This is an optimization exercise on Yosys and OpenROAD, whose aim is small area and a short achievable clock period, not a production implementation.
At most, simulation tests tie the RTL to the original design; equivalence was not proved.
Not every run is shown, and edits may drop behaviour that the tests do not exercise.
Only the layout flow was run in runs 3, 6, 7 and 17 to 19; the RTL was not checked for function there.

run_1/gates.png
The bar under the picture is 50 µm long.
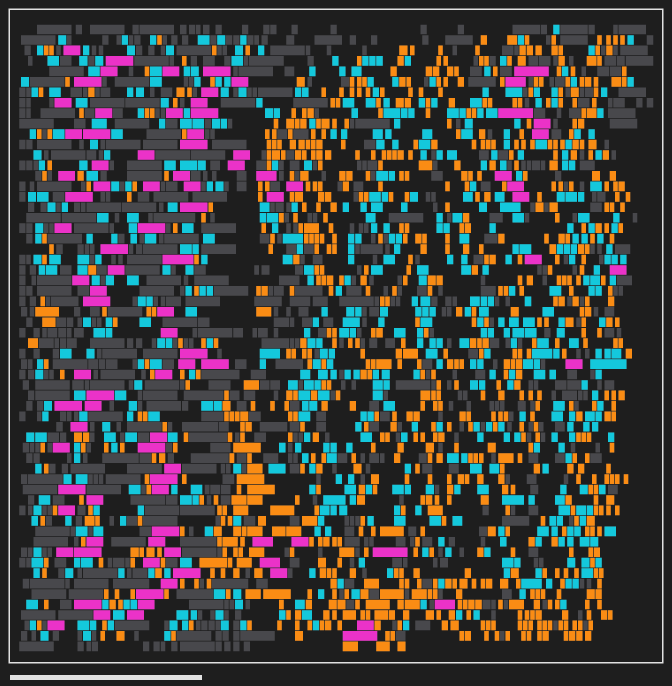
run_1/m2.png
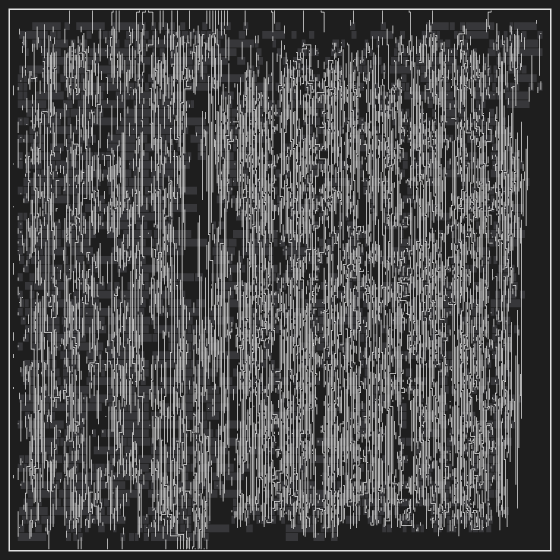
run_1/pinout.png
The bar under the picture is 50 µm long. Pins as bars across the die edge, other pins in grey.
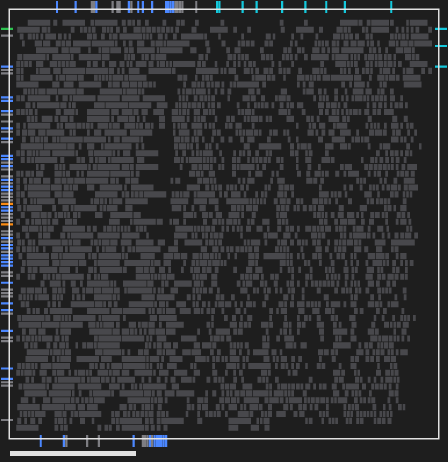
run_1/critical_path.png
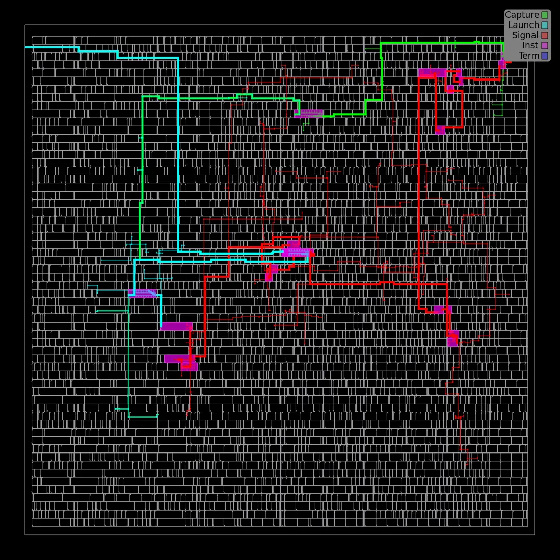
File: flow/design.v
module pac(clk, eo, phase, amplitude);
parameter N = 14;
parameter P = 12;
input clk, eo;
input [N-1:0] phase;
output [P-1:0] amplitude;
wire [11:0] a = phase[12] ? ~phase[11:0] : phase[11:0];
reg [12:0] t0;
wire [7:0] x0 = {a[11],a[10],a[9],a[8],a[7],a[6],a[5],a[4]};
always @(*) begin
  case (x0)
    8'd0: t0 = 13'd0;
    8'd1: t0 = 13'd50;
    8'd2: t0 = 13'd101;
    8'd3: t0 = 13'd151;
    8'd4: t0 = 13'd200;
    8'd5: t0 = 13'd250;
    8'd6: t0 = 13'd301;
    8'd7: t0 = 13'd351;
    8'd8: t0 = 13'd402;
    8'd9: t0 = 13'd452;
    8'd10: t0 = 13'd503;
    8'd11: t0 = 13'd553;
    8'd12: t0 = 13'd602;
    8'd13: t0 = 13'd652;
    8'd14: t0 = 13'd703;
    8'd15: t0 = 13'd753;
    8'd16: t0 = 13'd802;
    8'd17: t0 = 13'd852;
    8'd18: t0 = 13'd902;
    8'd19: t0 = 13'd952;
    8'd20: t0 = 13'd1002;
    8'd21: t0 = 13'd1052;
    8'd22: t0 = 13'd1101;
    8'd23: t0 = 13'd1151;
    8'd24: t0 = 13'd1201;
    8'd25: t0 = 13'd1251;
    8'd26: t0 = 13'd1300;
    8'd27: t0 = 13'd1350;
    8'd28: t0 = 13'd1400;
    8'd29: t0 = 13'd1449;
    8'd30: t0 = 13'd1499;
    8'd31: t0 = 13'd1548;
    8'd32: t0 = 13'd1598;
    8'd33: t0 = 13'd1647;
    8'd34: t0 = 13'd1696;
    8'd35: t0 = 13'd1745;
    8'd36: t0 = 13'd1794;
    8'd37: t0 = 13'd1843;
    8'd38: t0 = 13'd1892;
    8'd39: t0 = 13'd1941;
    8'd40: t0 = 13'd1988;
    8'd41: t0 = 13'd2037;
    8'd42: t0 = 13'd2086;
    8'd43: t0 = 13'd2135;
    8'd44: t0 = 13'd2184;
    8'd45: t0 = 13'd2233;
    8'd46: t0 = 13'd2282;
    8'd47: t0 = 13'd2330;
    8'd48: t0 = 13'd2377;
    8'd49: t0 = 13'd2425;
    8'd50: t0 = 13'd2473;
    8'd51: t0 = 13'd2521;
    8'd52: t0 = 13'd2570;
    8'd53: t0 = 13'd2617;
    8'd54: t0 = 13'd2664;
    8'd55: t0 = 13'd2711;
    8'd56: t0 = 13'd2759;
    8'd57: t0 = 13'd2806;
    8'd58: t0 = 13'd2853;
    8'd59: t0 = 13'd2900;
    8'd60: t0 = 13'd2947;
    8'd61: t0 = 13'd2994;
    8'd62: t0 = 13'd3041;
    8'd63: t0 = 13'd3087;
    8'd64: t0 = 13'd3134;
    8'd65: t0 = 13'd3180;
    8'd66: t0 = 13'd3227;
    8'd67: t0 = 13'd3273;
    8'd68: t0 = 13'd3319;
    8'd69: t0 = 13'd3365;
    8'd70: t0 = 13'd3410;
    8'd71: t0 = 13'd3456;
    8'd72: t0 = 13'd3502;
    8'd73: t0 = 13'd3547;
    8'd74: t0 = 13'd3592;
    8'd75: t0 = 13'd3637;
    8'd76: t0 = 13'd3681;
    8'd77: t0 = 13'd3726;
    8'd78: t0 = 13'd3771;
    8'd79: t0 = 13'd3816;
    8'd80: t0 = 13'd3860;
    8'd81: t0 = 13'd3905;
    8'd82: t0 = 13'd3949;
    8'd83: t0 = 13'd3993;
    8'd84: t0 = 13'd4037;
    8'd85: t0 = 13'd4080;
    8'd86: t0 = 13'd4123;
    8'd87: t0 = 13'd4166;
    8'd88: t0 = 13'd4210;
    8'd89: t0 = 13'd4253;
    8'd90: t0 = 13'd4296;
    8'd91: t0 = 13'd4339;
    8'd92: t0 = 13'd4383;
    8'd93: t0 = 13'd4424;
    8'd94: t0 = 13'd4467;
    8'd95: t0 = 13'd4509;
    8'd96: t0 = 13'd4549;
    8'd97: t0 = 13'd4590;
    8'd98: t0 = 13'd4632;
    8'd99: t0 = 13'd4673;
    8'd100: t0 = 13'd4715;
    8'd101: t0 = 13'd4756;
    8'd102: t0 = 13'd4797;
    8'd103: t0 = 13'd4838;
    8'd104: t0 = 13'd4877;
    8'd105: t0 = 13'd4919;
    8'd106: t0 = 13'd4959;
    8'd107: t0 = 13'd4998;
    8'd108: t0 = 13'd5039;
    8'd109: t0 = 13'd5078;
    8'd110: t0 = 13'd5117;
    8'd111: t0 = 13'd5156;
    8'd112: t0 = 13'd5195;
    8'd113: t0 = 13'd5233;
    8'd114: t0 = 13'd5272;
    8'd115: t0 = 13'd5310;
    8'd116: t0 = 13'd5349;
    8'd117: t0 = 13'd5387;
    8'd118: t0 = 13'd5424;
    8'd119: t0 = 13'd5462;
    8'd120: t0 = 13'd5500;
    8'd121: t0 = 13'd5537;
    8'd122: t0 = 13'd5574;
    8'd123: t0 = 13'd5611;
    8'd124: t0 = 13'd5645;
    8'd125: t0 = 13'd5682;
    8'd126: t0 = 13'd5718;
    8'd127: t0 = 13'd5754;
    8'd128: t0 = 13'd5791;
    8'd129: t0 = 13'd5826;
    8'd130: t0 = 13'd5861;
    8'd131: t0 = 13'd5896;
    8'd132: t0 = 13'd5931;
    8'd133: t0 = 13'd5966;
    8'd134: t0 = 13'd6000;
    8'd135: t0 = 13'd6034;
    8'd136: t0 = 13'd6068;
    8'd137: t0 = 13'd6102;
    8'd138: t0 = 13'd6135;
    8'd139: t0 = 13'd6168;
    8'd140: t0 = 13'd6201;
    8'd141: t0 = 13'd6234;
    8'd142: t0 = 13'd6266;
    8'd143: t0 = 13'd6298;
    8'd144: t0 = 13'd6331;
    8'd145: t0 = 13'd6363;
    8'd146: t0 = 13'd6394;
    8'd147: t0 = 13'd6425;
    8'd148: t0 = 13'd6457;
    8'd149: t0 = 13'd6487;
    8'd150: t0 = 13'd6518;
    8'd151: t0 = 13'd6548;
    8'd152: t0 = 13'd6578;
    8'd153: t0 = 13'd6608;
    8'd154: t0 = 13'd6637;
    8'd155: t0 = 13'd6667;
    8'd156: t0 = 13'd6696;
    8'd157: t0 = 13'd6725;
    8'd158: t0 = 13'd6754;
    8'd159: t0 = 13'd6782;
    8'd160: t0 = 13'd6811;
    8'd161: t0 = 13'd6838;
    8'd162: t0 = 13'd6865;
    8'd163: t0 = 13'd6892;
    8'd164: t0 = 13'd6919;
    8'd165: t0 = 13'd6945;
    8'd166: t0 = 13'd6972;
    8'd167: t0 = 13'd6998;
    8'd168: t0 = 13'd7025;
    8'd169: t0 = 13'd7050;
    8'd170: t0 = 13'd7075;
    8'd171: t0 = 13'd7100;
    8'd172: t0 = 13'd7124;
    8'd173: t0 = 13'd7149;
    8'd174: t0 = 13'd7175;
    8'd175: t0 = 13'd7198;
    8'd176: t0 = 13'd7223;
    8'd177: t0 = 13'd7246;
    8'd178: t0 = 13'd7269;
    8'd179: t0 = 13'd7292;
    8'd180: t0 = 13'd7315;
    8'd181: t0 = 13'd7338;
    8'd182: t0 = 13'd7360;
    8'd183: t0 = 13'd7381;
    8'd184: t0 = 13'd7403;
    8'd185: t0 = 13'd7424;
    8'd186: t0 = 13'd7445;
    8'd187: t0 = 13'd7466;
    8'd188: t0 = 13'd7487;
    8'd189: t0 = 13'd7507;
    8'd190: t0 = 13'd7526;
    8'd191: t0 = 13'd7545;
    8'd192: t0 = 13'd7566;
    8'd193: t0 = 13'd7585;
    8'd194: t0 = 13'd7604;
    8'd195: t0 = 13'd7623;
    8'd196: t0 = 13'd7641;
    8'd197: t0 = 13'd7659;
    8'd198: t0 = 13'd7676;
    8'd199: t0 = 13'd7694;
    8'd200: t0 = 13'd7711;
    8'd201: t0 = 13'd7728;
    8'd202: t0 = 13'd7744;
    8'd203: t0 = 13'd7760;
    8'd204: t0 = 13'd7777;
    8'd205: t0 = 13'd7792;
    8'd206: t0 = 13'd7807;
    8'd207: t0 = 13'd7822;
    8'd208: t0 = 13'd7836;
    8'd209: t0 = 13'd7851;
    8'd210: t0 = 13'd7865;
    8'd211: t0 = 13'd7878;
    8'd212: t0 = 13'd7893;
    8'd213: t0 = 13'd7906;
    8'd214: t0 = 13'd7919;
    8'd215: t0 = 13'd7932;
    8'd216: t0 = 13'd7945;
    8'd217: t0 = 13'd7957;
    8'd218: t0 = 13'd7968;
    8'd219: t0 = 13'd7979;
    8'd220: t0 = 13'd7991;
    8'd221: t0 = 13'd8001;
    8'd222: t0 = 13'd8012;
    8'd223: t0 = 13'd8022;
    8'd224: t0 = 13'd8033;
    8'd225: t0 = 13'd8042;
    8'd226: t0 = 13'd8051;
    8'd227: t0 = 13'd8060;
    8'd228: t0 = 13'd8071;
    8'd229: t0 = 13'd8079;
    8'd230: t0 = 13'd8087;
    8'd231: t0 = 13'd8094;
    8'd232: t0 = 13'd8101;
    8'd233: t0 = 13'd8108;
    8'd234: t0 = 13'd8115;
    8'd235: t0 = 13'd8122;
    8'd236: t0 = 13'd8129;
    8'd237: t0 = 13'd8135;
    8'd238: t0 = 13'd8140;
    8'd239: t0 = 13'd8146;
    8'd240: t0 = 13'd8148;
    8'd241: t0 = 13'd8154;
    8'd242: t0 = 13'd8159;
    8'd243: t0 = 13'd8163;
    8'd244: t0 = 13'd8167;
    8'd245: t0 = 13'd8170;
    8'd246: t0 = 13'd8173;
    8'd247: t0 = 13'd8176;
    8'd248: t0 = 13'd8180;
    8'd249: t0 = 13'd8183;
    8'd250: t0 = 13'd8184;
    8'd251: t0 = 13'd8184;
    8'd252: t0 = 13'd8187;
    8'd253: t0 = 13'd8188;
    8'd254: t0 = 13'd8188;
    8'd255: t0 = 13'd8188;
    default: t0 = 13'd0;
  endcase
end
reg [5:0] t1;
wire [9:0] x1 = {a[11],a[10],a[9],a[8],a[7],a[6],a[3],a[2],a[1],a[0]};
always @(*) begin
  case (x1)
    10'd0: t1 = 6'd0;
    10'd1: t1 = 6'd2;
    10'd2: t1 = 6'd6;
    10'd3: t1 = 6'd9;
    10'd4: t1 = 6'd12;
    10'd5: t1 = 6'd15;
    10'd6: t1 = 6'd18;
    10'd7: t1 = 6'd22;
    10'd8: t1 = 6'd24;
    10'd9: t1 = 6'd28;
    10'd10: t1 = 6'd30;
    10'd11: t1 = 6'd34;
    10'd12: t1 = 6'd37;
    10'd13: t1 = 6'd40;
    10'd14: t1 = 6'd43;
    10'd15: t1 = 6'd46;
    10'd16: t1 = 6'd0;
    10'd17: t1 = 6'd4;
    10'd18: t1 = 6'd6;
    10'd19: t1 = 6'd10;
    10'd20: t1 = 6'd13;
    10'd21: t1 = 6'd16;
    10'd22: t1 = 6'd19;
    10'd23: t1 = 6'd22;
    10'd24: t1 = 6'd26;
    10'd25: t1 = 6'd28;
    10'd26: t1 = 6'd32;
    10'd27: t1 = 6'd34;
    10'd28: t1 = 6'd38;
    10'd29: t1 = 6'd42;
    10'd30: t1 = 6'd44;
    10'd31: t1 = 6'd48;
    10'd32: t1 = 6'd0;
    10'd33: t1 = 6'd2;
    10'd34: t1 = 6'd6;
    10'd35: t1 = 6'd8;
    10'd36: t1 = 6'd12;
    10'd37: t1 = 6'd15;
    10'd38: t1 = 6'd18;
    10'd39: t1 = 6'd21;
    10'd40: t1 = 6'd24;
    10'd41: t1 = 6'd28;
    10'd42: t1 = 6'd30;
    10'd43: t1 = 6'd34;
    10'd44: t1 = 6'd36;
    10'd45: t1 = 6'd40;
    10'd46: t1 = 6'd43;
    10'd47: t1 = 6'd46;
    10'd48: t1 = 6'd0;
    10'd49: t1 = 6'd2;
    10'd50: t1 = 6'd6;
    10'd51: t1 = 6'd9;
    10'd52: t1 = 6'd12;
    10'd53: t1 = 6'd16;
    10'd54: t1 = 6'd18;
    10'd55: t1 = 6'd22;
    10'd56: t1 = 6'd24;
    10'd57: t1 = 6'd28;
    10'd58: t1 = 6'd31;
    10'd59: t1 = 6'd34;
    10'd60: t1 = 6'd38;
    10'd61: t1 = 6'd40;
    10'd62: t1 = 6'd44;
    10'd63: t1 = 6'd46;
    10'd64: t1 = 6'd0;
    10'd65: t1 = 6'd3;
    10'd66: t1 = 6'd6;
    10'd67: t1 = 6'd10;
    10'd68: t1 = 6'd13;
    10'd69: t1 = 6'd16;
    10'd70: t1 = 6'd19;
    10'd71: t1 = 6'd22;
    10'd72: t1 = 6'd25;
    10'd73: t1 = 6'd28;
    10'd74: t1 = 6'd31;
    10'd75: t1 = 6'd34;
    10'd76: t1 = 6'd38;
    10'd77: t1 = 6'd41;
    10'd78: t1 = 6'd44;
    10'd79: t1 = 6'd47;
    10'd80: t1 = 6'd0;
    10'd81: t1 = 6'd3;
    10'd82: t1 = 6'd7;
    10'd83: t1 = 6'd9;
    10'd84: t1 = 6'd13;
    10'd85: t1 = 6'd15;
    10'd86: t1 = 6'd19;
    10'd87: t1 = 6'd22;
    10'd88: t1 = 6'd25;
    10'd89: t1 = 6'd28;
    10'd90: t1 = 6'd31;
    10'd91: t1 = 6'd35;
    10'd92: t1 = 6'd37;
    10'd93: t1 = 6'd41;
    10'd94: t1 = 6'd43;
    10'd95: t1 = 6'd47;
    10'd96: t1 = 6'd0;
    10'd97: t1 = 6'd4;
    10'd98: t1 = 6'd6;
    10'd99: t1 = 6'd9;
    10'd100: t1 = 6'd12;
    10'd101: t1 = 6'd16;
    10'd102: t1 = 6'd19;
    10'd103: t1 = 6'd22;
    10'd104: t1 = 6'd25;
    10'd105: t1 = 6'd28;
    10'd106: t1 = 6'd32;
    10'd107: t1 = 6'd34;
    10'd108: t1 = 6'd37;
    10'd109: t1 = 6'd40;
    10'd110: t1 = 6'd44;
    10'd111: t1 = 6'd47;
    10'd112: t1 = 6'd0;
    10'd113: t1 = 6'd3;
    10'd114: t1 = 6'd6;
    10'd115: t1 = 6'd9;
    10'd116: t1 = 6'd12;
    10'd117: t1 = 6'd15;
    10'd118: t1 = 6'd19;
    10'd119: t1 = 6'd21;
    10'd120: t1 = 6'd24;
    10'd121: t1 = 6'd28;
    10'd122: t1 = 6'd31;
    10'd123: t1 = 6'd34;
    10'd124: t1 = 6'd37;
    10'd125: t1 = 6'd40;
    10'd126: t1 = 6'd43;
    10'd127: t1 = 6'd47;
    10'd128: t1 = 6'd0;
    10'd129: t1 = 6'd3;
    10'd130: t1 = 6'd5;
    10'd131: t1 = 6'd9;
    10'd132: t1 = 6'd12;
    10'd133: t1 = 6'd15;
    10'd134: t1 = 6'd18;
    10'd135: t1 = 6'd21;
    10'd136: t1 = 6'd24;
    10'd137: t1 = 6'd27;
    10'd138: t1 = 6'd31;
    10'd139: t1 = 6'd33;
    10'd140: t1 = 6'd36;
    10'd141: t1 = 6'd40;
    10'd142: t1 = 6'd43;
    10'd143: t1 = 6'd45;
    10'd144: t1 = 6'd0;
    10'd145: t1 = 6'd3;
    10'd146: t1 = 6'd6;
    10'd147: t1 = 6'd9;
    10'd148: t1 = 6'd12;
    10'd149: t1 = 6'd15;
    10'd150: t1 = 6'd18;
    10'd151: t1 = 6'd21;
    10'd152: t1 = 6'd24;
    10'd153: t1 = 6'd27;
    10'd154: t1 = 6'd30;
    10'd155: t1 = 6'd34;
    10'd156: t1 = 6'd37;
    10'd157: t1 = 6'd40;
    10'd158: t1 = 6'd42;
    10'd159: t1 = 6'd46;
    10'd160: t1 = 6'd0;
    10'd161: t1 = 6'd4;
    10'd162: t1 = 6'd8;
    10'd163: t1 = 6'd10;
    10'd164: t1 = 6'd13;
    10'd165: t1 = 6'd16;
    10'd166: t1 = 6'd20;
    10'd167: t1 = 6'd23;
    10'd168: t1 = 6'd25;
    10'd169: t1 = 6'd28;
    10'd170: t1 = 6'd32;
    10'd171: t1 = 6'd35;
    10'd172: t1 = 6'd37;
    10'd173: t1 = 6'd40;
    10'd174: t1 = 6'd44;
    10'd175: t1 = 6'd47;
    10'd176: t1 = 6'd0;
    10'd177: t1 = 6'd2;
    10'd178: t1 = 6'd4;
    10'd179: t1 = 6'd8;
    10'd180: t1 = 6'd12;
    10'd181: t1 = 6'd14;
    10'd182: t1 = 6'd16;
    10'd183: t1 = 6'd20;
    10'd184: t1 = 6'd24;
    10'd185: t1 = 6'd26;
    10'd186: t1 = 6'd28;
    10'd187: t1 = 6'd32;
    10'd188: t1 = 6'd36;
    10'd189: t1 = 6'd39;
    10'd190: t1 = 6'd41;
    10'd191: t1 = 6'd44;
    10'd192: t1 = 6'd0;
    10'd193: t1 = 6'd3;
    10'd194: t1 = 6'd6;
    10'd195: t1 = 6'd9;
    10'd196: t1 = 6'd12;
    10'd197: t1 = 6'd15;
    10'd198: t1 = 6'd18;
    10'd199: t1 = 6'd21;
    10'd200: t1 = 6'd24;
    10'd201: t1 = 6'd27;
    10'd202: t1 = 6'd30;
    10'd203: t1 = 6'd33;
    10'd204: t1 = 6'd36;
    10'd205: t1 = 6'd39;
    10'd206: t1 = 6'd42;
    10'd207: t1 = 6'd45;
    10'd208: t1 = 6'd0;
    10'd209: t1 = 6'd2;
    10'd210: t1 = 6'd5;
    10'd211: t1 = 6'd9;
    10'd212: t1 = 6'd12;
    10'd213: t1 = 6'd13;
    10'd214: t1 = 6'd17;
    10'd215: t1 = 6'd21;
    10'd216: t1 = 6'd24;
    10'd217: t1 = 6'd25;
    10'd218: t1 = 6'd29;
    10'd219: t1 = 6'd33;
    10'd220: t1 = 6'd35;
    10'd221: t1 = 6'd37;
    10'd222: t1 = 6'd41;
    10'd223: t1 = 6'd45;
    10'd224: t1 = 6'd0;
    10'd225: t1 = 6'd3;
    10'd226: t1 = 6'd6;
    10'd227: t1 = 6'd8;
    10'd228: t1 = 6'd12;
    10'd229: t1 = 6'd15;
    10'd230: t1 = 6'd18;
    10'd231: t1 = 6'd20;
    10'd232: t1 = 6'd24;
    10'd233: t1 = 6'd27;
    10'd234: t1 = 6'd29;
    10'd235: t1 = 6'd32;
    10'd236: t1 = 6'd35;
    10'd237: t1 = 6'd38;
    10'd238: t1 = 6'd41;
    10'd239: t1 = 6'd44;
    10'd240: t1 = 6'd0;
    10'd241: t1 = 6'd3;
    10'd242: t1 = 6'd6;
    10'd243: t1 = 6'd9;
    10'd244: t1 = 6'd11;
    10'd245: t1 = 6'd14;
    10'd246: t1 = 6'd17;
    10'd247: t1 = 6'd21;
    10'd248: t1 = 6'd23;
    10'd249: t1 = 6'd26;
    10'd250: t1 = 6'd29;
    10'd251: t1 = 6'd32;
    10'd252: t1 = 6'd35;
    10'd253: t1 = 6'd38;
    10'd254: t1 = 6'd41;
    10'd255: t1 = 6'd44;
    10'd256: t1 = 6'd0;
    10'd257: t1 = 6'd2;
    10'd258: t1 = 6'd5;
    10'd259: t1 = 6'd8;
    10'd260: t1 = 6'd12;
    10'd261: t1 = 6'd14;
    10'd262: t1 = 6'd17;
    10'd263: t1 = 6'd20;
    10'd264: t1 = 6'd22;
    10'd265: t1 = 6'd26;
    10'd266: t1 = 6'd28;
    10'd267: t1 = 6'd32;
    10'd268: t1 = 6'd34;
    10'd269: t1 = 6'd37;
    10'd270: t1 = 6'd40;
    10'd271: t1 = 6'd43;
    10'd272: t1 = 6'd0;
    10'd273: t1 = 6'd2;
    10'd274: t1 = 6'd6;
    10'd275: t1 = 6'd8;
    10'd276: t1 = 6'd11;
    10'd277: t1 = 6'd14;
    10'd278: t1 = 6'd17;
    10'd279: t1 = 6'd20;
    10'd280: t1 = 6'd22;
    10'd281: t1 = 6'd26;
    10'd282: t1 = 6'd28;
    10'd283: t1 = 6'd31;
    10'd284: t1 = 6'd34;
    10'd285: t1 = 6'd37;
    10'd286: t1 = 6'd39;
    10'd287: t1 = 6'd42;
    10'd288: t1 = 6'd0;
    10'd289: t1 = 6'd3;
    10'd290: t1 = 6'd5;
    10'd291: t1 = 6'd8;
    10'd292: t1 = 6'd11;
    10'd293: t1 = 6'd13;
    10'd294: t1 = 6'd17;
    10'd295: t1 = 6'd20;
    10'd296: t1 = 6'd22;
    10'd297: t1 = 6'd25;
    10'd298: t1 = 6'd28;
    10'd299: t1 = 6'd31;
    10'd300: t1 = 6'd33;
    10'd301: t1 = 6'd36;
    10'd302: t1 = 6'd39;
    10'd303: t1 = 6'd42;
    10'd304: t1 = 6'd0;
    10'd305: t1 = 6'd3;
    10'd306: t1 = 6'd6;
    10'd307: t1 = 6'd9;
    10'd308: t1 = 6'd11;
    10'd309: t1 = 6'd15;
    10'd310: t1 = 6'd17;
    10'd311: t1 = 6'd19;
    10'd312: t1 = 6'd23;
    10'd313: t1 = 6'd26;
    10'd314: t1 = 6'd28;
    10'd315: t1 = 6'd31;
    10'd316: t1 = 6'd34;
    10'd317: t1 = 6'd37;
    10'd318: t1 = 6'd39;
    10'd319: t1 = 6'd43;
    10'd320: t1 = 6'd0;
    10'd321: t1 = 6'd2;
    10'd322: t1 = 6'd5;
    10'd323: t1 = 6'd8;
    10'd324: t1 = 6'd11;
    10'd325: t1 = 6'd14;
    10'd326: t1 = 6'd17;
    10'd327: t1 = 6'd20;
    10'd328: t1 = 6'd22;
    10'd329: t1 = 6'd25;
    10'd330: t1 = 6'd28;
    10'd331: t1 = 6'd30;
    10'd332: t1 = 6'd33;
    10'd333: t1 = 6'd36;
    10'd334: t1 = 6'd38;
    10'd335: t1 = 6'd40;
    10'd336: t1 = 6'd0;
    10'd337: t1 = 6'd2;
    10'd338: t1 = 6'd6;
    10'd339: t1 = 6'd9;
    10'd340: t1 = 6'd10;
    10'd341: t1 = 6'd14;
    10'd342: t1 = 6'd17;
    10'd343: t1 = 6'd18;
    10'd344: t1 = 6'd22;
    10'd345: t1 = 6'd25;
    10'd346: t1 = 6'd27;
    10'd347: t1 = 6'd30;
    10'd348: t1 = 6'd33;
    10'd349: t1 = 6'd35;
    10'd350: t1 = 6'd38;
    10'd351: t1 = 6'd41;
    10'd352: t1 = 6'd0;
    10'd353: t1 = 6'd3;
    10'd354: t1 = 6'd5;
    10'd355: t1 = 6'd8;
    10'd356: t1 = 6'd11;
    10'd357: t1 = 6'd13;
    10'd358: t1 = 6'd16;
    10'd359: t1 = 6'd19;
    10'd360: t1 = 6'd22;
    10'd361: t1 = 6'd24;
    10'd362: t1 = 6'd27;
    10'd363: t1 = 6'd30;
    10'd364: t1 = 6'd32;
    10'd365: t1 = 6'd35;
    10'd366: t1 = 6'd38;
    10'd367: t1 = 6'd40;
    10'd368: t1 = 6'd0;
    10'd369: t1 = 6'd2;
    10'd370: t1 = 6'd4;
    10'd371: t1 = 6'd7;
    10'd372: t1 = 6'd10;
    10'd373: t1 = 6'd12;
    10'd374: t1 = 6'd14;
    10'd375: t1 = 6'd17;
    10'd376: t1 = 6'd20;
    10'd377: t1 = 6'd22;
    10'd378: t1 = 6'd25;
    10'd379: t1 = 6'd28;
    10'd380: t1 = 6'd30;
    10'd381: t1 = 6'd33;
    10'd382: t1 = 6'd36;
    10'd383: t1 = 6'd38;
    10'd384: t1 = 6'd0;
    10'd385: t1 = 6'd3;
    10'd386: t1 = 6'd6;
    10'd387: t1 = 6'd8;
    10'd388: t1 = 6'd11;
    10'd389: t1 = 6'd14;
    10'd390: t1 = 6'd16;
    10'd391: t1 = 6'd19;
    10'd392: t1 = 6'd22;
    10'd393: t1 = 6'd24;
    10'd394: t1 = 6'd27;
    10'd395: t1 = 6'd30;
    10'd396: t1 = 6'd33;
    10'd397: t1 = 6'd35;
    10'd398: t1 = 6'd38;
    10'd399: t1 = 6'd41;
    10'd400: t1 = 6'd0;
    10'd401: t1 = 6'd3;
    10'd402: t1 = 6'd5;
    10'd403: t1 = 6'd8;
    10'd404: t1 = 6'd10;
    10'd405: t1 = 6'd13;
    10'd406: t1 = 6'd16;
    10'd407: t1 = 6'd18;
    10'd408: t1 = 6'd21;
    10'd409: t1 = 6'd23;
    10'd410: t1 = 6'd25;
    10'd411: t1 = 6'd29;
    10'd412: t1 = 6'd31;
    10'd413: t1 = 6'd33;
    10'd414: t1 = 6'd36;
    10'd415: t1 = 6'd38;
    10'd416: t1 = 6'd0;
    10'd417: t1 = 6'd3;
    10'd418: t1 = 6'd6;
    10'd419: t1 = 6'd8;
    10'd420: t1 = 6'd11;
    10'd421: t1 = 6'd12;
    10'd422: t1 = 6'd15;
    10'd423: t1 = 6'd19;
    10'd424: t1 = 6'd20;
    10'd425: t1 = 6'd23;
    10'd426: t1 = 6'd25;
    10'd427: t1 = 6'd28;
    10'd428: t1 = 6'd31;
    10'd429: t1 = 6'd32;
    10'd430: t1 = 6'd35;
    10'd431: t1 = 6'd39;
    10'd432: t1 = 6'd0;
    10'd433: t1 = 6'd3;
    10'd434: t1 = 6'd4;
    10'd435: t1 = 6'd8;
    10'd436: t1 = 6'd10;
    10'd437: t1 = 6'd12;
    10'd438: t1 = 6'd15;
    10'd439: t1 = 6'd17;
    10'd440: t1 = 6'd20;
    10'd441: t1 = 6'd22;
    10'd442: t1 = 6'd24;
    10'd443: t1 = 6'd27;
    10'd444: t1 = 6'd29;
    10'd445: t1 = 6'd32;
    10'd446: t1 = 6'd34;
    10'd447: t1 = 6'd36;
    10'd448: t1 = 6'd0;
    10'd449: t1 = 6'd3;
    10'd450: t1 = 6'd6;
    10'd451: t1 = 6'd8;
    10'd452: t1 = 6'd11;
    10'd453: t1 = 6'd12;
    10'd454: t1 = 6'd15;
    10'd455: t1 = 6'd18;
    10'd456: t1 = 6'd20;
    10'd457: t1 = 6'd23;
    10'd458: t1 = 6'd24;
    10'd459: t1 = 6'd27;
    10'd460: t1 = 6'd29;
    10'd461: t1 = 6'd32;
    10'd462: t1 = 6'd35;
    10'd463: t1 = 6'd37;
    10'd464: t1 = 6'd0;
    10'd465: t1 = 6'd2;
    10'd466: t1 = 6'd5;
    10'd467: t1 = 6'd8;
    10'd468: t1 = 6'd10;
    10'd469: t1 = 6'd12;
    10'd470: t1 = 6'd14;
    10'd471: t1 = 6'd16;
    10'd472: t1 = 6'd19;
    10'd473: t1 = 6'd21;
    10'd474: t1 = 6'd24;
    10'd475: t1 = 6'd26;
    10'd476: t1 = 6'd28;
    10'd477: t1 = 6'd31;
    10'd478: t1 = 6'd33;
    10'd479: t1 = 6'd36;
    10'd480: t1 = 6'd0;
    10'd481: t1 = 6'd2;
    10'd482: t1 = 6'd4;
    10'd483: t1 = 6'd7;
    10'd484: t1 = 6'd8;
    10'd485: t1 = 6'd11;
    10'd486: t1 = 6'd13;
    10'd487: t1 = 6'd16;
    10'd488: t1 = 6'd18;
    10'd489: t1 = 6'd20;
    10'd490: t1 = 6'd23;
    10'd491: t1 = 6'd24;
    10'd492: t1 = 6'd27;
    10'd493: t1 = 6'd29;
    10'd494: t1 = 6'd32;
    10'd495: t1 = 6'd34;
    10'd496: t1 = 6'd0;
    10'd497: t1 = 6'd3;
    10'd498: t1 = 6'd6;
    10'd499: t1 = 6'd9;
    10'd500: t1 = 6'd11;
    10'd501: t1 = 6'd13;
    10'd502: t1 = 6'd15;
    10'd503: t1 = 6'd17;
    10'd504: t1 = 6'd19;
    10'd505: t1 = 6'd21;
    10'd506: t1 = 6'd24;
    10'd507: t1 = 6'd27;
    10'd508: t1 = 6'd29;
    10'd509: t1 = 6'd31;
    10'd510: t1 = 6'd33;
    10'd511: t1 = 6'd35;
    10'd512: t1 = 6'd0;
    10'd513: t1 = 6'd3;
    10'd514: t1 = 6'd4;
    10'd515: t1 = 6'd7;
    10'd516: t1 = 6'd9;
    10'd517: t1 = 6'd11;
    10'd518: t1 = 6'd13;
    10'd519: t1 = 6'd16;
    10'd520: t1 = 6'd18;
    10'd521: t1 = 6'd20;
    10'd522: t1 = 6'd22;
    10'd523: t1 = 6'd24;
    10'd524: t1 = 6'd27;
    10'd525: t1 = 6'd29;
    10'd526: t1 = 6'd31;
    10'd527: t1 = 6'd33;
    10'd528: t1 = 6'd0;
    10'd529: t1 = 6'd2;
    10'd530: t1 = 6'd4;
    10'd531: t1 = 6'd6;
    10'd532: t1 = 6'd9;
    10'd533: t1 = 6'd11;
    10'd534: t1 = 6'd13;
    10'd535: t1 = 6'd15;
    10'd536: t1 = 6'd17;
    10'd537: t1 = 6'd19;
    10'd538: t1 = 6'd21;
    10'd539: t1 = 6'd23;
    10'd540: t1 = 6'd25;
    10'd541: t1 = 6'd28;
    10'd542: t1 = 6'd30;
    10'd543: t1 = 6'd32;
    10'd544: t1 = 6'd0;
    10'd545: t1 = 6'd2;
    10'd546: t1 = 6'd4;
    10'd547: t1 = 6'd6;
    10'd548: t1 = 6'd8;
    10'd549: t1 = 6'd10;
    10'd550: t1 = 6'd12;
    10'd551: t1 = 6'd15;
    10'd552: t1 = 6'd17;
    10'd553: t1 = 6'd19;
    10'd554: t1 = 6'd21;
    10'd555: t1 = 6'd23;
    10'd556: t1 = 6'd25;
    10'd557: t1 = 6'd27;
    10'd558: t1 = 6'd29;
    10'd559: t1 = 6'd31;
    10'd560: t1 = 6'd0;
    10'd561: t1 = 6'd2;
    10'd562: t1 = 6'd4;
    10'd563: t1 = 6'd6;
    10'd564: t1 = 6'd8;
    10'd565: t1 = 6'd10;
    10'd566: t1 = 6'd12;
    10'd567: t1 = 6'd14;
    10'd568: t1 = 6'd16;
    10'd569: t1 = 6'd18;
    10'd570: t1 = 6'd20;
    10'd571: t1 = 6'd23;
    10'd572: t1 = 6'd25;
    10'd573: t1 = 6'd27;
    10'd574: t1 = 6'd29;
    10'd575: t1 = 6'd31;
    10'd576: t1 = 6'd0;
    10'd577: t1 = 6'd2;
    10'd578: t1 = 6'd4;
    10'd579: t1 = 6'd6;
    10'd580: t1 = 6'd8;
    10'd581: t1 = 6'd10;
    10'd582: t1 = 6'd11;
    10'd583: t1 = 6'd13;
    10'd584: t1 = 6'd15;
    10'd585: t1 = 6'd17;
    10'd586: t1 = 6'd19;
    10'd587: t1 = 6'd21;
    10'd588: t1 = 6'd23;
    10'd589: t1 = 6'd25;
    10'd590: t1 = 6'd27;
    10'd591: t1 = 6'd29;
    10'd592: t1 = 6'd0;
    10'd593: t1 = 6'd1;
    10'd594: t1 = 6'd3;
    10'd595: t1 = 6'd5;
    10'd596: t1 = 6'd7;
    10'd597: t1 = 6'd9;
    10'd598: t1 = 6'd11;
    10'd599: t1 = 6'd13;
    10'd600: t1 = 6'd14;
    10'd601: t1 = 6'd17;
    10'd602: t1 = 6'd18;
    10'd603: t1 = 6'd21;
    10'd604: t1 = 6'd22;
    10'd605: t1 = 6'd25;
    10'd606: t1 = 6'd26;
    10'd607: t1 = 6'd29;
    10'd608: t1 = 6'd0;
    10'd609: t1 = 6'd2;
    10'd610: t1 = 6'd3;
    10'd611: t1 = 6'd5;
    10'd612: t1 = 6'd7;
    10'd613: t1 = 6'd9;
    10'd614: t1 = 6'd11;
    10'd615: t1 = 6'd12;
    10'd616: t1 = 6'd15;
    10'd617: t1 = 6'd16;
    10'd618: t1 = 6'd18;
    10'd619: t1 = 6'd20;
    10'd620: t1 = 6'd22;
    10'd621: t1 = 6'd24;
    10'd622: t1 = 6'd26;
    10'd623: t1 = 6'd27;
    10'd624: t1 = 6'd0;
    10'd625: t1 = 6'd1;
    10'd626: t1 = 6'd3;
    10'd627: t1 = 6'd4;
    10'd628: t1 = 6'd6;
    10'd629: t1 = 6'd8;
    10'd630: t1 = 6'd10;
    10'd631: t1 = 6'd12;
    10'd632: t1 = 6'd13;
    10'd633: t1 = 6'd16;
    10'd634: t1 = 6'd17;
    10'd635: t1 = 6'd19;
    10'd636: t1 = 6'd21;
    10'd637: t1 = 6'd23;
    10'd638: t1 = 6'd24;
    10'd639: t1 = 6'd25;
    10'd640: t1 = 6'd0;
    10'd641: t1 = 6'd0;
    10'd642: t1 = 6'd3;
    10'd643: t1 = 6'd4;
    10'd644: t1 = 6'd6;
    10'd645: t1 = 6'd8;
    10'd646: t1 = 6'd9;
    10'd647: t1 = 6'd12;
    10'd648: t1 = 6'd12;
    10'd649: t1 = 6'd15;
    10'd650: t1 = 6'd16;
    10'd651: t1 = 6'd18;
    10'd652: t1 = 6'd20;
    10'd653: t1 = 6'd21;
    10'd654: t1 = 6'd23;
    10'd655: t1 = 6'd24;
    10'd656: t1 = 6'd0;
    10'd657: t1 = 6'd2;
    10'd658: t1 = 6'd3;
    10'd659: t1 = 6'd5;
    10'd660: t1 = 6'd7;
    10'd661: t1 = 6'd8;
    10'd662: t1 = 6'd11;
    10'd663: t1 = 6'd12;
    10'd664: t1 = 6'd13;
    10'd665: t1 = 6'd15;
    10'd666: t1 = 6'd17;
    10'd667: t1 = 6'd19;
    10'd668: t1 = 6'd20;
    10'd669: t1 = 6'd21;
    10'd670: t1 = 6'd23;
    10'd671: t1 = 6'd25;
    10'd672: t1 = 6'd0;
    10'd673: t1 = 6'd2;
    10'd674: t1 = 6'd4;
    10'd675: t1 = 6'd5;
    10'd676: t1 = 6'd6;
    10'd677: t1 = 6'd8;
    10'd678: t1 = 6'd10;
    10'd679: t1 = 6'd12;
    10'd680: t1 = 6'd13;
    10'd681: t1 = 6'd14;
    10'd682: t1 = 6'd16;
    10'd683: t1 = 6'd18;
    10'd684: t1 = 6'd19;
    10'd685: t1 = 6'd21;
    10'd686: t1 = 6'd22;
    10'd687: t1 = 6'd24;
    10'd688: t1 = 6'd0;
    10'd689: t1 = 6'd3;
    10'd690: t1 = 6'd4;
    10'd691: t1 = 6'd4;
    10'd692: t1 = 6'd8;
    10'd693: t1 = 6'd8;
    10'd694: t1 = 6'd10;
    10'd695: t1 = 6'd12;
    10'd696: t1 = 6'd12;
    10'd697: t1 = 6'd15;
    10'd698: t1 = 6'd16;
    10'd699: t1 = 6'd16;
    10'd700: t1 = 6'd20;
    10'd701: t1 = 6'd20;
    10'd702: t1 = 6'd21;
    10'd703: t1 = 6'd24;
    10'd704: t1 = 6'd0;
    10'd705: t1 = 6'd1;
    10'd706: t1 = 6'd3;
    10'd707: t1 = 6'd4;
    10'd708: t1 = 6'd6;
    10'd709: t1 = 6'd7;
    10'd710: t1 = 6'd8;
    10'd711: t1 = 6'd10;
    10'd712: t1 = 6'd12;
    10'd713: t1 = 6'd13;
    10'd714: t1 = 6'd15;
    10'd715: t1 = 6'd16;
    10'd716: t1 = 6'd17;
    10'd717: t1 = 6'd19;
    10'd718: t1 = 6'd20;
    10'd719: t1 = 6'd22;
    10'd720: t1 = 6'd0;
    10'd721: t1 = 6'd1;
    10'd722: t1 = 6'd3;
    10'd723: t1 = 6'd4;
    10'd724: t1 = 6'd5;
    10'd725: t1 = 6'd7;
    10'd726: t1 = 6'd8;
    10'd727: t1 = 6'd9;
    10'd728: t1 = 6'd11;
    10'd729: t1 = 6'd13;
    10'd730: t1 = 6'd13;
    10'd731: t1 = 6'd15;
    10'd732: t1 = 6'd17;
    10'd733: t1 = 6'd18;
    10'd734: t1 = 6'd19;
    10'd735: t1 = 6'd21;
    10'd736: t1 = 6'd0;
    10'd737: t1 = 6'd2;
    10'd738: t1 = 6'd3;
    10'd739: t1 = 6'd4;
    10'd740: t1 = 6'd6;
    10'd741: t1 = 6'd7;
    10'd742: t1 = 6'd8;
    10'd743: t1 = 6'd9;
    10'd744: t1 = 6'd11;
    10'd745: t1 = 6'd12;
    10'd746: t1 = 6'd13;
    10'd747: t1 = 6'd15;
    10'd748: t1 = 6'd16;
    10'd749: t1 = 6'd17;
    10'd750: t1 = 6'd19;
    10'd751: t1 = 6'd20;
    10'd752: t1 = 6'd0;
    10'd753: t1 = 6'd3;
    10'd754: t1 = 6'd3;
    10'd755: t1 = 6'd4;
    10'd756: t1 = 6'd7;
    10'd757: t1 = 6'd7;
    10'd758: t1 = 6'd8;
    10'd759: t1 = 6'd10;
    10'd760: t1 = 6'd11;
    10'd761: t1 = 6'd12;
    10'd762: t1 = 6'd13;
    10'd763: t1 = 6'd15;
    10'd764: t1 = 6'd16;
    10'd765: t1 = 6'd16;
    10'd766: t1 = 6'd19;
    10'd767: t1 = 6'd20;
    10'd768: t1 = 6'd0;
    10'd769: t1 = 6'd1;
    10'd770: t1 = 6'd3;
    10'd771: t1 = 6'd3;
    10'd772: t1 = 6'd4;
    10'd773: t1 = 6'd6;
    10'd774: t1 = 6'd7;
    10'd775: t1 = 6'd8;
    10'd776: t1 = 6'd10;
    10'd777: t1 = 6'd11;
    10'd778: t1 = 6'd12;
    10'd779: t1 = 6'd12;
    10'd780: t1 = 6'd14;
    10'd781: t1 = 6'd15;
    10'd782: t1 = 6'd16;
    10'd783: t1 = 6'd18;
    10'd784: t1 = 6'd0;
    10'd785: t1 = 6'd1;
    10'd786: t1 = 6'd2;
    10'd787: t1 = 6'd4;
    10'd788: t1 = 6'd4;
    10'd789: t1 = 6'd5;
    10'd790: t1 = 6'd6;
    10'd791: t1 = 6'd8;
    10'd792: t1 = 6'd9;
    10'd793: t1 = 6'd9;
    10'd794: t1 = 6'd11;
    10'd795: t1 = 6'd12;
    10'd796: t1 = 6'd13;
    10'd797: t1 = 6'd14;
    10'd798: t1 = 6'd16;
    10'd799: t1 = 6'd16;
    10'd800: t1 = 6'd0;
    10'd801: t1 = 6'd1;
    10'd802: t1 = 6'd2;
    10'd803: t1 = 6'd3;
    10'd804: t1 = 6'd4;
    10'd805: t1 = 6'd5;
    10'd806: t1 = 6'd6;
    10'd807: t1 = 6'd7;
    10'd808: t1 = 6'd8;
    10'd809: t1 = 6'd9;
    10'd810: t1 = 6'd10;
    10'd811: t1 = 6'd11;
    10'd812: t1 = 6'd12;
    10'd813: t1 = 6'd13;
    10'd814: t1 = 6'd14;
    10'd815: t1 = 6'd15;
    10'd816: t1 = 6'd0;
    10'd817: t1 = 6'd1;
    10'd818: t1 = 6'd2;
    10'd819: t1 = 6'd2;
    10'd820: t1 = 6'd4;
    10'd821: t1 = 6'd5;
    10'd822: t1 = 6'd6;
    10'd823: t1 = 6'd6;
    10'd824: t1 = 6'd7;
    10'd825: t1 = 6'd9;
    10'd826: t1 = 6'd9;
    10'd827: t1 = 6'd10;
    10'd828: t1 = 6'd11;
    10'd829: t1 = 6'd12;
    10'd830: t1 = 6'd13;
    10'd831: t1 = 6'd14;
    10'd832: t1 = 6'd0;
    10'd833: t1 = 6'd2;
    10'd834: t1 = 6'd2;
    10'd835: t1 = 6'd4;
    10'd836: t1 = 6'd4;
    10'd837: t1 = 6'd6;
    10'd838: t1 = 6'd6;
    10'd839: t1 = 6'd7;
    10'd840: t1 = 6'd8;
    10'd841: t1 = 6'd8;
    10'd842: t1 = 6'd10;
    10'd843: t1 = 6'd10;
    10'd844: t1 = 6'd12;
    10'd845: t1 = 6'd12;
    10'd846: t1 = 6'd13;
    10'd847: t1 = 6'd14;
    10'd848: t1 = 6'd0;
    10'd849: t1 = 6'd1;
    10'd850: t1 = 6'd2;
    10'd851: t1 = 6'd2;
    10'd852: t1 = 6'd3;
    10'd853: t1 = 6'd4;
    10'd854: t1 = 6'd5;
    10'd855: t1 = 6'd6;
    10'd856: t1 = 6'd6;
    10'd857: t1 = 6'd7;
    10'd858: t1 = 6'd7;
    10'd859: t1 = 6'd9;
    10'd860: t1 = 6'd10;
    10'd861: t1 = 6'd11;
    10'd862: t1 = 6'd11;
    10'd863: t1 = 6'd11;
    10'd864: t1 = 6'd0;
    10'd865: t1 = 6'd1;
    10'd866: t1 = 6'd1;
    10'd867: t1 = 6'd1;
    10'd868: t1 = 6'd1;
    10'd869: t1 = 6'd3;
    10'd870: t1 = 6'd5;
    10'd871: t1 = 6'd5;
    10'd872: t1 = 6'd5;
    10'd873: t1 = 6'd6;
    10'd874: t1 = 6'd7;
    10'd875: t1 = 6'd8;
    10'd876: t1 = 6'd9;
    10'd877: t1 = 6'd9;
    10'd878: t1 = 6'd9;
    10'd879: t1 = 6'd9;
    10'd880: t1 = 6'd0;
    10'd881: t1 = 6'd0;
    10'd882: t1 = 6'd1;
    10'd883: t1 = 6'd2;
    10'd884: t1 = 6'd3;
    10'd885: t1 = 6'd3;
    10'd886: t1 = 6'd4;
    10'd887: t1 = 6'd4;
    10'd888: t1 = 6'd5;
    10'd889: t1 = 6'd6;
    10'd890: t1 = 6'd7;
    10'd891: t1 = 6'd7;
    10'd892: t1 = 6'd8;
    10'd893: t1 = 6'd8;
    10'd894: t1 = 6'd9;
    10'd895: t1 = 6'd10;
    10'd896: t1 = 6'd0;
    10'd897: t1 = 6'd1;
    10'd898: t1 = 6'd1;
    10'd899: t1 = 6'd2;
    10'd900: t1 = 6'd2;
    10'd901: t1 = 6'd2;
    10'd902: t1 = 6'd3;
    10'd903: t1 = 6'd4;
    10'd904: t1 = 6'd5;
    10'd905: t1 = 6'd5;
    10'd906: t1 = 6'd6;
    10'd907: t1 = 6'd6;
    10'd908: t1 = 6'd6;
    10'd909: t1 = 6'd7;
    10'd910: t1 = 6'd8;
    10'd911: t1 = 6'd9;
    10'd912: t1 = 6'd0;
    10'd913: t1 = 6'd0;
    10'd914: t1 = 6'd0;
    10'd915: t1 = 6'd0;
    10'd916: t1 = 6'd0;
    10'd917: t1 = 6'd2;
    10'd918: t1 = 6'd2;
    10'd919: t1 = 6'd2;
    10'd920: t1 = 6'd2;
    10'd921: t1 = 6'd2;
    10'd922: t1 = 6'd2;
    10'd923: t1 = 6'd3;
    10'd924: t1 = 6'd4;
    10'd925: t1 = 6'd5;
    10'd926: t1 = 6'd6;
    10'd927: t1 = 6'd7;
    10'd928: t1 = 6'd0;
    10'd929: t1 = 6'd0;
    10'd930: t1 = 6'd1;
    10'd931: t1 = 6'd1;
    10'd932: t1 = 6'd1;
    10'd933: t1 = 6'd2;
    10'd934: t1 = 6'd3;
    10'd935: t1 = 6'd3;
    10'd936: t1 = 6'd4;
    10'd937: t1 = 6'd4;
    10'd938: t1 = 6'd4;
    10'd939: t1 = 6'd5;
    10'd940: t1 = 6'd5;
    10'd941: t1 = 6'd5;
    10'd942: t1 = 6'd5;
    10'd943: t1 = 6'd7;
    10'd944: t1 = 6'd0;
    10'd945: t1 = 6'd0;
    10'd946: t1 = 6'd0;
    10'd947: t1 = 6'd0;
    10'd948: t1 = 6'd0;
    10'd949: t1 = 6'd1;
    10'd950: t1 = 6'd1;
    10'd951: t1 = 6'd1;
    10'd952: t1 = 6'd2;
    10'd953: t1 = 6'd2;
    10'd954: t1 = 6'd3;
    10'd955: t1 = 6'd3;
    10'd956: t1 = 6'd4;
    10'd957: t1 = 6'd4;
    10'd958: t1 = 6'd4;
    10'd959: t1 = 6'd4;
    10'd960: t1 = 6'd0;
    10'd961: t1 = 6'd1;
    10'd962: t1 = 6'd1;
    10'd963: t1 = 6'd2;
    10'd964: t1 = 6'd3;
    10'd965: t1 = 6'd4;
    10'd966: t1 = 6'd4;
    10'd967: t1 = 6'd4;
    10'd968: t1 = 6'd4;
    10'd969: t1 = 6'd4;
    10'd970: t1 = 6'd4;
    10'd971: t1 = 6'd4;
    10'd972: t1 = 6'd4;
    10'd973: t1 = 6'd4;
    10'd974: t1 = 6'd4;
    10'd975: t1 = 6'd4;
    10'd976: t1 = 6'd0;
    10'd977: t1 = 6'd1;
    10'd978: t1 = 6'd1;
    10'd979: t1 = 6'd1;
    10'd980: t1 = 6'd2;
    10'd981: t1 = 6'd2;
    10'd982: t1 = 6'd2;
    10'd983: t1 = 6'd2;
    10'd984: t1 = 6'd3;
    10'd985: t1 = 6'd3;
    10'd986: t1 = 6'd3;
    10'd987: t1 = 6'd3;
    10'd988: t1 = 6'd3;
    10'd989: t1 = 6'd3;
    10'd990: t1 = 6'd3;
    10'd991: t1 = 6'd3;
    10'd992: t1 = 6'd0;
    10'd993: t1 = 6'd0;
    10'd994: t1 = 6'd0;
    10'd995: t1 = 6'd0;
    10'd996: t1 = 6'd0;
    10'd997: t1 = 6'd0;
    10'd998: t1 = 6'd0;
    10'd999: t1 = 6'd0;
    10'd1000: t1 = 6'd0;
    10'd1001: t1 = 6'd0;
    10'd1002: t1 = 6'd0;
    10'd1003: t1 = 6'd0;
    10'd1004: t1 = 6'd0;
    10'd1005: t1 = 6'd1;
    10'd1006: t1 = 6'd2;
    10'd1007: t1 = 6'd3;
    10'd1008: t1 = 6'd0;
    10'd1009: t1 = 6'd0;
    10'd1010: t1 = 6'd0;
    10'd1011: t1 = 6'd0;
    10'd1012: t1 = 6'd0;
    10'd1013: t1 = 6'd0;
    10'd1014: t1 = 6'd0;
    10'd1015: t1 = 6'd1;
    10'd1016: t1 = 6'd1;
    10'd1017: t1 = 6'd1;
    10'd1018: t1 = 6'd1;
    10'd1019: t1 = 6'd1;
    10'd1020: t1 = 6'd1;
    10'd1021: t1 = 6'd1;
    10'd1022: t1 = 6'd1;
    10'd1023: t1 = 6'd1;
    default: t1 = 6'd0;
  endcase
end
wire [14:0] s = t0 + t1 + 15'd0;
wire [10:0] m = s[12:2];
reg [P-1:0] data;
always @(posedge clk) data <= eo ? (phase[13] ? {1'b0, ~m} : {1'b1, m}) : {P{1'b0}};
assign amplitude = data;
endmodule
module phase_accumulator(clk, reset, mode, fph, word_in, word_out, phase);
    parameter M = 48;
    parameter N = 14;
    input clk, reset, fph;
    input [1:0] mode;
    input  [M-1:0] word_in;
    output [M-1:0] word_out;
    output [N-1:0] phase;
    reg [M-1:0] freq, acc;
    wire run = mode == 2'b00;
    wire wr  = mode == 2'b11;
    wire rd  = mode == 2'b10;
    wire wf = wr & fph;
    wire wa = wr & ~fph;
    assign phase    = acc[M-1:M-N];
    assign word_out = ({M{rd & fph}} & freq) | ({M{rd & ~fph}} & acc);
    wire [M-1:0] g0 = acc & freq;
    wire [M-1:0] p0 = acc ^ freq;
    localparam TOPL = 16;  
    reg [M-1:0] G, P;
    integer l, i;
    always @(*) begin
        G = g0; P = p0;
        for (l = 1; l < M; l = l * 2)
            for (i = 2*l-1; i < M; i = i + 2*l) begin
                G[i] = G[i] | (P[i] & G[i-l]);
                P[i] = P[i] & P[i-l];
            end
        for (l = TOPL; l >= 1; l = l / 2)
            for (i = 3*l-1; i < M; i = i + 2*l) begin
                G[i] = G[i] | (P[i] & G[i-l]);
                P[i] = P[i] & P[i-l];
            end
    end
    wire [M-1:0] sum = p0 ^ {G[M-2:0], 1'b0};
    wire [M-1:0] acc_n = run ? sum : (wa ? word_in : acc);
    always @ (posedge clk, posedge reset)
        if (reset) begin
            freq  <= 'b0;
            acc   <= 'b0;
        end else begin
            acc <= acc_n;
            if (wf) freq <= word_in;
        end
endmodule
module nco_core(clk, reset, mode, fph, word_in, word_out, amplitude);
    parameter M = 48;
    parameter N = 14;
    parameter P = 12;
    input clk, reset, fph;
    input [1:0] mode;
    input  [M-1:0] word_in;
    output [M-1:0] word_out;
    output [P-1:0] amplitude;
    wire [N-1:0] phase;
    phase_accumulator #(.M(M), .N(N)) U2_pa (
        .clk        (clk),
        .reset      (reset),
        .mode       (mode),
        .fph        (fph),
        .word_in    (word_in),
        .word_out   (word_out),
        .phase      (phase)
    );
    pac #(.N(N), .P(P)) U4_pac (
        .clk        (clk),
        .eo         (!reset && mode == 2'b00),
        .phase      (phase),
        .amplitude  (amplitude)
    );
endmodule
File: flow/flow/run.sh
#!/bin/bash
# Standard synthesis and layout (standard.sh), with two layout settings changed:
# ports are buffered with buf_2 instead of the delay-cell buffer buffer_ports picks,
# and timing repair may resize a cell into one of a different footprint.
set -euo pipefail
cd "$(dirname "$0")/.."
bash standard.sh \
  "BUFFER_PORTS_ARGS=-buffer_cell sky130_fd_sc_hd__buf_2" \
  MATCH_CELL_FOOTPRINT=0 \
  finish > flow_make.log 2>&1
File: flow/standard.sh
#!/bin/bash
# synth_recipe.tcl (not shown) runs the flow's synth.tcl, then flattens the netlist and writes it again
# the make line also repeats each setting of config.mk as NAME=value (left out here)
make -C /OpenROAD-flow-scripts/flow DESIGN_CONFIG=/design/flow/config.mk WORK_HOME=/design/flow/orfs CLKGATE_MAP_FILE= SYNTH_SCRIPT=/design/flow/synth_recipe.tcl "${@:-finish}"
File: flow/config.mk
export PLATFORM = sky130hd
export DESIGN_NAME = nco_core
export DESIGN_NICKNAME = nco_core
export VERILOG_FILES = /design/flow/design.v
export SDC_FILE = /design/flow/constraint.sdc
export NUM_CORES = 4
export LEC_CHECK = 0
export ABC_AREA = 1
export CAP_MARGIN = 20
export CORE_MARGIN = 2
export CORE_UTILIZATION = 50
export SETUP_SLACK_MARGIN = 2.8
export SLEW_MARGIN = 20
export SYNTH_MEMORY_MAX_BITS = 65536
File: flow/constraint.sdc
create_clock -name core_clock -period 7.0 [get_ports {clk}]
set_input_delay 1.4000 -clock core_clock [delete_from_list [all_inputs] [get_ports {clk}]]
set_output_delay 1.4000 -clock core_clock [all_outputs]
set_load 0.01 [all_outputs]
==> summary.txt, run 1 <==
Placement
  – Final GP Congestion: roughly 1.1
  – Placed cell count: around 2,600
  – Placed inst area: 0.0145 mm²

STA
  – Tcrit/Tclk final: 59.9%
  – Minimum clock period: approximately 4.2 ns
  – Slew @ Worst Pin: just over 1 ns
  – Number of hold violations in the final report: 0
  – FMAX: between 200 and 250 MHz
  – Setup Viol. Count Final: 0
  – Slew HR: about a third
  – RSZ-0062 raised after global routing: true
  – Skew final: 0.0117 ns

Global routing
  – Initial antenna violation count: 0
  – Gr usage total: 43.6%
  – Vias in the first global route: 16,651
  – Remaining Overflow, GRT: 0
  – Pin count of the biggest net entering global routing: 97
  – Global-route wire length before repair: roughly 97,000 µm

Logic synthesis
  – Synth cell types: 60
  – Post-Syn Nets: 2,389
  – Mapped Area: approximately 0.014 mm²
  – Synth Instances: 2,243
  – Yosys Warn Count: 2
  – Ys async rst share: about nine tenths
  – Sequential fraction of the synthesis area: around a fifth

CTS
  – CTS max path bufs: 2
  – Post-CTS setup buffers: 11
  – CTS tree: built
  – Hold Buf Count CTS: 0
  – CTS root buffer: clkbuf_16
  – TritonCTS Buffers: 9
  – Worst-Skew Late Latency: roughly 0.37 ns
  – # resized after CTS: ~70

Worst setup path
  – Critical Path Most Common Cell: a21oi_1
  – Crit path arrival time: ~4.5 ns
  – Crit-path cells: buf_8 > xor2_4 > buf_6 > nor2_2 > buf_4 > inv_1 > o221ai_1 > a32oi_1 > a21oi_1 > a21oi_2 > ha_4 > a21oi_2 > o21ai_1 > a21oi_1 > nand2_1 > or2_1 > a21oi_1
  – CP max-delay cell: dfrtp_4
  – Slowest Stage Delay on Critical Path: ~0.53 ns

Floorplan
  – Core box area: roughly 0.027 mm²
  – Die Y: roughly 170 µm
  – Die area: around 0.029 mm²
  – Die X: between 150 and 200 µm
  – Starting Density: 50.9%

Run status
  – Outcome: finished clean

Hold path
  – Hold WC Path Type: flip-flop to flip-flop

Routing
  – DRT iter0 DRCs: between 3,000 and 4,000
  – # DRC: 0
  – Total number of vias: approximately 18,000

Layout
  – Layout Nets: 2,495
  – Finished Layout Cells: ~2,700
  – Filler Cell Count: 2,632
Back to the opening pictures, gates.png:
| family | colour | cells | where |
|---|---|---|---|
| nand cells | orange | 846 | widely spread |
| aoi and oai cells | cyan | 565 | widely spread |
| fa/ha/maj cells | magenta | 93 | widely spread |

Back to the opening pictures, m2.png:
longest straight run: 64.3 µm
wire length on this layer: 26.9 mm
nets with wire on the layer: 1,995

Back to the opening pictures, pinout.png:
| port | colour | pins | direction | edge |
|---|---|---|---|---|
| `mode` | orange | 2 | input | west |
| `amplitude` | cyan | 12 | output | 9 north, 3 east |
| `clk` | green | 1 | input | west |
| `word_out` | blue | 48 | output | 27 west, 11 north, 10 south |
all pins by edge: 62 west, 31 north, 17 south, 3 east

Back to the opening pictures, critical_path.png:
Final Util: 60.0%
setup slack after layout: 2.80 ns
setup TNS: 0 ns

==> run 1: final timing paths <==
check                               startpoint  depth (start not counted)             end
worst max-delay path             U2_pa.acc[46]                         17  U4_pac.data[7]
worst min-delay path            U2_pa.freq[47]                          2  U2_pa.freq[47]
worst max register to register   U2_pa.acc[46]                         17  U4_pac.data[7]
worst min register to register  U2_pa.freq[47]                          2  U2_pa.freq[47]
max in group asynchronous                reset                          3   U2_pa.acc[46]
min in group asynchronous                reset                          2   U2_pa.acc[11]
==> run 1: final cells by class <==
class	count	area share, %
inverters	278	6.64
multi-input cells	1742	63.3
repair buffers	210	9.08
well taps	341	2.64
clock buffers	9	1.39
flip-flops and latches	108	16.4
clock inverters	6	0.488
==> run 1: layer usage <==
layer / vias to the layer above / GRT usage, % / wire length, µm
met2: 1557 / 64.7 / 26900
met4: 0 / 24.7 / 4780
met5: - / 0 / 0
li1: 7802 / - / -
met1: 8097 / 56.8 / 23800
met3: 404 / 12.4 / 9370
==> run 1: sequential cells by signal (all words and copies together) (netlist names) <==
name,cells
U2_pa.acc,48
U4_pac.data,12
U2_pa.freq,48
==> run 1: cell families (layout without fill, tap and decap cells) <==
logic type / Yosys count / in the layout / synth area share, %
flip-flops: 108 / 108 / 19.3
adder cells (fa/ha/maj): 93 / 93 / 9.79
AO/OA/AOI/OAI: 580 / 580 / 25.6
AND/OR/NAND/NOR: 1018 / 1022 / 30.6
buffers and inverters: 398 / 503 / 11.5
XOR/XNOR: 46 / 47 / 3.24
==> run 1: through the flow <==
stage	setup WS, ns	hold WS (ns)
after global routing	2.72	0.556
after global placement	1.57	0.472
after detailed placement	1.48	0.501
after CTS	2.74	0.518
after floorplan	3.09	0.453
final	2.80	0.521
==> run 1: cell usage after synthesis (all sizes together) (5+ instances only) <==
cell type	count	area, µm²
xnor2	19	200
dfrtp	96	2400
inv	275	1030
o21ai	206	1030
a21oi	140	701
o31ai	6	45.0
o22ai	59	369
nor3	21	105
dfxtp	12	240
xor2	27	244
a22oi	7	52.6
nand3	163	821
o2111ai	6	52.6
o221ai	45	394
a211oi	8	60.1
ha	69	863
nand3b	6	45.0
nand4	13	81.3
a221oi	19	166
a31oi	21	131
a21o	6	45.0
nand2	660	2530
clkbuf	67	251
nor2	147	569
fa	24	480
buf	53	278
or2	5	31.3
o211ai	23	173
==> inputs of run 2 (changes only) <==
--- a/flow/config.mk
+++ b/flow/config.mk
@@ -8,7 +8,7 @@
 export ABC_AREA = 1
 export CAP_MARGIN = 20
 export CORE_MARGIN = 2
-export CORE_UTILIZATION = 50
-export SETUP_SLACK_MARGIN = 2.8
+export CORE_UTILIZATION = 40
+export SETUP_SLACK_MARGIN = 2.5
 export SLEW_MARGIN = 20
 export SYNTH_MEMORY_MAX_BITS = 65536
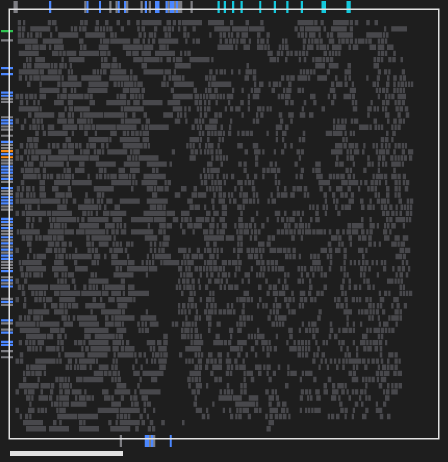
run_2/pinout.png
The bar under the picture is 50 µm long. Pins as bars across the die edge, other pins in grey.
| port | colour | pins | direction | edge |
|---|---|---|---|---|
| `amplitude` | cyan | 12 | output | north |
| `word_out` | blue | 48 | output | 32 west, 12 north, 4 south |
| `clk` | green | 1 | input | west |
| `mode` | orange | 2 | input | west |
all pins by edge: 69 west, 37 north, 7 south

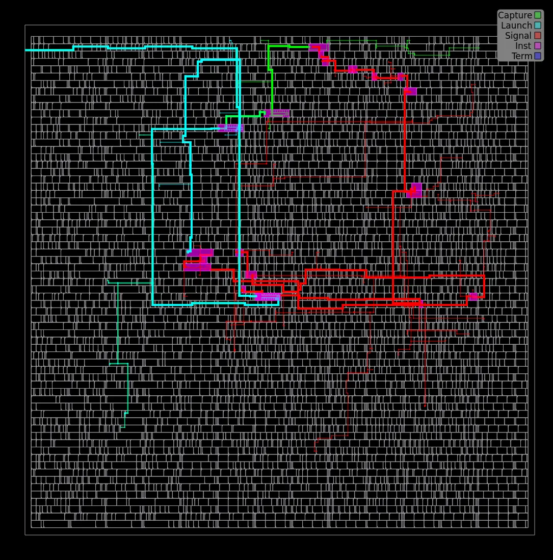
run_2/critical_path.png
Finished Layout Cells: 2,769
Final Util: 46.4%

==> run 2 against run 1 <==
Compared with the run above: flip-flop and latch count unchanged; setup slack worse by 0.22 ns; still clean; first-iteration DRC count fell by 26%; via count decreased by 3.5%; maximum frequency fell by 4.9%; design area is 3.5% lower.
==> summary.txt, run 2 <==
STA
  – RSZ-0062 raised after global routing: true
  – Setup Viol. Count Final: 0
  – Slew @ Worst Pin: just over 0.9 ns
  – Skew final: roughly 0.018 ns
  – FMAX: approximately 230 MHz
  – Setup TNS: 0 ns

Logic synthesis
  – Mapped Area: ~0.014 mm²
  – Synth cell types: 60
  – Yosys top cell by area: dfrtp_1
  – Yosys Warn Count: 2
  – Post-Syn Nets: around 2,400
  – Post-synth top area share: ~18%
  – Main area contributors after synthesis: dfrtp_1 (18%), nand2_1 (18%), inv_1 (7.3%)
  – Ys async rst share: 88.9%
  – Synth Instances: 2,243
  – Post-synth top cells: nand2_1 (640), inv_1 (265), o21ai_0 (195)
  – Cell with the most instances after synthesis: nand2_1

Placement
  – Final GP Congestion: roughly 1.1
  – Placed cell count: between 2,000 and 3,000

Layout
  – Largest regs: U2_pa.acc: 48 flops, U2_pa.freq: 48 flops, U4_pac.data: 12 flops
  – Filler Cell Count: between 3,000 and 4,000

Global routing
  – Global-route wire length before repair: ~100,000 µm
  – Vias in the first global route: 16,515
  – Gr usage total: about 37%
  – Pin count of the biggest net entering global routing: 97
  – Remaining Overflow, GRT: 0

CTS
  – CTS root buffer: clkbuf_16
  – CTS tree: built
  – TritonCTS Buffers: 9
  – Worst-Skew Late Latency: between 0.3 and 0.4 ns

Floorplan
  – Die X: around 190 µm
  – Die Y: approximately 190 µm
  – Starting Density: between 40% and 50%

Worst setup path
  – CP max-delay cell: xnor2_4
  – Crit-path cells: buf_4 > xnor2_4 > buf_4 > nor2_4 > buf_4 > inv_2 > nor2_1 > a311o_1 > a221oi_2 > ha_1 > a21oi_1 > o21ai_1 > a21oi_1 > nand2_1 > or2_1 > a21oi_1

Run status
  – Outcome: finished clean

Routing
  – # DRC: 0
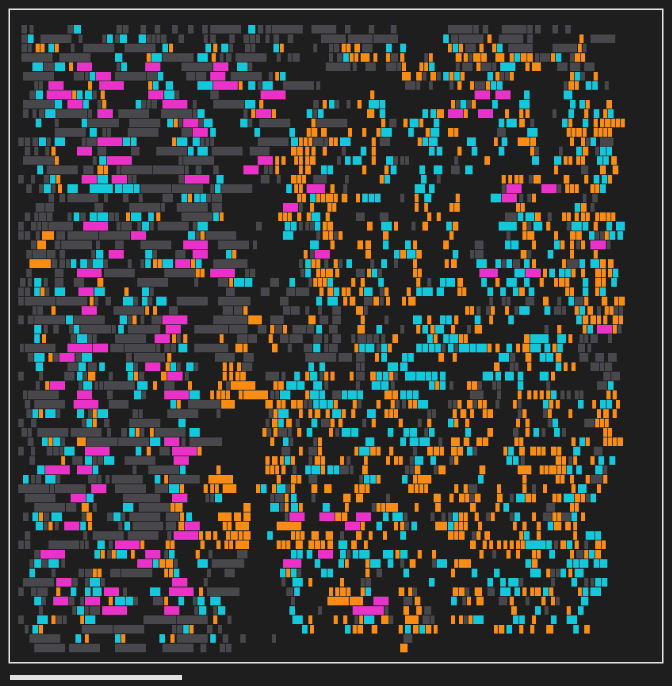
run_2/gates.png
The bar under the picture is 50 µm long.
| family | colour | cells | where |
|---|---|---|---|
| nand cells | orange | 844 | widely spread |
| aoi and oai cells | cyan | 565 | widely spread |
| fa/ha/maj cells | magenta | 93 | widely spread |

==> run 2: worst paths after layout <==
| check | depth (start not counted) | end | start | slack, ns |
|---|---|---|---|---|
| setup / recovery | 16 | U4_pac.data[7] | U2_pa.acc[46] | 2.59 |
| hold / removal | 2 | U2_pa.freq[47] | U2_pa.freq[47] | 0.49 |
| setup reg to reg | 16 | U4_pac.data[7] | U2_pa.acc[46] | 2.59 |
| hold reg to reg | 2 | U2_pa.freq[47] | U2_pa.freq[47] | 0.49 |
| max in group asynchronous | 3 | U2_pa.acc[40] | reset | 4.67 |
| min in group asynchronous | 2 | U2_pa.freq[5] | reset | 1.01 |
==> run 2: worst min-delay path: stages (launching register included) <==
cell	delay, ns
dfrtp_1	0.35
nand2_1	0.05
o21ai_0	0.06
==> run 2: through the flow <==
step                      hold slack (ns)  cell area (µm²)  worst slack, ns
after floorplan                     0.453            13700             3.09
after global placement              0.470            14700             1.84
after detailed placement            0.474            14700             1.86
after CTS                           0.494            15100             2.50
after global routing                0.519            15600             2.47
final                               0.495            15600             2.59
==> run 2: per-layer routing <==
layer / global-route usage, % / share of wire, %
met1: 49.4 / 40
met2: 55.1 / 41
met3: 10.7 / 12
met4: 18.6 / 6.1
met5: 0 / 0
==> run 2: kinds of logic (layout without fill, tap and decap cells) <==
family,after synthesis,count (layout),synth area share (%)
AOI/OAI and AO/OA,580,580,25.6
xor gates and xnor gates,46,46,3.24
adders and majority gates,93,93,9.79
buffers and inverters,398,473,11.5
DFF,108,108,19.3
other,0,1,0
and+or+nand+nor,1018,1020,30.6
==> run 2: cell type report <==
| type | count | share of cell area [%] |
|---|---|---|
| timing repair buffer | 178 | 7.04 |
| clock buffer | 9 | 1.44 |
| multi-input combinational | 1739 | 63.4 |
| clock inverter | 7 | 0.658 |
| tap | 448 | 3.59 |
| timing repair inverter | 1 | 0.0321 |
| inverter | 278 | 6.83 |
| sequential | 108 | 17.0 |
| antenna | 1 | 0.0160 |
==> run 2: repair_timing <==
item,in CTS,in global routing
hold buffers,0,0
endpoints found under the setup margin,44,12
gates cloned,1,2
buffers inserted,4,19
pin swaps,0,6
resized for setup,21,75
==> inputs of run 3 (changes only) <==
--- a/flow/design.v
+++ b/flow/design.v
@@ -1299,11 +1299,18 @@
     default: t1 = 6'd0;
   endcase
 end
-wire [14:0] s = t0 + t1 + 15'd0;
+reg [6:0] hr;
+reg [6:0] lr;
+reg q13, eos;
+always @(posedge clk) begin
+    hr <= t0[12:6];
+    lr <= {1'b0, t0[5:0]} + {1'b0, t1};
+    q13 <= phase[13];
+    eos <= eo;
+end
+wire [12:0] s = {hr + lr[6], lr[5:0]};
 wire [10:0] m = s[12:2];
-reg [P-1:0] data;
-always @(posedge clk) data <= eo ? (phase[13] ? {1'b0, ~m} : {1'b1, m}) : {P{1'b0}};
-assign amplitude = data;
+assign amplitude = eos ? (q13 ? {1'b0, ~m} : {1'b1, m}) : {P{1'b0}};
 endmodule
 module phase_accumulator(clk, reset, mode, fph, word_in, word_out, phase);
     parameter M = 48;
--- a/flow/config.mk
+++ b/flow/config.mk
@@ -9,6 +9,6 @@
 export CAP_MARGIN = 20
 export CORE_MARGIN = 2
 export CORE_UTILIZATION = 40
-export SETUP_SLACK_MARGIN = 2.5
+export SETUP_SLACK_MARGIN = 3.0
 export SLEW_MARGIN = 20
 export SYNTH_MEMORY_MAX_BITS = 65536
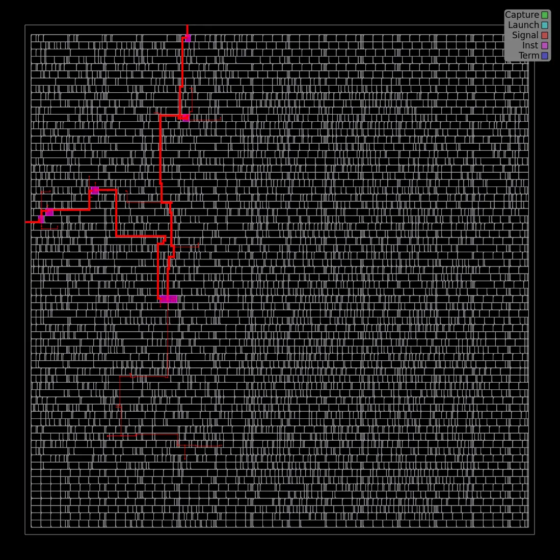
run_3/critical_path.png
Final Util: 45.8%
Finished Layout Cells: 2,710
minimum clock period: 4.04 ns

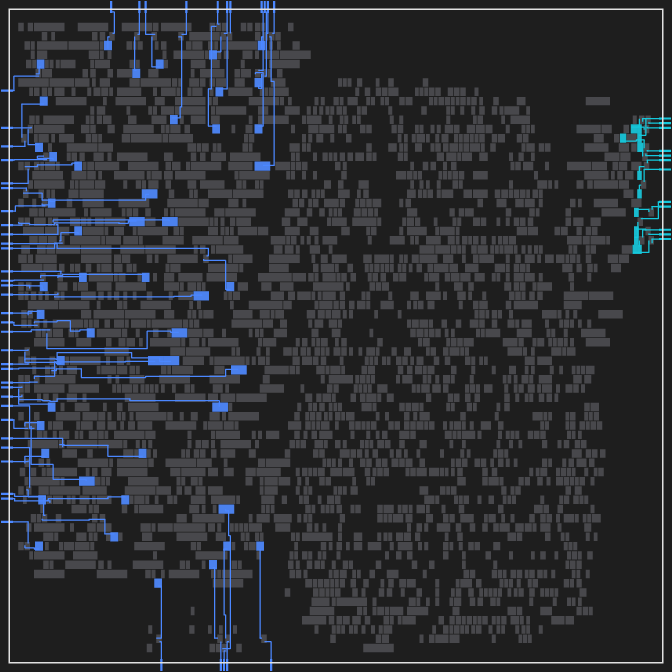
run_3/port_trees.png
| port | colour | bits | direction | end cells | buffers | wire |
|---|---|---|---|---|---|---|
| `amplitude` | cyan | 12 | output | 12 | 12 | 118 µm |
| `word_out` | blue | 48 | output | 48 | 48 | 1,550 µm |

==> run 3 against run 2 <==
Compared with the run above: sequential share of layout area barely moved; highest routed layer unchanged; setup slack improved by 0.37 ns; global-route usage fell by 3.2 points; die area rose by 2.2%; clock-buffer cell count rose by 1; non-clock buffer count fell by 19.
==> summary.txt, run 3 <==
Run status
  – Outcome: finished clean

Logic synthesis
  – Synth cell types: a little over 60
  – Main area contributors after synthesis: dfrtp_1 (17%), nand2_1 (15%), ha_1 (7.6%)
  – Synth Instances: 2,194
  – Yosys Warn Count: 2

Global routing
  – Gr usage total: ~34%
  – Remaining Overflow, GRT: 0

CTS
  – CTS tree: built
  – CTS root buffer: clkbuf_16
  – TritonCTS Buffers: 9
  – CTS max path bufs: 2

Layout
  – Filler Cell Count: around 3,700
  – # diodes: 0

STA
  – FMAX: roughly 250 MHz
  – Tcrit/Tclk final: between 50 and 60%

Worst setup path
  – Crit Reg-Reg Endpoint: U4_pac.lr[5]
  – Worst r2r path cells: 20
  – Crit-path cells: buf_2 > clkinvlp_4 > buf_4 > nand3_4 > o22ai_1 > buf_2
  – Slowest Stage Delay on Critical Path: 0.30 ns

Routing
  – # DRC: 0

Floorplan
  – Die X: 191 µm
  – Starting Density: 40.6%

Placement
  – Placed cell count: about 2,700
  – Placed inst area: ~0.015 mm²

Hold path
  – Worst Hold Depth: 0
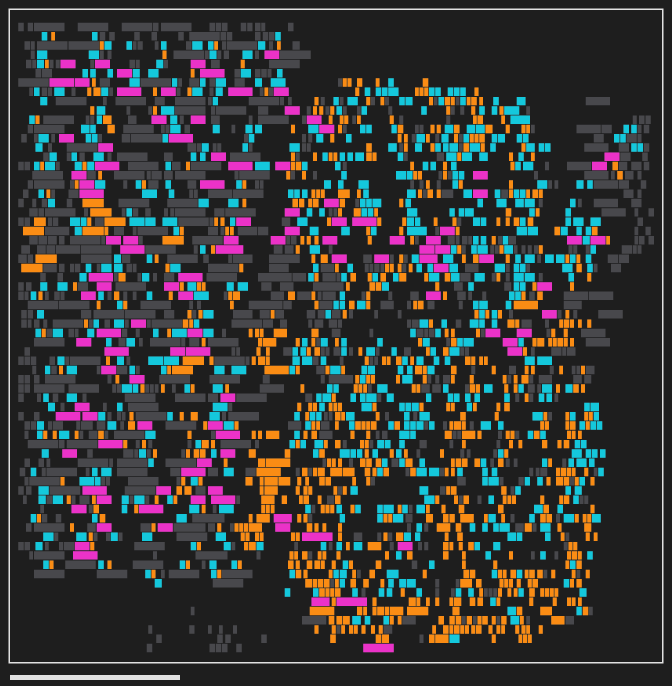
run_3/gates.png
The bar under the picture is 50 µm long.
| family | colour | cells |
|---|---|---|
| nand cells | orange | 755 |
| aoi and oai cells | cyan | 582 |
| fa/ha/maj cells | magenta | 110 |

[run 3: changes by cell type after synthesis, moves of 11 or more]
cell / delta
buf_6: +11
xnor2_1: +16
a21oi_1: +15
ha_1: +16
clkbuf_1: -19
xor2_1: -15
nand2_1: -92
o21ai_0: -19
[run 3: area by class of cell]
class                   instances  share of cell area, %
clock buffers                  10                   1.45
clock inverters                 6                  0.427
inverters                     281                   6.96
multi-input cells            1688                   64.2
flip-flops and latches        110                   17.0
well taps                     455                   3.60
repair buffers                159                   6.38
repair inverters                1                 0.0474
[run 3: worst register-to-register path: cells and delay by family, from the launching register on]
| family | cells | cell delay, ns |
|---|---|---|
| simple gates | 12 | 1.36 |
| compound gates | 5 | 1.16 |
| fa+ha+maj | 2 | 0.69 |
| flops | 1 | 0.44 |
| buf+inv | 1 | 0.19 |
[run 3: cells by family after synthesis]
kind of cell	synth area share (%)
AO/OA/AOI/OAI	25.6
XOR/XNOR	3.23
adder cells (fa/ha/maj)	11.1
buffers and inverters	12.4
flip-flops	19.1
AND/OR/NAND/NOR	28.5
[run 3: metrics by stage]
stage / setup slack, ns / hold WS, ns
floorplan: 3.09 / 0.347
global placement: 2.06 / 0.356
detailed placement: 2.41 / 0.358
CTS: 2.95 / 0.378
global route: 2.93 / 0.395
finish: 2.96 / 0.374
[run 3: layer usage]
layer / global-route usage (%) / share of wire, %
met1: 44.6 / 38
met2: 51.3 / 42
met5: 0 / 0
met3: 9.31 / 14
met4: 16.4 / 5.6
[run 3: how the worst max path moves through the flow]
| stage | start | endpoint | slack, ns | cells past startpoint |
|---|---|---|---|---|
| floorplan | reset | U2_pa.acc[0] | 3.09 | 1 |
| global placement | mode[0] | word_out[39] | 2.06 | 5 |
| detailed placement | U2_pa.acc[0] | U2_pa.acc[47] | 2.41 | 23 |
| CTS | fph | word_out[27] | 2.95 | 6 |
| global route | mode[0] | word_out[46] | 2.93 | 6 |
| finish | mode[0] | word_out[0] | 2.96 | 6 |
==> inputs of run 4 (changes only) <==
--- a/flow/design.v
+++ b/flow/design.v
@@ -1299,16 +1299,16 @@
     default: t1 = 6'd0;
   endcase
 end
-reg [6:0] hr;
-reg [6:0] lr;
+reg [12:0] t0r;
+reg [5:0] t1r;
 reg q13, eos;
 always @(posedge clk) begin
-    hr <= t0[12:6];
-    lr <= {1'b0, t0[5:0]} + {1'b0, t1};
+    t0r <= t0;
+    t1r <= t1;
     q13 <= phase[13];
     eos <= eo;
 end
-wire [12:0] s = {hr + lr[6], lr[5:0]};
+wire [14:0] s = t0r + t1r + 15'd0;
 wire [10:0] m = s[12:2];
 assign amplitude = eos ? (q13 ? {1'b0, ~m} : {1'b1, m}) : {P{1'b0}};
 endmodule
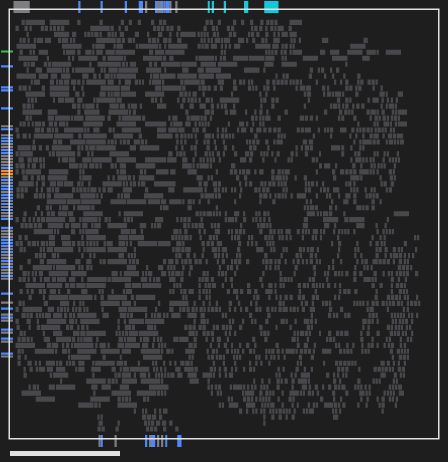
run_4/pinout.png
The bar under the picture is 50 µm long. Pins as bars across the die edge, other pins in grey.
| port | colour | pins | direction | edge |
|---|---|---|---|---|
| `mode` | orange | 2 | input | west |
| `word_out` | blue | 48 | output | 32 west, 9 north, 7 south |
| `amplitude` | cyan | 12 | output | north |
| `clk` | green | 1 | input | west |
all pins by edge: 66 west, 35 north, 12 south

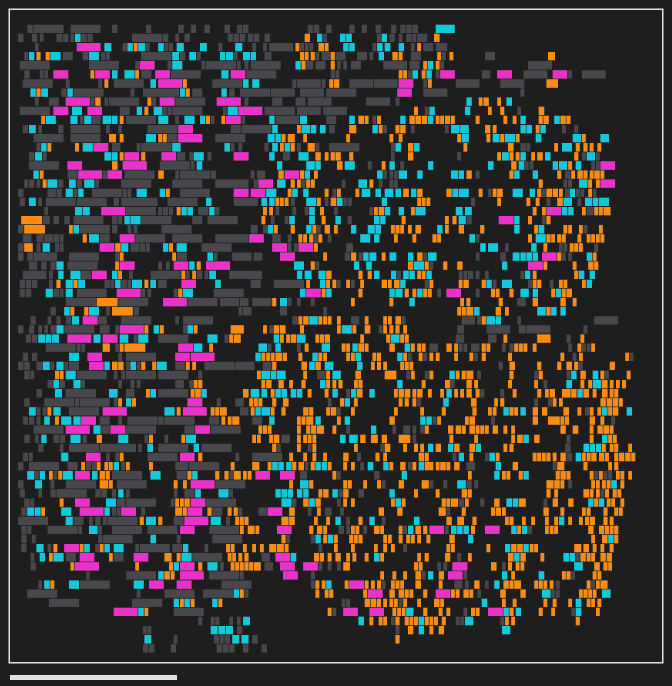
run_4/gates.png
The bar under the picture is 50 µm long.
| family | colour | cells |
|---|---|---|
| fa/ha/maj cells | magenta | 109 |
| aoi and oai cells | cyan | 491 |
| nand cells | orange | 1,040 |

==> run 4 against run 3 <==
Compared with the run above: via count up 2.3%; critical endpoint is now word_out[33]; area after synthesis up 3.6%; clock-buffer cell count up 7; hold slack about the same; sequential share of layout area up 0.69 points; design area up 0.98%; register-to-register slack better by 0.15 ns; die area up 3.5%; highest routed layer is now met5; wire length up 1.1%; utilization down 0.99 points.
==> summary.txt, run 4 <==
Placement
  – Final GP Congestion: around 1.0
  – Placed inst area: between 0.015 and 0.02 mm²

Worst setup path
  – CP max-delay cell: o22ai_1
  – Crit-path cells: buf_2 > clkinvlp_4 > buf_12 > nand3_4 > o22ai_1 > buf_2

Hold path
  – Worst Hold Depth: 0

Layout
  – Final Util: between 40 and 50%
  – Largest regs: U2_pa.acc: 48 flops, U2_pa.freq: 48 flops, U4_pac.t0r: 13 flops
  – # diodes: 0

STA
  – Number of hold violations in the final report: 0
  – Minimum clock period: about 3.8 ns
  – Setup TNS: 0 ns

Logic synthesis
  – Yosys Warn Count: 2
  – Sequential fraction of the synthesis area: around a fifth

Floorplan
  – Die Y: 195 µm
  – Die area: between 0.03 and 0.04 mm²

Global routing
  – Vias in the first global route: roughly 17,000
  – Remaining Overflow, GRT: 0
  – M2 GR Usage: 50.2%
  – Gr usage total: between 30% and 40%
  – Initial antenna violation count: 5

Run status
  – Outcome: finished clean

CTS
  – Worst-Skew Late Latency: 0.43 ns
  – CTS tree: built
  – TritonCTS Buffers: 17

Routing
  – # DRC: 0
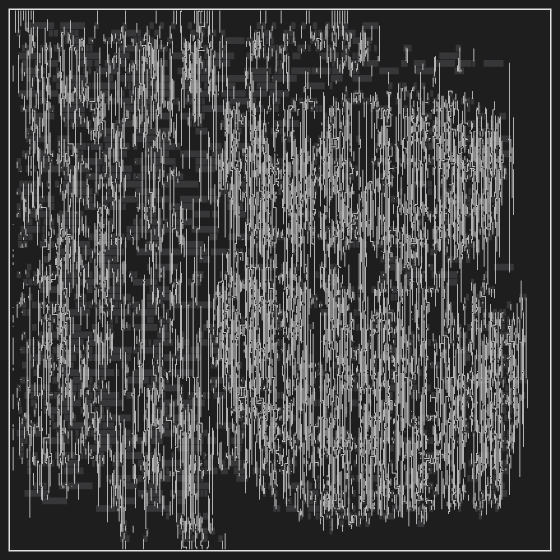
run_4/m2.png
wire length on this layer: 27.2 mm
main direction: vertical

-- run 4: path summary, 6_finish.rpt --
| path | startpoint | end | slack (ns) |
|---|---|---|---|
| worst max-delay path | mode[0] | word_out[33] | 3.15 |
| min in group asynchronous | reset | U2_pa.acc[1] | 1.04 |
| max in group asynchronous | reset | U2_pa.freq[33] | 4.80 |
| worst min-delay path | U2_pa.acc[47] | U4_pac.q13 | 0.37 |
| worst min register to register | U2_pa.acc[47] | U4_pac.q13 | 0.37 |
| worst max register to register | U2_pa.acc[46] | U4_pac.t1r[0] | 3.21 |
-- run 4: layout make-up --
cell class	instances	area, µm²	area share [%]
Timing Repair Buffer	142	831	5.20
Inverter	273	1030	6.45
Tap cell	461	577	3.61
Multi-Input combinational cell	1879	10100	63.3
Clock inverter	14	176	1.10
Clock buffer	17	425	2.66
Sequential cell	117	2820	17.7
-- run 4: timing repair --
action,in CTS,in global routing
cloned,1,2
setup endpoints to repair,49,53
pin swaps,0,6
buffers inserted,0,3
gates resized for setup,3,19
-- run 4: cell families (layout without fill, tap and decap cells) --
logic type / after synthesis / after routing / share of synthesized area [%]
buffers and inverters: 407 / 446 / 11.9
and+or+nand+nor: 1228 / 1231 / 34.8
DFF: 117 / 117 / 19.4
adders and majority gates: 109 / 109 / 10.6
xor gates and xnor gates: 40 / 40 / 2.87
AOI/OAI and AO/OA: 499 / 499 / 20.4
-- run 4: layer usage --
metal / wire length [µm] / vias to the layer above / part of all wire [%]
li1: - / 8013 / -
met1: 26200 / 8138 / 41
met2: 27200 / 1239 / 42
met3: 7520 / 259 / 12
met4: 3400 / 10 / 5.3
met5: 57 / - / 0.088
==> inputs of run 5 (changes only) <==
--- a/flow/config.mk
+++ b/flow/config.mk
@@ -9,6 +9,6 @@
 export CAP_MARGIN = 20
 export CORE_MARGIN = 2
 export CORE_UTILIZATION = 40
-export SETUP_SLACK_MARGIN = 3.0
+export SETUP_SLACK_MARGIN = 3.3
 export SLEW_MARGIN = 20
 export SYNTH_MEMORY_MAX_BITS = 65536
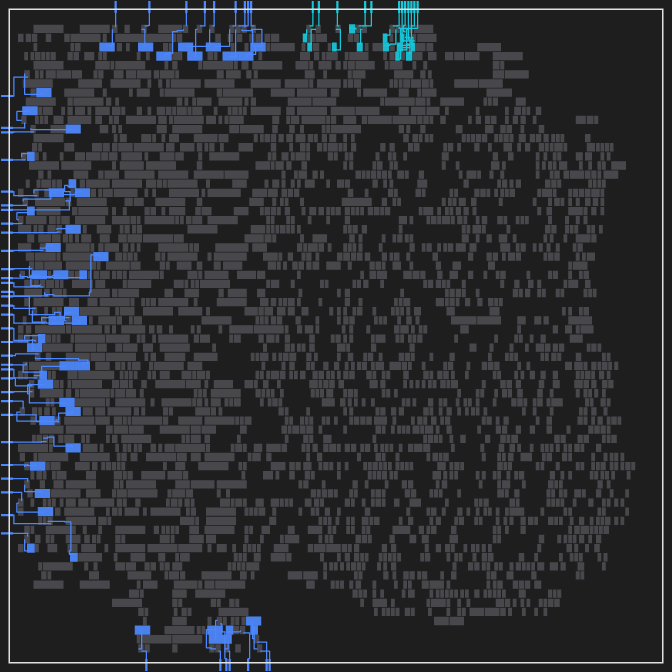
run_5/port_trees.png
| port | colour | bits | direction | end cells | buffers | wire |
|---|---|---|---|---|---|---|
| `amplitude` | cyan | 12 | output | 12 | 12 | 160 µm |
| `word_out` | blue | 48 | output | 48 | 48 | 871 µm |

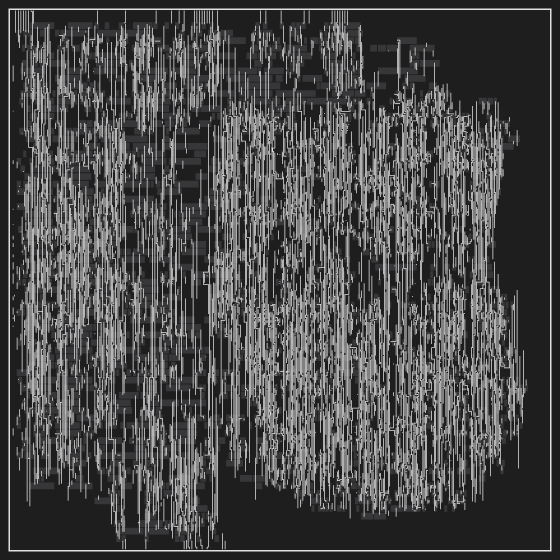
run_5/m2.png
longest straight run: 77.2 µm
main direction: vertical
share of all routed wire: 43%
wire length on this layer: 28.4 mm
nets with wire on the layer: 2,072

==> run 5 against run 4 <==
Compared with the run above: area after synthesis is the same; wire length grew 3.2%; still clean on timing, DRC and antenna; register-to-register slack improved by 0.18 ns; final cell count grew 0.72%; utilization rose by 2.1 points; global-route usage rose by 1.2 points; via count rose by 2.4%; critical path depth rose by 2; highest routed layer unchanged; largest cell class unchanged; clock skew down 0.0013 ns; synthesized cell count is the same.
==> summary.txt, run 5 <==
Global routing
  – Global-route wire length before repair: about 100,000 µm
  – Gr usage total: between 30% and 40%
  – Remaining Overflow, GRT: 0
  – Vias in the first global route: 17,481
  – Pin count of the biggest net entering global routing: 97

CTS
  – Hold Buf Count CTS: 0
  – CTS tree: built
  – TritonCTS Buffers: 17
  – CTS max path bufs: 2
  – Worst-Skew Late Latency: approximately 0.45 ns

Logic synthesis
  – Sequential fraction of the synthesis area: 19.4%
  – Post-Syn Nets: about 2,600
  – Ys async rst share: between 80% and 90%
  – Mapped Area: roughly 0.015 mm²
  – Main area contributors after synthesis: nand2_1 (21%), dfrtp_1 (17%), ha_1 (7.3%)
  – Post-synth top area share: 20.6%
  – Cell with the most instances after synthesis: nand2_1
  – Synth Instances: 2,400
  – Yosys Warn Count: 2
  – Synth cell types: between 50 and 60
  – Post-synth top cells: nand2_1 (799), inv_1 (262), nand3_1 (199)

Routing
  – # DRC: 0
  – Total number of vias: 18,088

STA
  – Slew HR: 25.7%
  – Tcrit/Tclk final: about 55%
  – Setup slack after layout: slightly above 3 ns
  – Skew final: 0.0141 ns
  – Number of hold violations in the final report: 0
  – Setup Viol. Count Final: 0
  – FMAX: about 260 MHz

Floorplan
  – Die area: around 0.038 mm²
  – Die Y: ~190 µm
  – Core box area: between 0.03 and 0.04 mm²
  – Starting Density: 40.8%
  – Die X: approximately 200 µm

Worst setup path
  – Worst r2r src: U2_pa.acc[46]
  – Worst r2r path cells: 17

Run status
  – Outcome: finished clean

Placement
  – Placed inst area: 0.0152 mm²
  – Final GP Congestion: 1.01
  – Placed cell count: approximately 2,900

Layout
  – Layout Nets: 2,609
  – Largest regs: U2_pa.acc: 48 flops, U2_pa.freq: 48 flops, U4_pac.t0r: 13 flops
  – Final instance area: roughly 0.017 mm²

Hold path
  – Hold WC Path Type: flip-flop to flip-flop
  – Worst Hold Depth: 0
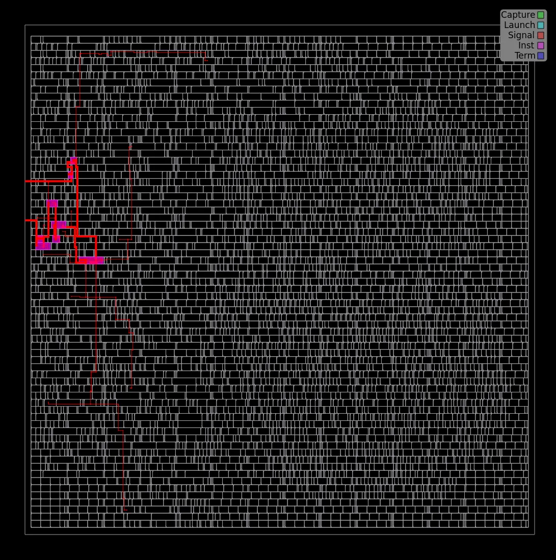
run_5/critical_path.png
minimum clock period: 3.88 ns
Final Util: 47.0%

-- run 5: stage by stage --
| stage | hold slack (ns) | util [%] |
|---|---|---|
| 2_1_floorplan | 0.347 | - |
| 3_3_place_gp | 0.356 | 42.6 |
| 3_5_place_dp | 0.359 | 42.6 |
| 4_1_cts | 0.379 | 46.3 |
| 5_1_grt | 0.401 | 47.0 |
| 6_report | 0.371 | 47.0 |
-- run 5: area by class of cell --
class / count / area, µm²
Timing Repair inverter: 2 / 15.0
Clock inverter: 14 / 141
Inverter: 273 / 1040
Multi-Input combinational cell: 1882 / 10600
Sequential cell: 117 / 2830
Clock buffer: 18 / 439
Tap cell: 461 / 577
Antenna cell: 3 / 7.51
Fill cell: 3794 / 18900
Timing Repair Buffer: 154 / 1110
-- run 5: path summary, 6_finish.rpt --
kind | to
max | word_out[12]
min in group asynchronous | U2_pa.freq[11]
min | U4_pac.q13
min reg2reg | U4_pac.q13
max reg2reg | U4_pac.t1r[1]
max in group asynchronous | U2_pa.freq[38]
-- run 5: worst max-delay path, cell delays in order --
cell and delay [ns]:
buf_8 0.10, clkinvlp_4 0.09, buf_6 0.10, nand3b_1 0.10, buf_8 0.20, clkbuf_16 0.19, o22ai_1 0.13, buf_2 0.17
-- run 5: cell families after synthesis --
group                    share of synthesized area [%]
AO/OA/AOI/OAI                                     20.4
XOR/XNOR                                          2.87
AND/OR/NAND/NOR                                   34.8
adder cells (fa/ha/maj)                           10.6
flip-flops                                        19.4
buffers and inverters                             11.9
-- run 5: routing by layer --
layer | up-vias | global-route usage (%) | share of wire, %
met5 | - | 0 | 0.032
met4 | 4 | 20.5 | 6.0
met1 | 8398 | 44.7 | 39
met2 | 1331 | 52.3 | 43
li1 | 8065 | - | -
met3 | 290 | 8.57 | 12
-- run 5: repair_timing --
action                                  in CTS  in global routing
gates cloned                                14                  1
endpoints found under the setup margin      66                 73
resized for setup                           95                 50
setup buffers                               11                  0
pin swaps                                   10                 12
## Run 6: files that changed since run 5, shown whole
removed: flow/flow/run.sh
removed: flow/standard.sh
==> flow/design.v <==
module pac(clk, eo, phase, amplitude);
parameter N = 14;
parameter P = 12;
input clk, eo;
input [N-1:0] phase;
output [P-1:0] amplitude;
wire [11:0] a = phase[12] ? ~phase[11:0] : phase[11:0];
reg [18:0] t0;
wire [6:0] x0 = {a[11],a[10],a[9],a[8],a[7],a[6],a[5]};
always @(*) begin
  case (x0)
    7'd0: t0 = 19'd0;
    7'd1: t0 = 19'd6432;
    7'd2: t0 = 19'd12864;
    7'd3: t0 = 19'd19280;
    7'd4: t0 = 19'd25728;
    7'd5: t0 = 19'd32144;
    7'd6: t0 = 19'd38560;
    7'd7: t0 = 19'd44976;
    7'd8: t0 = 19'd51368;
    7'd9: t0 = 19'd57792;
    7'd10: t0 = 19'd64160;
    7'd11: t0 = 19'd70528;
    7'd12: t0 = 19'd76896;
    7'd13: t0 = 19'd83272;
    7'd14: t0 = 19'd89616;
    7'd15: t0 = 19'd95936;
    7'd16: t0 = 19'd102256;
    7'd17: t0 = 19'd108544;
    7'd18: t0 = 19'd114840;
    7'd19: t0 = 19'd121120;
    7'd20: t0 = 19'd127360;
    7'd21: t0 = 19'd133592;
    7'd22: t0 = 19'd139784;
    7'd23: t0 = 19'd145984;
    7'd24: t0 = 19'd152128;
    7'd25: t0 = 19'd158336;
    7'd26: t0 = 19'd164424;
    7'd27: t0 = 19'd170528;
    7'd28: t0 = 19'd176584;
    7'd29: t0 = 19'd182632;
    7'd30: t0 = 19'd188648;
    7'd31: t0 = 19'd194640;
    7'd32: t0 = 19'd200568;
    7'd33: t0 = 19'd206520;
    7'd34: t0 = 19'd212416;
    7'd35: t0 = 19'd218280;
    7'd36: t0 = 19'd224116;
    7'd37: t0 = 19'd229912;
    7'd38: t0 = 19'd235664;
    7'd39: t0 = 19'd241400;
    7'd40: t0 = 19'd247088;
    7'd41: t0 = 19'd252736;
    7'd42: t0 = 19'd258360;
    7'd43: t0 = 19'd263932;
    7'd44: t0 = 19'd269472;
    7'd45: t0 = 19'd274944;
    7'd46: t0 = 19'd280432;
    7'd47: t0 = 19'd285832;
    7'd48: t0 = 19'd291224;
    7'd49: t0 = 19'd296536;
    7'd50: t0 = 19'd301816;
    7'd51: t0 = 19'd307060;
    7'd52: t0 = 19'd312240;
    7'd53: t0 = 19'd317400;
    7'd54: t0 = 19'd322496;
    7'd55: t0 = 19'd327536;
    7'd56: t0 = 19'd332528;
    7'd57: t0 = 19'd337496;
    7'd58: t0 = 19'd342352;
    7'd59: t0 = 19'd347208;
    7'd60: t0 = 19'd352008;
    7'd61: t0 = 19'd356736;
    7'd62: t0 = 19'd361424;
    7'd63: t0 = 19'd366072;
    7'd64: t0 = 19'd370656;
    7'd65: t0 = 19'd375168;
    7'd66: t0 = 19'd379616;
    7'd67: t0 = 19'd384024;
    7'd68: t0 = 19'd388384;
    7'd69: t0 = 19'd392672;
    7'd70: t0 = 19'd396896;
    7'd71: t0 = 19'd401024;
    7'd72: t0 = 19'd405184;
    7'd73: t0 = 19'd409232;
    7'd74: t0 = 19'd413216;
    7'd75: t0 = 19'd417136;
    7'd76: t0 = 19'd421008;
    7'd77: t0 = 19'd424808;
    7'd78: t0 = 19'd428544;
    7'd79: t0 = 19'd432224;
    7'd80: t0 = 19'd435840;
    7'd81: t0 = 19'd439352;
    7'd82: t0 = 19'd442848;
    7'd83: t0 = 19'd446248;
    7'd84: t0 = 19'd449600;
    7'd85: t0 = 19'd452848;
    7'd86: t0 = 19'd456064;
    7'd87: t0 = 19'd459224;
    7'd88: t0 = 19'd462272;
    7'd89: t0 = 19'd465280;
    7'd90: t0 = 19'd468184;
    7'd91: t0 = 19'd471040;
    7'd92: t0 = 19'd473792;
    7'd93: t0 = 19'd476576;
    7'd94: t0 = 19'd479200;
    7'd95: t0 = 19'd481776;
    7'd96: t0 = 19'd484264;
    7'd97: t0 = 19'd486688;
    7'd98: t0 = 19'd489024;
    7'd99: t0 = 19'd491328;
    7'd100: t0 = 19'd493536;
    7'd101: t0 = 19'd495616;
    7'd102: t0 = 19'd497704;
    7'd103: t0 = 19'd499696;
    7'd104: t0 = 19'd501600;
    7'd105: t0 = 19'd503424;
    7'd106: t0 = 19'd505168;
    7'd107: t0 = 19'd506856;
    7'd108: t0 = 19'd508448;
    7'd109: t0 = 19'd509968;
    7'd110: t0 = 19'd511424;
    7'd111: t0 = 19'd512808;
    7'd112: t0 = 19'd514096;
    7'd113: t0 = 19'd515320;
    7'd114: t0 = 19'd516448;
    7'd115: t0 = 19'd517496;
    7'd116: t0 = 19'd518496;
    7'd117: t0 = 19'd519396;
    7'd118: t0 = 19'd520224;
    7'd119: t0 = 19'd520976;
    7'd120: t0 = 19'd521648;
    7'd121: t0 = 19'd522224;
    7'd122: t0 = 19'd522740;
    7'd123: t0 = 19'd523176;
    7'd124: t0 = 19'd523520;
    7'd125: t0 = 19'd523776;
    7'd126: t0 = 19'd524004;
    7'd127: t0 = 19'd524032;
    default: t0 = 19'd0;
  endcase
end
reg [7:0] t1;
wire [6:0] x1 = {a[11],a[10],a[9],a[8],a[7],a[6],a[5]};
always @(*) begin
  case (x1)
    7'd0: t1 = 8'd201;
    7'd1: t1 = 8'd201;
    7'd2: t1 = 8'd201;
    7'd3: t1 = 8'd201;
    7'd4: t1 = 8'd200;
    7'd5: t1 = 8'd201;
    7'd6: t1 = 8'd200;
    7'd7: t1 = 8'd200;
    7'd8: t1 = 8'd200;
    7'd9: t1 = 8'd199;
    7'd10: t1 = 8'd199;
    7'd11: t1 = 8'd199;
    7'd12: t1 = 8'd199;
    7'd13: t1 = 8'd198;
    7'd14: t1 = 8'd198;
    7'd15: t1 = 8'd198;
    7'd16: t1 = 8'd197;
    7'd17: t1 = 8'd197;
    7'd18: t1 = 8'd196;
    7'd19: t1 = 8'd195;
    7'd20: t1 = 8'd195;
    7'd21: t1 = 8'd194;
    7'd22: t1 = 8'd194;
    7'd23: t1 = 8'd193;
    7'd24: t1 = 8'd192;
    7'd25: t1 = 8'd191;
    7'd26: t1 = 8'd190;
    7'd27: t1 = 8'd189;
    7'd28: t1 = 8'd189;
    7'd29: t1 = 8'd188;
    7'd30: t1 = 8'd187;
    7'd31: t1 = 8'd186;
    7'd32: t1 = 8'd186;
    7'd33: t1 = 8'd184;
    7'd34: t1 = 8'd183;
    7'd35: t1 = 8'd182;
    7'd36: t1 = 8'd181;
    7'd37: t1 = 8'd180;
    7'd38: t1 = 8'd179;
    7'd39: t1 = 8'd178;
    7'd40: t1 = 8'd177;
    7'd41: t1 = 8'd176;
    7'd42: t1 = 8'd174;
    7'd43: t1 = 8'd173;
    7'd44: t1 = 8'd172;
    7'd45: t1 = 8'd171;
    7'd46: t1 = 8'd169;
    7'd47: t1 = 8'd168;
    7'd48: t1 = 8'd166;
    7'd49: t1 = 8'd165;
    7'd50: t1 = 8'd164;
    7'd51: t1 = 8'd162;
    7'd52: t1 = 8'd161;
    7'd53: t1 = 8'd159;
    7'd54: t1 = 8'd157;
    7'd55: t1 = 8'd156;
    7'd56: t1 = 8'd155;
    7'd57: t1 = 8'd152;
    7'd58: t1 = 8'd152;
    7'd59: t1 = 8'd150;
    7'd60: t1 = 8'd148;
    7'd61: t1 = 8'd146;
    7'd62: t1 = 8'd145;
    7'd63: t1 = 8'd143;
    7'd64: t1 = 8'd141;
    7'd65: t1 = 8'd140;
    7'd66: t1 = 8'd138;
    7'd67: t1 = 8'd136;
    7'd68: t1 = 8'd134;
    7'd69: t1 = 8'd132;
    7'd70: t1 = 8'd131;
    7'd71: t1 = 8'd129;
    7'd72: t1 = 8'd127;
    7'd73: t1 = 8'd125;
    7'd74: t1 = 8'd123;
    7'd75: t1 = 8'd121;
    7'd76: t1 = 8'd119;
    7'd77: t1 = 8'd117;
    7'd78: t1 = 8'd115;
    7'd79: t1 = 8'd112;
    7'd80: t1 = 8'd110;
    7'd81: t1 = 8'd109;
    7'd82: t1 = 8'd107;
    7'd83: t1 = 8'd104;
    7'd84: t1 = 8'd102;
    7'd85: t1 = 8'd101;
    7'd86: t1 = 8'd98;
    7'd87: t1 = 8'd95;
    7'd88: t1 = 8'd93;
    7'd89: t1 = 8'd91;
    7'd90: t1 = 8'd90;
    7'd91: t1 = 8'd87;
    7'd92: t1 = 8'd85;
    7'd93: t1 = 8'd82;
    7'd94: t1 = 8'd80;
    7'd95: t1 = 8'd78;
    7'd96: t1 = 8'd76;
    7'd97: t1 = 8'd74;
    7'd98: t1 = 8'd72;
    7'd99: t1 = 8'd69;
    7'd100: t1 = 8'd66;
    7'd101: t1 = 8'd64;
    7'd102: t1 = 8'd62;
    7'd103: t1 = 8'd59;
    7'd104: t1 = 8'd57;
    7'd105: t1 = 8'd55;
    7'd106: t1 = 8'd53;
    7'd107: t1 = 8'd50;
    7'd108: t1 = 8'd48;
    7'd109: t1 = 8'd46;
    7'd110: t1 = 8'd43;
    7'd111: t1 = 8'd40;
    7'd112: t1 = 8'd38;
    7'd113: t1 = 8'd35;
    7'd114: t1 = 8'd33;
    7'd115: t1 = 8'd31;
    7'd116: t1 = 8'd28;
    7'd117: t1 = 8'd26;
    7'd118: t1 = 8'd23;
    7'd119: t1 = 8'd21;
    7'd120: t1 = 8'd18;
    7'd121: t1 = 8'd16;
    7'd122: t1 = 8'd14;
    7'd123: t1 = 8'd11;
    7'd124: t1 = 8'd9;
    7'd125: t1 = 8'd6;
    7'd126: t1 = 8'd4;
    7'd127: t1 = 8'd1;
    default: t1 = 8'd0;
  endcase
end
wire [20:0] s = t0 + (t1 * a[4:0]) + 21'd0;
wire [10:0] m = s[18:8];
reg [P-1:0] data;
always @(posedge clk) data <= eo ? (phase[13] ? {1'b0, ~m} : {1'b1, m}) : {P{1'b0}};
assign amplitude = data;
endmodule
module phase_accumulator(clk, reset, mode, fph, word_in, word_out, phase);
    parameter M = 48;
    parameter N = 14;
    input clk, reset, fph;
    input [1:0] mode;
    input  [M-1:0] word_in;
    output [M-1:0] word_out;
    output [N-1:0] phase;
    reg [M-1:0] freq, acc;
    wire run = mode == 2'b00;
    wire wr  = mode == 2'b11;
    wire rd  = mode == 2'b10;
    wire wf = wr & fph;
    wire wa = wr & ~fph;
    assign phase    = acc[M-1:M-N];
    assign word_out = ({M{rd & fph}} & freq) | ({M{rd & ~fph}} & acc);
    wire [M-1:0] g0 = acc & freq;
    wire [M-1:0] p0 = acc ^ freq;
    localparam TOPL = 1 << ($clog2(M) - 2);
    reg [M-1:0] G, P;
    integer l, i;
    always @(*) begin
        G = g0; P = p0;
        for (l = 1; l < M; l = l * 2)
            for (i = 2*l-1; i < M; i = i + 2*l) begin
                G[i] = G[i] | (P[i] & G[i-l]);
                P[i] = P[i] & P[i-l];
            end
        for (l = TOPL; l >= 1; l = l / 2)
            for (i = 3*l-1; i < M; i = i + 2*l) begin
                G[i] = G[i] | (P[i] & G[i-l]);
                P[i] = P[i] & P[i-l];
            end
    end
    wire [M-1:0] sum = p0 ^ {G[M-2:0], 1'b0};
    wire [M-1:0] acc_n = run ? sum : (wa ? word_in : acc);
    always @ (posedge clk, posedge reset)
        if (reset) begin
            freq  <= 'b0;
            acc   <= 'b0;
        end else begin
            acc <= acc_n;
            if (wf) freq <= word_in;
        end
endmodule
module nco_core(clk, reset, mode, fph, word_in, word_out, amplitude);
    parameter M = 48;
    parameter N = 14;
    parameter P = 12;
    input clk, reset, fph;
    input [1:0] mode;
    input  [M-1:0] word_in;
    output [M-1:0] word_out;
    output [P-1:0] amplitude;
    wire [N-1:0] phase;
    phase_accumulator #(.M(M), .N(N)) U2_pa (
        .clk        (clk),
        .reset      (reset),
        .mode       (mode),
        .fph        (fph),
        .word_in    (word_in),
        .word_out   (word_out),
        .phase      (phase)
    );
    pac #(.N(N), .P(P)) U4_pac (
        .clk        (clk),
        .eo         (!reset && mode == 2'b00),
        .phase      (phase),
        .amplitude  (amplitude)
    );
endmodule
==> flow/run.sh <==
#!/bin/bash
# synth_recipe.tcl (not shown) runs the flow's synth.tcl, then flattens the netlist and writes it again
# the make line also repeats each setting of config.mk as NAME=value (left out here)
make -C /OpenROAD-flow-scripts/flow DESIGN_CONFIG=/design/flow/config.mk WORK_HOME=/design/flow/orfs CLKGATE_MAP_FILE= SYNTH_SCRIPT=/design/flow/synth_recipe.tcl finish
==> flow/config.mk <==
export PLATFORM = sky130hd
export DESIGN_NAME = nco_core
export DESIGN_NICKNAME = nco_core
export VERILOG_FILES = /design/flow/design.v
export SDC_FILE = /design/flow/constraint.sdc
export NUM_CORES = 4
export LEC_CHECK = 0
export ABC_AREA = 1
export CAP_MARGIN = 20
export CORE_MARGIN = 2
export CORE_UTILIZATION = 40
export SETUP_SLACK_MARGIN = 2.75
export SLEW_MARGIN = 20
export SYNTH_MEMORY_MAX_BITS = 65536
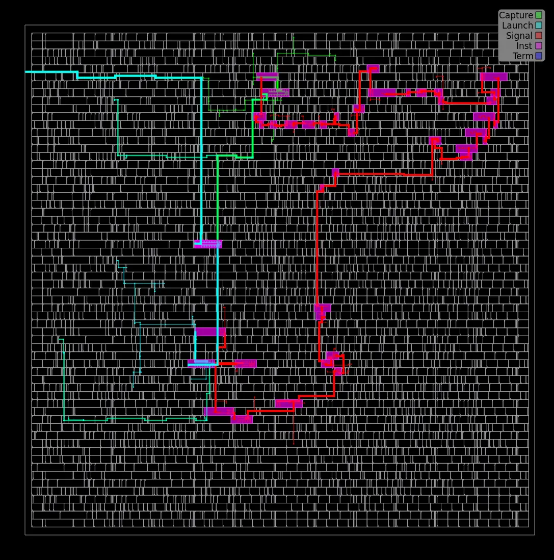
run_6/critical_path.png
setup slack after layout: 0.853 ns
Finished Layout Cells: 2,195
Final Util: 51.5%

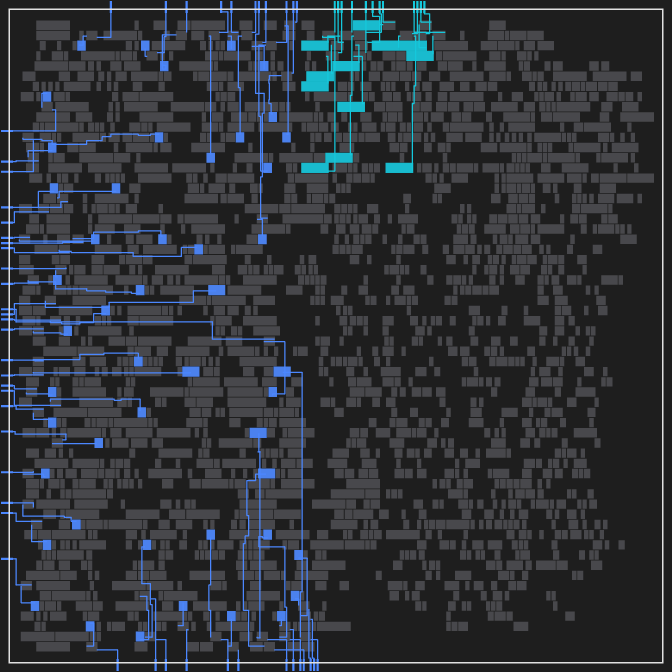
run_6/port_trees.png
| port | colour | bits | direction | end cells | buffers | wire |
|---|---|---|---|---|---|---|
| `word_out` | blue | 48 | output | 48 | 48 | 1,650 µm |
| `amplitude` | cyan | 12 | output | 12 | 12 | 280 µm |

==> run 6 against run 5 <==
Compared with the run above: clock skew fell by 0.0057 ns; utilization grew 4.6 points; design area is 12% lower; setup slack got worse by 2.3 ns; critical endpoint is now U4_pac.data[6]; flip-flop and latch count is 9 lower; maximum frequency down 37%; hold slack better by 0.12 ns; global-route usage down 4.4 points; non-clock buffer count rose by 93; final cell count fell by 25%; still clean on timing, DRC and antenna.
==> summary.txt, run 6 <==
Run status
  – Outcome: finished clean

Logic synthesis
  – Synth Instances: 1,618
  – Mux share of post-synthesis cell area: 0%
  – Yosys top cell by area: dfrtp_1
  – Largest family of logic cells by synthesized area: simple AND/OR/NAND/NOR gates
  – Synth cell types: 56
  – Synth Area in Compound Gates: between 20 and 25%
  – Post-synthesis simple-gate area fraction: between 20% and 30%
  – Post-Syn Nets: roughly 1,800
  – Yosys Warn Count: 2
  – Adder-cell share of the synthesized area: between 10% and 20%

Routing
  – Total number of vias: between 10,000 and 15,000
  – # DRC: 0

STA
  – Minimum clock period: about 6.1 ns
  – Slew HR: 40.1%
  – Number of hold violations in the final report: 0
  – RSZ-0062 raised after global routing: true
  – FMAX: around 160 MHz

Floorplan
  – Die area: approximately 0.03 mm²
  – Core box area: ~0.029 mm²
  – Die Y: between 150 and 200 µm

Hold path
  – Min-delay src: U2_pa.freq[47]

Worst setup path
  – Critical Path Most Common Cell: nand2_4
  – Setup crit start: U2_pa.acc[46]

CTS
  – Hold Buf Count CTS: 0
  – CTS root buffer: clkbuf_16
  – TritonCTS Buffers: 9

Global routing
  – Remaining Overflow, GRT: 0

Placement
  – Placed inst area: around 0.014 mm²
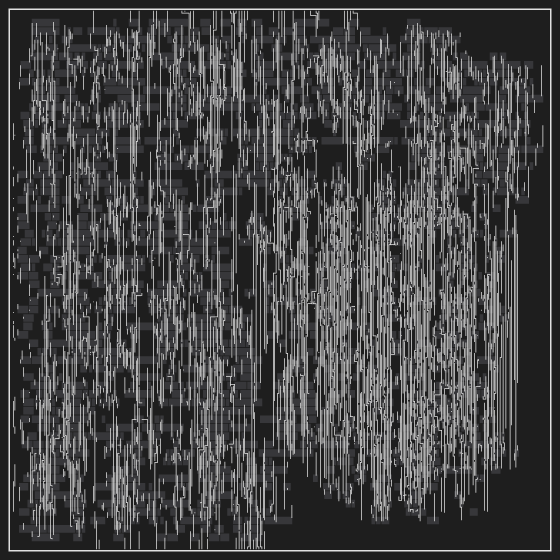
run_6/m2.png
main direction: vertical
longest straight run: 81.3 µm
nets with wire on the layer: 1,636

==> run 6: changes by cell type after synthesis, sizes merged, moves of 19 or more <==
cell   previous run  this run
nand3           202        88
buf              83        32
o21ai           164       112
nor2            157       106
nand2           813       386
a21oi           144        86
nor3             28         9
==> run 6: area by class of cell <==
class	instances	area (µm²)
Antenna cell	1	2.50
Clock buffer	11	233
Clock inverter	3	40.0
Fill cell	2861	13900
Inverter	262	996
Multi-Input combinational cell	1179	8180
Sequential cell	108	2650
Tap cell	384	480
Timing Repair Buffer	247	2160
==> run 6: stage by stage <==
stage / setup WS [ns] / utilization, % / hold WS (ns)
2_1_floorplan: 1.06 / - / 0.453
3_3_place_gp: 0.357 / 47.9 / 0.468
3_5_place_dp: 0.251 / 47.9 / 0.480
4_1_cts: 0.859 / 50.4 / 0.496
5_1_grt: 0.468 / 51.5 / 0.551
6_report: 0.853 / 51.5 / 0.490
==> run 6: repair_timing <==
item	CTS	global route
buffers inserted	28	14
pin swaps	34	17
endpoints found under the hold margin	0	0
resized for setup	131	44
endpoints found under the setup margin	59	11
==> run 6: layer usage <==
metal | global-route usage, % | share of wire [%] | up-vias
li1 | - | - | 5791
met1 | 38.5 | 40 | 5906
met2 | 48.7 | 46 | 536
met3 | 4.53 | 7.1 | 158
met4 | 17.4 | 6.4 | 0
met5 | 0 | 0 | -
==> run 6: cells by family after synthesis <==
| logic type | Yosys count |
|---|---|
| xor+xnor | 51 |
| fa+ha+maj | 135 |
| compound gates | 382 |
| simple gates | 611 |
| buf+inv | 331 |
| flops | 108 |
==> run 6: path summary, 6_finish.rpt <==
check	endpoint	slack, ns	cells after the start
min in group asynchronous	U2_pa.acc[9]	1.47	2
max in group asynchronous	U2_pa.acc[46]	4.31	3
max reg2reg	U4_pac.data[6]	0.85	38
min reg2reg	U2_pa.freq[47]	0.49	2
min	U2_pa.freq[47]	0.49	2
max	U4_pac.data[6]	0.85	38
--- run 7 (changed files replaced; the others as in run 6) ---
==> flow/design.v <==
module pac(clk, eo, phase, amplitude);
parameter N = 14;
parameter P = 12;
input clk, eo;
input [N-1:0] phase;
output [P-1:0] amplitude;
wire [11:0] i = phase[12] ? ~phase[11:0] : phase[11:0];
wire [4:0] c = i[4:0];
reg [18:0] T;
reg [7:0] S;
always @(*) begin
    case (i[11:5])
        0: T = 19'd0;
        1: T = 19'd6432;
        2: T = 19'd12864;
        3: T = 19'd19296;
        4: T = 19'd25728;
        5: T = 19'd32144;
        6: T = 19'd38560;
        7: T = 19'd44976;
        8: T = 19'd51392;
        9: T = 19'd57792;
        10: T = 19'd64160;
        11: T = 19'd70528;
        12: T = 19'd76896;
        13: T = 19'd83296;
        14: T = 19'd89616;
        15: T = 19'd95936;
        16: T = 19'd102256;
        17: T = 19'd108544;
        18: T = 19'd114840;
        19: T = 19'd121120;
        20: T = 19'd127360;
        21: T = 19'd133592;
        22: T = 19'd139784;
        23: T = 19'd146048;
        24: T = 19'd152192;
        25: T = 19'd158336;
        26: T = 19'd164424;
        27: T = 19'd170528;
        28: T = 19'd176560;
        29: T = 19'd182656;
        30: T = 19'd188656;
        31: T = 19'd194640;
        32: T = 19'd200568;
        33: T = 19'd206520;
        34: T = 19'd212416;
        35: T = 19'd218304;
        36: T = 19'd224096;
        37: T = 19'd229920;
        38: T = 19'd235648;
        39: T = 19'd241400;
        40: T = 19'd247088;
        41: T = 19'd252736;
        42: T = 19'd258368;
        43: T = 19'd263932;
        44: T = 19'd269472;
        45: T = 19'd274944;
        46: T = 19'd280448;
        47: T = 19'd285856;
        48: T = 19'd291224;
        49: T = 19'd296512;
        50: T = 19'd301816;
        51: T = 19'd307040;
        52: T = 19'd312224;
        53: T = 19'd317416;
        54: T = 19'd322496;
        55: T = 19'd327552;
        56: T = 19'd332512;
        57: T = 19'd337496;
        58: T = 19'd342336;
        59: T = 19'd347200;
        60: T = 19'd352024;
        61: T = 19'd356736;
        62: T = 19'd361424;
        63: T = 19'd366048;
        64: T = 19'd370656;
        65: T = 19'd375168;
        66: T = 19'd379616;
        67: T = 19'd384048;
        68: T = 19'd388352;
        69: T = 19'd392672;
        70: T = 19'd396864;
        71: T = 19'd401024;
        72: T = 19'd405120;
        73: T = 19'd409248;
        74: T = 19'd413216;
        75: T = 19'd417152;
        76: T = 19'd421008;
        77: T = 19'd424800;
        78: T = 19'd428544;
        79: T = 19'd432224;
        80: T = 19'd435840;
        81: T = 19'd439352;
        82: T = 19'd442848;
        83: T = 19'd446256;
        84: T = 19'd449600;
        85: T = 19'd452848;
        86: T = 19'd456064;
        87: T = 19'd459224;
        88: T = 19'd462272;
        89: T = 19'd465280;
        90: T = 19'd468184;
        91: T = 19'd471040;
        92: T = 19'd473792;
        93: T = 19'd476576;
        94: T = 19'd479200;
        95: T = 19'd481760;
        96: T = 19'd484264;
        97: T = 19'd486688;
        98: T = 19'd489024;
        99: T = 19'd491328;
        100: T = 19'd493504;
        101: T = 19'd495616;
        102: T = 19'd497728;
        103: T = 19'd499696;
        104: T = 19'd501600;
        105: T = 19'd503424;
        106: T = 19'd505168;
        107: T = 19'd506856;
        108: T = 19'd508448;
        109: T = 19'd509952;
        110: T = 19'd511424;
        111: T = 19'd512808;
        112: T = 19'd514080;
        113: T = 19'd515320;
        114: T = 19'd516480;
        115: T = 19'd517496;
        116: T = 19'd518496;
        117: T = 19'd519396;
        118: T = 19'd520224;
        119: T = 19'd520960;
        120: T = 19'd521648;
        121: T = 19'd522224;
        122: T = 19'd522748;
        123: T = 19'd523200;
        124: T = 19'd523520;
        125: T = 19'd523776;
        126: T = 19'd523968;
        127: T = 19'd524032;
        default: T = 19'd0;
    endcase
end
always @(*) begin
    case (i[11:5])
        0: S = 8'd201;
        1: S = 8'd201;
        2: S = 8'd201;
        3: S = 8'd200;
        4: S = 8'd200;
        5: S = 8'd201;
        6: S = 8'd200;
        7: S = 8'd200;
        8: S = 8'd199;
        9: S = 8'd199;
        10: S = 8'd199;
        11: S = 8'd199;
        12: S = 8'd199;
        13: S = 8'd197;
        14: S = 8'd198;
        15: S = 8'd198;
        16: S = 8'd197;
        17: S = 8'd197;
        18: S = 8'd196;
        19: S = 8'd195;
        20: S = 8'd195;
        21: S = 8'd194;
        22: S = 8'd194;
        23: S = 8'd190;
        24: S = 8'd190;
        25: S = 8'd190;
        26: S = 8'd190;
        27: S = 8'd189;
        28: S = 8'd190;
        29: S = 8'd187;
        30: S = 8'd186;
        31: S = 8'd186;
        32: S = 8'd186;
        33: S = 8'd184;
        34: S = 8'd183;
        35: S = 8'd181;
        36: S = 8'd182;
        37: S = 8'd179;
        38: S = 8'd180;
        39: S = 8'd178;
        40: S = 8'd177;
        41: S = 8'd176;
        42: S = 8'd173;
        43: S = 8'd172;
        44: S = 8'd172;
        45: S = 8'd171;
        46: S = 8'd168;
        47: S = 8'd167;
        48: S = 8'd166;
        49: S = 8'd167;
        50: S = 8'd164;
        51: S = 8'd163;
        52: S = 8'd162;
        53: S = 8'd158;
        54: S = 8'd157;
        55: S = 8'd155;
        56: S = 8'd156;
        57: S = 8'd152;
        58: S = 8'd153;
        59: S = 8'd151;
        60: S = 8'd147;
        61: S = 8'd146;
        62: S = 8'd145;
        63: S = 8'd144;
        64: S = 8'd141;
        65: S = 8'd140;
        66: S = 8'd138;
        67: S = 8'd135;
        68: S = 8'd136;
        69: S = 8'd132;
        70: S = 8'd134;
        71: S = 8'd128;
        72: S = 8'd128;
        73: S = 8'd123;
        74: S = 8'd123;
        75: S = 8'd120;
        76: S = 8'd119;
        77: S = 8'd118;
        78: S = 8'd115;
        79: S = 8'd112;
        80: S = 8'd110;
        81: S = 8'd109;
        82: S = 8'd107;
        83: S = 8'd103;
        84: S = 8'd102;
        85: S = 8'd101;
        86: S = 8'd98;
        87: S = 8'd95;
        88: S = 8'd93;
        89: S = 8'd91;
        90: S = 8'd90;
        91: S = 8'd86;
        92: S = 8'd85;
        93: S = 8'd82;
        94: S = 8'd80;
        95: S = 8'd79;
        96: S = 8'd76;
        97: S = 8'd74;
        98: S = 8'd72;
        99: S = 8'd69;
        100: S = 8'd68;
        101: S = 8'd64;
        102: S = 8'd61;
        103: S = 8'd59;
        104: S = 8'd57;
        105: S = 8'd55;
        106: S = 8'd53;
        107: S = 8'd50;
        108: S = 8'd48;
        109: S = 8'd47;
        110: S = 8'd42;
        111: S = 8'd40;
        112: S = 8'd39;
        113: S = 8'd35;
        114: S = 8'd31;
        115: S = 8'd31;
        116: S = 8'd28;
        117: S = 8'd26;
        118: S = 8'd23;
        119: S = 8'd22;
        120: S = 8'd18;
        121: S = 8'd16;
        122: S = 8'd13;
        123: S = 8'd8;
        124: S = 8'd9;
        125: S = 8'd0;
        126: S = 8'd10;
        127: S = 8'd0;
        default: S = 8'd0;
    endcase
end
wire [19:0] pp [0:5];
assign pp[0] = {20{c[0]}} & (S << 0);
assign pp[1] = {20{c[1]}} & (S << 1);
assign pp[2] = {20{c[2]}} & (S << 2);
assign pp[3] = {20{c[3]}} & (S << 3);
assign pp[4] = {20{c[4]}} & (S << 4);
assign pp[5] = T;
wire [19:0] cs0 = pp[0] ^ pp[1] ^ pp[2];
wire [19:0] cc0 = ((pp[0] & pp[1]) | (pp[0] & pp[2]) | (pp[1] & pp[2])) << 1;
wire [19:0] cs1 = pp[3] ^ pp[4] ^ pp[5];
wire [19:0] cc1 = ((pp[3] & pp[4]) | (pp[3] & pp[5]) | (pp[4] & pp[5])) << 1;
wire [19:0] cs2 = cs0 ^ cc0 ^ cs1;
wire [19:0] cc2 = ((cs0 & cc0) | (cs0 & cs1) | (cc0 & cs1)) << 1;
wire [19:0] cs3 = cs2 ^ cc2 ^ cc1;
wire [19:0] cc3 = ((cs2 & cc2) | (cs2 & cc1) | (cc2 & cc1)) << 1;
wire [19:0] s = cs3 + cc3;
wire [10:0] m = s[18:8];
reg [P-1:0] data;
always @(posedge clk) data <= eo ? (phase[13] ? {1'b0, ~m} : {1'b1, m}) : {P{1'b0}};
assign amplitude = data;
endmodule
module phase_accumulator(clk, reset, mode, fph, word_in, word_out, phase);
    parameter M = 48;
    parameter N = 14;
    input clk, reset, fph;
    input [1:0] mode;
    input  [M-1:0] word_in;
    output [M-1:0] word_out;
    output [N-1:0] phase;
    reg [M-1:0] freq, acc;
    wire run = mode == 2'b00;
    wire wr  = mode == 2'b11;
    wire rd  = mode == 2'b10;
    wire wf = wr & fph;
    wire wa = wr & ~fph;
    assign phase    = acc[M-1:M-N];
    assign word_out = ({M{rd & fph}} & freq) | ({M{rd & ~fph}} & acc);
    wire [M-1:0] g0 = acc & freq;
    wire [M-1:0] p0 = acc ^ freq;
    localparam TOPL = 1 << ($clog2(M) - 2);
    reg [M-1:0] G, P;
    integer l, i;
    always @(*) begin
        G = g0; P = p0;
        for (l = 1; l < M; l = l * 2)
            for (i = 2*l-1; i < M; i = i + 2*l) begin
                G[i] = G[i] | (P[i] & G[i-l]);
                P[i] = P[i] & P[i-l];
            end
        for (l = TOPL; l >= 1; l = l / 2)
            for (i = 3*l-1; i < M; i = i + 2*l) begin
                G[i] = G[i] | (P[i] & G[i-l]);
                P[i] = P[i] & P[i-l];
            end
    end
    wire [M-1:0] sum = p0 ^ {G[M-2:0], 1'b0};
    wire [M-1:0] acc_n = run ? sum : (wa ? word_in : acc);
    always @ (posedge clk, posedge reset)
        if (reset) begin
            freq  <= 'b0;
            acc   <= 'b0;
        end else begin
            acc <= acc_n;
            if (wf) freq <= word_in;
        end
endmodule
module nco_core(clk, reset, mode, fph, word_in, word_out, amplitude);
    parameter M = 48;
    parameter N = 14;
    parameter P = 12;
    input clk, reset, fph;
    input [1:0] mode;
    input  [M-1:0] word_in;
    output [M-1:0] word_out;
    output [P-1:0] amplitude;
    wire [N-1:0] phase;
    phase_accumulator #(.M(M), .N(N)) U2_pa (
        .clk        (clk),
        .reset      (reset),
        .mode       (mode),
        .fph        (fph),
        .word_in    (word_in),
        .word_out   (word_out),
        .phase      (phase)
    );
    pac #(.N(N), .P(P)) U4_pac (
        .clk        (clk),
        .eo         (!reset && mode == 2'b00),
        .phase      (phase),
        .amplitude  (amplitude)
    );
endmodule
==> flow/config.mk <==
export PLATFORM = sky130hd
export DESIGN_NAME = nco_core
export DESIGN_NICKNAME = nco_core
export VERILOG_FILES = /design/flow/design.v
export SDC_FILE = /design/flow/constraint.sdc
export NUM_CORES = 4
export LEC_CHECK = 0
export ABC_AREA = 1
export CAP_MARGIN = 20
export CORE_MARGIN = 2
export CORE_UTILIZATION = 40
export SETUP_SLACK_MARGIN = 2.5
export SLEW_MARGIN = 20
export SYNTH_MEMORY_MAX_BITS = 65536
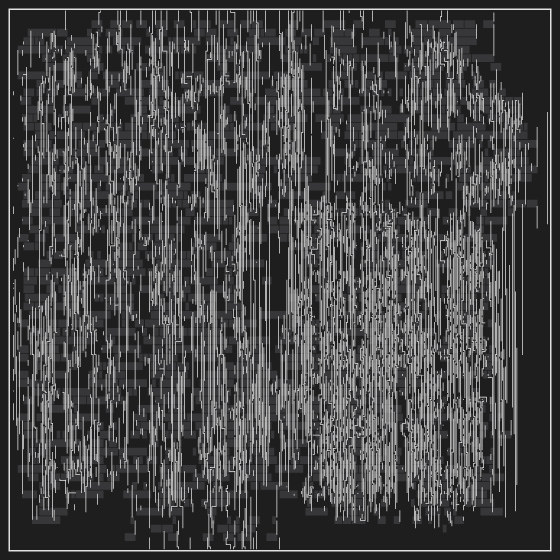
run_7/m2.png
longest straight run: 77.5 µm
share of all routed wire: 45%
nets with wire on the layer: 1,632

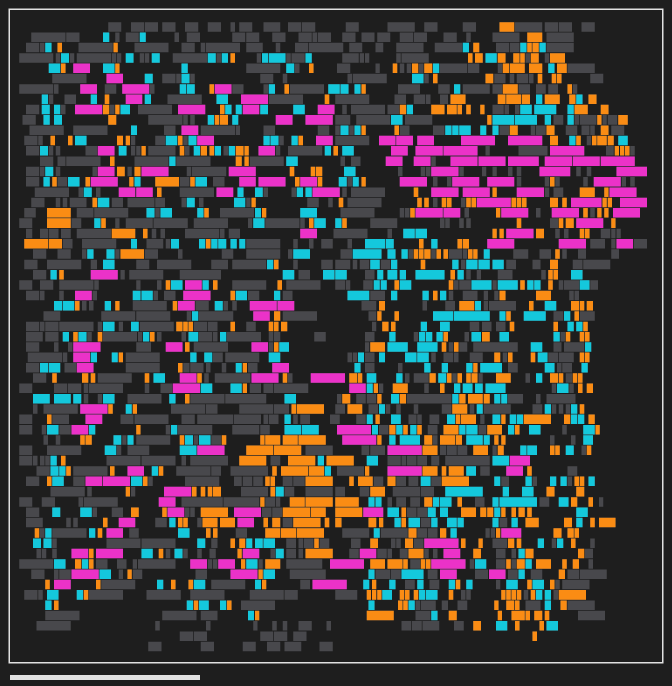
run_7/gates.png
The bar under the picture is 50 µm long.
| family | colour | cells | where |
|---|---|---|---|
| fa/ha/maj cells | magenta | 128 | widely spread |
| aoi and oai cells | cyan | 380 | widely spread |
| nand cells | orange | 471 | widely spread |

==> run 7 against run 6 <==
Compared with the run above: still clean; register-to-register slack better by 1.2 ns; setup slack better by 1.2 ns; flip-flop and latch count is the same; utilization is 5.3 points higher.
==> summary.txt, run 7 <==
Worst setup path
  – Critical Path Most Common Cell: a21oi_4
  – Crit-path cells: buf_12 > clkinv_16 > nand2_8 > nand2_8 > ha_4 > nand3_4 > a21oi_4 > a311oi_2 > nor2_1 > a21oi_1 > o211ai_1 > fa_1 > fa_1 > inv_1 > fa_2 > ha_4 > a21oi_4 > o21ai_2 > a21oi_4 > nand2_4 > a21o_1 > a21oi_1
  – Cell family with the largest share of critical-path delay: adder cells

Run status
  – Outcome: finished clean

Floorplan
  – Starting Density: between 40% and 50%

Global routing
  – Vias in the first global route: between 10,000 and 15,000
  – Gr usage total: 33.3%
  – Initial antenna violation count: 2

Logic synthesis
  – Mapped Area: approximately 0.011 mm²
  – Post-synthesis simple-gate area fraction: 21.8%
  – Synth Instances: about 1,600
  – Synth cell types: 66
  – Post-Syn Nets: 1,745
  – Main area contributors after synthesis: dfrtp_1 (21%), nand2_1 (12%), fa_1 (9.1%)
  – Mux share of post-synthesis cell area: 0%
  – Adder-cell share of the synthesized area: 17.6%
  – Yosys top cell by area: dfrtp_1
  – Post-synth top area share: between 20% and 30%
  – Yosys Warn Count: 2

STA
  – Setup TNS: 0 ns
  – Minimum clock period: around 5 ns
  – Tcrit/Tclk final: 70.2%
  – Slew HR: between 30% and 40%
  – Number of hold violations in the final report: 0

Layout
  – # diodes: 0
  – Finished Layout Cells: roughly 2,100

Routing
  – DRT iter0 DRCs: about 1,500

CTS
  – CTS root buffer: clkbuf_16
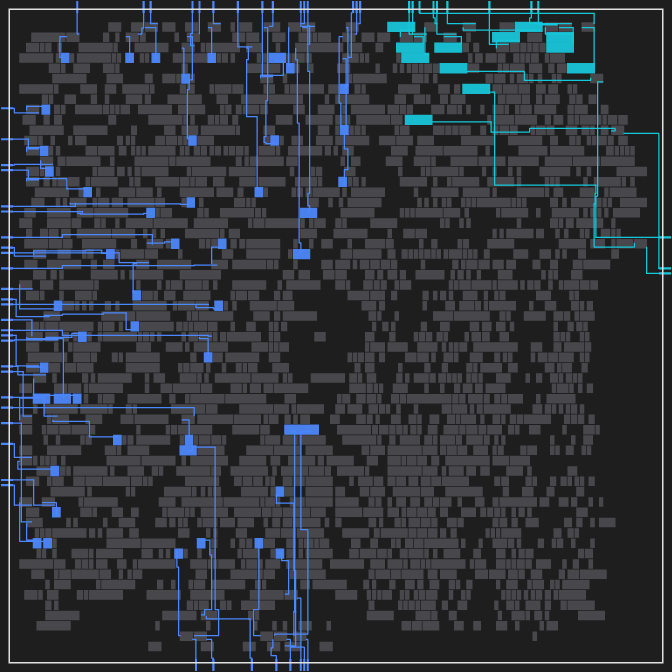
run_7/port_trees.png
| port | colour | bits | direction | end cells | buffers | wire |
|---|---|---|---|---|---|---|
| `amplitude` | cyan | 12 | output | 12 | 12 | 501 µm |
| `word_out` | blue | 48 | output | 48 | 48 | 1,770 µm |

[run 7: cell families after synthesis]
kind of cell,Yosys count
adders and majority gates,128
DFF,108
AOI/OAI and AO/OA,395
xor gates and xnor gates,42
and+or+nand+nor,569
buffers and inverters,322
[run 7: area by class of cell]
class / instances / area [µm²]
Fill cell: 2610 / 12000
Timing Repair Buffer: 249 / 2560
Timing Repair inverter: 1 / 6.26
Sequential cell: 108 / 2650
Clock buffer: 9 / 225
Tap cell: 378 / 473
Clock inverter: 7 / 115
Inverter: 254 / 1030
Multi-Input combinational cell: 1142 / 8730
[run 7: worst min-delay path: stages (launching register included)]
cell     delay [ns]
dfrtp_1        0.35
nand2_1        0.05
o21ai_0        0.06
[run 7: path summary, 6_finish.rpt]
check	from	endpoint	cells past startpoint
worst min-delay path	U2_pa.freq[47]	U2_pa.freq[47]	2
min in group asynchronous	reset	U2_pa.freq[30]	2
worst min register to register	U2_pa.freq[47]	U2_pa.freq[47]	2
max in group asynchronous	reset	U2_pa.acc[46]	3
worst max-delay path	U2_pa.acc[46]	U4_pac.data[7]	22
worst max register to register	U2_pa.acc[46]	U4_pac.data[7]	22
[run 7: metrics by stage]
stage	cell area, µm²	hold WS [ns]	worst slack, ns
finish	15800	0.494	2.09
global placement	13100	0.473	1.12
CTS	15300	0.496	2.19
floorplan	11700	0.453	2.43
global route	15800	0.554	1.93
detailed placement	13100	0.476	1.29
[run 7: per-layer routing]
layer  routed length [µm]  GRT usage [%]  vias to the layer above
met5                   13              0                        -
met4                 3020           16.8                        2
met3                 4930           9.69                      236
met2                21700           52.3                      764
met1                18700           41.6                     6029
li1                     -              -                     5662
[run 7: repair_timing]
| action | CTS | global route |
|---|---|---|
| gates resized for setup | 203 | 73 |
| endpoints found under the hold margin | 0 | 0 |
| gates cloned | 12 | 1 |
| hold buffers | 0 | 0 |
| endpoints found under the setup margin | 59 | 49 |
| pin swaps | 68 | 26 |
| setup buffers | 92 | 22 |
==> run 8: a larger rewrite; changed files in full <==
removed: flow/run.sh
==> flow/design.v <==
module pac(clk, eo, phase, amplitude);
parameter N = 14;
parameter P = 12;
input clk, eo;
input [N-1:0] phase;
output [P-1:0] amplitude;
wire [11:0] a = phase[12] ? ~phase[11:0] : phase[11:0];
reg [14:0] t0;
always @(*) begin
  case (a[11:4])
    8'd0: t0 = 15'd2;
    8'd1: t0 = 15'd202;
    8'd2: t0 = 15'd403;
    8'd3: t0 = 15'd604;
    8'd4: t0 = 15'd804;
    8'd5: t0 = 15'd1004;
    8'd6: t0 = 15'd1205;
    8'd7: t0 = 15'd1406;
    8'd8: t0 = 15'd1608;
    8'd9: t0 = 15'd1809;
    8'd10: t0 = 15'd2010;
    8'd11: t0 = 15'd2211;
    8'd12: t0 = 15'd2410;
    8'd13: t0 = 15'd2610;
    8'd14: t0 = 15'd2811;
    8'd15: t0 = 15'd3011;
    8'd16: t0 = 15'd3212;
    8'd17: t0 = 15'd3411;
    8'd18: t0 = 15'd3612;
    8'd19: t0 = 15'd3811;
    8'd20: t0 = 15'd4009;
    8'd21: t0 = 15'd4209;
    8'd22: t0 = 15'd4408;
    8'd23: t0 = 15'd4607;
    8'd24: t0 = 15'd4807;
    8'd25: t0 = 15'd5005;
    8'd26: t0 = 15'd5205;
    8'd27: t0 = 15'd5402;
    8'd28: t0 = 15'd5601;
    8'd29: t0 = 15'd5799;
    8'd30: t0 = 15'd5996;
    8'd31: t0 = 15'd6193;
    8'd32: t0 = 15'd6391;
    8'd33: t0 = 15'd6588;
    8'd34: t0 = 15'd6785;
    8'd35: t0 = 15'd6982;
    8'd36: t0 = 15'd7178;
    8'd37: t0 = 15'd7374;
    8'd38: t0 = 15'd7570;
    8'd39: t0 = 15'd7764;
    8'd40: t0 = 15'd7960;
    8'd41: t0 = 15'd8155;
    8'd42: t0 = 15'd8348;
    8'd43: t0 = 15'd8543;
    8'd44: t0 = 15'd8736;
    8'd45: t0 = 15'd8930;
    8'd46: t0 = 15'd9124;
    8'd47: t0 = 15'd9316;
    8'd48: t0 = 15'd9511;
    8'd49: t0 = 15'd9703;
    8'd50: t0 = 15'd9895;
    8'd51: t0 = 15'd10087;
    8'd52: t0 = 15'd10277;
    8'd53: t0 = 15'd10467;
    8'd54: t0 = 15'd10658;
    8'd55: t0 = 15'd10847;
    8'd56: t0 = 15'd11036;
    8'd57: t0 = 15'd11226;
    8'd58: t0 = 15'd11415;
    8'd59: t0 = 15'd11602;
    8'd60: t0 = 15'd11791;
    8'd61: t0 = 15'd11977;
    8'd62: t0 = 15'd12165;
    8'd63: t0 = 15'd12351;
    8'd64: t0 = 15'd12536;
    8'd65: t0 = 15'd12722;
    8'd66: t0 = 15'd12907;
    8'd67: t0 = 15'd13091;
    8'd68: t0 = 15'd13277;
    8'd69: t0 = 15'd13460;
    8'd70: t0 = 15'd13643;
    8'd71: t0 = 15'd13825;
    8'd72: t0 = 15'd14008;
    8'd73: t0 = 15'd14189;
    8'd74: t0 = 15'd14370;
    8'd75: t0 = 15'd14549;
    8'd76: t0 = 15'd14729;
    8'd77: t0 = 15'd14908;
    8'd78: t0 = 15'd15087;
    8'd79: t0 = 15'd15265;
    8'd80: t0 = 15'd15444;
    8'd81: t0 = 15'd15621;
    8'd82: t0 = 15'd15797;
    8'd83: t0 = 15'd15973;
    8'd84: t0 = 15'd16146;
    8'd85: t0 = 15'd16320;
    8'd86: t0 = 15'd16495;
    8'd87: t0 = 15'd16666;
    8'd88: t0 = 15'd16842;
    8'd89: t0 = 15'd17014;
    8'd90: t0 = 15'd17184;
    8'd91: t0 = 15'd17355;
    8'd92: t0 = 15'd17531;
    8'd93: t0 = 15'd17697;
    8'd94: t0 = 15'd17867;
    8'd95: t0 = 15'd18034;
    8'd96: t0 = 15'd18202;
    8'd97: t0 = 15'd18367;
    8'd98: t0 = 15'd18533;
    8'd99: t0 = 15'd18698;
    8'd100: t0 = 15'd18863;
    8'd101: t0 = 15'd19027;
    8'd102: t0 = 15'd19190;
    8'd103: t0 = 15'd19353;
    8'd104: t0 = 15'd19516;
    8'd105: t0 = 15'd19678;
    8'd106: t0 = 15'd19838;
    8'd107: t0 = 15'd19997;
    8'd108: t0 = 15'd20156;
    8'd109: t0 = 15'd20313;
    8'd110: t0 = 15'd20471;
    8'd111: t0 = 15'd20627;
    8'd112: t0 = 15'd20783;
    8'd113: t0 = 15'd20938;
    8'd114: t0 = 15'd21092;
    8'd115: t0 = 15'd21244;
    8'd116: t0 = 15'd21398;
    8'd117: t0 = 15'd21550;
    8'd118: t0 = 15'd21701;
    8'd119: t0 = 15'd21851;
    8'd120: t0 = 15'd22003;
    8'd121: t0 = 15'd22151;
    8'd122: t0 = 15'd22298;
    8'd123: t0 = 15'd22444;
    8'd124: t0 = 15'd22589;
    8'd125: t0 = 15'd22734;
    8'd126: t0 = 15'd22878;
    8'd127: t0 = 15'd23022;
    8'd128: t0 = 15'd23166;
    8'd129: t0 = 15'd23306;
    8'd130: t0 = 15'd23448;
    8'd131: t0 = 15'd23587;
    8'd132: t0 = 15'd23727;
    8'd133: t0 = 15'd23868;
    8'd134: t0 = 15'd24004;
    8'd135: t0 = 15'd24140;
    8'd136: t0 = 15'd24272;
    8'd137: t0 = 15'd24408;
    8'd138: t0 = 15'd24543;
    8'd139: t0 = 15'd24672;
    8'd140: t0 = 15'd24806;
    8'd141: t0 = 15'd24936;
    8'd142: t0 = 15'd25064;
    8'd143: t0 = 15'd25192;
    8'd144: t0 = 15'd25327;
    8'd145: t0 = 15'd25455;
    8'd146: t0 = 15'd25579;
    8'd147: t0 = 15'd25703;
    8'd148: t0 = 15'd25827;
    8'd149: t0 = 15'd25951;
    8'd150: t0 = 15'd26071;
    8'd151: t0 = 15'd26192;
    8'd152: t0 = 15'd26314;
    8'd153: t0 = 15'd26433;
    8'd154: t0 = 15'd26550;
    8'd155: t0 = 15'd26668;
    8'd156: t0 = 15'd26784;
    8'd157: t0 = 15'd26899;
    8'd158: t0 = 15'd27012;
    8'd159: t0 = 15'd27124;
    8'd160: t0 = 15'd27241;
    8'd161: t0 = 15'd27350;
    8'd162: t0 = 15'd27460;
    8'd163: t0 = 15'd27569;
    8'd164: t0 = 15'd27679;
    8'd165: t0 = 15'd27785;
    8'd166: t0 = 15'd27890;
    8'd167: t0 = 15'd27994;
    8'd168: t0 = 15'd28101;
    8'd169: t0 = 15'd28203;
    8'd170: t0 = 15'd28302;
    8'd171: t0 = 15'd28404;
    8'd172: t0 = 15'd28506;
    8'd173: t0 = 15'd28604;
    8'd174: t0 = 15'd28702;
    8'd175: t0 = 15'd28797;
    8'd176: t0 = 15'd28893;
    8'd177: t0 = 15'd28986;
    8'd178: t0 = 15'd29079;
    8'd179: t0 = 15'd29170;
    8'd180: t0 = 15'd29262;
    8'd181: t0 = 15'd29352;
    8'd182: t0 = 15'd29440;
    8'd183: t0 = 15'd29525;
    8'd184: t0 = 15'd29615;
    8'd185: t0 = 15'd29701;
    8'd186: t0 = 15'd29786;
    8'd187: t0 = 15'd29868;
    8'd188: t0 = 15'd29951;
    8'd189: t0 = 15'd30031;
    8'd190: t0 = 15'd30110;
    8'd191: t0 = 15'd30189;
    8'd192: t0 = 15'd30267;
    8'd193: t0 = 15'd30343;
    8'd194: t0 = 15'd30418;
    8'd195: t0 = 15'd30492;
    8'd196: t0 = 15'd30566;
    8'd197: t0 = 15'd30638;
    8'd198: t0 = 15'd30709;
    8'd199: t0 = 15'd30777;
    8'd200: t0 = 15'd30845;
    8'd201: t0 = 15'd30913;
    8'd202: t0 = 15'd30977;
    8'd203: t0 = 15'd31041;
    8'd204: t0 = 15'd31108;
    8'd205: t0 = 15'd31170;
    8'd206: t0 = 15'd31231;
    8'd207: t0 = 15'd31290;
    8'd208: t0 = 15'd31350;
    8'd209: t0 = 15'd31407;
    8'd210: t0 = 15'd31464;
    8'd211: t0 = 15'd31518;
    8'd212: t0 = 15'd31574;
    8'd213: t0 = 15'd31626;
    8'd214: t0 = 15'd31677;
    8'd215: t0 = 15'd31728;
    8'd216: t0 = 15'd31780;
    8'd217: t0 = 15'd31828;
    8'd218: t0 = 15'd31873;
    8'd219: t0 = 15'd31919;
    8'd220: t0 = 15'd31965;
    8'd221: t0 = 15'd32007;
    8'd222: t0 = 15'd32050;
    8'd223: t0 = 15'd32090;
    8'd224: t0 = 15'd32131;
    8'd225: t0 = 15'd32170;
    8'd226: t0 = 15'd32207;
    8'd227: t0 = 15'd32241;
    8'd228: t0 = 15'd32280;
    8'd229: t0 = 15'd32312;
    8'd230: t0 = 15'd32344;
    8'd231: t0 = 15'd32375;
    8'd232: t0 = 15'd32407;
    8'd233: t0 = 15'd32435;
    8'd234: t0 = 15'd32462;
    8'd235: t0 = 15'd32488;
    8'd236: t0 = 15'd32522;
    8'd237: t0 = 15'd32541;
    8'd238: t0 = 15'd32569;
    8'd239: t0 = 15'd32587;
    8'd240: t0 = 15'd32603;
    8'd241: t0 = 15'd32621;
    8'd242: t0 = 15'd32639;
    8'd243: t0 = 15'd32655;
    8'd244: t0 = 15'd32671;
    8'd245: t0 = 15'd32684;
    8'd246: t0 = 15'd32696;
    8'd247: t0 = 15'd32704;
    8'd248: t0 = 15'd32720;
    8'd249: t0 = 15'd32732;
    8'd250: t0 = 15'd32736;
    8'd251: t0 = 15'd32736;
    8'd252: t0 = 15'd32750;
    8'd253: t0 = 15'd32752;
    8'd254: t0 = 15'd32752;
    8'd255: t0 = 15'd32752;
    default: t0 = 15'd0;
  endcase
end
reg [7:0] k;
always @(*) begin
  case (a[11:6])
    6'd0: k = 8'd198;
    6'd1: k = 8'd202;
    6'd2: k = 8'd198;
    6'd3: k = 8'd200;
    6'd4: k = 8'd198;
    6'd5: k = 8'd199;
    6'd6: k = 8'd198;
    6'd7: k = 8'd198;
    6'd8: k = 8'd196;
    6'd9: k = 8'd195;
    6'd10: k = 8'd196;
    6'd11: k = 8'd195;
    6'd12: k = 8'd189;
    6'd13: k = 8'd188;
    6'd14: k = 8'd188;
    6'd15: k = 8'd186;
    6'd16: k = 8'd185;
    6'd17: k = 8'd181;
    6'd18: k = 8'd179;
    6'd19: k = 8'd179;
    6'd20: k = 8'd174;
    6'd21: k = 8'd176;
    6'd22: k = 8'd172;
    6'd23: k = 8'd164;
    6'd24: k = 8'd166;
    6'd25: k = 8'd163;
    6'd26: k = 8'd158;
    6'd27: k = 8'd156;
    6'd28: k = 8'd154;
    6'd29: k = 8'd149;
    6'd30: k = 8'd143;
    6'd31: k = 8'd145;
    6'd32: k = 8'd140;
    6'd33: k = 8'd133;
    6'd34: k = 8'd130;
    6'd35: k = 8'd131;
    6'd36: k = 8'd121;
    6'd37: k = 8'd121;
    6'd38: k = 8'd117;
    6'd39: k = 8'd115;
    6'd40: k = 8'd108;
    6'd41: k = 8'd104;
    6'd42: k = 8'd101;
    6'd43: k = 8'd94;
    6'd44: k = 8'd92;
    6'd45: k = 8'd89;
    6'd46: k = 8'd80;
    6'd47: k = 8'd79;
    6'd48: k = 8'd74;
    6'd49: k = 8'd68;
    6'd50: k = 8'd63;
    6'd51: k = 8'd59;
    6'd52: k = 8'd56;
    6'd53: k = 8'd51;
    6'd54: k = 8'd46;
    6'd55: k = 8'd41;
    6'd56: k = 8'd36;
    6'd57: k = 8'd30;
    6'd58: k = 8'd27;
    6'd59: k = 8'd10;
    6'd60: k = 8'd17;
    6'd61: k = 8'd16;
    6'd62: k = 8'd5;
    6'd63: k = 8'd5;
    default: k = 8'd0;
  endcase
end
wire r = ({a[11:6], a[3:0]} == 10'd223) | ({a[11:6], a[3:0]} == 10'd303) | ({a[11:6], a[3:0]} == 10'd411) | ({a[11:6], a[3:0]} == 10'd450) | ({a[11:6], a[3:0]} == 10'd455) | ({a[11:6], a[3:0]} == 10'd463) | ({a[11:6], a[3:0]} == 10'd477) | ({a[11:6], a[3:0]} == 10'd525) | ({a[11:6], a[3:0]} == 10'd630) | ({a[11:6], a[3:0]} == 10'd663) | ({a[11:6], a[3:0]} == 10'd837) | ({a[11:6], a[3:0]} == 10'd853) | ({a[11:6], a[3:0]} == 10'd861);
wire w0 = (a[0] & k[2]) ^ (a[1] & k[1]) ^ (a[2] & k[0]);
wire w1 = ((a[0] & k[2]) & (a[1] & k[1])) | ((a[0] & k[2]) & (a[2] & k[0])) | ((a[1] & k[1]) & (a[2] & k[0]));
wire w2 = (a[0] & k[3]) ^ (a[1] & k[2]) ^ (a[2] & k[1]);
wire w3 = ((a[0] & k[3]) & (a[1] & k[2])) | ((a[0] & k[3]) & (a[2] & k[1])) | ((a[1] & k[2]) & (a[2] & k[1]));
wire w4 = (a[0] & k[4]) ^ (a[1] & k[3]) ^ (a[2] & k[2]);
wire w5 = ((a[0] & k[4]) & (a[1] & k[3])) | ((a[0] & k[4]) & (a[2] & k[2])) | ((a[1] & k[3]) & (a[2] & k[2]));
wire w6 = (a[0] & k[5]) ^ (a[1] & k[4]) ^ (a[2] & k[3]);
wire w7 = ((a[0] & k[5]) & (a[1] & k[4])) | ((a[0] & k[5]) & (a[2] & k[3])) | ((a[1] & k[4]) & (a[2] & k[3]));
wire w8 = (a[0] & k[6]) ^ (a[1] & k[5]) ^ (a[2] & k[4]);
wire w9 = ((a[0] & k[6]) & (a[1] & k[5])) | ((a[0] & k[6]) & (a[2] & k[4])) | ((a[1] & k[5]) & (a[2] & k[4]));
wire w10 = (a[0] & k[7]) ^ (a[1] & k[6]) ^ (a[2] & k[5]);
wire w11 = ((a[0] & k[7]) & (a[1] & k[6])) | ((a[0] & k[7]) & (a[2] & k[5])) | ((a[1] & k[6]) & (a[2] & k[5]));
wire w12 = (a[1] & k[7]) ^ (a[2] & k[6]) ^ (a[3] & k[5]);
wire w13 = ((a[1] & k[7]) & (a[2] & k[6])) | ((a[1] & k[7]) & (a[3] & k[5])) | ((a[2] & k[6]) & (a[3] & k[5]));
wire w14 = w1 ^ w2 ^ (a[3] & k[0]);
wire w15 = (w1 & w2) | (w1 & (a[3] & k[0])) | (w2 & (a[3] & k[0]));
wire w16 = w3 ^ w4 ^ (a[3] & k[1]);
wire w17 = (w3 & w4) | (w3 & (a[3] & k[1])) | (w4 & (a[3] & k[1]));
wire w18 = w5 ^ w6 ^ (a[3] & k[2]);
wire w19 = (w5 & w6) | (w5 & (a[3] & k[2])) | (w6 & (a[3] & k[2]));
wire w20 = w7 ^ w8 ^ (a[3] & k[3]);
wire w21 = (w7 & w8) | (w7 & (a[3] & k[3])) | (w8 & (a[3] & k[3]));
wire w22 = w9 ^ w10 ^ (a[3] & k[4]);
wire w23 = (w9 & w10) | (w9 & (a[3] & k[4])) | (w10 & (a[3] & k[4]));
wire w24 = w13 ^ (a[2] & k[7]) ^ (a[3] & k[6]);
wire w25 = (w13 & (a[2] & k[7])) | (w13 & (a[3] & k[6])) | ((a[2] & k[7]) & (a[3] & k[6]));
wire w26 = w23 ^ w11 ^ w12;
wire w27 = (w23 & w11) | (w23 & w12) | (w11 & w12);
wire w28 = w15 ^ w16 ^ t0[0];
wire w29 = (w15 & w16) | (w15 & t0[0]) | (w16 & t0[0]);
wire w30 = w17 ^ w18 ^ t0[1];
wire w31 = (w17 & w18) | (w17 & t0[1]) | (w18 & t0[1]);
wire w32 = w19 ^ w20 ^ t0[2];
wire w33 = (w19 & w20) | (w19 & t0[2]) | (w20 & t0[2]);
wire w34 = w21 ^ w22 ^ t0[3];
wire w35 = (w21 & w22) | (w21 & t0[3]) | (w22 & t0[3]);
wire w36 = w27 ^ w24 ^ t0[5];
wire w37 = (w27 & w24) | (w27 & t0[5]) | (w24 & t0[5]);
wire w38 = w25 ^ (a[3] & k[7]) ^ t0[6];
wire w39 = (w25 & (a[3] & k[7])) | (w25 & t0[6]) | ((a[3] & k[7]) & t0[6]);
wire w40 = w35 ^ w26 ^ t0[4];
wire w41 = (w35 & w26) | (w35 & t0[4]) | (w26 & t0[4]);
wire [18:0] x = {t0[14], t0[13], t0[12], t0[11], t0[10], t0[9], t0[8], w39, w37, w41, w40, w33, w31, w29, w28, w14, w0, (a[0] & k[1]), (a[0] & k[0])};
wire [18:0] y = {1'b0, 1'b0, 1'b0, 1'b0, 1'b0, 1'b0, 1'b0, t0[7], w38, w36, 1'b0, w34, w32, w30, 1'b0, 1'b0, 1'b0, (a[1] & k[0]), 1'b0};
wire [4:0] lo = x[3:0] + y[3:0];
reg [14:0] xr, yr;
reg cr, rr, q13, eos;
always @(posedge clk) begin
    xr <= x[18:4];
    yr <= y[18:4];
    cr <= lo[4];
    rr <= r;
    q13 <= phase[13];
    eos <= eo;
end
wire [15:0] s = xr + yr + cr + rr;
wire [10:0] m = s[14:4];
assign amplitude = eos ? (q13 ? {1'b0, ~m} : {1'b1, m}) : {P{1'b0}};
endmodule
module phase_accumulator(clk, reset, mode, fph, word_in, word_out, phase);
    parameter M = 48;
    parameter N = 14;
    input clk, reset, fph;
    input [1:0] mode;
    input  [M-1:0] word_in;
    output [M-1:0] word_out;
    output [N-1:0] phase;
    reg [M-1:0] freq, acc;
    wire run = mode == 2'b00;
    wire wr  = mode == 2'b11;
    wire rd  = mode == 2'b10;
    wire wf = wr & fph;
    wire wa = wr & ~fph;
    assign phase    = acc[M-1:M-N];
    assign word_out = ({M{rd & fph}} & freq) | ({M{rd & ~fph}} & acc);
    wire [M-1:0] g0 = acc & freq;
    wire [M-1:0] p0 = acc ^ freq;
    localparam TOPL = 16;  
    reg [M-1:0] G, P;
    integer l, i;
    always @(*) begin
        G = g0; P = p0;
        for (l = 1; l < M; l = l * 2)
            for (i = 2*l-1; i < M; i = i + 2*l) begin
                G[i] = G[i] | (P[i] & G[i-l]);
                P[i] = P[i] & P[i-l];
            end
        for (l = TOPL; l >= 1; l = l / 2)
            for (i = 3*l-1; i < M; i = i + 2*l) begin
                G[i] = G[i] | (P[i] & G[i-l]);
                P[i] = P[i] & P[i-l];
            end
    end
    wire [M-1:0] sum = p0 ^ {G[M-2:0], 1'b0};
    wire [M-1:0] acc_n = run ? sum : (wa ? word_in : acc);
    always @ (posedge clk, posedge reset)
        if (reset) begin
            freq  <= 'b0;
            acc   <= 'b0;
        end else begin
            acc <= acc_n;
            if (wf) freq <= word_in;
        end
endmodule
module nco_core(clk, reset, mode, fph, word_in, word_out, amplitude);
    parameter M = 48;
    parameter N = 14;
    parameter P = 12;
    input clk, reset, fph;
    input [1:0] mode;
    input  [M-1:0] word_in;
    output [M-1:0] word_out;
    output [P-1:0] amplitude;
    wire [N-1:0] phase;
    phase_accumulator #(.M(M), .N(N)) U2_pa (
        .clk        (clk),
        .reset      (reset),
        .mode       (mode),
        .fph        (fph),
        .word_in    (word_in),
        .word_out   (word_out),
        .phase      (phase)
    );
    pac #(.N(N), .P(P)) U4_pac (
        .clk        (clk),
        .eo         (!reset && mode == 2'b00),
        .phase      (phase),
        .amplitude  (amplitude)
    );
endmodule
==> flow/flow/run.sh <==
#!/bin/bash
# Standard synthesis and layout (standard.sh), with these layout settings changed:
# - ports are buffered with buf_2 instead of the delay-cell buffer buffer_ports picks;
# - timing repair may resize a cell into one of a different footprint;
# - clock tree: clkbuf_4/clkbuf_8 buffers and no dummy loads.
set -euo pipefail
cd "$(dirname "$0")/.."
bash standard.sh \
  "BUFFER_PORTS_ARGS=-buffer_cell sky130_fd_sc_hd__buf_2" \
  MATCH_CELL_FOOTPRINT=0 \
  "CTS_ARGS=-sink_clustering_enable -repair_clock_nets -dont_use_dummy_load -buf_list sky130_fd_sc_hd__clkbuf_8 -root_buf sky130_fd_sc_hd__clkbuf_8" \
  finish > flow_make.log 2>&1
==> flow/standard.sh <==
#!/bin/bash
# synth_recipe.tcl (not shown) runs the flow's synth.tcl, then flattens the netlist and writes it again
# the make line also repeats each setting of config.mk as NAME=value (left out here)
make -C /OpenROAD-flow-scripts/flow DESIGN_CONFIG=/design/flow/config.mk WORK_HOME=/design/flow/orfs CLKGATE_MAP_FILE= SYNTH_SCRIPT=/design/flow/synth_recipe.tcl "${@:-finish}"
==> flow/config.mk <==
export PLATFORM = sky130hd
export DESIGN_NAME = nco_core
export DESIGN_NICKNAME = nco_core
export VERILOG_FILES = /design/flow/design.v
export SDC_FILE = /design/flow/constraint.sdc
export NUM_CORES = 4
export LEC_CHECK = 0
export ABC_AREA = 1
export CAP_MARGIN = 20
export CORE_MARGIN = 2
export CORE_UTILIZATION = 40
export SETUP_SLACK_MARGIN = 3.0
export SLEW_MARGIN = 20
export SYNTH_MEMORY_MAX_BITS = 65536
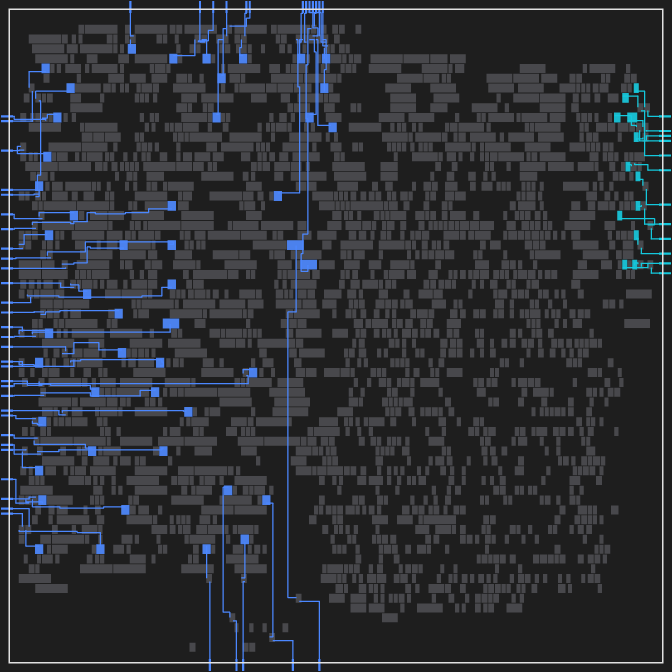
run_8/port_trees.png
| port | colour | bits | direction | end cells | buffers | wire |
|---|---|---|---|---|---|---|
| `amplitude` | cyan | 12 | output | 12 | 12 | 152 µm |
| `word_out` | blue | 48 | output | 48 | 48 | 1,620 µm |

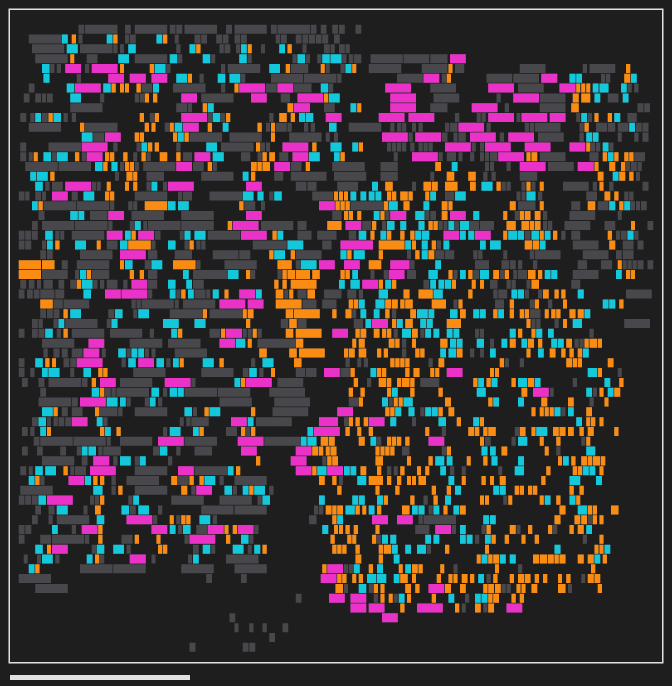
run_8/gates.png
The bar under the picture is 50 µm long.
| family | colour | cells | where |
|---|---|---|---|
| nand cells | orange | 642 | widely spread |
| aoi and oai cells | cyan | 387 | widely spread |
| fa/ha/maj cells | magenta | 136 | widely spread |

==> run 8 against run 7 <==
Compared with the run above: still clean on timing, DRC and antenna; global-route usage fell by 4.7 points; die area rose by 11%; synthesized cell count rose by 18%; non-clock buffer count fell by 98; wire length fell by 0.12%; flip-flop and latch count rose by 13; via count rose by 6.6%; setup slack improved by 0.86 ns; clock-buffer cell count rose by 8; area after synthesis rose by 11%.
==> summary.txt, run 8 <==
Logic synthesis
  – Yosys top cell by area: dfrtp_1
  – Adder-cell share of the synthesized area: 16.4%
  – Yosys Warn Count: 2
  – Largest family of logic cells by synthesized area: simple AND/OR/NAND/NOR gates
  – XOR/XNOR share of the synthesized area: under 10%
  – Synth Instances: 1,838
  – Post-synth top area share: between 10% and 20%
  – Post-Syn Nets: 2,027
  – Main area contributors after synthesis: dfrtp_1 (19%), nand2_1 (14%), ha_1 (8.9%)
  – Post-synth top cells: nand2_1 (479), inv_1 (250), nor2_1 (138)
  – Synth Area in Compound Gates: a little under a fifth
  – Sequential fraction of the synthesis area: a little under a quarter
  – Cell with the most instances after synthesis: nand2_1

Global routing
  – Global-route wire length before repair: between 70,000 and 80,000 µm
  – Vias in the first global route: ~13,000
  – Initial antenna violation count: 1
  – Gr usage total: 28.5%
  – Remaining Overflow, GRT: 0

Layout
  – Final instance area: around 0.014 mm²
  – Finished Layout Cells: between 2,000 and 2,500
  – Layout Nets: 2,120
  – Final Util: ~46%

STA
  – Tcrit/Tclk final: between 50% and 60%
  – Minimum clock period: roughly 4.1 ns
  – RSZ-0062 raised after global routing: true
  – Number of hold violations in the final report: 0
  – FMAX: 247 MHz
  – Setup Viol. Count Final: 0
  – Setup slack after layout: 2.95 ns
  – Slew @ Worst Pin: about 0.83 ns
  – Slew HR: between 40% and 50%

Run status
  – Outcome: finished clean

Placement
  – Placed inst area: ~0.013 mm²
  – Placed cell count: about 2,300

CTS
  – CTS root buffer: clkbuf_8
  – CTS max path bufs: 2
  – TritonCTS Buffers: 17

Floorplan
  – Die area: 0.0327 mm²
  – Die Y: 181 µm
  – Core box area: between 0.03 and 0.04 mm²
  – Starting Density: 40.8%

Worst setup path
  – CP max-delay cell: dfrtp_4
  – Slowest Stage Delay on Critical Path: around 0.55 ns
  – R2r setup slk: 2.95 ns
  – Worst r2r src: U2_pa.acc[46]
  – Setup crit start: U2_pa.acc[46]

Hold path
  – Hold EP: U4_pac.q13
  – Hold WC Path Type: flip-flop to flip-flop
  – Worst Hold Depth: 0

Routing
  – Total number of vias: 13,533
  – DRT iter0 DRCs: ~1,600
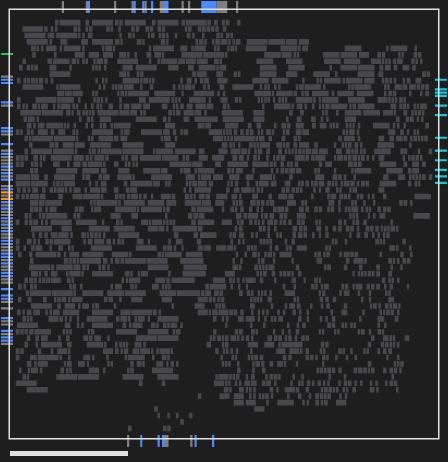
run_8/pinout.png
The bar under the picture is 50 µm long. Pins as bars across the die edge, other pins in grey.
| port | colour | pins | direction | edge |
|---|---|---|---|---|
| `word_out` | blue | 48 | output | 30 west, 13 north, 5 south |
| `mode` | orange | 2 | input | west |
| `clk` | green | 1 | input | west |
| `amplitude` | cyan | 12 | output | east |

==> run 8: cell types whose count changed after synthesis, sizes merged, moves of 13 or more <==
cell	change
a21oi	-13
dfxtp	+13
nand2	+105
nand3	+53
nand4	+16
nor2	+52
o21ai	+35
o221ai	-17
==> run 8: worst max path at each step <==
stage          slack [ns]            to  cells after the start
6_report             2.95  U4_pac.xr[4]                     14
5_1_grt              2.86  U4_pac.xr[4]                     14
4_1_cts              2.88  word_out[41]                      5
3_5_place_dp         1.99  U4_pac.xr[4]                     13
3_3_place_gp         1.94  word_out[41]                      5
2_1_floorplan        3.09  U2_pa.acc[0]                      1
==> run 8: layout make-up <==
| type | instances | area, µm² |
|---|---|---|
| Inverter | 256 | 988 |
| Multi-Input combinational cell | 1383 | 8580 |
| Timing Repair inverter | 1 | 7.51 |
| Timing Repair Buffer | 151 | 970 |
| Clock buffer | 17 | 234 |
| Sequential cell | 121 | 2910 |
| Fill cell | 3251 | 16500 |
| Tap cell | 396 | 495 |
==> run 8: kinds of logic (layout without fill, tap and decap cells) <==
family | Yosys count | count (layout)
DFF | 121 | 121
xor gates and xnor gates | 43 | 43
buffers and inverters | 341 | 425
AOI/OAI and AO/OA | 395 | 395
and+or+nand+nor | 802 | 809
adders and majority gates | 136 | 136
==> run 8: worst max-delay path: cells and delay by family, from the launching register on <==
kind	cells	cell delay, ns
adder cells (fa/ha/maj)	4	1.31
AND/OR/NAND/NOR	4	0.83
flip-flops	1	0.55
buffers and inverters	3	0.54
XOR/XNOR	1	0.45
AO/OA/AOI/OAI	2	0.23
==> run 8: layer usage <==
| layer | up-vias | share of wire (%) | GRT usage, % |
|---|---|---|---|
| met5 | - | 0 | 0 |
| met4 | 0 | 4.4 | 13.0 |
| met3 | 146 | 11 | 6.09 |
| met2 | 840 | 44 | 44.1 |
| met1 | 6284 | 41 | 38.3 |
| li1 | 6263 | - | - |
==> run 8: repair_timing <==
action,CTS,global route
gates resized for setup,32,52
hold buffers,0,0
pin swaps,4,10
gates cloned,3,7
endpoints found under the setup margin,73,85
setup buffers,7,13
==> inputs of run 9 (changes only) <==
--- a/flow/config.mk
+++ b/flow/config.mk
@@ -8,7 +8,7 @@
 export ABC_AREA = 1
 export CAP_MARGIN = 20
 export CORE_MARGIN = 2
-export CORE_UTILIZATION = 40
+export CORE_UTILIZATION = 65
 export SETUP_SLACK_MARGIN = 3.0
 export SLEW_MARGIN = 20
 export SYNTH_MEMORY_MAX_BITS = 65536
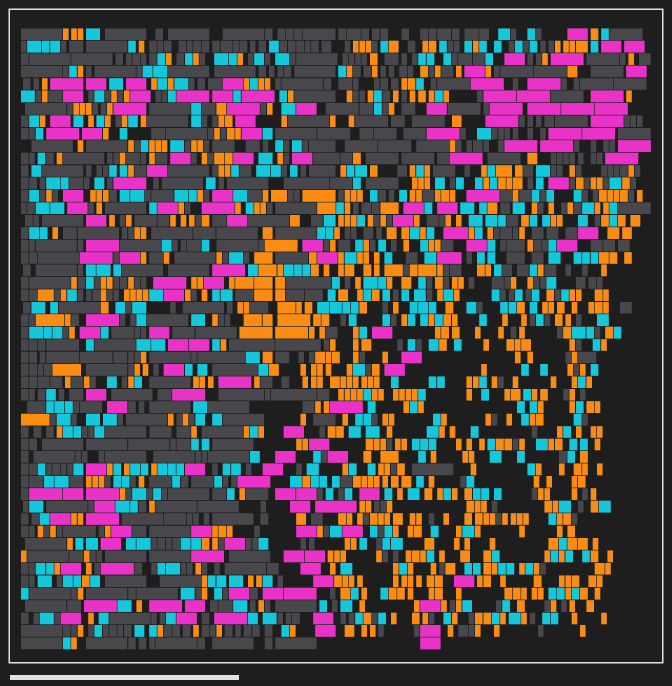
run_9/gates.png
The bar under the picture is 50 µm long.
| family | colour | cells | where |
|---|---|---|---|
| aoi and oai cells | cyan | 387 | widely spread |
| nand cells | orange | 640 | widely spread |
| fa/ha/maj cells | magenta | 136 | widely spread |

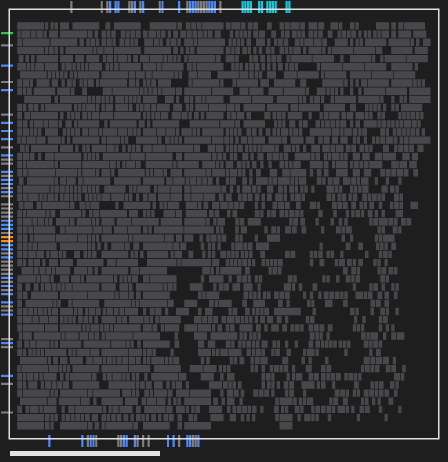
run_9/pinout.png
The bar under the picture is 50 µm long. Pins as bars across the die edge, other pins in grey.
| port | colour | pins | direction | edge |
|---|---|---|---|---|
| `word_out` | blue | 48 | output | 23 west, 13 north, 12 south |
| `amplitude` | cyan | 12 | output | north |
| `mode` | orange | 2 | input | west |
| `clk` | green | 1 | input | west |
all pins by edge: 53 west, 38 north, 22 south

==> run 9 against run 8 <==
Compared with the run above: largest cell class unchanged; synthesized cell count did not move; area after synthesis did not move; wire length barely moved; flip-flop and latch count did not move.
==> summary.txt, run 9 <==
Run status
  – Outcome: finished clean

Worst setup path
  – R2r setup slk: 3.00 ns
  – Crit path arrival time: about 4.3 ns
  – Worst r2r path cells: 16
  – Worst r2r src: U2_pa.acc[46]

Layout
  – Multi-input combinational cell area: between 0.008 and 0.009 mm²
  – Final instance area: approximately 0.014 mm²
  – Filler Cell Count: 1,345
  – Layout Nets: roughly 2,100
  – Reg area: 0.00291 mm²

Routing
  – Total number of vias: 14,672
  – # DRC: 0
  – DRT iter0 DRCs: 2,538

Floorplan
  – Die Y: approximately 140 µm
  – Core box area: approximately 0.019 mm²
  – Starting Density: 66.6%
  – Die X: about 140 µm

CTS
  – CTS tree: built
  – Worst-Skew Late Latency: between 0.4 and 0.5 ns
  – CTS root buffer: clkbuf_8

Placement
  – Final GP Congestion: between 1 and 1.5

Global routing
  – Pin count of the biggest net entering global routing: 97

Logic synthesis
  – Synth Instances: approximately 1,800
  – Yosys Warn Count: 2
  – Mapped Area: approximately 0.012 mm²
  – Sequential fraction of the synthesis area: 23.2%
  – Main area contributors after synthesis: dfrtp_1 (19%), nand2_1 (14%), ha_1 (8.9%)

Hold path
  – Hold WC Path Type: flip-flop to flip-flop
  – Min-delay src: U2_pa.freq[9]
  – Hold EP: U2_pa.freq[9]
  – Worst Hold Depth: 2

STA
  – Skew final: ~0.053 ns
  – Setup TNS: 0 ns
  – Tcrit/Tclk final: between 50 and 60%
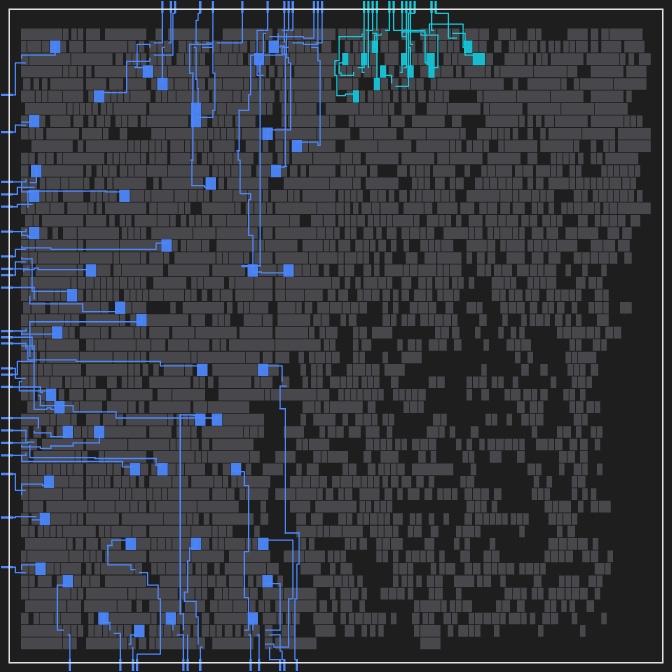
run_9/port_trees.png
| port | colour | bits | direction | end cells | buffers | wire |
|---|---|---|---|---|---|---|
| `word_out` | blue | 48 | output | 48 | 48 | 1,390 µm |
| `amplitude` | cyan | 12 | output | 12 | 12 | 226 µm |

-- run 9: cell types whose count changed in the layout (fill, tap and decap cells not counted), moves of 3 or more --
cell	before	now
buf_4	29	33
buf_6	1	4
nand2_2	18	13
nand2_4	7	12
nor2_4	6	3
o21ai_0	122	119
o21ai_1	18	21
o22ai_1	52	55
o22ai_2	3	0
-- run 9: cell type report --
| cell class | instances | share of cell area, % |
|---|---|---|
| clock buffer | 17 | 1.68 |
| timing repair buffer | 155 | 7.02 |
| sequential | 121 | 20.9 |
| tap | 234 | 2.10 |
| multi-input combinational | 1381 | 61.2 |
| inverter | 256 | 7.12 |
-- run 9: cells by family (layout without fill, tap and decap cells) --
logic type               Yosys count  in the layout  share of synthesized area [%]
adder cells (fa/ha/maj)          136            136                           16.4
buffers and inverters            341            428                           11.0
flip-flops                       121            121                           23.2
AO/OA/AOI/OAI                    395            395                           18.8
XOR/XNOR                          43             43                           3.85
AND/OR/NAND/NOR                  802            807                           26.7
-- run 9: per-stage QoR --
step	setup slack, ns	utilization [%]	hold WS, ns
2_1_floorplan	3.09	-	0.347
3_3_place_gp	1.78	69.6	0.473
3_5_place_dp	1.68	69.8	0.476
4_1_cts	2.94	72.6	0.509
5_1_grt	2.92	74.2	0.503
6_report	3.00	74.2	0.522
-- run 9: timing repair --
item                       4_1_cts  5_1_grt
hold buffers                     0        0
gates resized for setup         33       36
setup buffers                   12       17
setup endpoints to repair       49       11
cloned                           3        3
pin swaps                        5        6
-- run 9: per-layer routing --
metal,share of wire (%),vias up,GRT usage [%],wire (µm)
met2,44,1370,73.6,21500
met1,34,6683,58.0,16400
met5,0,-,0,0
li1,-,6257,-,-
met4,7.6,0,26.0,3660
met3,14,362,11.5,6820
-- run 9: worst reg2reg max path, stage by stage (launching register included) --
cell	delay, ns
dfrtp_4	0.52
buf_6	0.18
inv_6	0.12
nand2_4	0.12
nand2_8	0.14
buf_4	0.16
nor2_4	0.08
nor2_2	0.23
a21oi_1	0.12
nand3_1	0.16
nor2_1	0.08
fa_1	0.55
inv_1	0.05
fa_1	0.51
inv_1	0.06
fa_1	0.41
fa_1	0.43
==> inputs of run 10 (changes only) <==
--- a/flow/config.mk
+++ b/flow/config.mk
@@ -8,7 +8,7 @@
 export ABC_AREA = 1
 export CAP_MARGIN = 20
 export CORE_MARGIN = 2
-export CORE_UTILIZATION = 65
+export CORE_UTILIZATION = 55
 export SETUP_SLACK_MARGIN = 3.0
 export SLEW_MARGIN = 20
 export SYNTH_MEMORY_MAX_BITS = 65536
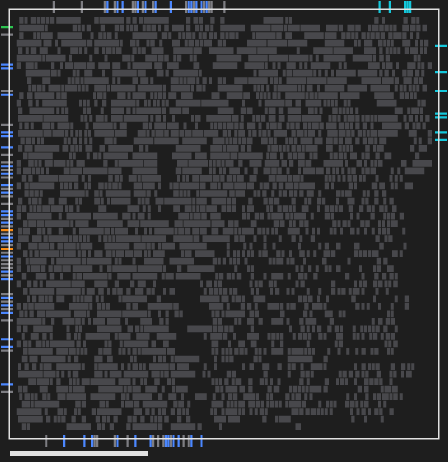
run_10/pinout.png
The bar under the picture is 50 µm long. Pins as bars across the die edge, other pins in grey.
| port | colour | pins | direction | edge |
|---|---|---|---|---|
| `word_out` | blue | 48 | output | 24 west, 12 south, 12 north |
| `amplitude` | cyan | 12 | output | 7 east, 5 north |
| `mode` | orange | 2 | input | west |
| `clk` | green | 1 | input | west |
all pins by edge: 52 west, 31 north, 23 south, 7 east

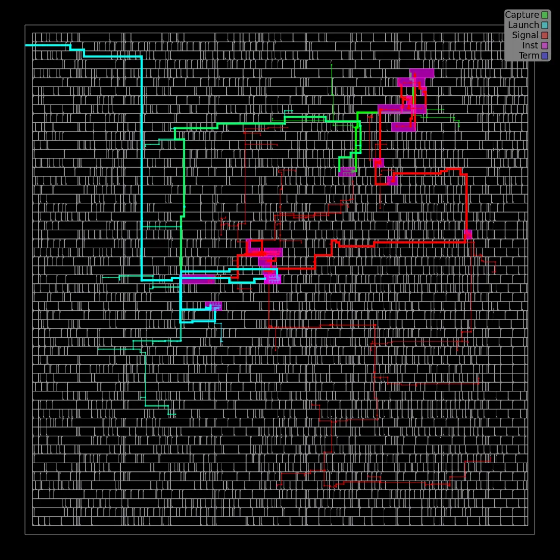
run_10/critical_path.png
Final Util: 62.3%
Finished Layout Cells: 2,219

==> run 10 against run 9 <==
Compared with the run above: setup slack better by 0.031 ns; critical path depth decreased by 1; hold slack got worse by 0.11 ns; register-to-register slack better by 0.03 ns; wire length shrank 3.7%; maximum frequency is 0.77% higher; critical path type unchanged; largest cell class unchanged.
==> summary.txt, run 10 <==
Floorplan
  – Die Y: about 150 µm
  – Die area: 0.0239 mm²
  – Die X: around 150 µm
  – Starting Density: 55.5%

CTS
  – CTS max path bufs: 2
  – Hold Buf Count CTS: 0
  – CTS tree: built
  – Worst-Skew Late Latency: about 0.46 ns
  – CTS root buffer: clkbuf_8

Global routing
  – Gr usage total: a little under two fifths
  – Met1 Use GR: 48.5%
  – Busiest grt layer: met2
  – Met3 Use GR: under 10%
  – Initial antenna violation count: 0
  – Global-route wire length before repair: ~70,000 µm
  – Remaining Overflow, GRT: 0
  – Vias in the first global route: between 10,000 and 15,000
  – Pin count of the biggest net entering global routing: 97
  – M2 GR Usage: between 50% and 60%

Worst setup path
  – CP bufs+invs: 5
  – Critical Path Most Common Cell: fa_1
  – Cell family with the largest share of critical-path delay: adder cells
  – Crit Reg-Reg Endpoint: U4_pac.xr[4]
  – Worst r2r path cells: 15
  – Critical path destination: U4_pac.xr[4]
  – Worst r2r src: U2_pa.acc[46]
  – Slowest Stage Delay on Critical Path: between 0.5 and 0.6 ns
  – Crit path arrival time: 4.29 ns
  – Crit-path cells: buf_8 > nand2_1 > nand2_4 > nor2_4 > buf_6 > inv_4 > o221ai_1 > nand3_1 > nor2_1 > fa_1 > inv_1 > fa_1 > inv_1 > fa_2 > fa_1
  – CP max-delay cell: dfrtp_4

STA
  – Slew HR: between 20 and 30%
  – Setup TNS: 0 ns
  – FMAX: about 250 MHz
  – Minimum clock period: approximately 4 ns
  – Tcrit/Tclk final: 56.6%
  – RSZ-0062 raised after global routing: true
  – Skew final: between 0.04 and 0.05 ns
  – Setup Viol. Count Final: 0

Logic synthesis
  – Mapped Area: 0.0125 mm²
  – Ys async rst share: roughly 79%
  – Cell with the most instances after synthesis: nand2_1
  – Post-synth top cells: nand2_1 (479), inv_1 (250), nor2_1 (138)
  – Post-synth top area share: between 10% and 20%
  – Main area contributors after synthesis: dfrtp_1 (19%), nand2_1 (14%), ha_1 (8.9%)
  – Synth cell types: slightly below 50
  – Yosys Warn Count: 2
  – Post-Syn Nets: about 2,000
  – Synth Instances: 1,838

Routing
  – Total number of vias: 13,791
  – Highest Signal Layer: met4
  – Metal1 wirelength: between 15,000 and 20,000 µm
  – DRT iter0 DRCs: between 1,500 and 2,000
  – Met2 WL: between 20,000 and 25,000 µm

Placement
  – Placed cell count: roughly 2,200

Layout
  – Largest regs: U2_pa.acc: 48 flops, U2_pa.freq: 48 flops, U4_pac.xr: 15 flops
  – Commonest non-fill, non-tap cells in the layout: nand2_1 (472), inv_1 (243), nor2_1 (133), o21ai_0 (122), buf_2 (112)
  – # diodes: 0

Run status
  – Outcome: finished clean
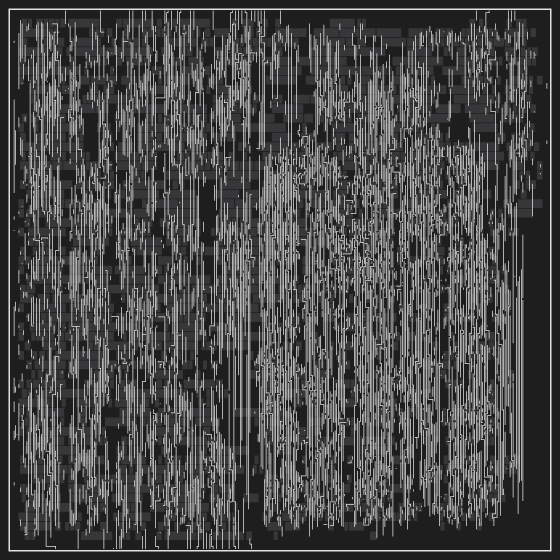
run_10/m2.png
longest straight run: 83.3 µm
wire length on this layer: 21.0 mm
main direction: vertical
nets with wire on the layer: 1,697

## run 10: changes by cell type in the layout (fill, tap and decap cells not counted), sizes merged
cell	previous run	this run
buf	154	157
clkbuf	18	19
clkinvlp	3	4
inv	253	252
nand2	498	497
xnor2	36	37
## run 10: how the worst min path moves through the flow
| stage | end | start | slack (ns) | cells after the start |
|---|---|---|---|---|
| final | U4_pac.q13 | U2_pa.acc[47] | 0.41 | 0 |
| after global placement | U4_pac.q13 | U2_pa.acc[47] | 0.42 | 0 |
| after CTS | U4_pac.q13 | U2_pa.acc[47] | 0.42 | 0 |
| after floorplan | U4_pac.q13 | U2_pa.acc[47] | 0.35 | 0 |
| after detailed placement | U4_pac.q13 | U2_pa.acc[47] | 0.42 | 0 |
| after global routing | U4_pac.q13 | U2_pa.acc[47] | 0.41 | 0 |
## run 10: layout make-up
type                            instances  area, µm²
Inverter                              256        991
Clock buffer                           17        234
Fill cell                            2143       8490
Tap cell                              285        357
Timing Repair Buffer                  159       1010
Sequential cell                       121       2910
Multi-Input combinational cell       1381       8520
## run 10: cells by family (layout without fill, tap and decap cells)
| kind of cell | count (synthesis) | in the layout | share of synthesized area [%] |
|---|---|---|---|
| adders and majority gates | 136 | 136 | 16.4 |
| AOI/OAI and AO/OA | 395 | 395 | 18.8 |
| DFF | 121 | 121 | 23.2 |
| xor gates and xnor gates | 43 | 44 | 3.85 |
| buffers and inverters | 341 | 432 | 11.0 |
| and+or+nand+nor | 802 | 806 | 26.7 |
## run 10: stage by stage
step	util (%)	instance area (µm²)	worst slack [ns]	hold WS, ns
finish	62.3	14000	3.03	0.414
floorplan	-	12500	3.09	0.347
CTS	60.4	13600	2.95	0.425
global route	62.3	14000	2.93	0.412
detailed placement	58.4	13100	1.82	0.422
global placement	58.4	13100	1.97	0.415
## run 10: repair_timing
item / CTS / global route
pin swaps: 2 / 9
endpoints found under the setup margin: 22 / 11
cloned: 1 / 5
gates resized for setup: 28 / 44
setup buffers: 11 / 21
==> inputs of run 11 (changes only) <==
==> flow/flow/run.sh (replaced) <==
#!/bin/bash
# Standard synthesis and layout (standard.sh), with these layout settings changed:
# - ports are buffered with buf_1 instead of the delay-cell buffer buffer_ports picks;
# - timing repair may resize a cell into one of a different footprint;
# - clock tree: clkbuf_4/clkbuf_8 buffers and no dummy loads.
set -euo pipefail
cd "$(dirname "$0")/.."
bash standard.sh \
  "BUFFER_PORTS_ARGS=-buffer_cell sky130_fd_sc_hd__buf_1" \
  MATCH_CELL_FOOTPRINT=0 \
  "CTS_ARGS=-sink_clustering_enable -repair_clock_nets -dont_use_dummy_load -buf_list sky130_fd_sc_hd__clkbuf_8 -root_buf sky130_fd_sc_hd__clkbuf_8" \
  finish > flow_make.log 2>&1
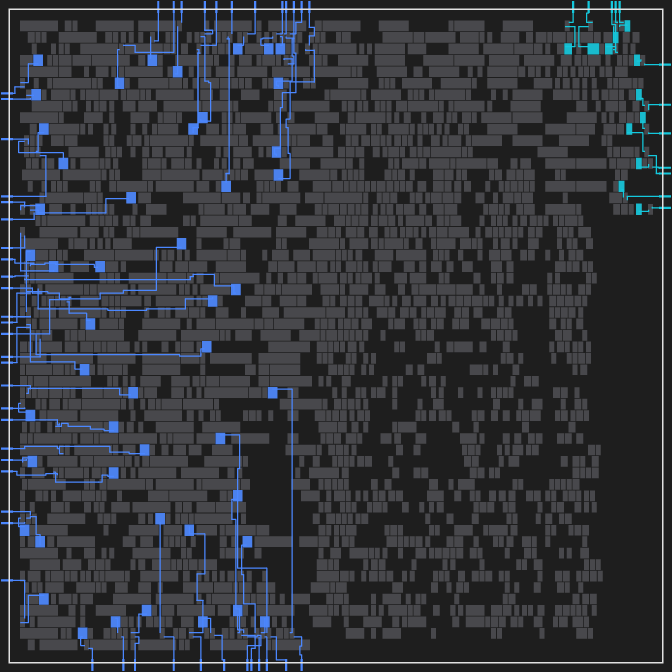
run_11/port_trees.png
| port | colour | bits | direction | end cells | buffers | wire |
|---|---|---|---|---|---|---|
| `word_out` | blue | 48 | output | 48 | 48 | 1,370 µm |
| `amplitude` | cyan | 12 | output | 12 | 12 | 106 µm |

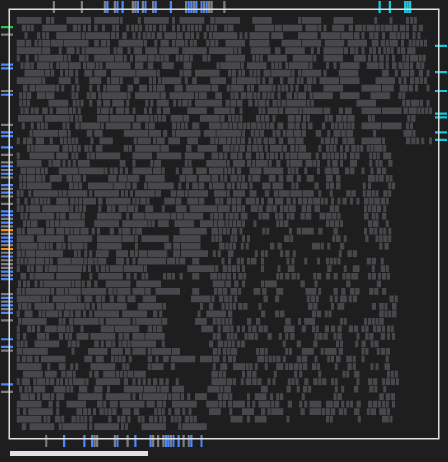
run_11/pinout.png
The bar under the picture is 50 µm long. Pins as bars across the die edge, other pins in grey.
| port | colour | pins | direction | edge |
|---|---|---|---|---|
| `clk` | green | 1 | input | west |
| `mode` | orange | 2 | input | west |
| `word_out` | blue | 48 | output | 24 west, 12 south, 12 north |
| `amplitude` | cyan | 12 | output | 7 east, 5 north |
all pins by edge: 52 west, 31 north, 23 south, 7 east

==> run 11 against run 10 <==
Compared with the run above: still clean on timing, DRC and antenna; global-route usage up 0.37 points; area after synthesis is the same; sequential share of layout area about the same; maximum frequency increased by 0.18%; die area unchanged; setup slack gained 0.0070 ns; non-clock buffer count is 7 higher; synthesized cell count is the same.
==> summary.txt, run 11 <==
Worst setup path
  – Slowest Stage Delay on Critical Path: 0.56 ns
  – Crit Reg-Reg Endpoint: U4_pac.xr[4]
  – Crit-path cells: buf_4 > xor2_4 > ha_2 > nor2_1 > nor2_2 > nand2_1 > o211ai_1 > nand3_1 > o21ai_0 > nand2_1 > nor2_1 > fa_1 > fa_1

Floorplan
  – Starting Density: a little under three fifths
  – Core box area: 0.0225 mm²
  – Tap Cells: 285
  – Die Y: about 150 µm

STA
  – RSZ-0062 raised after global routing: false
  – Setup Viol. Count Final: 0
  – FMAX: roughly 250 MHz
  – Skew final: between 0.04 and 0.05 ns

Placement
  – Placed inst area: 0.0131 mm²
  – Placed cell count: 2,166

Global routing
  – Gr usage total: 38.0%
  – Vias in the first global route: 13,120
  – Global-route wire length before repair: 71,000 µm

Layout
  – Commonest non-fill, non-tap cells in the layout: nand2_1 (468), inv_1 (242), nor2_1 (134), o21ai_0 (121), buf_1 (110)
  – Signal buf overhead: between 6 and 7%
  – CLK BUF: 17
  – Layout Nets: 2,133
  – Final-layout clock-cell area share: 1.67%
  – Multi-input gate share of total cell area: between 60 and 70%
  – # diodes: 0

Run status
  – Outcome: finished clean

Logic synthesis
  – Yosys top cell by area: dfrtp_1
  – Ys async rst share: ~80%
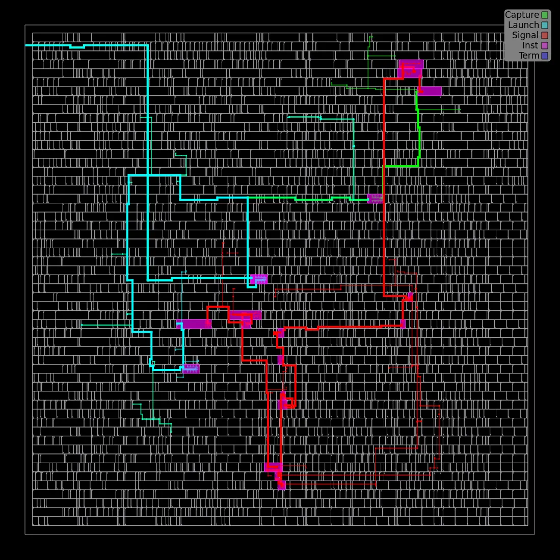
run_11/critical_path.png
Finished Layout Cells: 2,227
setup slack after layout: 3.04 ns
minimum clock period: 3.96 ns
Final Util: 62.2%

-- run 11: changes by cell type in the layout (fill, tap and decap cells not counted), moves of 3 or more --
cell     delta
buf_16      +4
buf_6       -5
buf_2     -112
nand3_2     -3
buf_1     +110
nand2_1     -4
nand2_4     +5
buf_4      +11
-- run 11: per-stage QoR --
step                utilization [%]  worst slack (ns)
floorplan                         -              3.09
global placement               57.7              1.96
detailed placement             58.2              1.88
CTS                            60.1              2.93
global route                   62.2              2.97
finish                         62.2              3.04
-- run 11: worst max-delay path by stage --
stage	from	end	slack, ns	cells after the start
final	U2_pa.acc[46]	U4_pac.xr[4]	3.04	13
after detailed placement	U2_pa.acc[46]	U4_pac.xr[4]	1.88	12
after floorplan	reset	U2_pa.acc[0]	3.09	1
after global placement	mode[1]	word_out[46]	1.96	4
after CTS	U2_pa.acc[46]	U4_pac.xr[4]	2.93	15
after global routing	U2_pa.acc[46]	U4_pac.xr[4]	2.97	13
-- run 11: timing repair --
action / in CTS / in global routing
setup buffers: 5 / 33
setup endpoints to repair: 62 / 40
hold buffers: 0 / 0
resized for setup: 27 / 49
gates cloned: 1 / 5
pin swaps: 2 / 7
-- run 11: per-layer routing --
metal / track usage, % / vias to the layer above
met5: 0 / -
met4: 20.5 / 0
met2: 60.2 / 952
met1: 48.7 / 6462
li1: - / 6307
met3: 8.04 / 234
-- run 11: worst register-to-register path, stage by stage (launching register included) --
cell and delay [ns]:
dfrtp_4 0.52, buf_4 0.21, xor2_4 0.23, ha_2 0.57, nor2_1 0.10, nor2_2 0.40, nand2_1 0.11, o211ai_1 0.13
nand3_1 0.11, o21ai_0 0.33, nand2_1 0.11, nor2_1 0.36, fa_1 0.27, fa_1 0.40
-- run 11: logic make-up after synthesis --
family                   share of synthesized area, %
buffers and inverters                            11.0
flip-flops                                       23.2
AO/OA/AOI/OAI                                    18.8
XOR/XNOR                                         3.85
AND/OR/NAND/NOR                                  26.7
adder cells (fa/ha/maj)                          16.4
==> inputs of run 12 (changes only) <==
==> flow/flow/run.sh (replaced) <==
#!/bin/bash
# The standard synthesis and layout (standard.sh), with these layout settings changed:
# - ports are buffered with buf_1 instead of the delay-cell buffer buffer_ports picks
#   (timing repair still resizes the ones on critical paths);
# - timing repair may resize a cell into one of a different footprint;
# - clock tree: clkbuf_8 buffers and no dummy loads.
# All output of the flow goes to flow_make.log; ORFS keeps each step's log under orfs/logs/.
set -euo pipefail
cd "$(dirname "$0")/.."
bash standard.sh \
  "BUFFER_PORTS_ARGS=-buffer_cell sky130_fd_sc_hd__buf_1" \
  MATCH_CELL_FOOTPRINT=0 \
  "CTS_ARGS=-sink_clustering_enable -repair_clock_nets -dont_use_dummy_load -buf_list sky130_fd_sc_hd__clkbuf_8 -root_buf sky130_fd_sc_hd__clkbuf_8" \
  finish > flow_make.log 2>&1
--- a/flow/config.mk
+++ b/flow/config.mk
@@ -6,9 +6,9 @@
 export NUM_CORES = 4
 export LEC_CHECK = 0
 export ABC_AREA = 1
-export CAP_MARGIN = 20
+export CAP_MARGIN = 5
 export CORE_MARGIN = 2
 export CORE_UTILIZATION = 55
 export SETUP_SLACK_MARGIN = 3.0
-export SLEW_MARGIN = 20
+export SLEW_MARGIN = 5
 export SYNTH_MEMORY_MAX_BITS = 65536
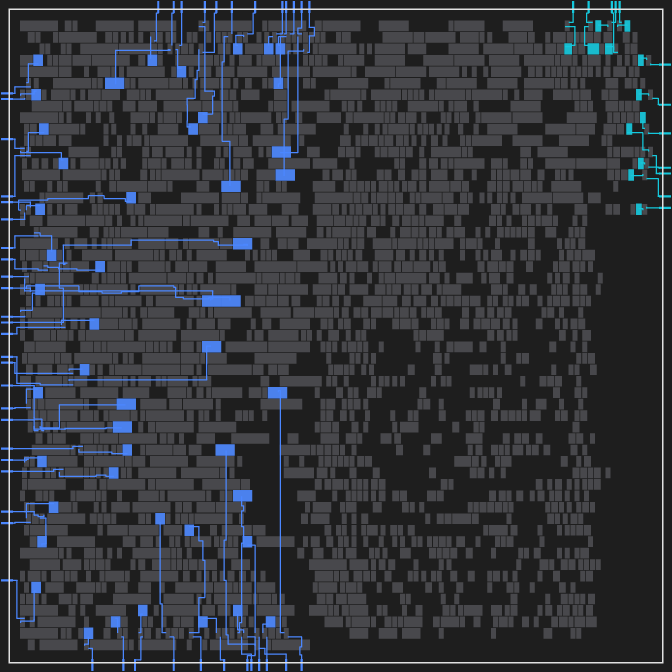
run_12/port_trees.png
| port | colour | bits | direction | end cells | buffers | wire |
|---|---|---|---|---|---|---|
| `amplitude` | cyan | 12 | output | 12 | 12 | 98.2 µm |
| `word_out` | blue | 48 | output | 48 | 48 | 1,320 µm |

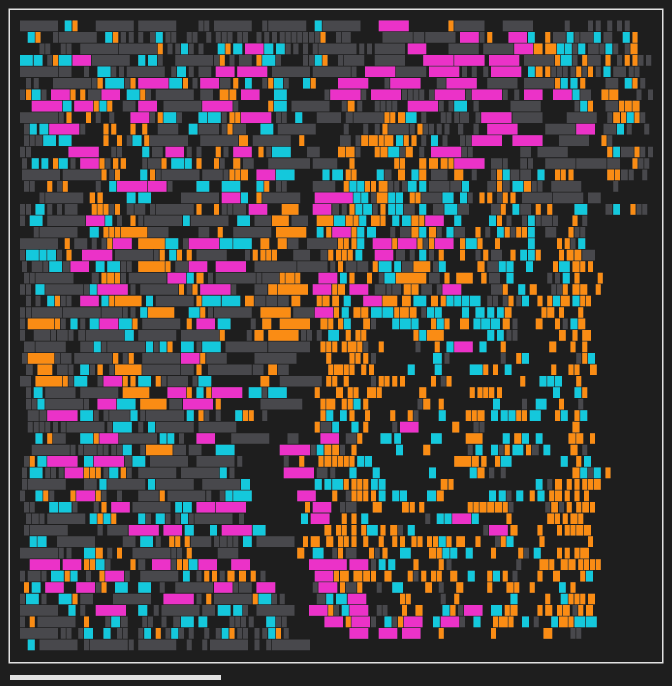
run_12/gates.png
The bar under the picture is 50 µm long.
| family | colour | cells |
|---|---|---|
| fa/ha/maj cells | magenta | 136 |
| nand cells | orange | 649 |
| aoi and oai cells | cyan | 387 |

==> run 12 against run 11 <==
Compared with the run above: still clean on timing, DRC and antenna; critical path depth fell by 7; non-clock buffer count shrank 9; sequential share of layout area is 0.15 points lower; flip-flop and latch count is the same; highest routed layer unchanged.
==> summary.txt, run 12 <==
Floorplan
  – Die X: ~150 µm
  – Die Y: roughly 150 µm
  – Core box area: 0.0225 mm²
  – Starting Density: roughly 56%

Logic synthesis
  – Yosys top cell by area: dfrtp_1
  – Synth cell types: slightly below 50
  – Main area contributors after synthesis: dfrtp_1 (19%), nand2_1 (14%), ha_1 (8.9%)
  – Ys async rst share: about four fifths
  – Synth Instances: ~1,800
  – Post-Syn Nets: a little over 2,000
  – Yosys Warn Count: 2
  – Post-synth top cells: nand2_1 (479), inv_1 (250), nor2_1 (138)
  – Sequential fraction of the synthesis area: a little under a quarter
  – Post-synth top area share: around a fifth

Run status
  – Outcome: finished clean

CTS
  – Hold Buf Count CTS: 0
  – Worst-Skew Late Latency: around 0.47 ns
  – TritonCTS Buffers: 17
  – CTS root buffer: clkbuf_8
  – CTS max path bufs: 2

Global routing
  – Global-route wire length before repair: ~74,000 µm
  – Initial antenna violation count: 0
  – Vias in the first global route: ~13,000
  – Met1 Use GR: between 40% and 50%
  – Gr usage total: around 40%
  – Remaining Overflow, GRT: 0
  – M2 GR Usage: ~65%
  – Busiest grt layer: met2
  – Met3 Use GR: ~9%

Hold path
  – Hold WC Path Type: flip-flop to flip-flop
  – Min-delay src: U2_pa.acc[47]
  – Worst Hold Depth: 0

Worst setup path
  – Worst r2r src: U2_pa.acc[46]
  – Worst r2r path cells: 14
  – Setup crit start: fph
  – Crit path arrival time: 2.60 ns
  – CP bufs+invs: 4
  – CP max-delay cell: o22ai_1
  – Cell family with the largest share of critical-path delay: buffers and inverters

STA
  – Number of hold violations in the final report: 0
  – Hold_ws: roughly 0.43 ns
  – RSZ-0062 raised after global routing: true
  – Skew final: between 0.04 and 0.05 ns
  – Tcrit/Tclk final: between 50% and 60%

Layout
  – Layout Nets: roughly 2,100
  – # diodes: 0
  – Largest regs: U2_pa.acc: 48 flops, U2_pa.freq: 48 flops, U4_pac.xr: 15 flops

Routing
  – DRT iter0 DRCs: a little under 2,000
  – Met2 WL: between 20,000 and 25,000 µm
  – Highest Signal Layer: met4
  – Met3 wire len: 5550 µm

Placement
  – Place WS: 1.88 ns
  – Placed inst area: ~0.013 mm²
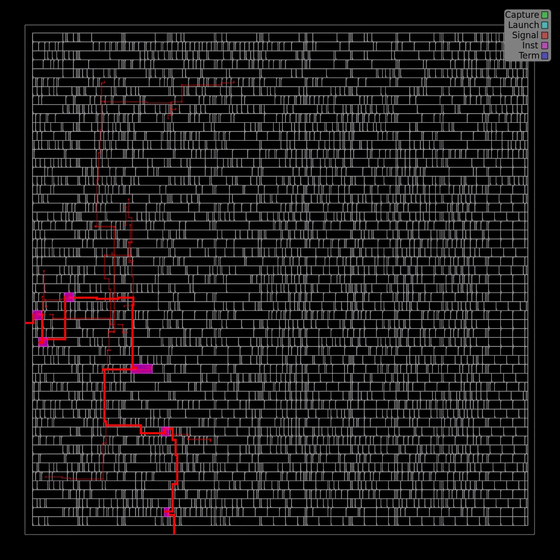
run_12/critical_path.png
setup slack after layout: 3.00 ns
Finished Layout Cells: 2,226
Final Util: 62.6%

==> run 12: changes by cell type in the layout (fill, tap and decap cells not counted), moves of 2 or more <==
cell	before	now
clkinvlp_4	4	6
nand3_4	3	12
o22ai_1	55	42
buf_12	3	5
buf_4	45	38
buf_1	110	108
o22ai_2	0	13
nand2_4	11	8
inv_2	6	3
buf_16	4	0
nand2_1	468	470
==> run 12: timing repair <==
| action | CTS | global route |
|---|---|---|
| endpoints found under the hold margin | 0 | 0 |
| cloned | 11 | 3 |
| pin swaps | 6 | 6 |
| gates resized for setup | 59 | 39 |
| setup endpoints to repair | 62 | 57 |
| setup buffers | 16 | 17 |
==> run 12: area by class of cell <==
cell class	count	area (µm²)
fill	2077	8410
sequential	121	2910
timing repair buffer	157	846
tap	285	357
multi-input combinational	1390	8750
clock buffer	17	234
inverter	256	998
==> run 12: logic make-up (layout without fill, tap and decap cells) <==
logic type / Yosys count / in the layout / share of synthesized area (%)
AO/OA/AOI/OAI: 395 / 395 / 18.8
XOR/XNOR: 43 / 43 / 3.85
adder cells (fa/ha/maj): 136 / 136 / 16.4
flip-flops: 121 / 121 / 23.2
AND/OR/NAND/NOR: 802 / 816 / 26.7
buffers and inverters: 341 / 430 / 11.0
==> run 12: path summary, 6_finish.rpt <==
path / slack (ns) / endpoint
min: 0.43 / U4_pac.q13
max reg2reg: 3.04 / U4_pac.xr[4]
min reg2reg: 0.43 / U4_pac.q13
max in group asynchronous: 4.71 / U2_pa.acc[46]
max: 3.00 / word_out[0]
min in group asynchronous: 0.91 / U2_pa.freq[27]
==> run 12: worst register-to-register path, cell delays in order (launching register included) <==
cell and delay, ns:
dfrtp_4 0.57, buf_4 0.21, xnor2_4 0.39, ha_1 0.39, ha_1 0.37, inv_1 0.16
nand2_1 0.16, o21ai_0 0.15, nand2_1 0.08, o21ai_0 0.07, o21ai_1 0.15, nand2_1 0.07
nor2_1 0.40, fa_1 0.29, fa_1 0.40
==> inputs of run 13 (changes only) <==
--- a/flow/config.mk
+++ b/flow/config.mk
@@ -6,9 +6,9 @@
 export NUM_CORES = 4
 export LEC_CHECK = 0
 export ABC_AREA = 1
-export CAP_MARGIN = 5
+export CAP_MARGIN = 20
 export CORE_MARGIN = 2
 export CORE_UTILIZATION = 55
 export SETUP_SLACK_MARGIN = 3.0
-export SLEW_MARGIN = 5
+export SLEW_MARGIN = 20
 export SYNTH_MEMORY_MAX_BITS = 65536
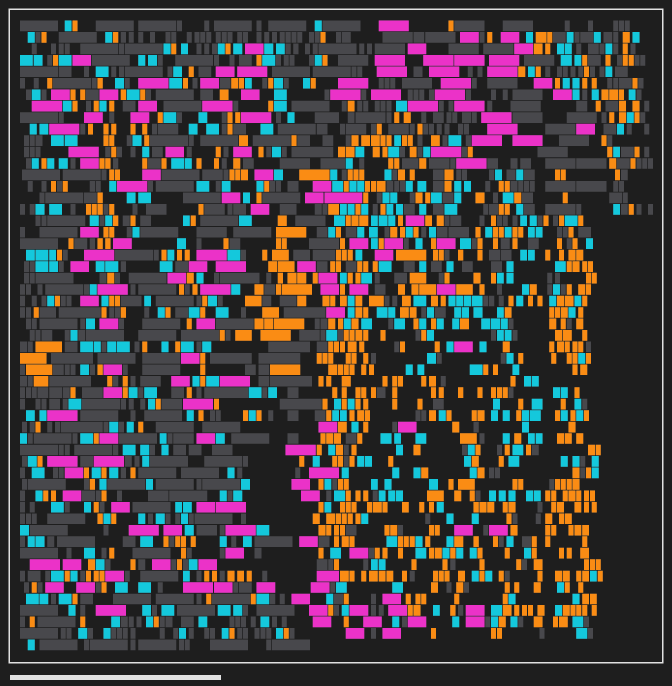
run_13/gates.png
The bar under the picture is 50 µm long.
| family | colour | cells |
|---|---|---|
| nand cells | orange | 641 |
| fa/ha/maj cells | magenta | 136 |
| aoi and oai cells | cyan | 387 |

==> run 13 against run 12 <==
Compared with the run above: design area decreased by 0.73%; non-clock buffer count increased by 9; setup slack better by 0.040 ns; critical endpoint is now U4_pac.xr[4]; clock-buffer cell count unchanged; critical path type is now flip-flop to flip-flop; still clean on timing, DRC and antenna; synthesized cell count did not move; wire length is 3.3% lower.
==> summary.txt, run 13 <==
Run status
  – Outcome: finished clean

Worst setup path
  – CP bufs+invs: 1
  – Slowest Stage Delay on Critical Path: about 0.56 ns
  – CP max-delay cell: ha_2
  – Cell family with the largest share of critical-path delay: adder cells
  – Crit-path cells: buf_4 > xor2_4 > ha_2 > nor2_1 > nor2_2 > nand2_1 > o211ai_1 > nand3_1 > o21ai_0 > nand2_1 > nor2_1 > fa_1 > fa_1
  – Crit path arrival time: around 4.3 ns

CTS
  – CTS tree: built
  – TritonCTS Buffers: 17
  – Worst-Skew Late Latency: 0.46 ns
  – CTS root buffer: clkbuf_8
  – Hold Buf Count CTS: 0
  – CTS max path bufs: 2

Global routing
  – Gr usage total: a little under two fifths
  – Pin count of the biggest net entering global routing: 97
  – Remaining Overflow, GRT: 0
  – Initial antenna violation count: 0

Hold path
  – Hold WC Path Type: flip-flop to flip-flop

Logic synthesis
  – Ys async rst share: roughly four fifths
  – Main area contributors after synthesis: dfrtp_1 (19%), nand2_1 (14%), ha_1 (8.9%)
  – Mapped Area: 0.0125 mm²
  – Synth cell types: 49
  – Sequential fraction of the synthesis area: between 20% and 30%
  – Cell with the most instances after synthesis: nand2_1
  – Synth Instances: about 1,800
  – Post-synth top area share: roughly 19%
  – Yosys top cell by area: dfrtp_1
  – Yosys Warn Count: 2
  – Post-synth top cells: nand2_1 (479), inv_1 (250), nor2_1 (138)

STA
  – RSZ-0062 raised after global routing: false
  – Skew final: 0.0447 ns
  – Number of hold violations in the final report: 0
  – Slew @ Worst Pin: 1.01 ns
  – Tcrit/Tclk final: approximately 57%
  – Slew HR: between 30 and 40%
  – Setup TNS: 0 ns
  – Minimum clock period: between 3 and 4 ns

Layout
  – Layout Nets: around 2,100
  – Filler Cell Count: about 2,100
  – Reg area: just under 0.003 mm²

Placement
  – Final GP Congestion: approximately 1

Floorplan
  – Die area: approximately 0.024 mm²

Routing
  – # DRC: 0
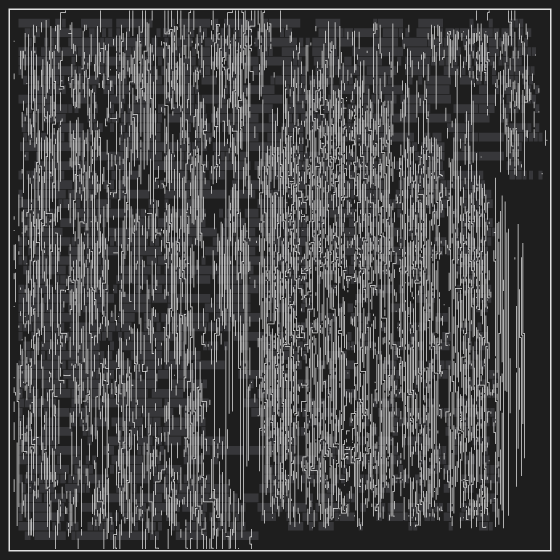
run_13/m2.png
share of all routed wire: 45%
nets with wire on the layer: 1,712
longest straight run: 82.1 µm
wire length on this layer: 21.1 mm
main direction: vertical

[run 13: cell counts after synthesis]
No cell type changed its count.
[run 13: worst paths after layout]
path                          startpoint             end  slack (ns)  cells after the start
setup / recovery           U2_pa.acc[46]    U4_pac.xr[4]        3.04                     13
hold / removal             U2_pa.acc[47]      U4_pac.q13        0.44                      0
setup reg to reg           U2_pa.acc[46]    U4_pac.xr[4]        3.04                     13
hold reg to reg            U2_pa.acc[47]      U4_pac.q13        0.44                      0
max in group asynchronous          reset   U2_pa.acc[46]        4.71                      3
min in group asynchronous          reset  U2_pa.freq[27]        0.91                      2
[run 13: through the flow]
stage	util [%]	setup WS, ns	hold slack [ns]	area, µm²
final	62.2	3.04	0.440	14000
after detailed placement	58.2	1.88	0.422	13100
after global routing	62.2	2.97	0.431	14000
after global placement	57.7	1.96	0.417	13000
after CTS	60.1	2.93	0.433	13500
after floorplan	-	3.09	0.347	12500
[run 13: metal layers]
layer  part of all wire [%]  vias up  global-route usage (%)  wire [µm]
met5                      0        -                       0          0
met4                    6.1        0                    20.5       2840
met3                     11      234                    8.04       5220
met2                     45      952                    60.2      21100
li1                       -     6307                       -          -
met1                     37     6462                    48.7      17500
[run 13: final cells by class]
cell class                      instances  share of cell area [%]
Sequential cell                       121                    20.8
Clock buffer                           17                    1.67
Tap cell                              285                    2.55
Multi-Input combinational cell       1382                    61.1
Inverter                              256                    7.08
Timing Repair Buffer                  166                    6.84
[run 13: cell families after synthesis]
kind of cell,after synthesis,share of synthesized area [%]
and+or+nand+nor,802,26.7
buffers and inverters,341,11.0
DFF,121,23.2
xor gates and xnor gates,43,3.85
AOI/OAI and AO/OA,395,18.8
adders and majority gates,136,16.4
[run 13: repair_timing]
item,CTS,global route
setup buffers,5,33
cloned,1,5
pin swaps,2,7
gates resized for setup,27,49
setup endpoints to repair,62,40
==> inputs of run 14 (changes only) <==
==> flow/flow/run.sh (replaced) <==
#!/bin/bash
# Standard synthesis and layout (standard.sh), with two layout settings changed:
# ports are buffered with buf_2 instead of the delay-cell buffer buffer_ports picks,
# and timing repair may resize a cell into one of a different footprint.
set -euo pipefail
cd "$(dirname "$0")/.."
bash standard.sh \
  "BUFFER_PORTS_ARGS=-buffer_cell sky130_fd_sc_hd__buf_2" \
  MATCH_CELL_FOOTPRINT=0 \
  finish > flow_make.log 2>&1
--- a/flow/config.mk
+++ b/flow/config.mk
@@ -8,7 +8,7 @@
 export ABC_AREA = 1
 export CAP_MARGIN = 20
 export CORE_MARGIN = 2
-export CORE_UTILIZATION = 55
+export CORE_UTILIZATION = 40
 export SETUP_SLACK_MARGIN = 3.0
 export SLEW_MARGIN = 20
 export SYNTH_MEMORY_MAX_BITS = 65536
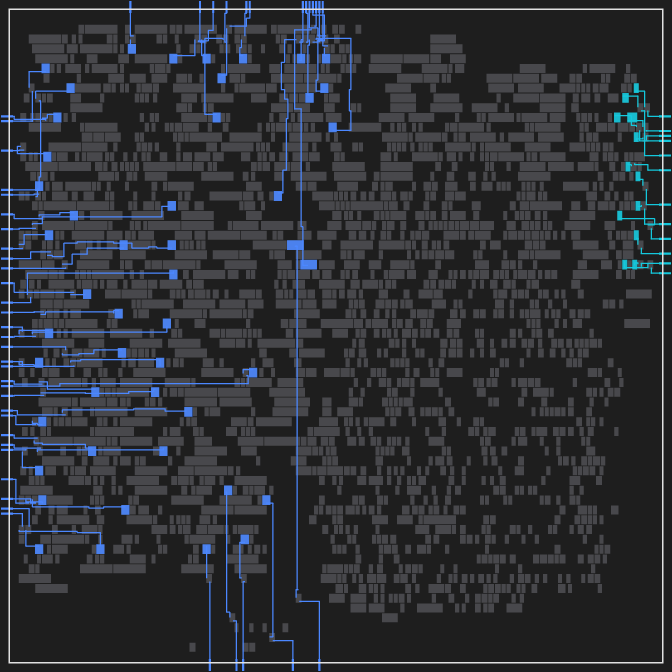
run_14/port_trees.png
| port | colour | bits | direction | end cells | buffers | wire |
|---|---|---|---|---|---|---|
| `amplitude` | cyan | 12 | output | 12 | 12 | 153 µm |
| `word_out` | blue | 48 | output | 48 | 48 | 1,630 µm |

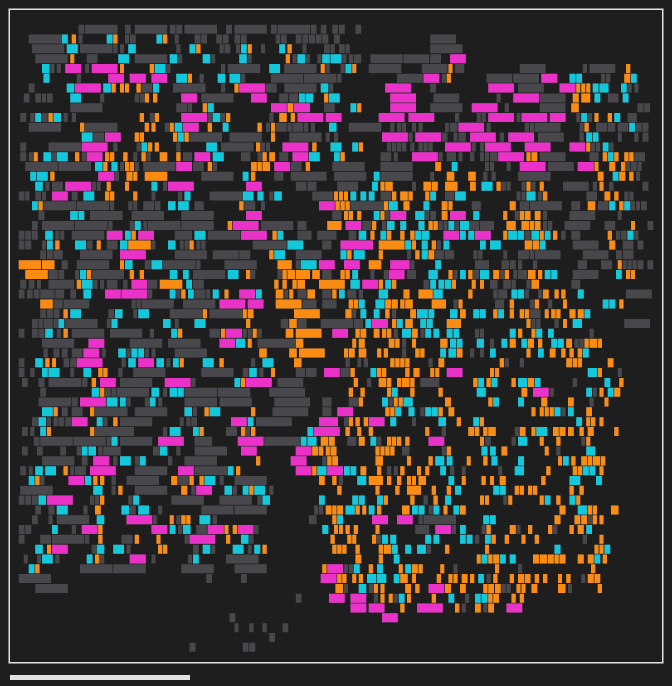
run_14/gates.png
The bar under the picture is 50 µm long.
| family | colour | cells | where |
|---|---|---|---|
| nand cells | orange | 643 | widely spread |
| fa/ha/maj cells | magenta | 136 | widely spread |
| aoi and oai cells | cyan | 387 | widely spread |

==> run 14 against run 13 <==
Compared with the run above: non-clock buffer count decreased by 10; sequential share of layout area decreased by 0.80 points; maximum frequency decreased by 0.67%; setup slack got worse by 0.027 ns; highest routed layer unchanged; register-to-register slack improved by 0.08 ns; still clean on timing, DRC and antenna; critical path type is now input port to output pin; flip-flop and latch count unchanged; global-route usage decreased by 9.1 points.
==> summary.txt, run 14 <==
Worst setup path
  – Slowest Stage Delay on Critical Path: approximately 0.28 ns
  – Critical Path Most Common Cell: buf_2
  – CP max-delay cell: buf_2
  – Crit path arrival time: 2.58 ns
  – CP bufs+invs: 4
  – R2r setup slk: about 3.1 ns

Global routing
  – Global-route wire length before repair: between 70,000 and 80,000 µm
  – Remaining Overflow, GRT: 0
  – Vias in the first global route: between 10,000 and 15,000
  – Pin count of the biggest net entering global routing: 97

Logic synthesis
  – Post-Syn Nets: about 2,000
  – Ys async rst share: roughly four fifths
  – Yosys top cell by area: dfrtp_1
  – Post-synth top area share: 19.2%
  – Sequential fraction of the synthesis area: about 23%
  – Post-synth top cells: nand2_1 (479), inv_1 (250), nor2_1 (138)
  – Cell with the most instances after synthesis: nand2_1
  – Synth Instances: about 1,800

CTS
  – Hold Buf Count CTS: 0
  – CTS max path bufs: 2
  – CTS root buffer: clkbuf_16
  – CTS tree: built

Layout
  – Largest regs: U2_pa.acc: 48 flops, U2_pa.freq: 48 flops, U4_pac.xr: 15 flops
  – Finished Layout Cells: 2,346
  – # diodes: 0

STA
  – Setup Viol. Count Final: 0
  – Slew @ Worst Pin: slightly above 0.8 ns
  – FMAX: about 250 MHz
  – Skew final: roughly 0.011 ns
  – Minimum clock period: between 3 and 4 ns

Floorplan
  – Die area: approximately 0.033 mm²
  – Core box area: 0.0307 mm²
  – Die Y: ~180 µm

Placement
  – Placed cell count: 2,277

Run status
  – Outcome: finished clean

Routing
  – Total number of vias: roughly 14,000
  – # DRC: 0
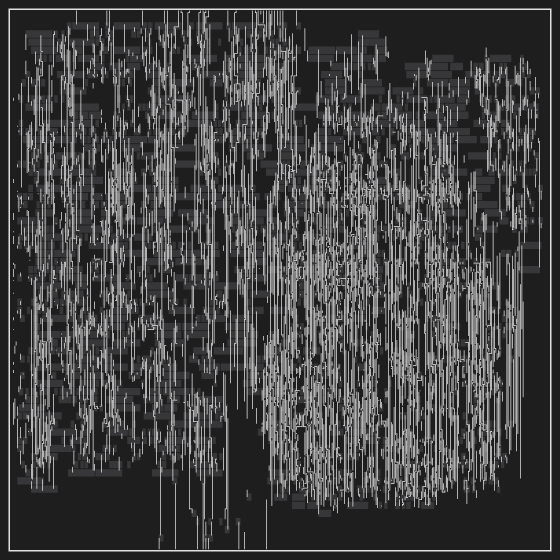
run_14/m2.png
longest straight run: 76.2 µm
wire length on this layer: 21.5 mm
nets with wire on the layer: 1,671
main direction: vertical

## run 14: changes by cell type in the layout (fill, tap and decap cells not counted), sizes merged
cell / delta
bufinv: +1
buf: -9
nand3: +3
clkbuf: +2
clkinv: +5
nand2: -1
clkinvlp: +3
inv: +4
## run 14: layout make-up
class	count	area, µm²
sequential	121	2910
inverter	256	991
clock inverter	12	113
clock buffer	20	467
tap	396	495
fill	3222	16100
timing repair inverter	1	7.51
timing repair buffer	156	990
multi-input combinational	1384	8580
## run 14: cell families after synthesis
logic type | Yosys count | synth area share, %
AO/OA/AOI/OAI | 395 | 18.8
XOR/XNOR | 43 | 3.85
adder cells (fa/ha/maj) | 136 | 16.4
buffers and inverters | 341 | 11.0
flip-flops | 121 | 23.2
AND/OR/NAND/NOR | 802 | 26.7
## run 14: worst paths after layout
path                               start            end  cells past startpoint
setup / recovery                     fph   word_out[47]                      6
hold / removal             U2_pa.acc[47]     U4_pac.q13                      0
setup reg to reg           U2_pa.acc[46]   U4_pac.xr[4]                     14
hold reg to reg            U2_pa.acc[47]     U4_pac.q13                      0
max in group asynchronous          reset  U2_pa.acc[35]                      3
min in group asynchronous          reset  U2_pa.acc[34]                      2
## run 14: stage by stage
| stage | instance area [µm²] | setup slack (ns) | hold slack, ns |
|---|---|---|---|
| floorplan | 12500 | 3.09 | 0.347 |
| global placement | 13300 | 1.94 | 0.357 |
| detailed placement | 13300 | 1.99 | 0.374 |
| CTS | 14100 | 2.94 | 0.388 |
| global route | 14600 | 2.95 | 0.402 |
| finish | 14600 | 3.02 | 0.382 |
## run 14: timing repair
action	4_1_cts	5_1_grt
gates cloned	4	6
pin swaps	3	9
setup buffers	7	19
gates resized for setup	38	46
endpoints found under the setup margin	86	39
## run 14: metal layers
layer,up-vias,wire length (µm),GRT usage [%]
li1,6304,-,-
met1,6393,20300,38.6
met2,778,21500,44.7
met3,167,4680,5.74
met4,0,2320,13.6
met5,-,0,0
==> inputs of run 15 (changes only) <==
==> flow/flow/run.sh (replaced) <==
#!/bin/bash
# The standard synthesis and layout (standard.sh), with these changes:
# - synthesis: the same script (synth_recipe.tcl and ORFS synth.tcl, so the same registers with
#   the same names and cells), except that ABC maps the logic with flow/abc_nf.script;
# - ports are buffered with buf_2 instead of the delay-cell buffer buffer_ports picks;
# - timing repair may resize a cell into one of a different footprint;
# - clock tree: clkbuf_8 buffers and no dummy loads.
set -euo pipefail
W="$(cd "$(dirname "$0")/.." && pwd)"
cd "$W"
# ORFS synth.tcl with the ABC script replaced after synth_preamble.tcl sets it
sed '/^source \$::env(SCRIPTS_DIR)\/synth_preamble.tcl/a set abc_script $::env(ABCX_SCRIPT)\nset abc_args [list -script $abc_script {*}$lib_args {*}$lib_dont_use_args -constr $::env(OBJECTS_DIR)/abc.constr]' \
  "$FLOW_HOME/scripts/synth.tcl" > flow_synth.tcl
grep -q 'ABCX_SCRIPT' flow_synth.tcl
# The standard flow's synthesis wrapper, sourcing that copy
sed "s|^source \$::env(SCRIPTS_DIR)/synth.tcl|source $W/flow_synth.tcl|" synth_recipe.tcl > flow_synth_recipe.tcl
grep -q "flow_synth.tcl" flow_synth_recipe.tcl
# standard.sh with the synthesis script replaced
sed "s|SYNTH_SCRIPT=[^ ]*|SYNTH_SCRIPT=$W/flow_synth_recipe.tcl|" standard.sh > flow_standard.sh
grep -q "flow_synth_recipe.tcl" flow_standard.sh
export ABCX_SCRIPT="$W/flow/abc_nf.script"
bash flow_standard.sh \
  "BUFFER_PORTS_ARGS=-buffer_cell sky130_fd_sc_hd__buf_2" \
  MATCH_CELL_FOOTPRINT=0 \
  "CTS_ARGS=-sink_clustering_enable -repair_clock_nets -dont_use_dummy_load -buf_list sky130_fd_sc_hd__clkbuf_8 -root_buf sky130_fd_sc_hd__clkbuf_8" \
  finish > flow_make.log 2>&1
==> flow/flow/abc_nf.script (new file) <==
strash
&get -n
&st
&dch
&nf
&put
topo
stime -c
buffer -c
upsize -c
dnsize -c
--- a/flow/config.mk
+++ b/flow/config.mk
@@ -8,7 +8,7 @@
 export ABC_AREA = 1
 export CAP_MARGIN = 20
 export CORE_MARGIN = 2
-export CORE_UTILIZATION = 40
+export CORE_UTILIZATION = 55
 export SETUP_SLACK_MARGIN = 3.0
 export SLEW_MARGIN = 20
 export SYNTH_MEMORY_MAX_BITS = 65536
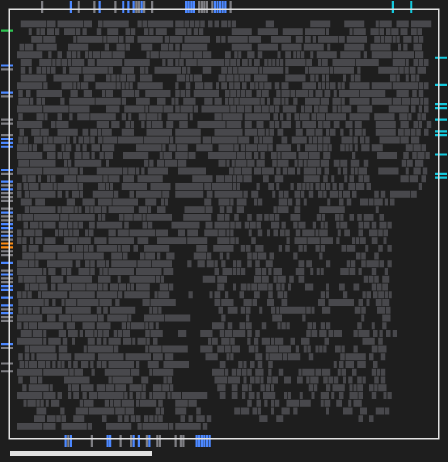
run_15/pinout.png
The bar under the picture is 50 µm long. Pins as bars across the die edge, other pins in grey.
| port | colour | pins | direction | edge |
|---|---|---|---|---|
| `amplitude` | cyan | 12 | output | 10 east, 2 north |
| `clk` | green | 1 | input | west |
| `mode` | orange | 2 | input | west |
| `word_out` | blue | 48 | output | 20 west, 15 north, 13 south |
all pins by edge: 49 west, 31 north, 23 south, 10 east

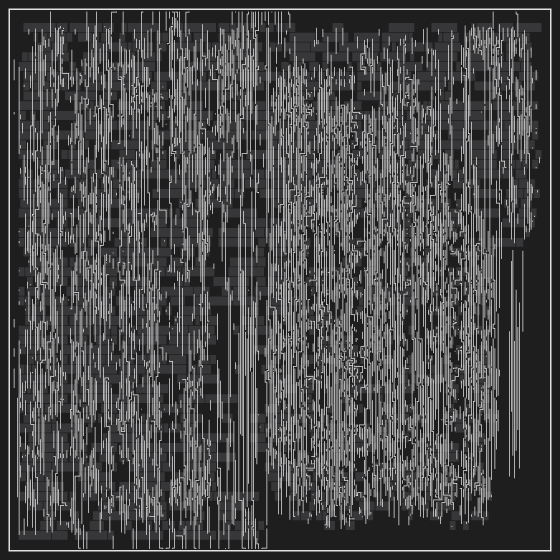
run_15/m2.png
share of all routed wire: 44%
nets with wire on the layer: 1,484

==> run 15 against run 14 <==
Compared with the run above: non-clock buffer count grew 19; wire length decreased by 6.2%; critical path depth is 8 higher; critical endpoint is now U4_pac.xr[4].
==> summary.txt, run 15 <==
STA
  – Number of hold violations in the final report: 0
  – Skew final: roughly 0.04 ns
  – FMAX: around 240 MHz
  – RSZ-0062 raised after global routing: true
  – Setup TNS: 0 ns
  – Minimum clock period: 4.10 ns
  – Setup Viol. Count Final: 0

Worst setup path
  – Worst r2r path cells: 14
  – R2r setup slk: between 2 and 3 ns
  – Crit-path cells: buf_4 > xor2_4 > buf_4 > ha_2 > ha_1 > nor2_1 > nor2_1 > nor2_1 > o21ai_0 > o311ai_0 > a31oi_1 > o221ai_1 > a21oi_1 > fa_1
  – Setup crit start: U2_pa.acc[46]
  – CP bufs+invs: 2
  – Crit path arrival time: about 4.4 ns
  – Critical Path Most Common Cell: nor2_1
  – Crit Reg-Reg Endpoint: U4_pac.xr[4]
  – Worst r2r src: U2_pa.acc[46]
  – Slowest Stage Delay on Critical Path: approximately 0.56 ns

Floorplan
  – Die Y: approximately 150 µm
  – Die X: about 150 µm
  – Die area: 0.0226 mm²
  – Starting Density: a little under three fifths

Placement
  – Final GP Congestion: 1.04

CTS
  – CTS tree: built
  – CTS max path bufs: 2
  – Hold Buf Count CTS: 0
  – TritonCTS Buffers: 17

Logic synthesis
  – Yosys top cell by area: dfrtp_1
  – Yosys Warn Count: 2
  – Synth Instances: ~1,500
  – Mapped Area: roughly 0.012 mm²
  – Cell with the most instances after synthesis: a21oi_1
  – Sequential fraction of the synthesis area: approximately a quarter
  – Main area contributors after synthesis: dfrtp_1 (20%), ha_1 (9.4%), fa_1 (8.0%)

Hold path
  – Hold WC Path Type: flip-flop to flip-flop
  – Worst Hold Depth: 0
  – Hold EP: U4_pac.q13
  – Min-delay src: U2_pa.acc[47]

Global routing
  – Gr usage total: around two fifths
  – Initial antenna violation count: 3
  – Remaining Overflow, GRT: 0

Layout
  – Final Util: between 60% and 70%
  – Filler Cell Count: 1,774
  – Reg area: 0.00291 mm²
  – Commonest non-fill, non-tap cells in the layout: a21oi_1 (161), nand2_1 (159), nor2_1 (144), buf_2 (113)
  – Multi-input combinational cell area: around 0.0086 mm²
  – Layout Nets: ~1,800

Run status
  – Outcome: finished clean

Routing
  – # DRC: 0
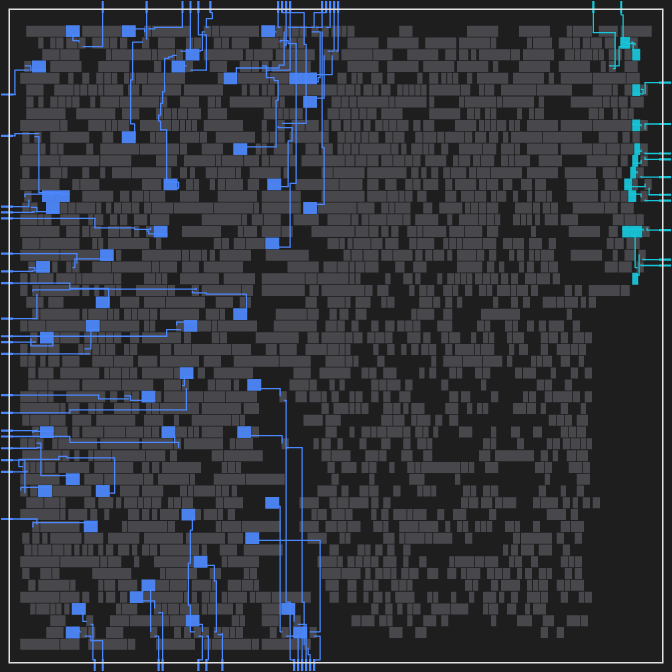
run_15/port_trees.png
| port | colour | bits | direction | end cells | buffers | wire |
|---|---|---|---|---|---|---|
| `amplitude` | cyan | 12 | output | 12 | 12 | 124 µm |
| `word_out` | blue | 48 | output | 48 | 48 | 1,400 µm |

## run 15: changes by cell type after synthesis, moves of 23 or more
| cell | previous run | this run |
|---|---|---|
| a211oi_1 | 2 | 26 |
| a21oi_1 | 98 | 166 |
| a22o_1 | 0 | 51 |
| inv_1 | 250 | 52 |
| mux2_2 | 0 | 37 |
| nand2_1 | 479 | 162 |
| nand3_1 | 113 | 36 |
| nor3_1 | 20 | 43 |
| o21ai_0 | 123 | 99 |
| o221ai_1 | 36 | 5 |
| o22ai_1 | 55 | 18 |
## run 15: per-layer routing
layer  up-vias  share of wire, %  track usage [%]  wire, µm
li1       5508                 -                -         -
met1      5985                36             49.0     16300
met2      1025                44             60.8     20400
met3       310                12             11.8      5710
met4         4               7.4             21.7      3390
met5         -             0.072                0        33
## run 15: per-stage QoR
| step | cells | hold WS (ns) | setup slack [ns] | instance area [µm²] |
|---|---|---|---|---|
| floorplan | 1458 | 0.405 | 3.00 | 11800 |
| global placement | 1778 | 0.435 | 2.07 | 12500 |
| detailed placement | 1778 | 0.436 | 1.95 | 12500 |
| CTS | 1809 | 0.429 | 2.94 | 13000 |
| global route | 1836 | 0.454 | 2.83 | 13600 |
| finish | 1837 | 0.425 | 2.90 | 13600 |
## run 15: how the worst max path moves through the flow
stage                               to  slack (ns)  depth (start not counted)
final                     U4_pac.xr[4]        2.90                         14
after global routing      U4_pac.xr[4]        2.83                         14
after floorplan           U4_pac.xr[4]        3.00                         17
after detailed placement  U4_pac.xr[4]        1.95                         13
after global placement    U4_pac.xr[4]        2.07                         13
after CTS                 U4_pac.xr[4]        2.94                         11
## run 15: timing repair
| item | in CTS | in global routing |
|---|---|---|
| pin swaps | 2 | 19 |
| resized for setup | 34 | 66 |
| setup buffers | 12 | 21 |
| cloned | 2 | 6 |
| endpoints found under the setup margin | 69 | 57 |
## run 15: cell families after synthesis
kind of cell	after synthesis	share of synthesized area, %
xor gates and xnor gates	44	3.97
AOI/OAI and AO/OA	509	27.8
muxes	40	3.79
and+or+nand+nor	460	17.0
adders and majority gates	136	17.4
buffers and inverters	148	5.45
DFF	121	24.6
## run 15: final cells by class
type / instances / area share, %
Sequential cell: 121 / 21.5
Tap cell: 275 / 2.54
Antenna cell: 1 / 0.0185
Clock buffer: 17 / 1.73
Timing Repair inverter: 1 / 0.0369
Multi-Input combinational cell: 1191 / 63.7
Timing Repair Buffer: 175 / 8.83
Inverter: 56 / 1.68
==> inputs of run 16 (changes only) <==
--- a/flow/flow/run.sh
+++ b/flow/flow/run.sh
@@ -2,7 +2,7 @@
 # The standard synthesis and layout (standard.sh), with these changes:
 # - synthesis: the same script (synth_recipe.tcl and ORFS synth.tcl, so the same registers with
 #   the same names and cells), except that ABC maps the logic with flow/abc_nf.script;
-# - ports are buffered with buf_2 instead of the delay-cell buffer buffer_ports picks;
+# - ports are buffered with buf_1 instead of the delay-cell buffer buffer_ports picks;
 # - timing repair may resize a cell into one of a different footprint;
 # - clock tree: clkbuf_8 buffers and no dummy loads.
 set -euo pipefail
@@ -20,7 +20,7 @@
 grep -q "flow_synth_recipe.tcl" flow_standard.sh
 export ABCX_SCRIPT="$W/flow/abc_nf.script"
 bash flow_standard.sh \
-  "BUFFER_PORTS_ARGS=-buffer_cell sky130_fd_sc_hd__buf_2" \
+  "BUFFER_PORTS_ARGS=-buffer_cell sky130_fd_sc_hd__buf_1" \
   MATCH_CELL_FOOTPRINT=0 \
   "CTS_ARGS=-sink_clustering_enable -repair_clock_nets -dont_use_dummy_load -buf_list sky130_fd_sc_hd__clkbuf_8 -root_buf sky130_fd_sc_hd__clkbuf_8" \
   finish > flow_make.log 2>&1
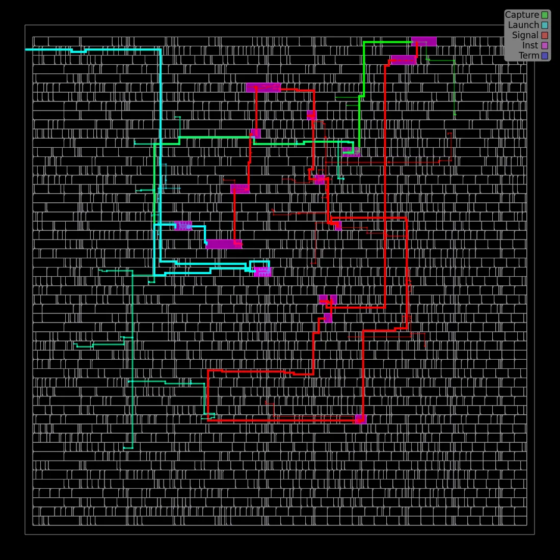
run_16/critical_path.png
minimum clock period: 4.08 ns
setup slack after layout: 2.92 ns

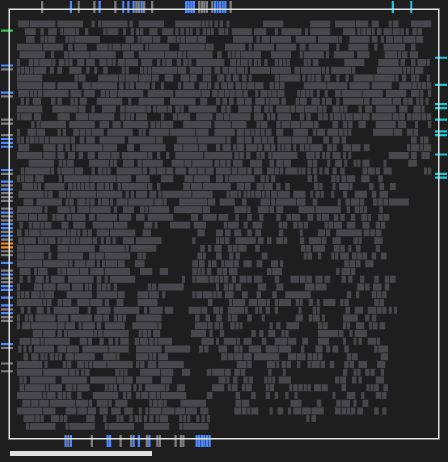
run_16/pinout.png
The bar under the picture is 50 µm long. Pins as bars across the die edge, other pins in grey.
| port | colour | pins | direction | edge |
|---|---|---|---|---|
| `word_out` | blue | 48 | output | 20 west, 15 north, 13 south |
| `clk` | green | 1 | input | west |
| `mode` | orange | 2 | input | west |
| `amplitude` | cyan | 12 | output | 10 east, 2 north |

==> run 16 against run 15 <==
Compared with the run above: hold slack gained 0.016 ns; critical path depth down 3; area after synthesis did not move; sequential share of layout area barely moved; final cell count increased by 0.44%; non-clock buffer count up 4; design area down 0.19%; utilization decreased by 0.12 points; still clean; critical path type unchanged; via count increased by 1.7%; global-route usage hardly changed; synthesized cell count unchanged; critical endpoint is now U4_pac.yr[2].
==> summary.txt, run 16 <==
Run status
  – Outcome: finished clean

CTS
  – CTS max path bufs: 2
  – Worst-Skew Late Latency: roughly 0.47 ns

STA
  – Number of hold violations in the final report: 0
  – Slew HR: about 14%
  – Setup Viol. Count Final: 0
  – Slew @ Worst Pin: about 1.3 ns
  – RSZ-0062 raised after global routing: true
  – Hold_ws: 0.441 ns

Hold path
  – Min-delay src: U2_pa.acc[47]
  – Worst Hold Depth: 0
  – Hold WC Path Type: flip-flop to flip-flop

Layout
  – Final instance area: between 0.01 and 0.015 mm²
  – Layout Nets: roughly 1,800
  – Commonest non-fill, non-tap cells in the layout: a21oi_1 (162), nand2_1 (159), nor2_1 (146), buf_1 (107)

Logic synthesis
  – Post-synth top area share: between 20 and 25%
  – XOR/XNOR share of the synthesized area: 3.97%
  – Synth Area in Compound Gates: 27.8%
  – Ys async rst share: roughly 79%
  – Yosys Warn Count: 2
  – Mux share of post-synthesis cell area: about 3.8%
  – Synth cell types: 78
  – Adder-cell share of the synthesized area: roughly 17%
  – Cell with the most instances after synthesis: a21oi_1

Placement
  – Final GP Congestion: between 1 and 1.5

Worst setup path
  – Crit Reg-Reg Endpoint: U4_pac.yr[2]
  – CP bufs+invs: 4
  – Crit path arrival time: about 4.4 ns
  – Cell family with the largest share of critical-path delay: simple AND/OR/NAND/NOR gates
  – CP max-delay cell: nor3_1

Floorplan
  – Die Y: around 150 µm
  – Die area: about 0.023 mm²
  – Die X: around 150 µm

Global routing
  – Gr usage total: 39.3%
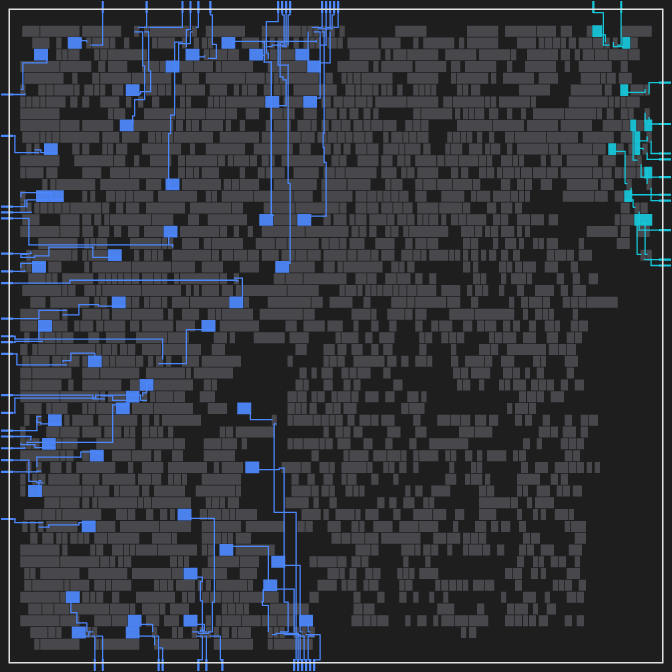
run_16/port_trees.png
| port | colour | bits | direction | end cells | buffers | wire |
|---|---|---|---|---|---|---|
| `word_out` | blue | 48 | output | 48 | 48 | 1,350 µm |
| `amplitude` | cyan | 12 | output | 12 | 12 | 139 µm |

==> run 16: worst max-delay path by stage <==
stage,endpoint,start,cells after the start
2_1_floorplan,U4_pac.xr[4],U2_pa.acc[46],17
3_3_place_gp,U4_pac.xr[4],U2_pa.acc[46],13
3_5_place_dp,U4_pac.xr[4],U2_pa.acc[46],13
4_1_cts,word_out[0],fph,4
5_1_grt,U4_pac.xr[4],U2_pa.acc[46],13
6_report,U4_pac.yr[2],U2_pa.acc[46],11
==> run 16: final cells by class <==
class                      count  area, µm²
multi-input combinational   1193       8630
fill                        1779       7490
sequential                   121       2910
timing repair buffer         179       1130
tap                          275        344
inverter                      56        243
clock buffer                  17        234
timing repair inverter         4       35.0
==> run 16: logic make-up (layout without fill, tap and decap cells) <==
family,after synthesis,after routing
buffers and inverters,148,256
muxes,40,40
adders and majority gates,136,136
and+or+nand+nor,460,463
DFF,121,121
xor gates and xnor gates,44,45
AOI/OAI and AO/OA,509,509
==> run 16: stage by stage <==
step | util (%) | instances | worst slack [ns]
finish | 64.3 | 1845 | 2.92
global route | 64.3 | 1845 | 2.92
CTS | 61.2 | 1806 | 2.95
detailed placement | 58.8 | 1777 | 1.96
global placement | 58.8 | 1777 | 2.08
floorplan | - | 1458 | 3.00
==> run 16: repair_timing <==
| action | in CTS | in global routing |
|---|---|---|
| gates cloned | 2 | 12 |
| resized for setup | 37 | 69 |
| pin swaps | 2 | 15 |
| setup buffers | 10 | 27 |
| endpoints found under the setup margin | 67 | 67 |
==> run 16: per-layer routing <==
| layer | track usage (%) | share of wire, % |
|---|---|---|
| met1 | 49.9 | 35 |
| met2 | 60.3 | 44 |
| met3 | 10.8 | 13 |
| met4 | 22.1 | 7.6 |
| met5 | 0 | 0.027 |
==> run 16: worst reg2reg max path: stages, from the launching register on <==
cell     delay (ns)
dfrtp_4        0.52
buf_8          0.16
buf_4          0.15
xor2_4         0.21
buf_4          0.19
buf_4          0.19
nor3_1         1.02
a32oi_1        0.44
a31oi_1        0.29
a21oi_1        0.05
and3_1         0.25
fa_1           0.48
==> run 17: too many edits to list; what changed since run 16 <==
flow/design.v: 470 -> 356 lines; modules unchanged: 2
  pac: edited, 399 -> 285 lines
==> flow/flow/run.sh (replaced) <==
#!/bin/bash
# Standard synthesis and layout (standard.sh), with these layout settings changed:
# - ports are buffered with buf_2 instead of the delay-cell buffer buffer_ports picks;
# - timing repair may resize a cell into one of a different footprint;
# - clock tree: clkbuf_4/clkbuf_8 buffers and no dummy loads.
set -euo pipefail
cd "$(dirname "$0")/.."
bash standard.sh \
  "BUFFER_PORTS_ARGS=-buffer_cell sky130_fd_sc_hd__buf_2" \
  MATCH_CELL_FOOTPRINT=0 \
  "CTS_ARGS=-sink_clustering_enable -repair_clock_nets -dont_use_dummy_load -buf_list {sky130_fd_sc_hd__clkbuf_4 sky130_fd_sc_hd__clkbuf_8} -sink_clustering_size 12 -root_buf sky130_fd_sc_hd__clkbuf_8" \
  finish > flow_make.log 2>&1
removed: flow/flow/abc_nf.script
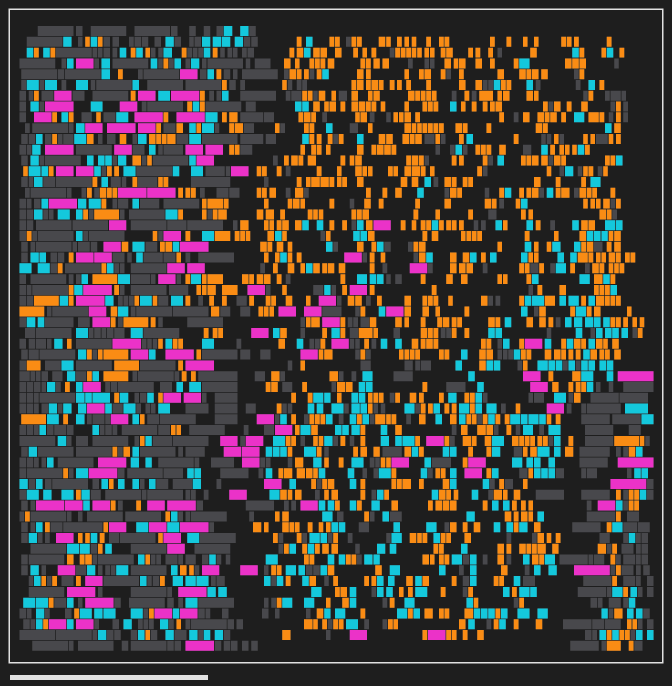
run_17/gates.png
The bar under the picture is 50 µm long.
| family | colour | cells |
|---|---|---|
| aoi and oai cells | cyan | 473 |
| nand cells | orange | 973 |
| fa/ha/maj cells | magenta | 109 |

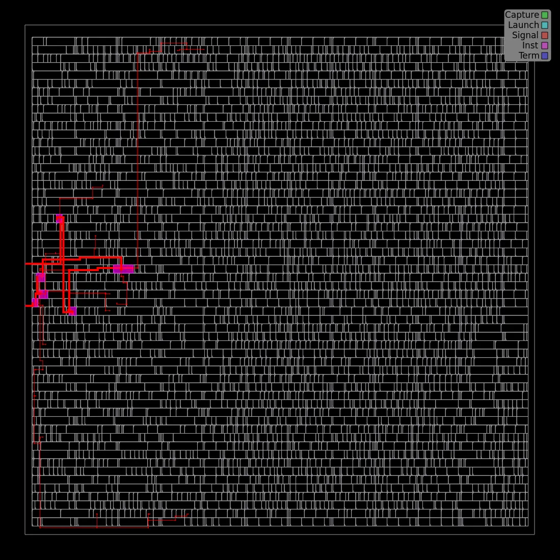
run_17/critical_path.png
Finished Layout Cells: 2,663
Final Util: 60.6%
minimum clock period: 4.06 ns
setup slack after layout: 2.94 ns

==> run 17 against run 16 <==
Compared with the run above: still clean on timing, DRC and antenna; global-route usage rose by 7.9 points; die area rose by 20%.
==> summary.txt, run 17 <==
STA
  – Hold_ws: 0.404 ns
  – Setup TNS: 0 ns
  – RSZ-0062 raised after global routing: true
  – Setup Viol. Count Final: 0
  – Slew HR: 23.4%
  – Tcrit/Tclk final: 58.1%
  – Skew final: about 0.034 ns
  – Number of hold violations in the final report: 0
  – Slew @ Worst Pin: approximately 1.1 ns

Global routing
  – Remaining Overflow, GRT: 0
  – Vias in the first global route: between 15,000 and 20,000
  – Pin count of the biggest net entering global routing: 97
  – Initial antenna violation count: 1

Placement
  – Placed inst area: roughly 0.015 mm²
  – Placed cell count: approximately 2,600
  – Place WS: around 2.5 ns
  – Final GP Congestion: between 1 and 1.5

Logic synthesis
  – Post-synth top area share: a little under a fifth
  – Synth Instances: between 2,000 and 2,500
  – Synth cell types: 55
  – Yosys top cell by area: nand2_1
  – Post-Syn Nets: 2,450
  – Yosys Warn Count: 2
  – Most used DFF post-synth: dfrtp_1
  – Mapped Area: approximately 0.014 mm²
  – Cell with the most instances after synthesis: nand2_1
  – Sequential fraction of the synthesis area: ~20%
  – Post-synth top cells: nand2_1 (697), inv_1 (259), nand3_1 (227)
  – Ys async rst share: 82.1%

CTS
  – Hold Buf Count CTS: 0
  – CTS tree: built
  – CTS max path bufs: 2
  – CTS root buffer: clkbuf_8
  – Worst-Skew Late Latency: about 0.45 ns
  – TritonCTS Buffers: 17

Worst setup path
  – Crit path arrival time: about 2.7 ns
  – CP endpoint kind: output pin

Routing
  – Total number of vias: about 18,000
  – DRT iter0 DRCs: ~3,600
  – # DRC: 0

Layout
  – Filler Cell Count: 2,389
  – Reg area: 0.00283 mm²
  – Final instance area: 0.0153 mm²
  – Largest regs: U2_pa.acc: 48 flops, U2_pa.freq: 48 flops, U4_pac.t0r: 13 flops
  – Layout Nets: ~2,500
  – Multi-input combinational cell area: about 0.01 mm²

Floorplan
  – Die X: between 150 and 200 µm
  – Die area: between 0.02 and 0.03 mm²
  – Die Y: approximately 160 µm

Run status
  – Outcome: finished clean

Hold path
  – Hold WC Path Type: flip-flop to flip-flop
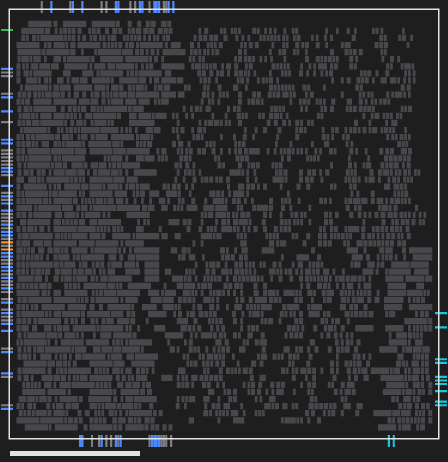
run_17/pinout.png
The bar under the picture is 50 µm long. Pins as bars across the die edge, other pins in grey.
| port | colour | pins | direction | edge |
|---|---|---|---|---|
| `amplitude` | cyan | 12 | output | 10 east, 2 south |
| `word_out` | blue | 48 | output | 27 west, 12 north, 9 south |
| `mode` | orange | 2 | input | west |
| `clk` | green | 1 | input | west |

run 17: cell count changes in the layout (fill, tap and decap cells not counted), sizes merged, moves of 37 or more:
cell and delta:
a22o -49, inv +206, mux2 -37, nand2 +552, nand3 +199, o21ai +43
o22ai +39
run 17: kinds of logic (layout without fill, tap and decap cells):
group,Yosys count,count (layout),share of synthesized area (%)
buffers and inverters,390,428,11.5
AO/OA/AOI/OAI,487,487,20.5
adder cells (fa/ha/maj),109,109,10.9
XOR/XNOR,44,44,3.36
AND/OR/NAND/NOR,1141,1147,33.7
other,0,1,0
flip-flops,117,117,19.9
run 17: repair_timing:
action                                  in CTS  in global routing
setup buffers                                0                  3
endpoints found under the setup margin      50                 53
pin swaps                                    2                 14
gates cloned                                 6                  0
resized for setup                           12                 27
run 17: layout make-up:
| cell class | instances | share of cell area, % |
|---|---|---|
| Multi-Input combinational cell | 1787 | 65.3 |
| Tap cell | 330 | 2.70 |
| Antenna cell | 1 | 0.0164 |
| Sequential cell | 117 | 18.5 |
| Timing Repair Buffer | 141 | 5.31 |
| Clock buffer | 17 | 1.53 |
| Inverter | 270 | 6.69 |
run 17: worst paths after layout:
| path | startpoint | end | slack (ns) | cells after the start |
|---|---|---|---|---|
| min | U2_pa.acc[47] | U4_pac.q13 | 0.40 | 0 |
| max in group asynchronous | reset | U2_pa.freq[29] | 5.06 | 4 |
| min reg2reg | U2_pa.acc[47] | U4_pac.q13 | 0.40 | 0 |
| max reg2reg | U2_pa.acc[46] | U4_pac.t0r[6] | 3.20 | 10 |
| max | fph | word_out[41] | 2.94 | 6 |
| min in group asynchronous | reset | U2_pa.freq[2] | 0.89 | 2 |
run 17: layer usage:
layer	wire length, µm	up-vias	global-route usage, %
li1	-	7715	-
met1	22400	8156	59.0
met2	27000	1729	70.7
met3	10100	444	16.7
met4	4940	2	26.4
met5	9	-	0
run 17: critical path, stage by stage:
cell and delay (ns):
buf_2 0.22, clkinvlp_4 0.11, buf_4 0.19, nand3_4 0.25
o22ai_1 0.29, buf_2 0.20
==> inputs of run 18 (changes only) <==
--- a/flow/flow/run.sh
+++ b/flow/flow/run.sh
@@ -8,5 +8,5 @@
 bash standard.sh \
   "BUFFER_PORTS_ARGS=-buffer_cell sky130_fd_sc_hd__buf_2" \
   MATCH_CELL_FOOTPRINT=0 \
-  "CTS_ARGS=-sink_clustering_enable -repair_clock_nets -dont_use_dummy_load -buf_list {sky130_fd_sc_hd__clkbuf_4 sky130_fd_sc_hd__clkbuf_8} -sink_clustering_size 12 -root_buf sky130_fd_sc_hd__clkbuf_8" \
+  "CTS_ARGS=-sink_clustering_enable -repair_clock_nets -dont_use_dummy_load -buf_list sky130_fd_sc_hd__clkbuf_8 -root_buf sky130_fd_sc_hd__clkbuf_8" \
   finish > flow_make.log 2>&1
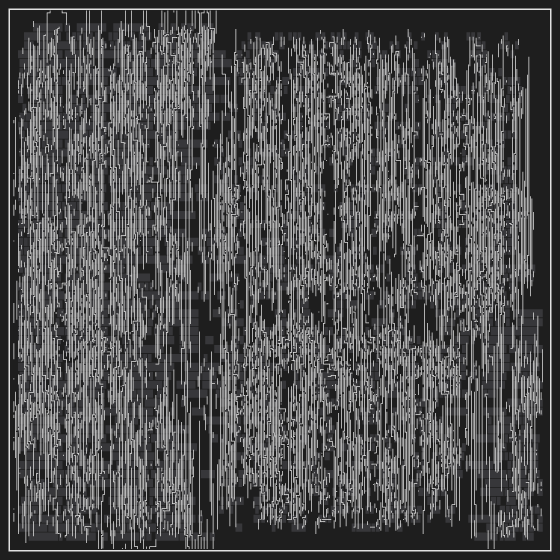
run_18/m2.png
longest straight run: 67.7 µm
nets with wire on the layer: 2,009

==> run 18 against run 17 <==
Compared with the run above: first-iteration DRC count unchanged; utilization unchanged; global-route usage unchanged; critical endpoint unchanged.
==> summary.txt, run 18 <==
Run status
  – Outcome: finished clean

Routing
  – DRT iter0 DRCs: 3,610
  – # DRC: 0

STA
  – RSZ-0062 raised after global routing: true
  – Number of hold violations in the final report: 0
  – Setup Viol. Count Final: 0
  – Setup TNS: 0 ns
  – Skew final: between 0.03 and 0.04 ns

CTS
  – Worst-Skew Late Latency: 0.45 ns
  – TritonCTS Buffers: 17
  – CTS tree: built
  – CTS root buffer: clkbuf_8
  – CTS max path bufs: 2

Floorplan
  – Starting Density: a little under three fifths
  – Die area: around 0.027 mm²
  – Die X: approximately 160 µm
  – Core box area: between 0.02 and 0.03 mm²

Global routing
  – Global-route wire length before repair: around 97,000 µm
  – Initial antenna violation count: 1
  – Pin count of the biggest net entering global routing: 97
  – Remaining Overflow, GRT: 0

Logic synthesis
  – Most used DFF post-synth: dfrtp_1
  – Post-Syn Nets: 2,450
  – Yosys top cell by area: nand2_1
  – Post-synth top cells: nand2_1 (697), inv_1 (259), nand3_1 (227)
  – Synth cell types: 55
  – Ys async rst share: around 82%
  – Mapped Area: between 0.01 and 0.015 mm²
  – Post-synth top area share: between 10% and 20%
  – Sequential fraction of the synthesis area: around 20%

Worst setup path
  – Worst r2r src: U2_pa.acc[46]
  – Setup crit start: fph
  – Slowest Stage Delay on Critical Path: slightly below 0.3 ns
  – Crit path arrival time: between 2 and 3 ns
  – Cell family with the largest share of critical-path delay: buffers and inverters
  – CP bufs+invs: 4

Layout
  – Largest regs: U2_pa.acc: 48 flops, U2_pa.freq: 48 flops, U4_pac.t0r: 13 flops
  – Final instance area: 0.0153 mm²
  – Layout Nets: between 2,000 and 2,500

Placement
  – Placed inst area: 0.0148 mm²
  – Final GP Congestion: around 1.1
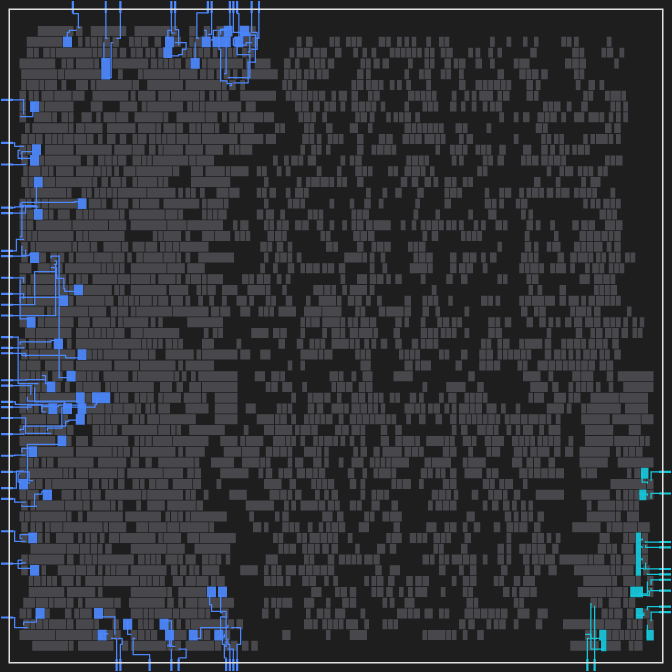
run_18/port_trees.png
| port | colour | bits | direction | end cells | buffers | wire |
|---|---|---|---|---|---|---|
| `amplitude` | cyan | 12 | output | 12 | 12 | 111 µm |
| `word_out` | blue | 48 | output | 48 | 48 | 873 µm |

==> run 18: metal layers <==
metal	global-route usage, %	wire length, µm	share of wire, %
met5	0	9	0.014
met4	26.4	4940	7.7
met3	16.7	10100	16
met2	70.7	27000	42
met1	59.0	22400	35
==> run 18: cell families (layout without fill, tap and decap cells) <==
group                    after synthesis  in the layout  share of synthesized area, %
AND/OR/NAND/NOR                     1141           1147                          33.7
AO/OA/AOI/OAI                        487            487                          20.5
buffers and inverters                390            428                          11.5
flip-flops                           117            117                          19.9
adder cells (fa/ha/maj)              109            109                          10.9
XOR/XNOR                              44             44                          3.36
other                                  0              1                             0
==> run 18: repair_timing <==
item	in CTS	in global routing
gates resized for setup	12	27
endpoints found under the setup margin	50	53
gates cloned	6	0
buffers inserted	0	3
pin swaps	2	14
hold buffers	0	0
==> run 18: area by class of cell <==
type                       count  area [µm²]
tap                          330         413
multi-input combinational   1787        9990
antenna                        1        2.50
sequential                   117        2830
clock buffer                  17         234
fill                        2389        9950
timing repair buffer         141         813
inverter                     270        1020
==> run 18: worst paths after layout <==
kind / end / slack [ns] / cells past startpoint
max: word_out[41] / 2.94 / 6
min: U4_pac.q13 / 0.40 / 0
max reg2reg: U4_pac.t0r[6] / 3.20 / 10
min reg2reg: U4_pac.q13 / 0.40 / 0
max in group asynchronous: U2_pa.freq[29] / 5.06 / 4
min in group asynchronous: U2_pa.freq[2] / 0.89 / 2
==> run 18: per-stage QoR <==
stage	hold slack (ns)	cells	setup WS [ns]	utilization [%]
6_report	0.404	2663	2.94	60.6
5_1_grt	0.419	2662	2.93	60.6
4_1_cts	0.408	2658	3.00	59.9
3_5_place_dp	0.396	2635	2.52	58.4
3_3_place_gp	0.354	2635	2.71	58.4
2_1_floorplan	0.347	2288	3.09	-
==> inputs of run 19 (changes only) <==
--- a/flow/config.mk
+++ b/flow/config.mk
@@ -9,6 +9,7 @@
 export CAP_MARGIN = 20
 export CORE_MARGIN = 2
 export CORE_UTILIZATION = 55
+export GPL_TIMING_DRIVEN = 1
 export SETUP_SLACK_MARGIN = 3.0
 export SLEW_MARGIN = 20
 export SYNTH_MEMORY_MAX_BITS = 65536
==> run 19 against run 18 <==
Compared with the run above: critical path depth is the same; highest routed layer unchanged; clock-buffer cell count stayed put; global-route usage is the same; critical endpoint unchanged; critical path type unchanged; via count unchanged; first-iteration DRC count did not move; area after synthesis stayed put; die area unchanged; flip-flop and latch count unchanged; non-clock buffer count is the same; register-to-register slack hardly changed.
==> summary.txt, run 19 <==
Worst setup path
  – Worst path depth: 6
  – Cell family with the largest share of critical-path delay: buffers and inverters
  – Critical Path Most Common Cell: buf_2
  – Worst r2r path cells: 10
  – Crit-path cells: buf_2 > clkinvlp_4 > buf_4 > nand3_4 > o22ai_1 > buf_2

STA
  – Slew @ Worst Pin: about 1.1 ns
  – Setup Viol. Count Final: 0
  – Minimum clock period: ~4.1 ns
  – RSZ-0062 raised after global routing: true
  – FMAX: 246 MHz
  – Setup slack after layout: slightly below 3 ns
  – Slew HR: a little under a quarter
  – Tcrit/Tclk final: between 50% and 60%

Layout
  – Layout Nets: 2,496
  – Commonest non-fill, non-tap cells in the layout: nand2_1 (691), inv_1 (254), nand3_1 (221), o21ai_0 (137), a21oi_1 (134)

CTS
  – CTS tree: built

Hold path
  – Worst Hold Depth: 0
  – Hold WC Path Type: flip-flop to flip-flop

Logic synthesis
  – Main area contributors after synthesis: nand2_1 (18%), dfrtp_1 (17%), nand3_1 (8.0%)
  – Ys async rst share: ~80%
  – Mapped Area: ~0.014 mm²
  – Sequential fraction of the synthesis area: 19.9%
  – Yosys top cell by area: nand2_1
  – Post-synth top area share: a little under a fifth
  – Cell with the most instances after synthesis: nand2_1

Floorplan
  – Die Y: 164 µm
  – Die area: 0.0270 mm²
  – Die X: 164 µm

Global routing
  – Pin count of the biggest net entering global routing: 97
  – Gr usage total: between 40% and 50%
  – Vias in the first global route: roughly 17,000

Routing
  – DRT iter0 DRCs: between 3,000 and 4,000

Placement
  – Final GP Congestion: 1.06
  – Place WS: about 2.5 ns

Run status
  – Outcome: finished clean
## run 19: cell counts after synthesis
Identical to the previous run, type by type.
## run 19: final cells by class
type	instances	area [µm²]
multi-input combinational	1787	9990
fill	2389	9950
sequential	117	2830
inverter	270	1020
timing repair buffer	141	813
tap	330	413
clock buffer	17	234
antenna	1	2.50
## run 19: cells by family (layout without fill, tap and decap cells)
| family | Yosys count | in the layout | synth area share [%] |
|---|---|---|---|
| buffers and inverters | 390 | 428 | 11.5 |
| adders and majority gates | 109 | 109 | 10.9 |
| AOI/OAI and AO/OA | 487 | 487 | 20.5 |
| and+or+nand+nor | 1141 | 1147 | 33.7 |
| DFF | 117 | 117 | 19.9 |
| xor gates and xnor gates | 44 | 44 | 3.36 |
| other | 0 | 1 | 0 |
## run 19: final timing paths
check	slack [ns]	to	start
max in group asynchronous	5.06	U2_pa.freq[29]	reset
worst min register to register	0.40	U4_pac.q13	U2_pa.acc[47]
worst max register to register	3.20	U4_pac.t0r[6]	U2_pa.acc[46]
worst min-delay path	0.40	U4_pac.q13	U2_pa.acc[47]
min in group asynchronous	0.89	U2_pa.freq[2]	reset
worst max-delay path	2.94	word_out[41]	fph
## run 19: through the flow
step / util (%) / instance area, µm² / cells / hold WS [ns]
final: 60.6 / 15300 / 2663 / 0.404
after global routing: 60.6 / 15300 / 2662 / 0.419
after CTS: 59.9 / 15100 / 2658 / 0.408
after detailed placement: 58.4 / 14800 / 2635 / 0.396
after global placement: 58.4 / 14800 / 2635 / 0.354
after floorplan: - / 14200 / 2288 / 0.347
## run 19: metal layers
| layer | track usage [%] | routed length [µm] |
|---|---|---|
| met2 | 70.7 | 27000 |
| met4 | 26.4 | 4940 |
| met1 | 59.0 | 22400 |
| met3 | 16.7 | 10100 |
| met5 | 0 | 9 |
## run 19: repair_timing
action / in CTS / in global routing
resized for setup: 12 / 27
gates cloned: 6 / 0
endpoints found under the setup margin: 50 / 53
pin swaps: 2 / 14
setup buffers: 0 / 3

==> screenshots <==
Selected gate families.
The bar under the picture is 50 µm long.
picture 1
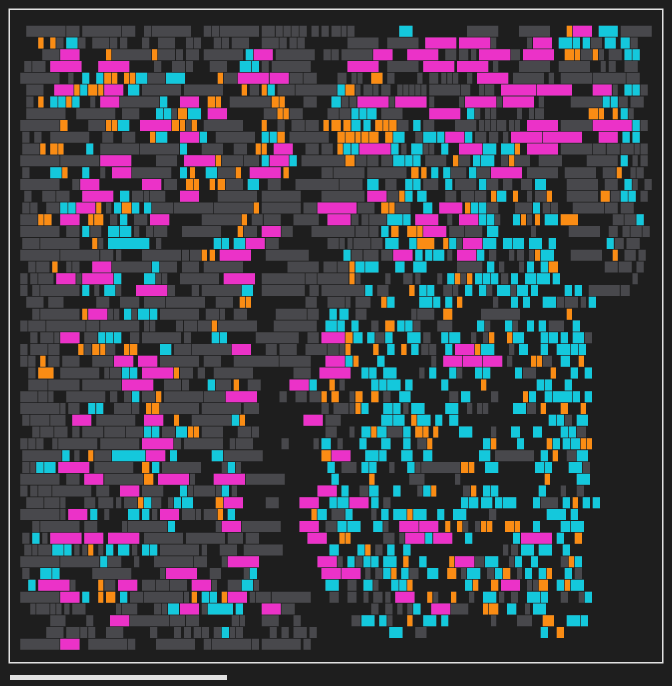
picture 2
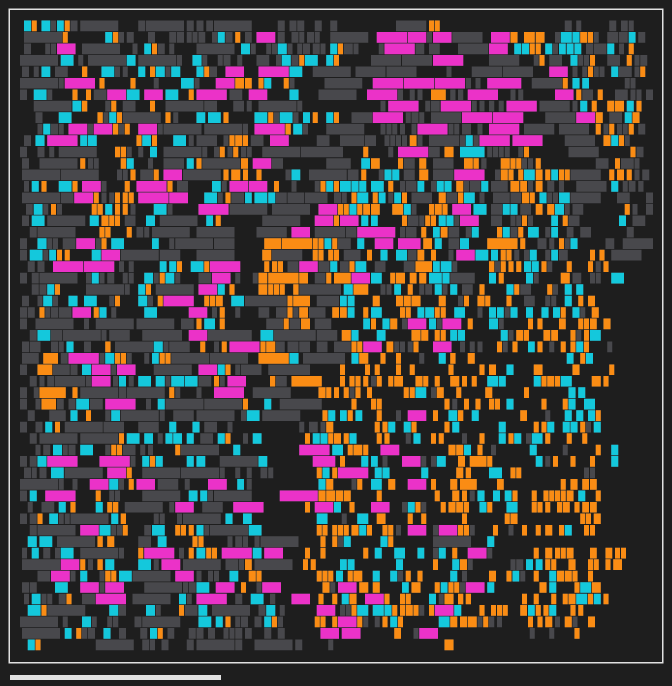
picture 3
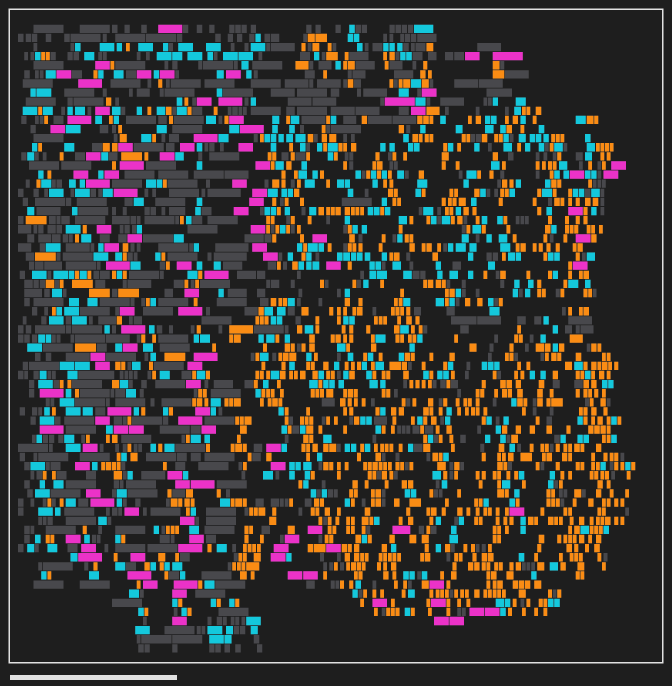
picture 4
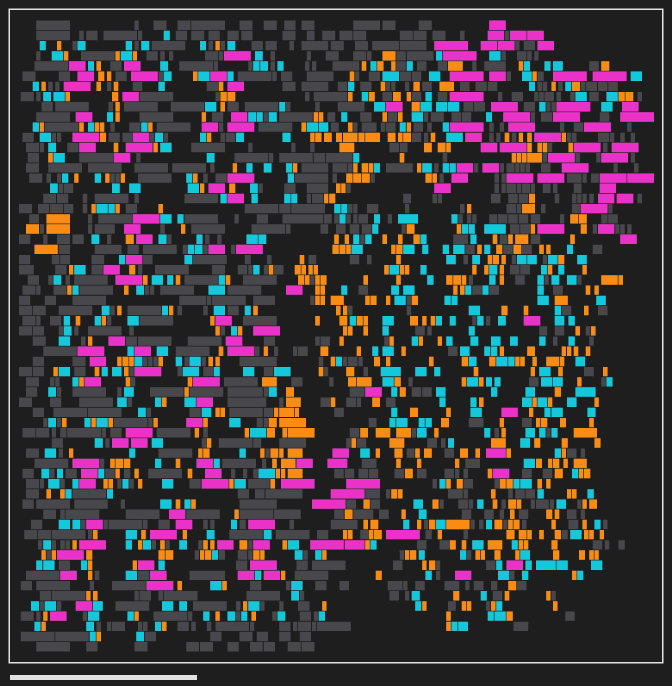
picture 2: run 10
picture 1: run 15
picture 3: run 5
picture 4: run 6
Of these, largest die: picture 3
Of these, most cells: picture 3

re-timing with driven ports:
Ports are ideal in the flow. The routed layouts listed here were re-timed in OpenROAD.
Step 1 sets driving cells, clkbuf_16 on the clock port and buf_2 on the other inputs (assumed; they add their load-dependent delay and slew).
Step 2 moves the port delays by t, midway between the first and last clock arrival at a register: inputs arrive t later, outputs are due t later. That takes back most of the time a late clock gives input paths.
Slacks: ideal ports / drivers / drivers and shift; pairs: ideal ports / drivers.
run	t, ns	slack for setup (ns)	hold slack, ns	worst setup path at the end	latest minus earliest clock arrival (ns)
run 1	0.417	2.805 / 2.805 / 2.805	0.521 / 0.521 / 0.521	register to register	0.012 / 0.011
run 2	0.416	2.588 / 2.588 / 2.588	0.495 / 0.495 / 0.495	register to register	0.018 / 0.017
run 3	0.414	2.962 / 2.942 / 2.942	0.374 / 0.374 / 0.374	input to output	0.024 / 0.023
run 4	0.474	3.153 / 3.127 / 2.933	0.373 / 0.373 / 0.373	input to register	0.015 / 0.016
run 5	0.490	3.115 / 3.064 / 2.926	0.371 / 0.371 / 0.371	input to register	0.014 / 0.014
run 6	0.402	0.853 / 0.853 / 0.853	0.490 / 0.490 / 0.490	register to register	0.008 / 0.009
run 7	0.412	2.089 / 2.089 / 2.089	0.494 / 0.494 / 0.494	register to register	0.015 / 0.015
run 8	0.499	2.947 / 2.947 / 2.769	0.385 / 0.385 / 0.385	input to register	0.039 / 0.039
run 9	0.487	3.004 / 2.993 / 2.818	0.522 / 0.522 / 0.522	input to register	0.053 / 0.053
run 10	0.485	3.035 / 3.035 / 3.035	0.414 / 0.414 / 0.414	register to register	0.043 / 0.042
run 11	0.488	3.042 / 3.042 / 3.009	0.440 / 0.440 / 0.440	input to register	0.044 / 0.045
run 12	0.493	3.002 / 2.980 / 2.784	0.430 / 0.430 / 0.430	input to register	0.040 / 0.040
run 13	0.488	3.042 / 3.042 / 3.009	0.440 / 0.440 / 0.440	input to register	0.044 / 0.045
run 14	0.481	3.015 / 2.993 / 2.731	0.382 / 0.382 / 0.382	input to register	0.010 / 0.011
run 15	0.487	2.902 / 2.902 / 2.902	0.425 / 0.425 / 0.425	register to register	0.040 / 0.040
run 16	0.492	2.917 / 2.917 / 2.917	0.441 / 0.441 / 0.441	register to register	0.050 / 0.050
run 17	0.479	2.936 / 2.918 / 2.885	0.404 / 0.404 / 0.404	input to register	0.035 / 0.034
run 18	0.479	2.936 / 2.918 / 2.885	0.404 / 0.404 / 0.404	input to register	0.035 / 0.034
run 19	0.479	2.936 / 2.918 / 2.885	0.404 / 0.404 / 0.404	input to register	0.035 / 0.034
After both steps setup and hold are still met in every run listed. The setup slack of run 14, which loses most, moves by -0.022 ns with the drivers and by -0.284 ns with both steps.
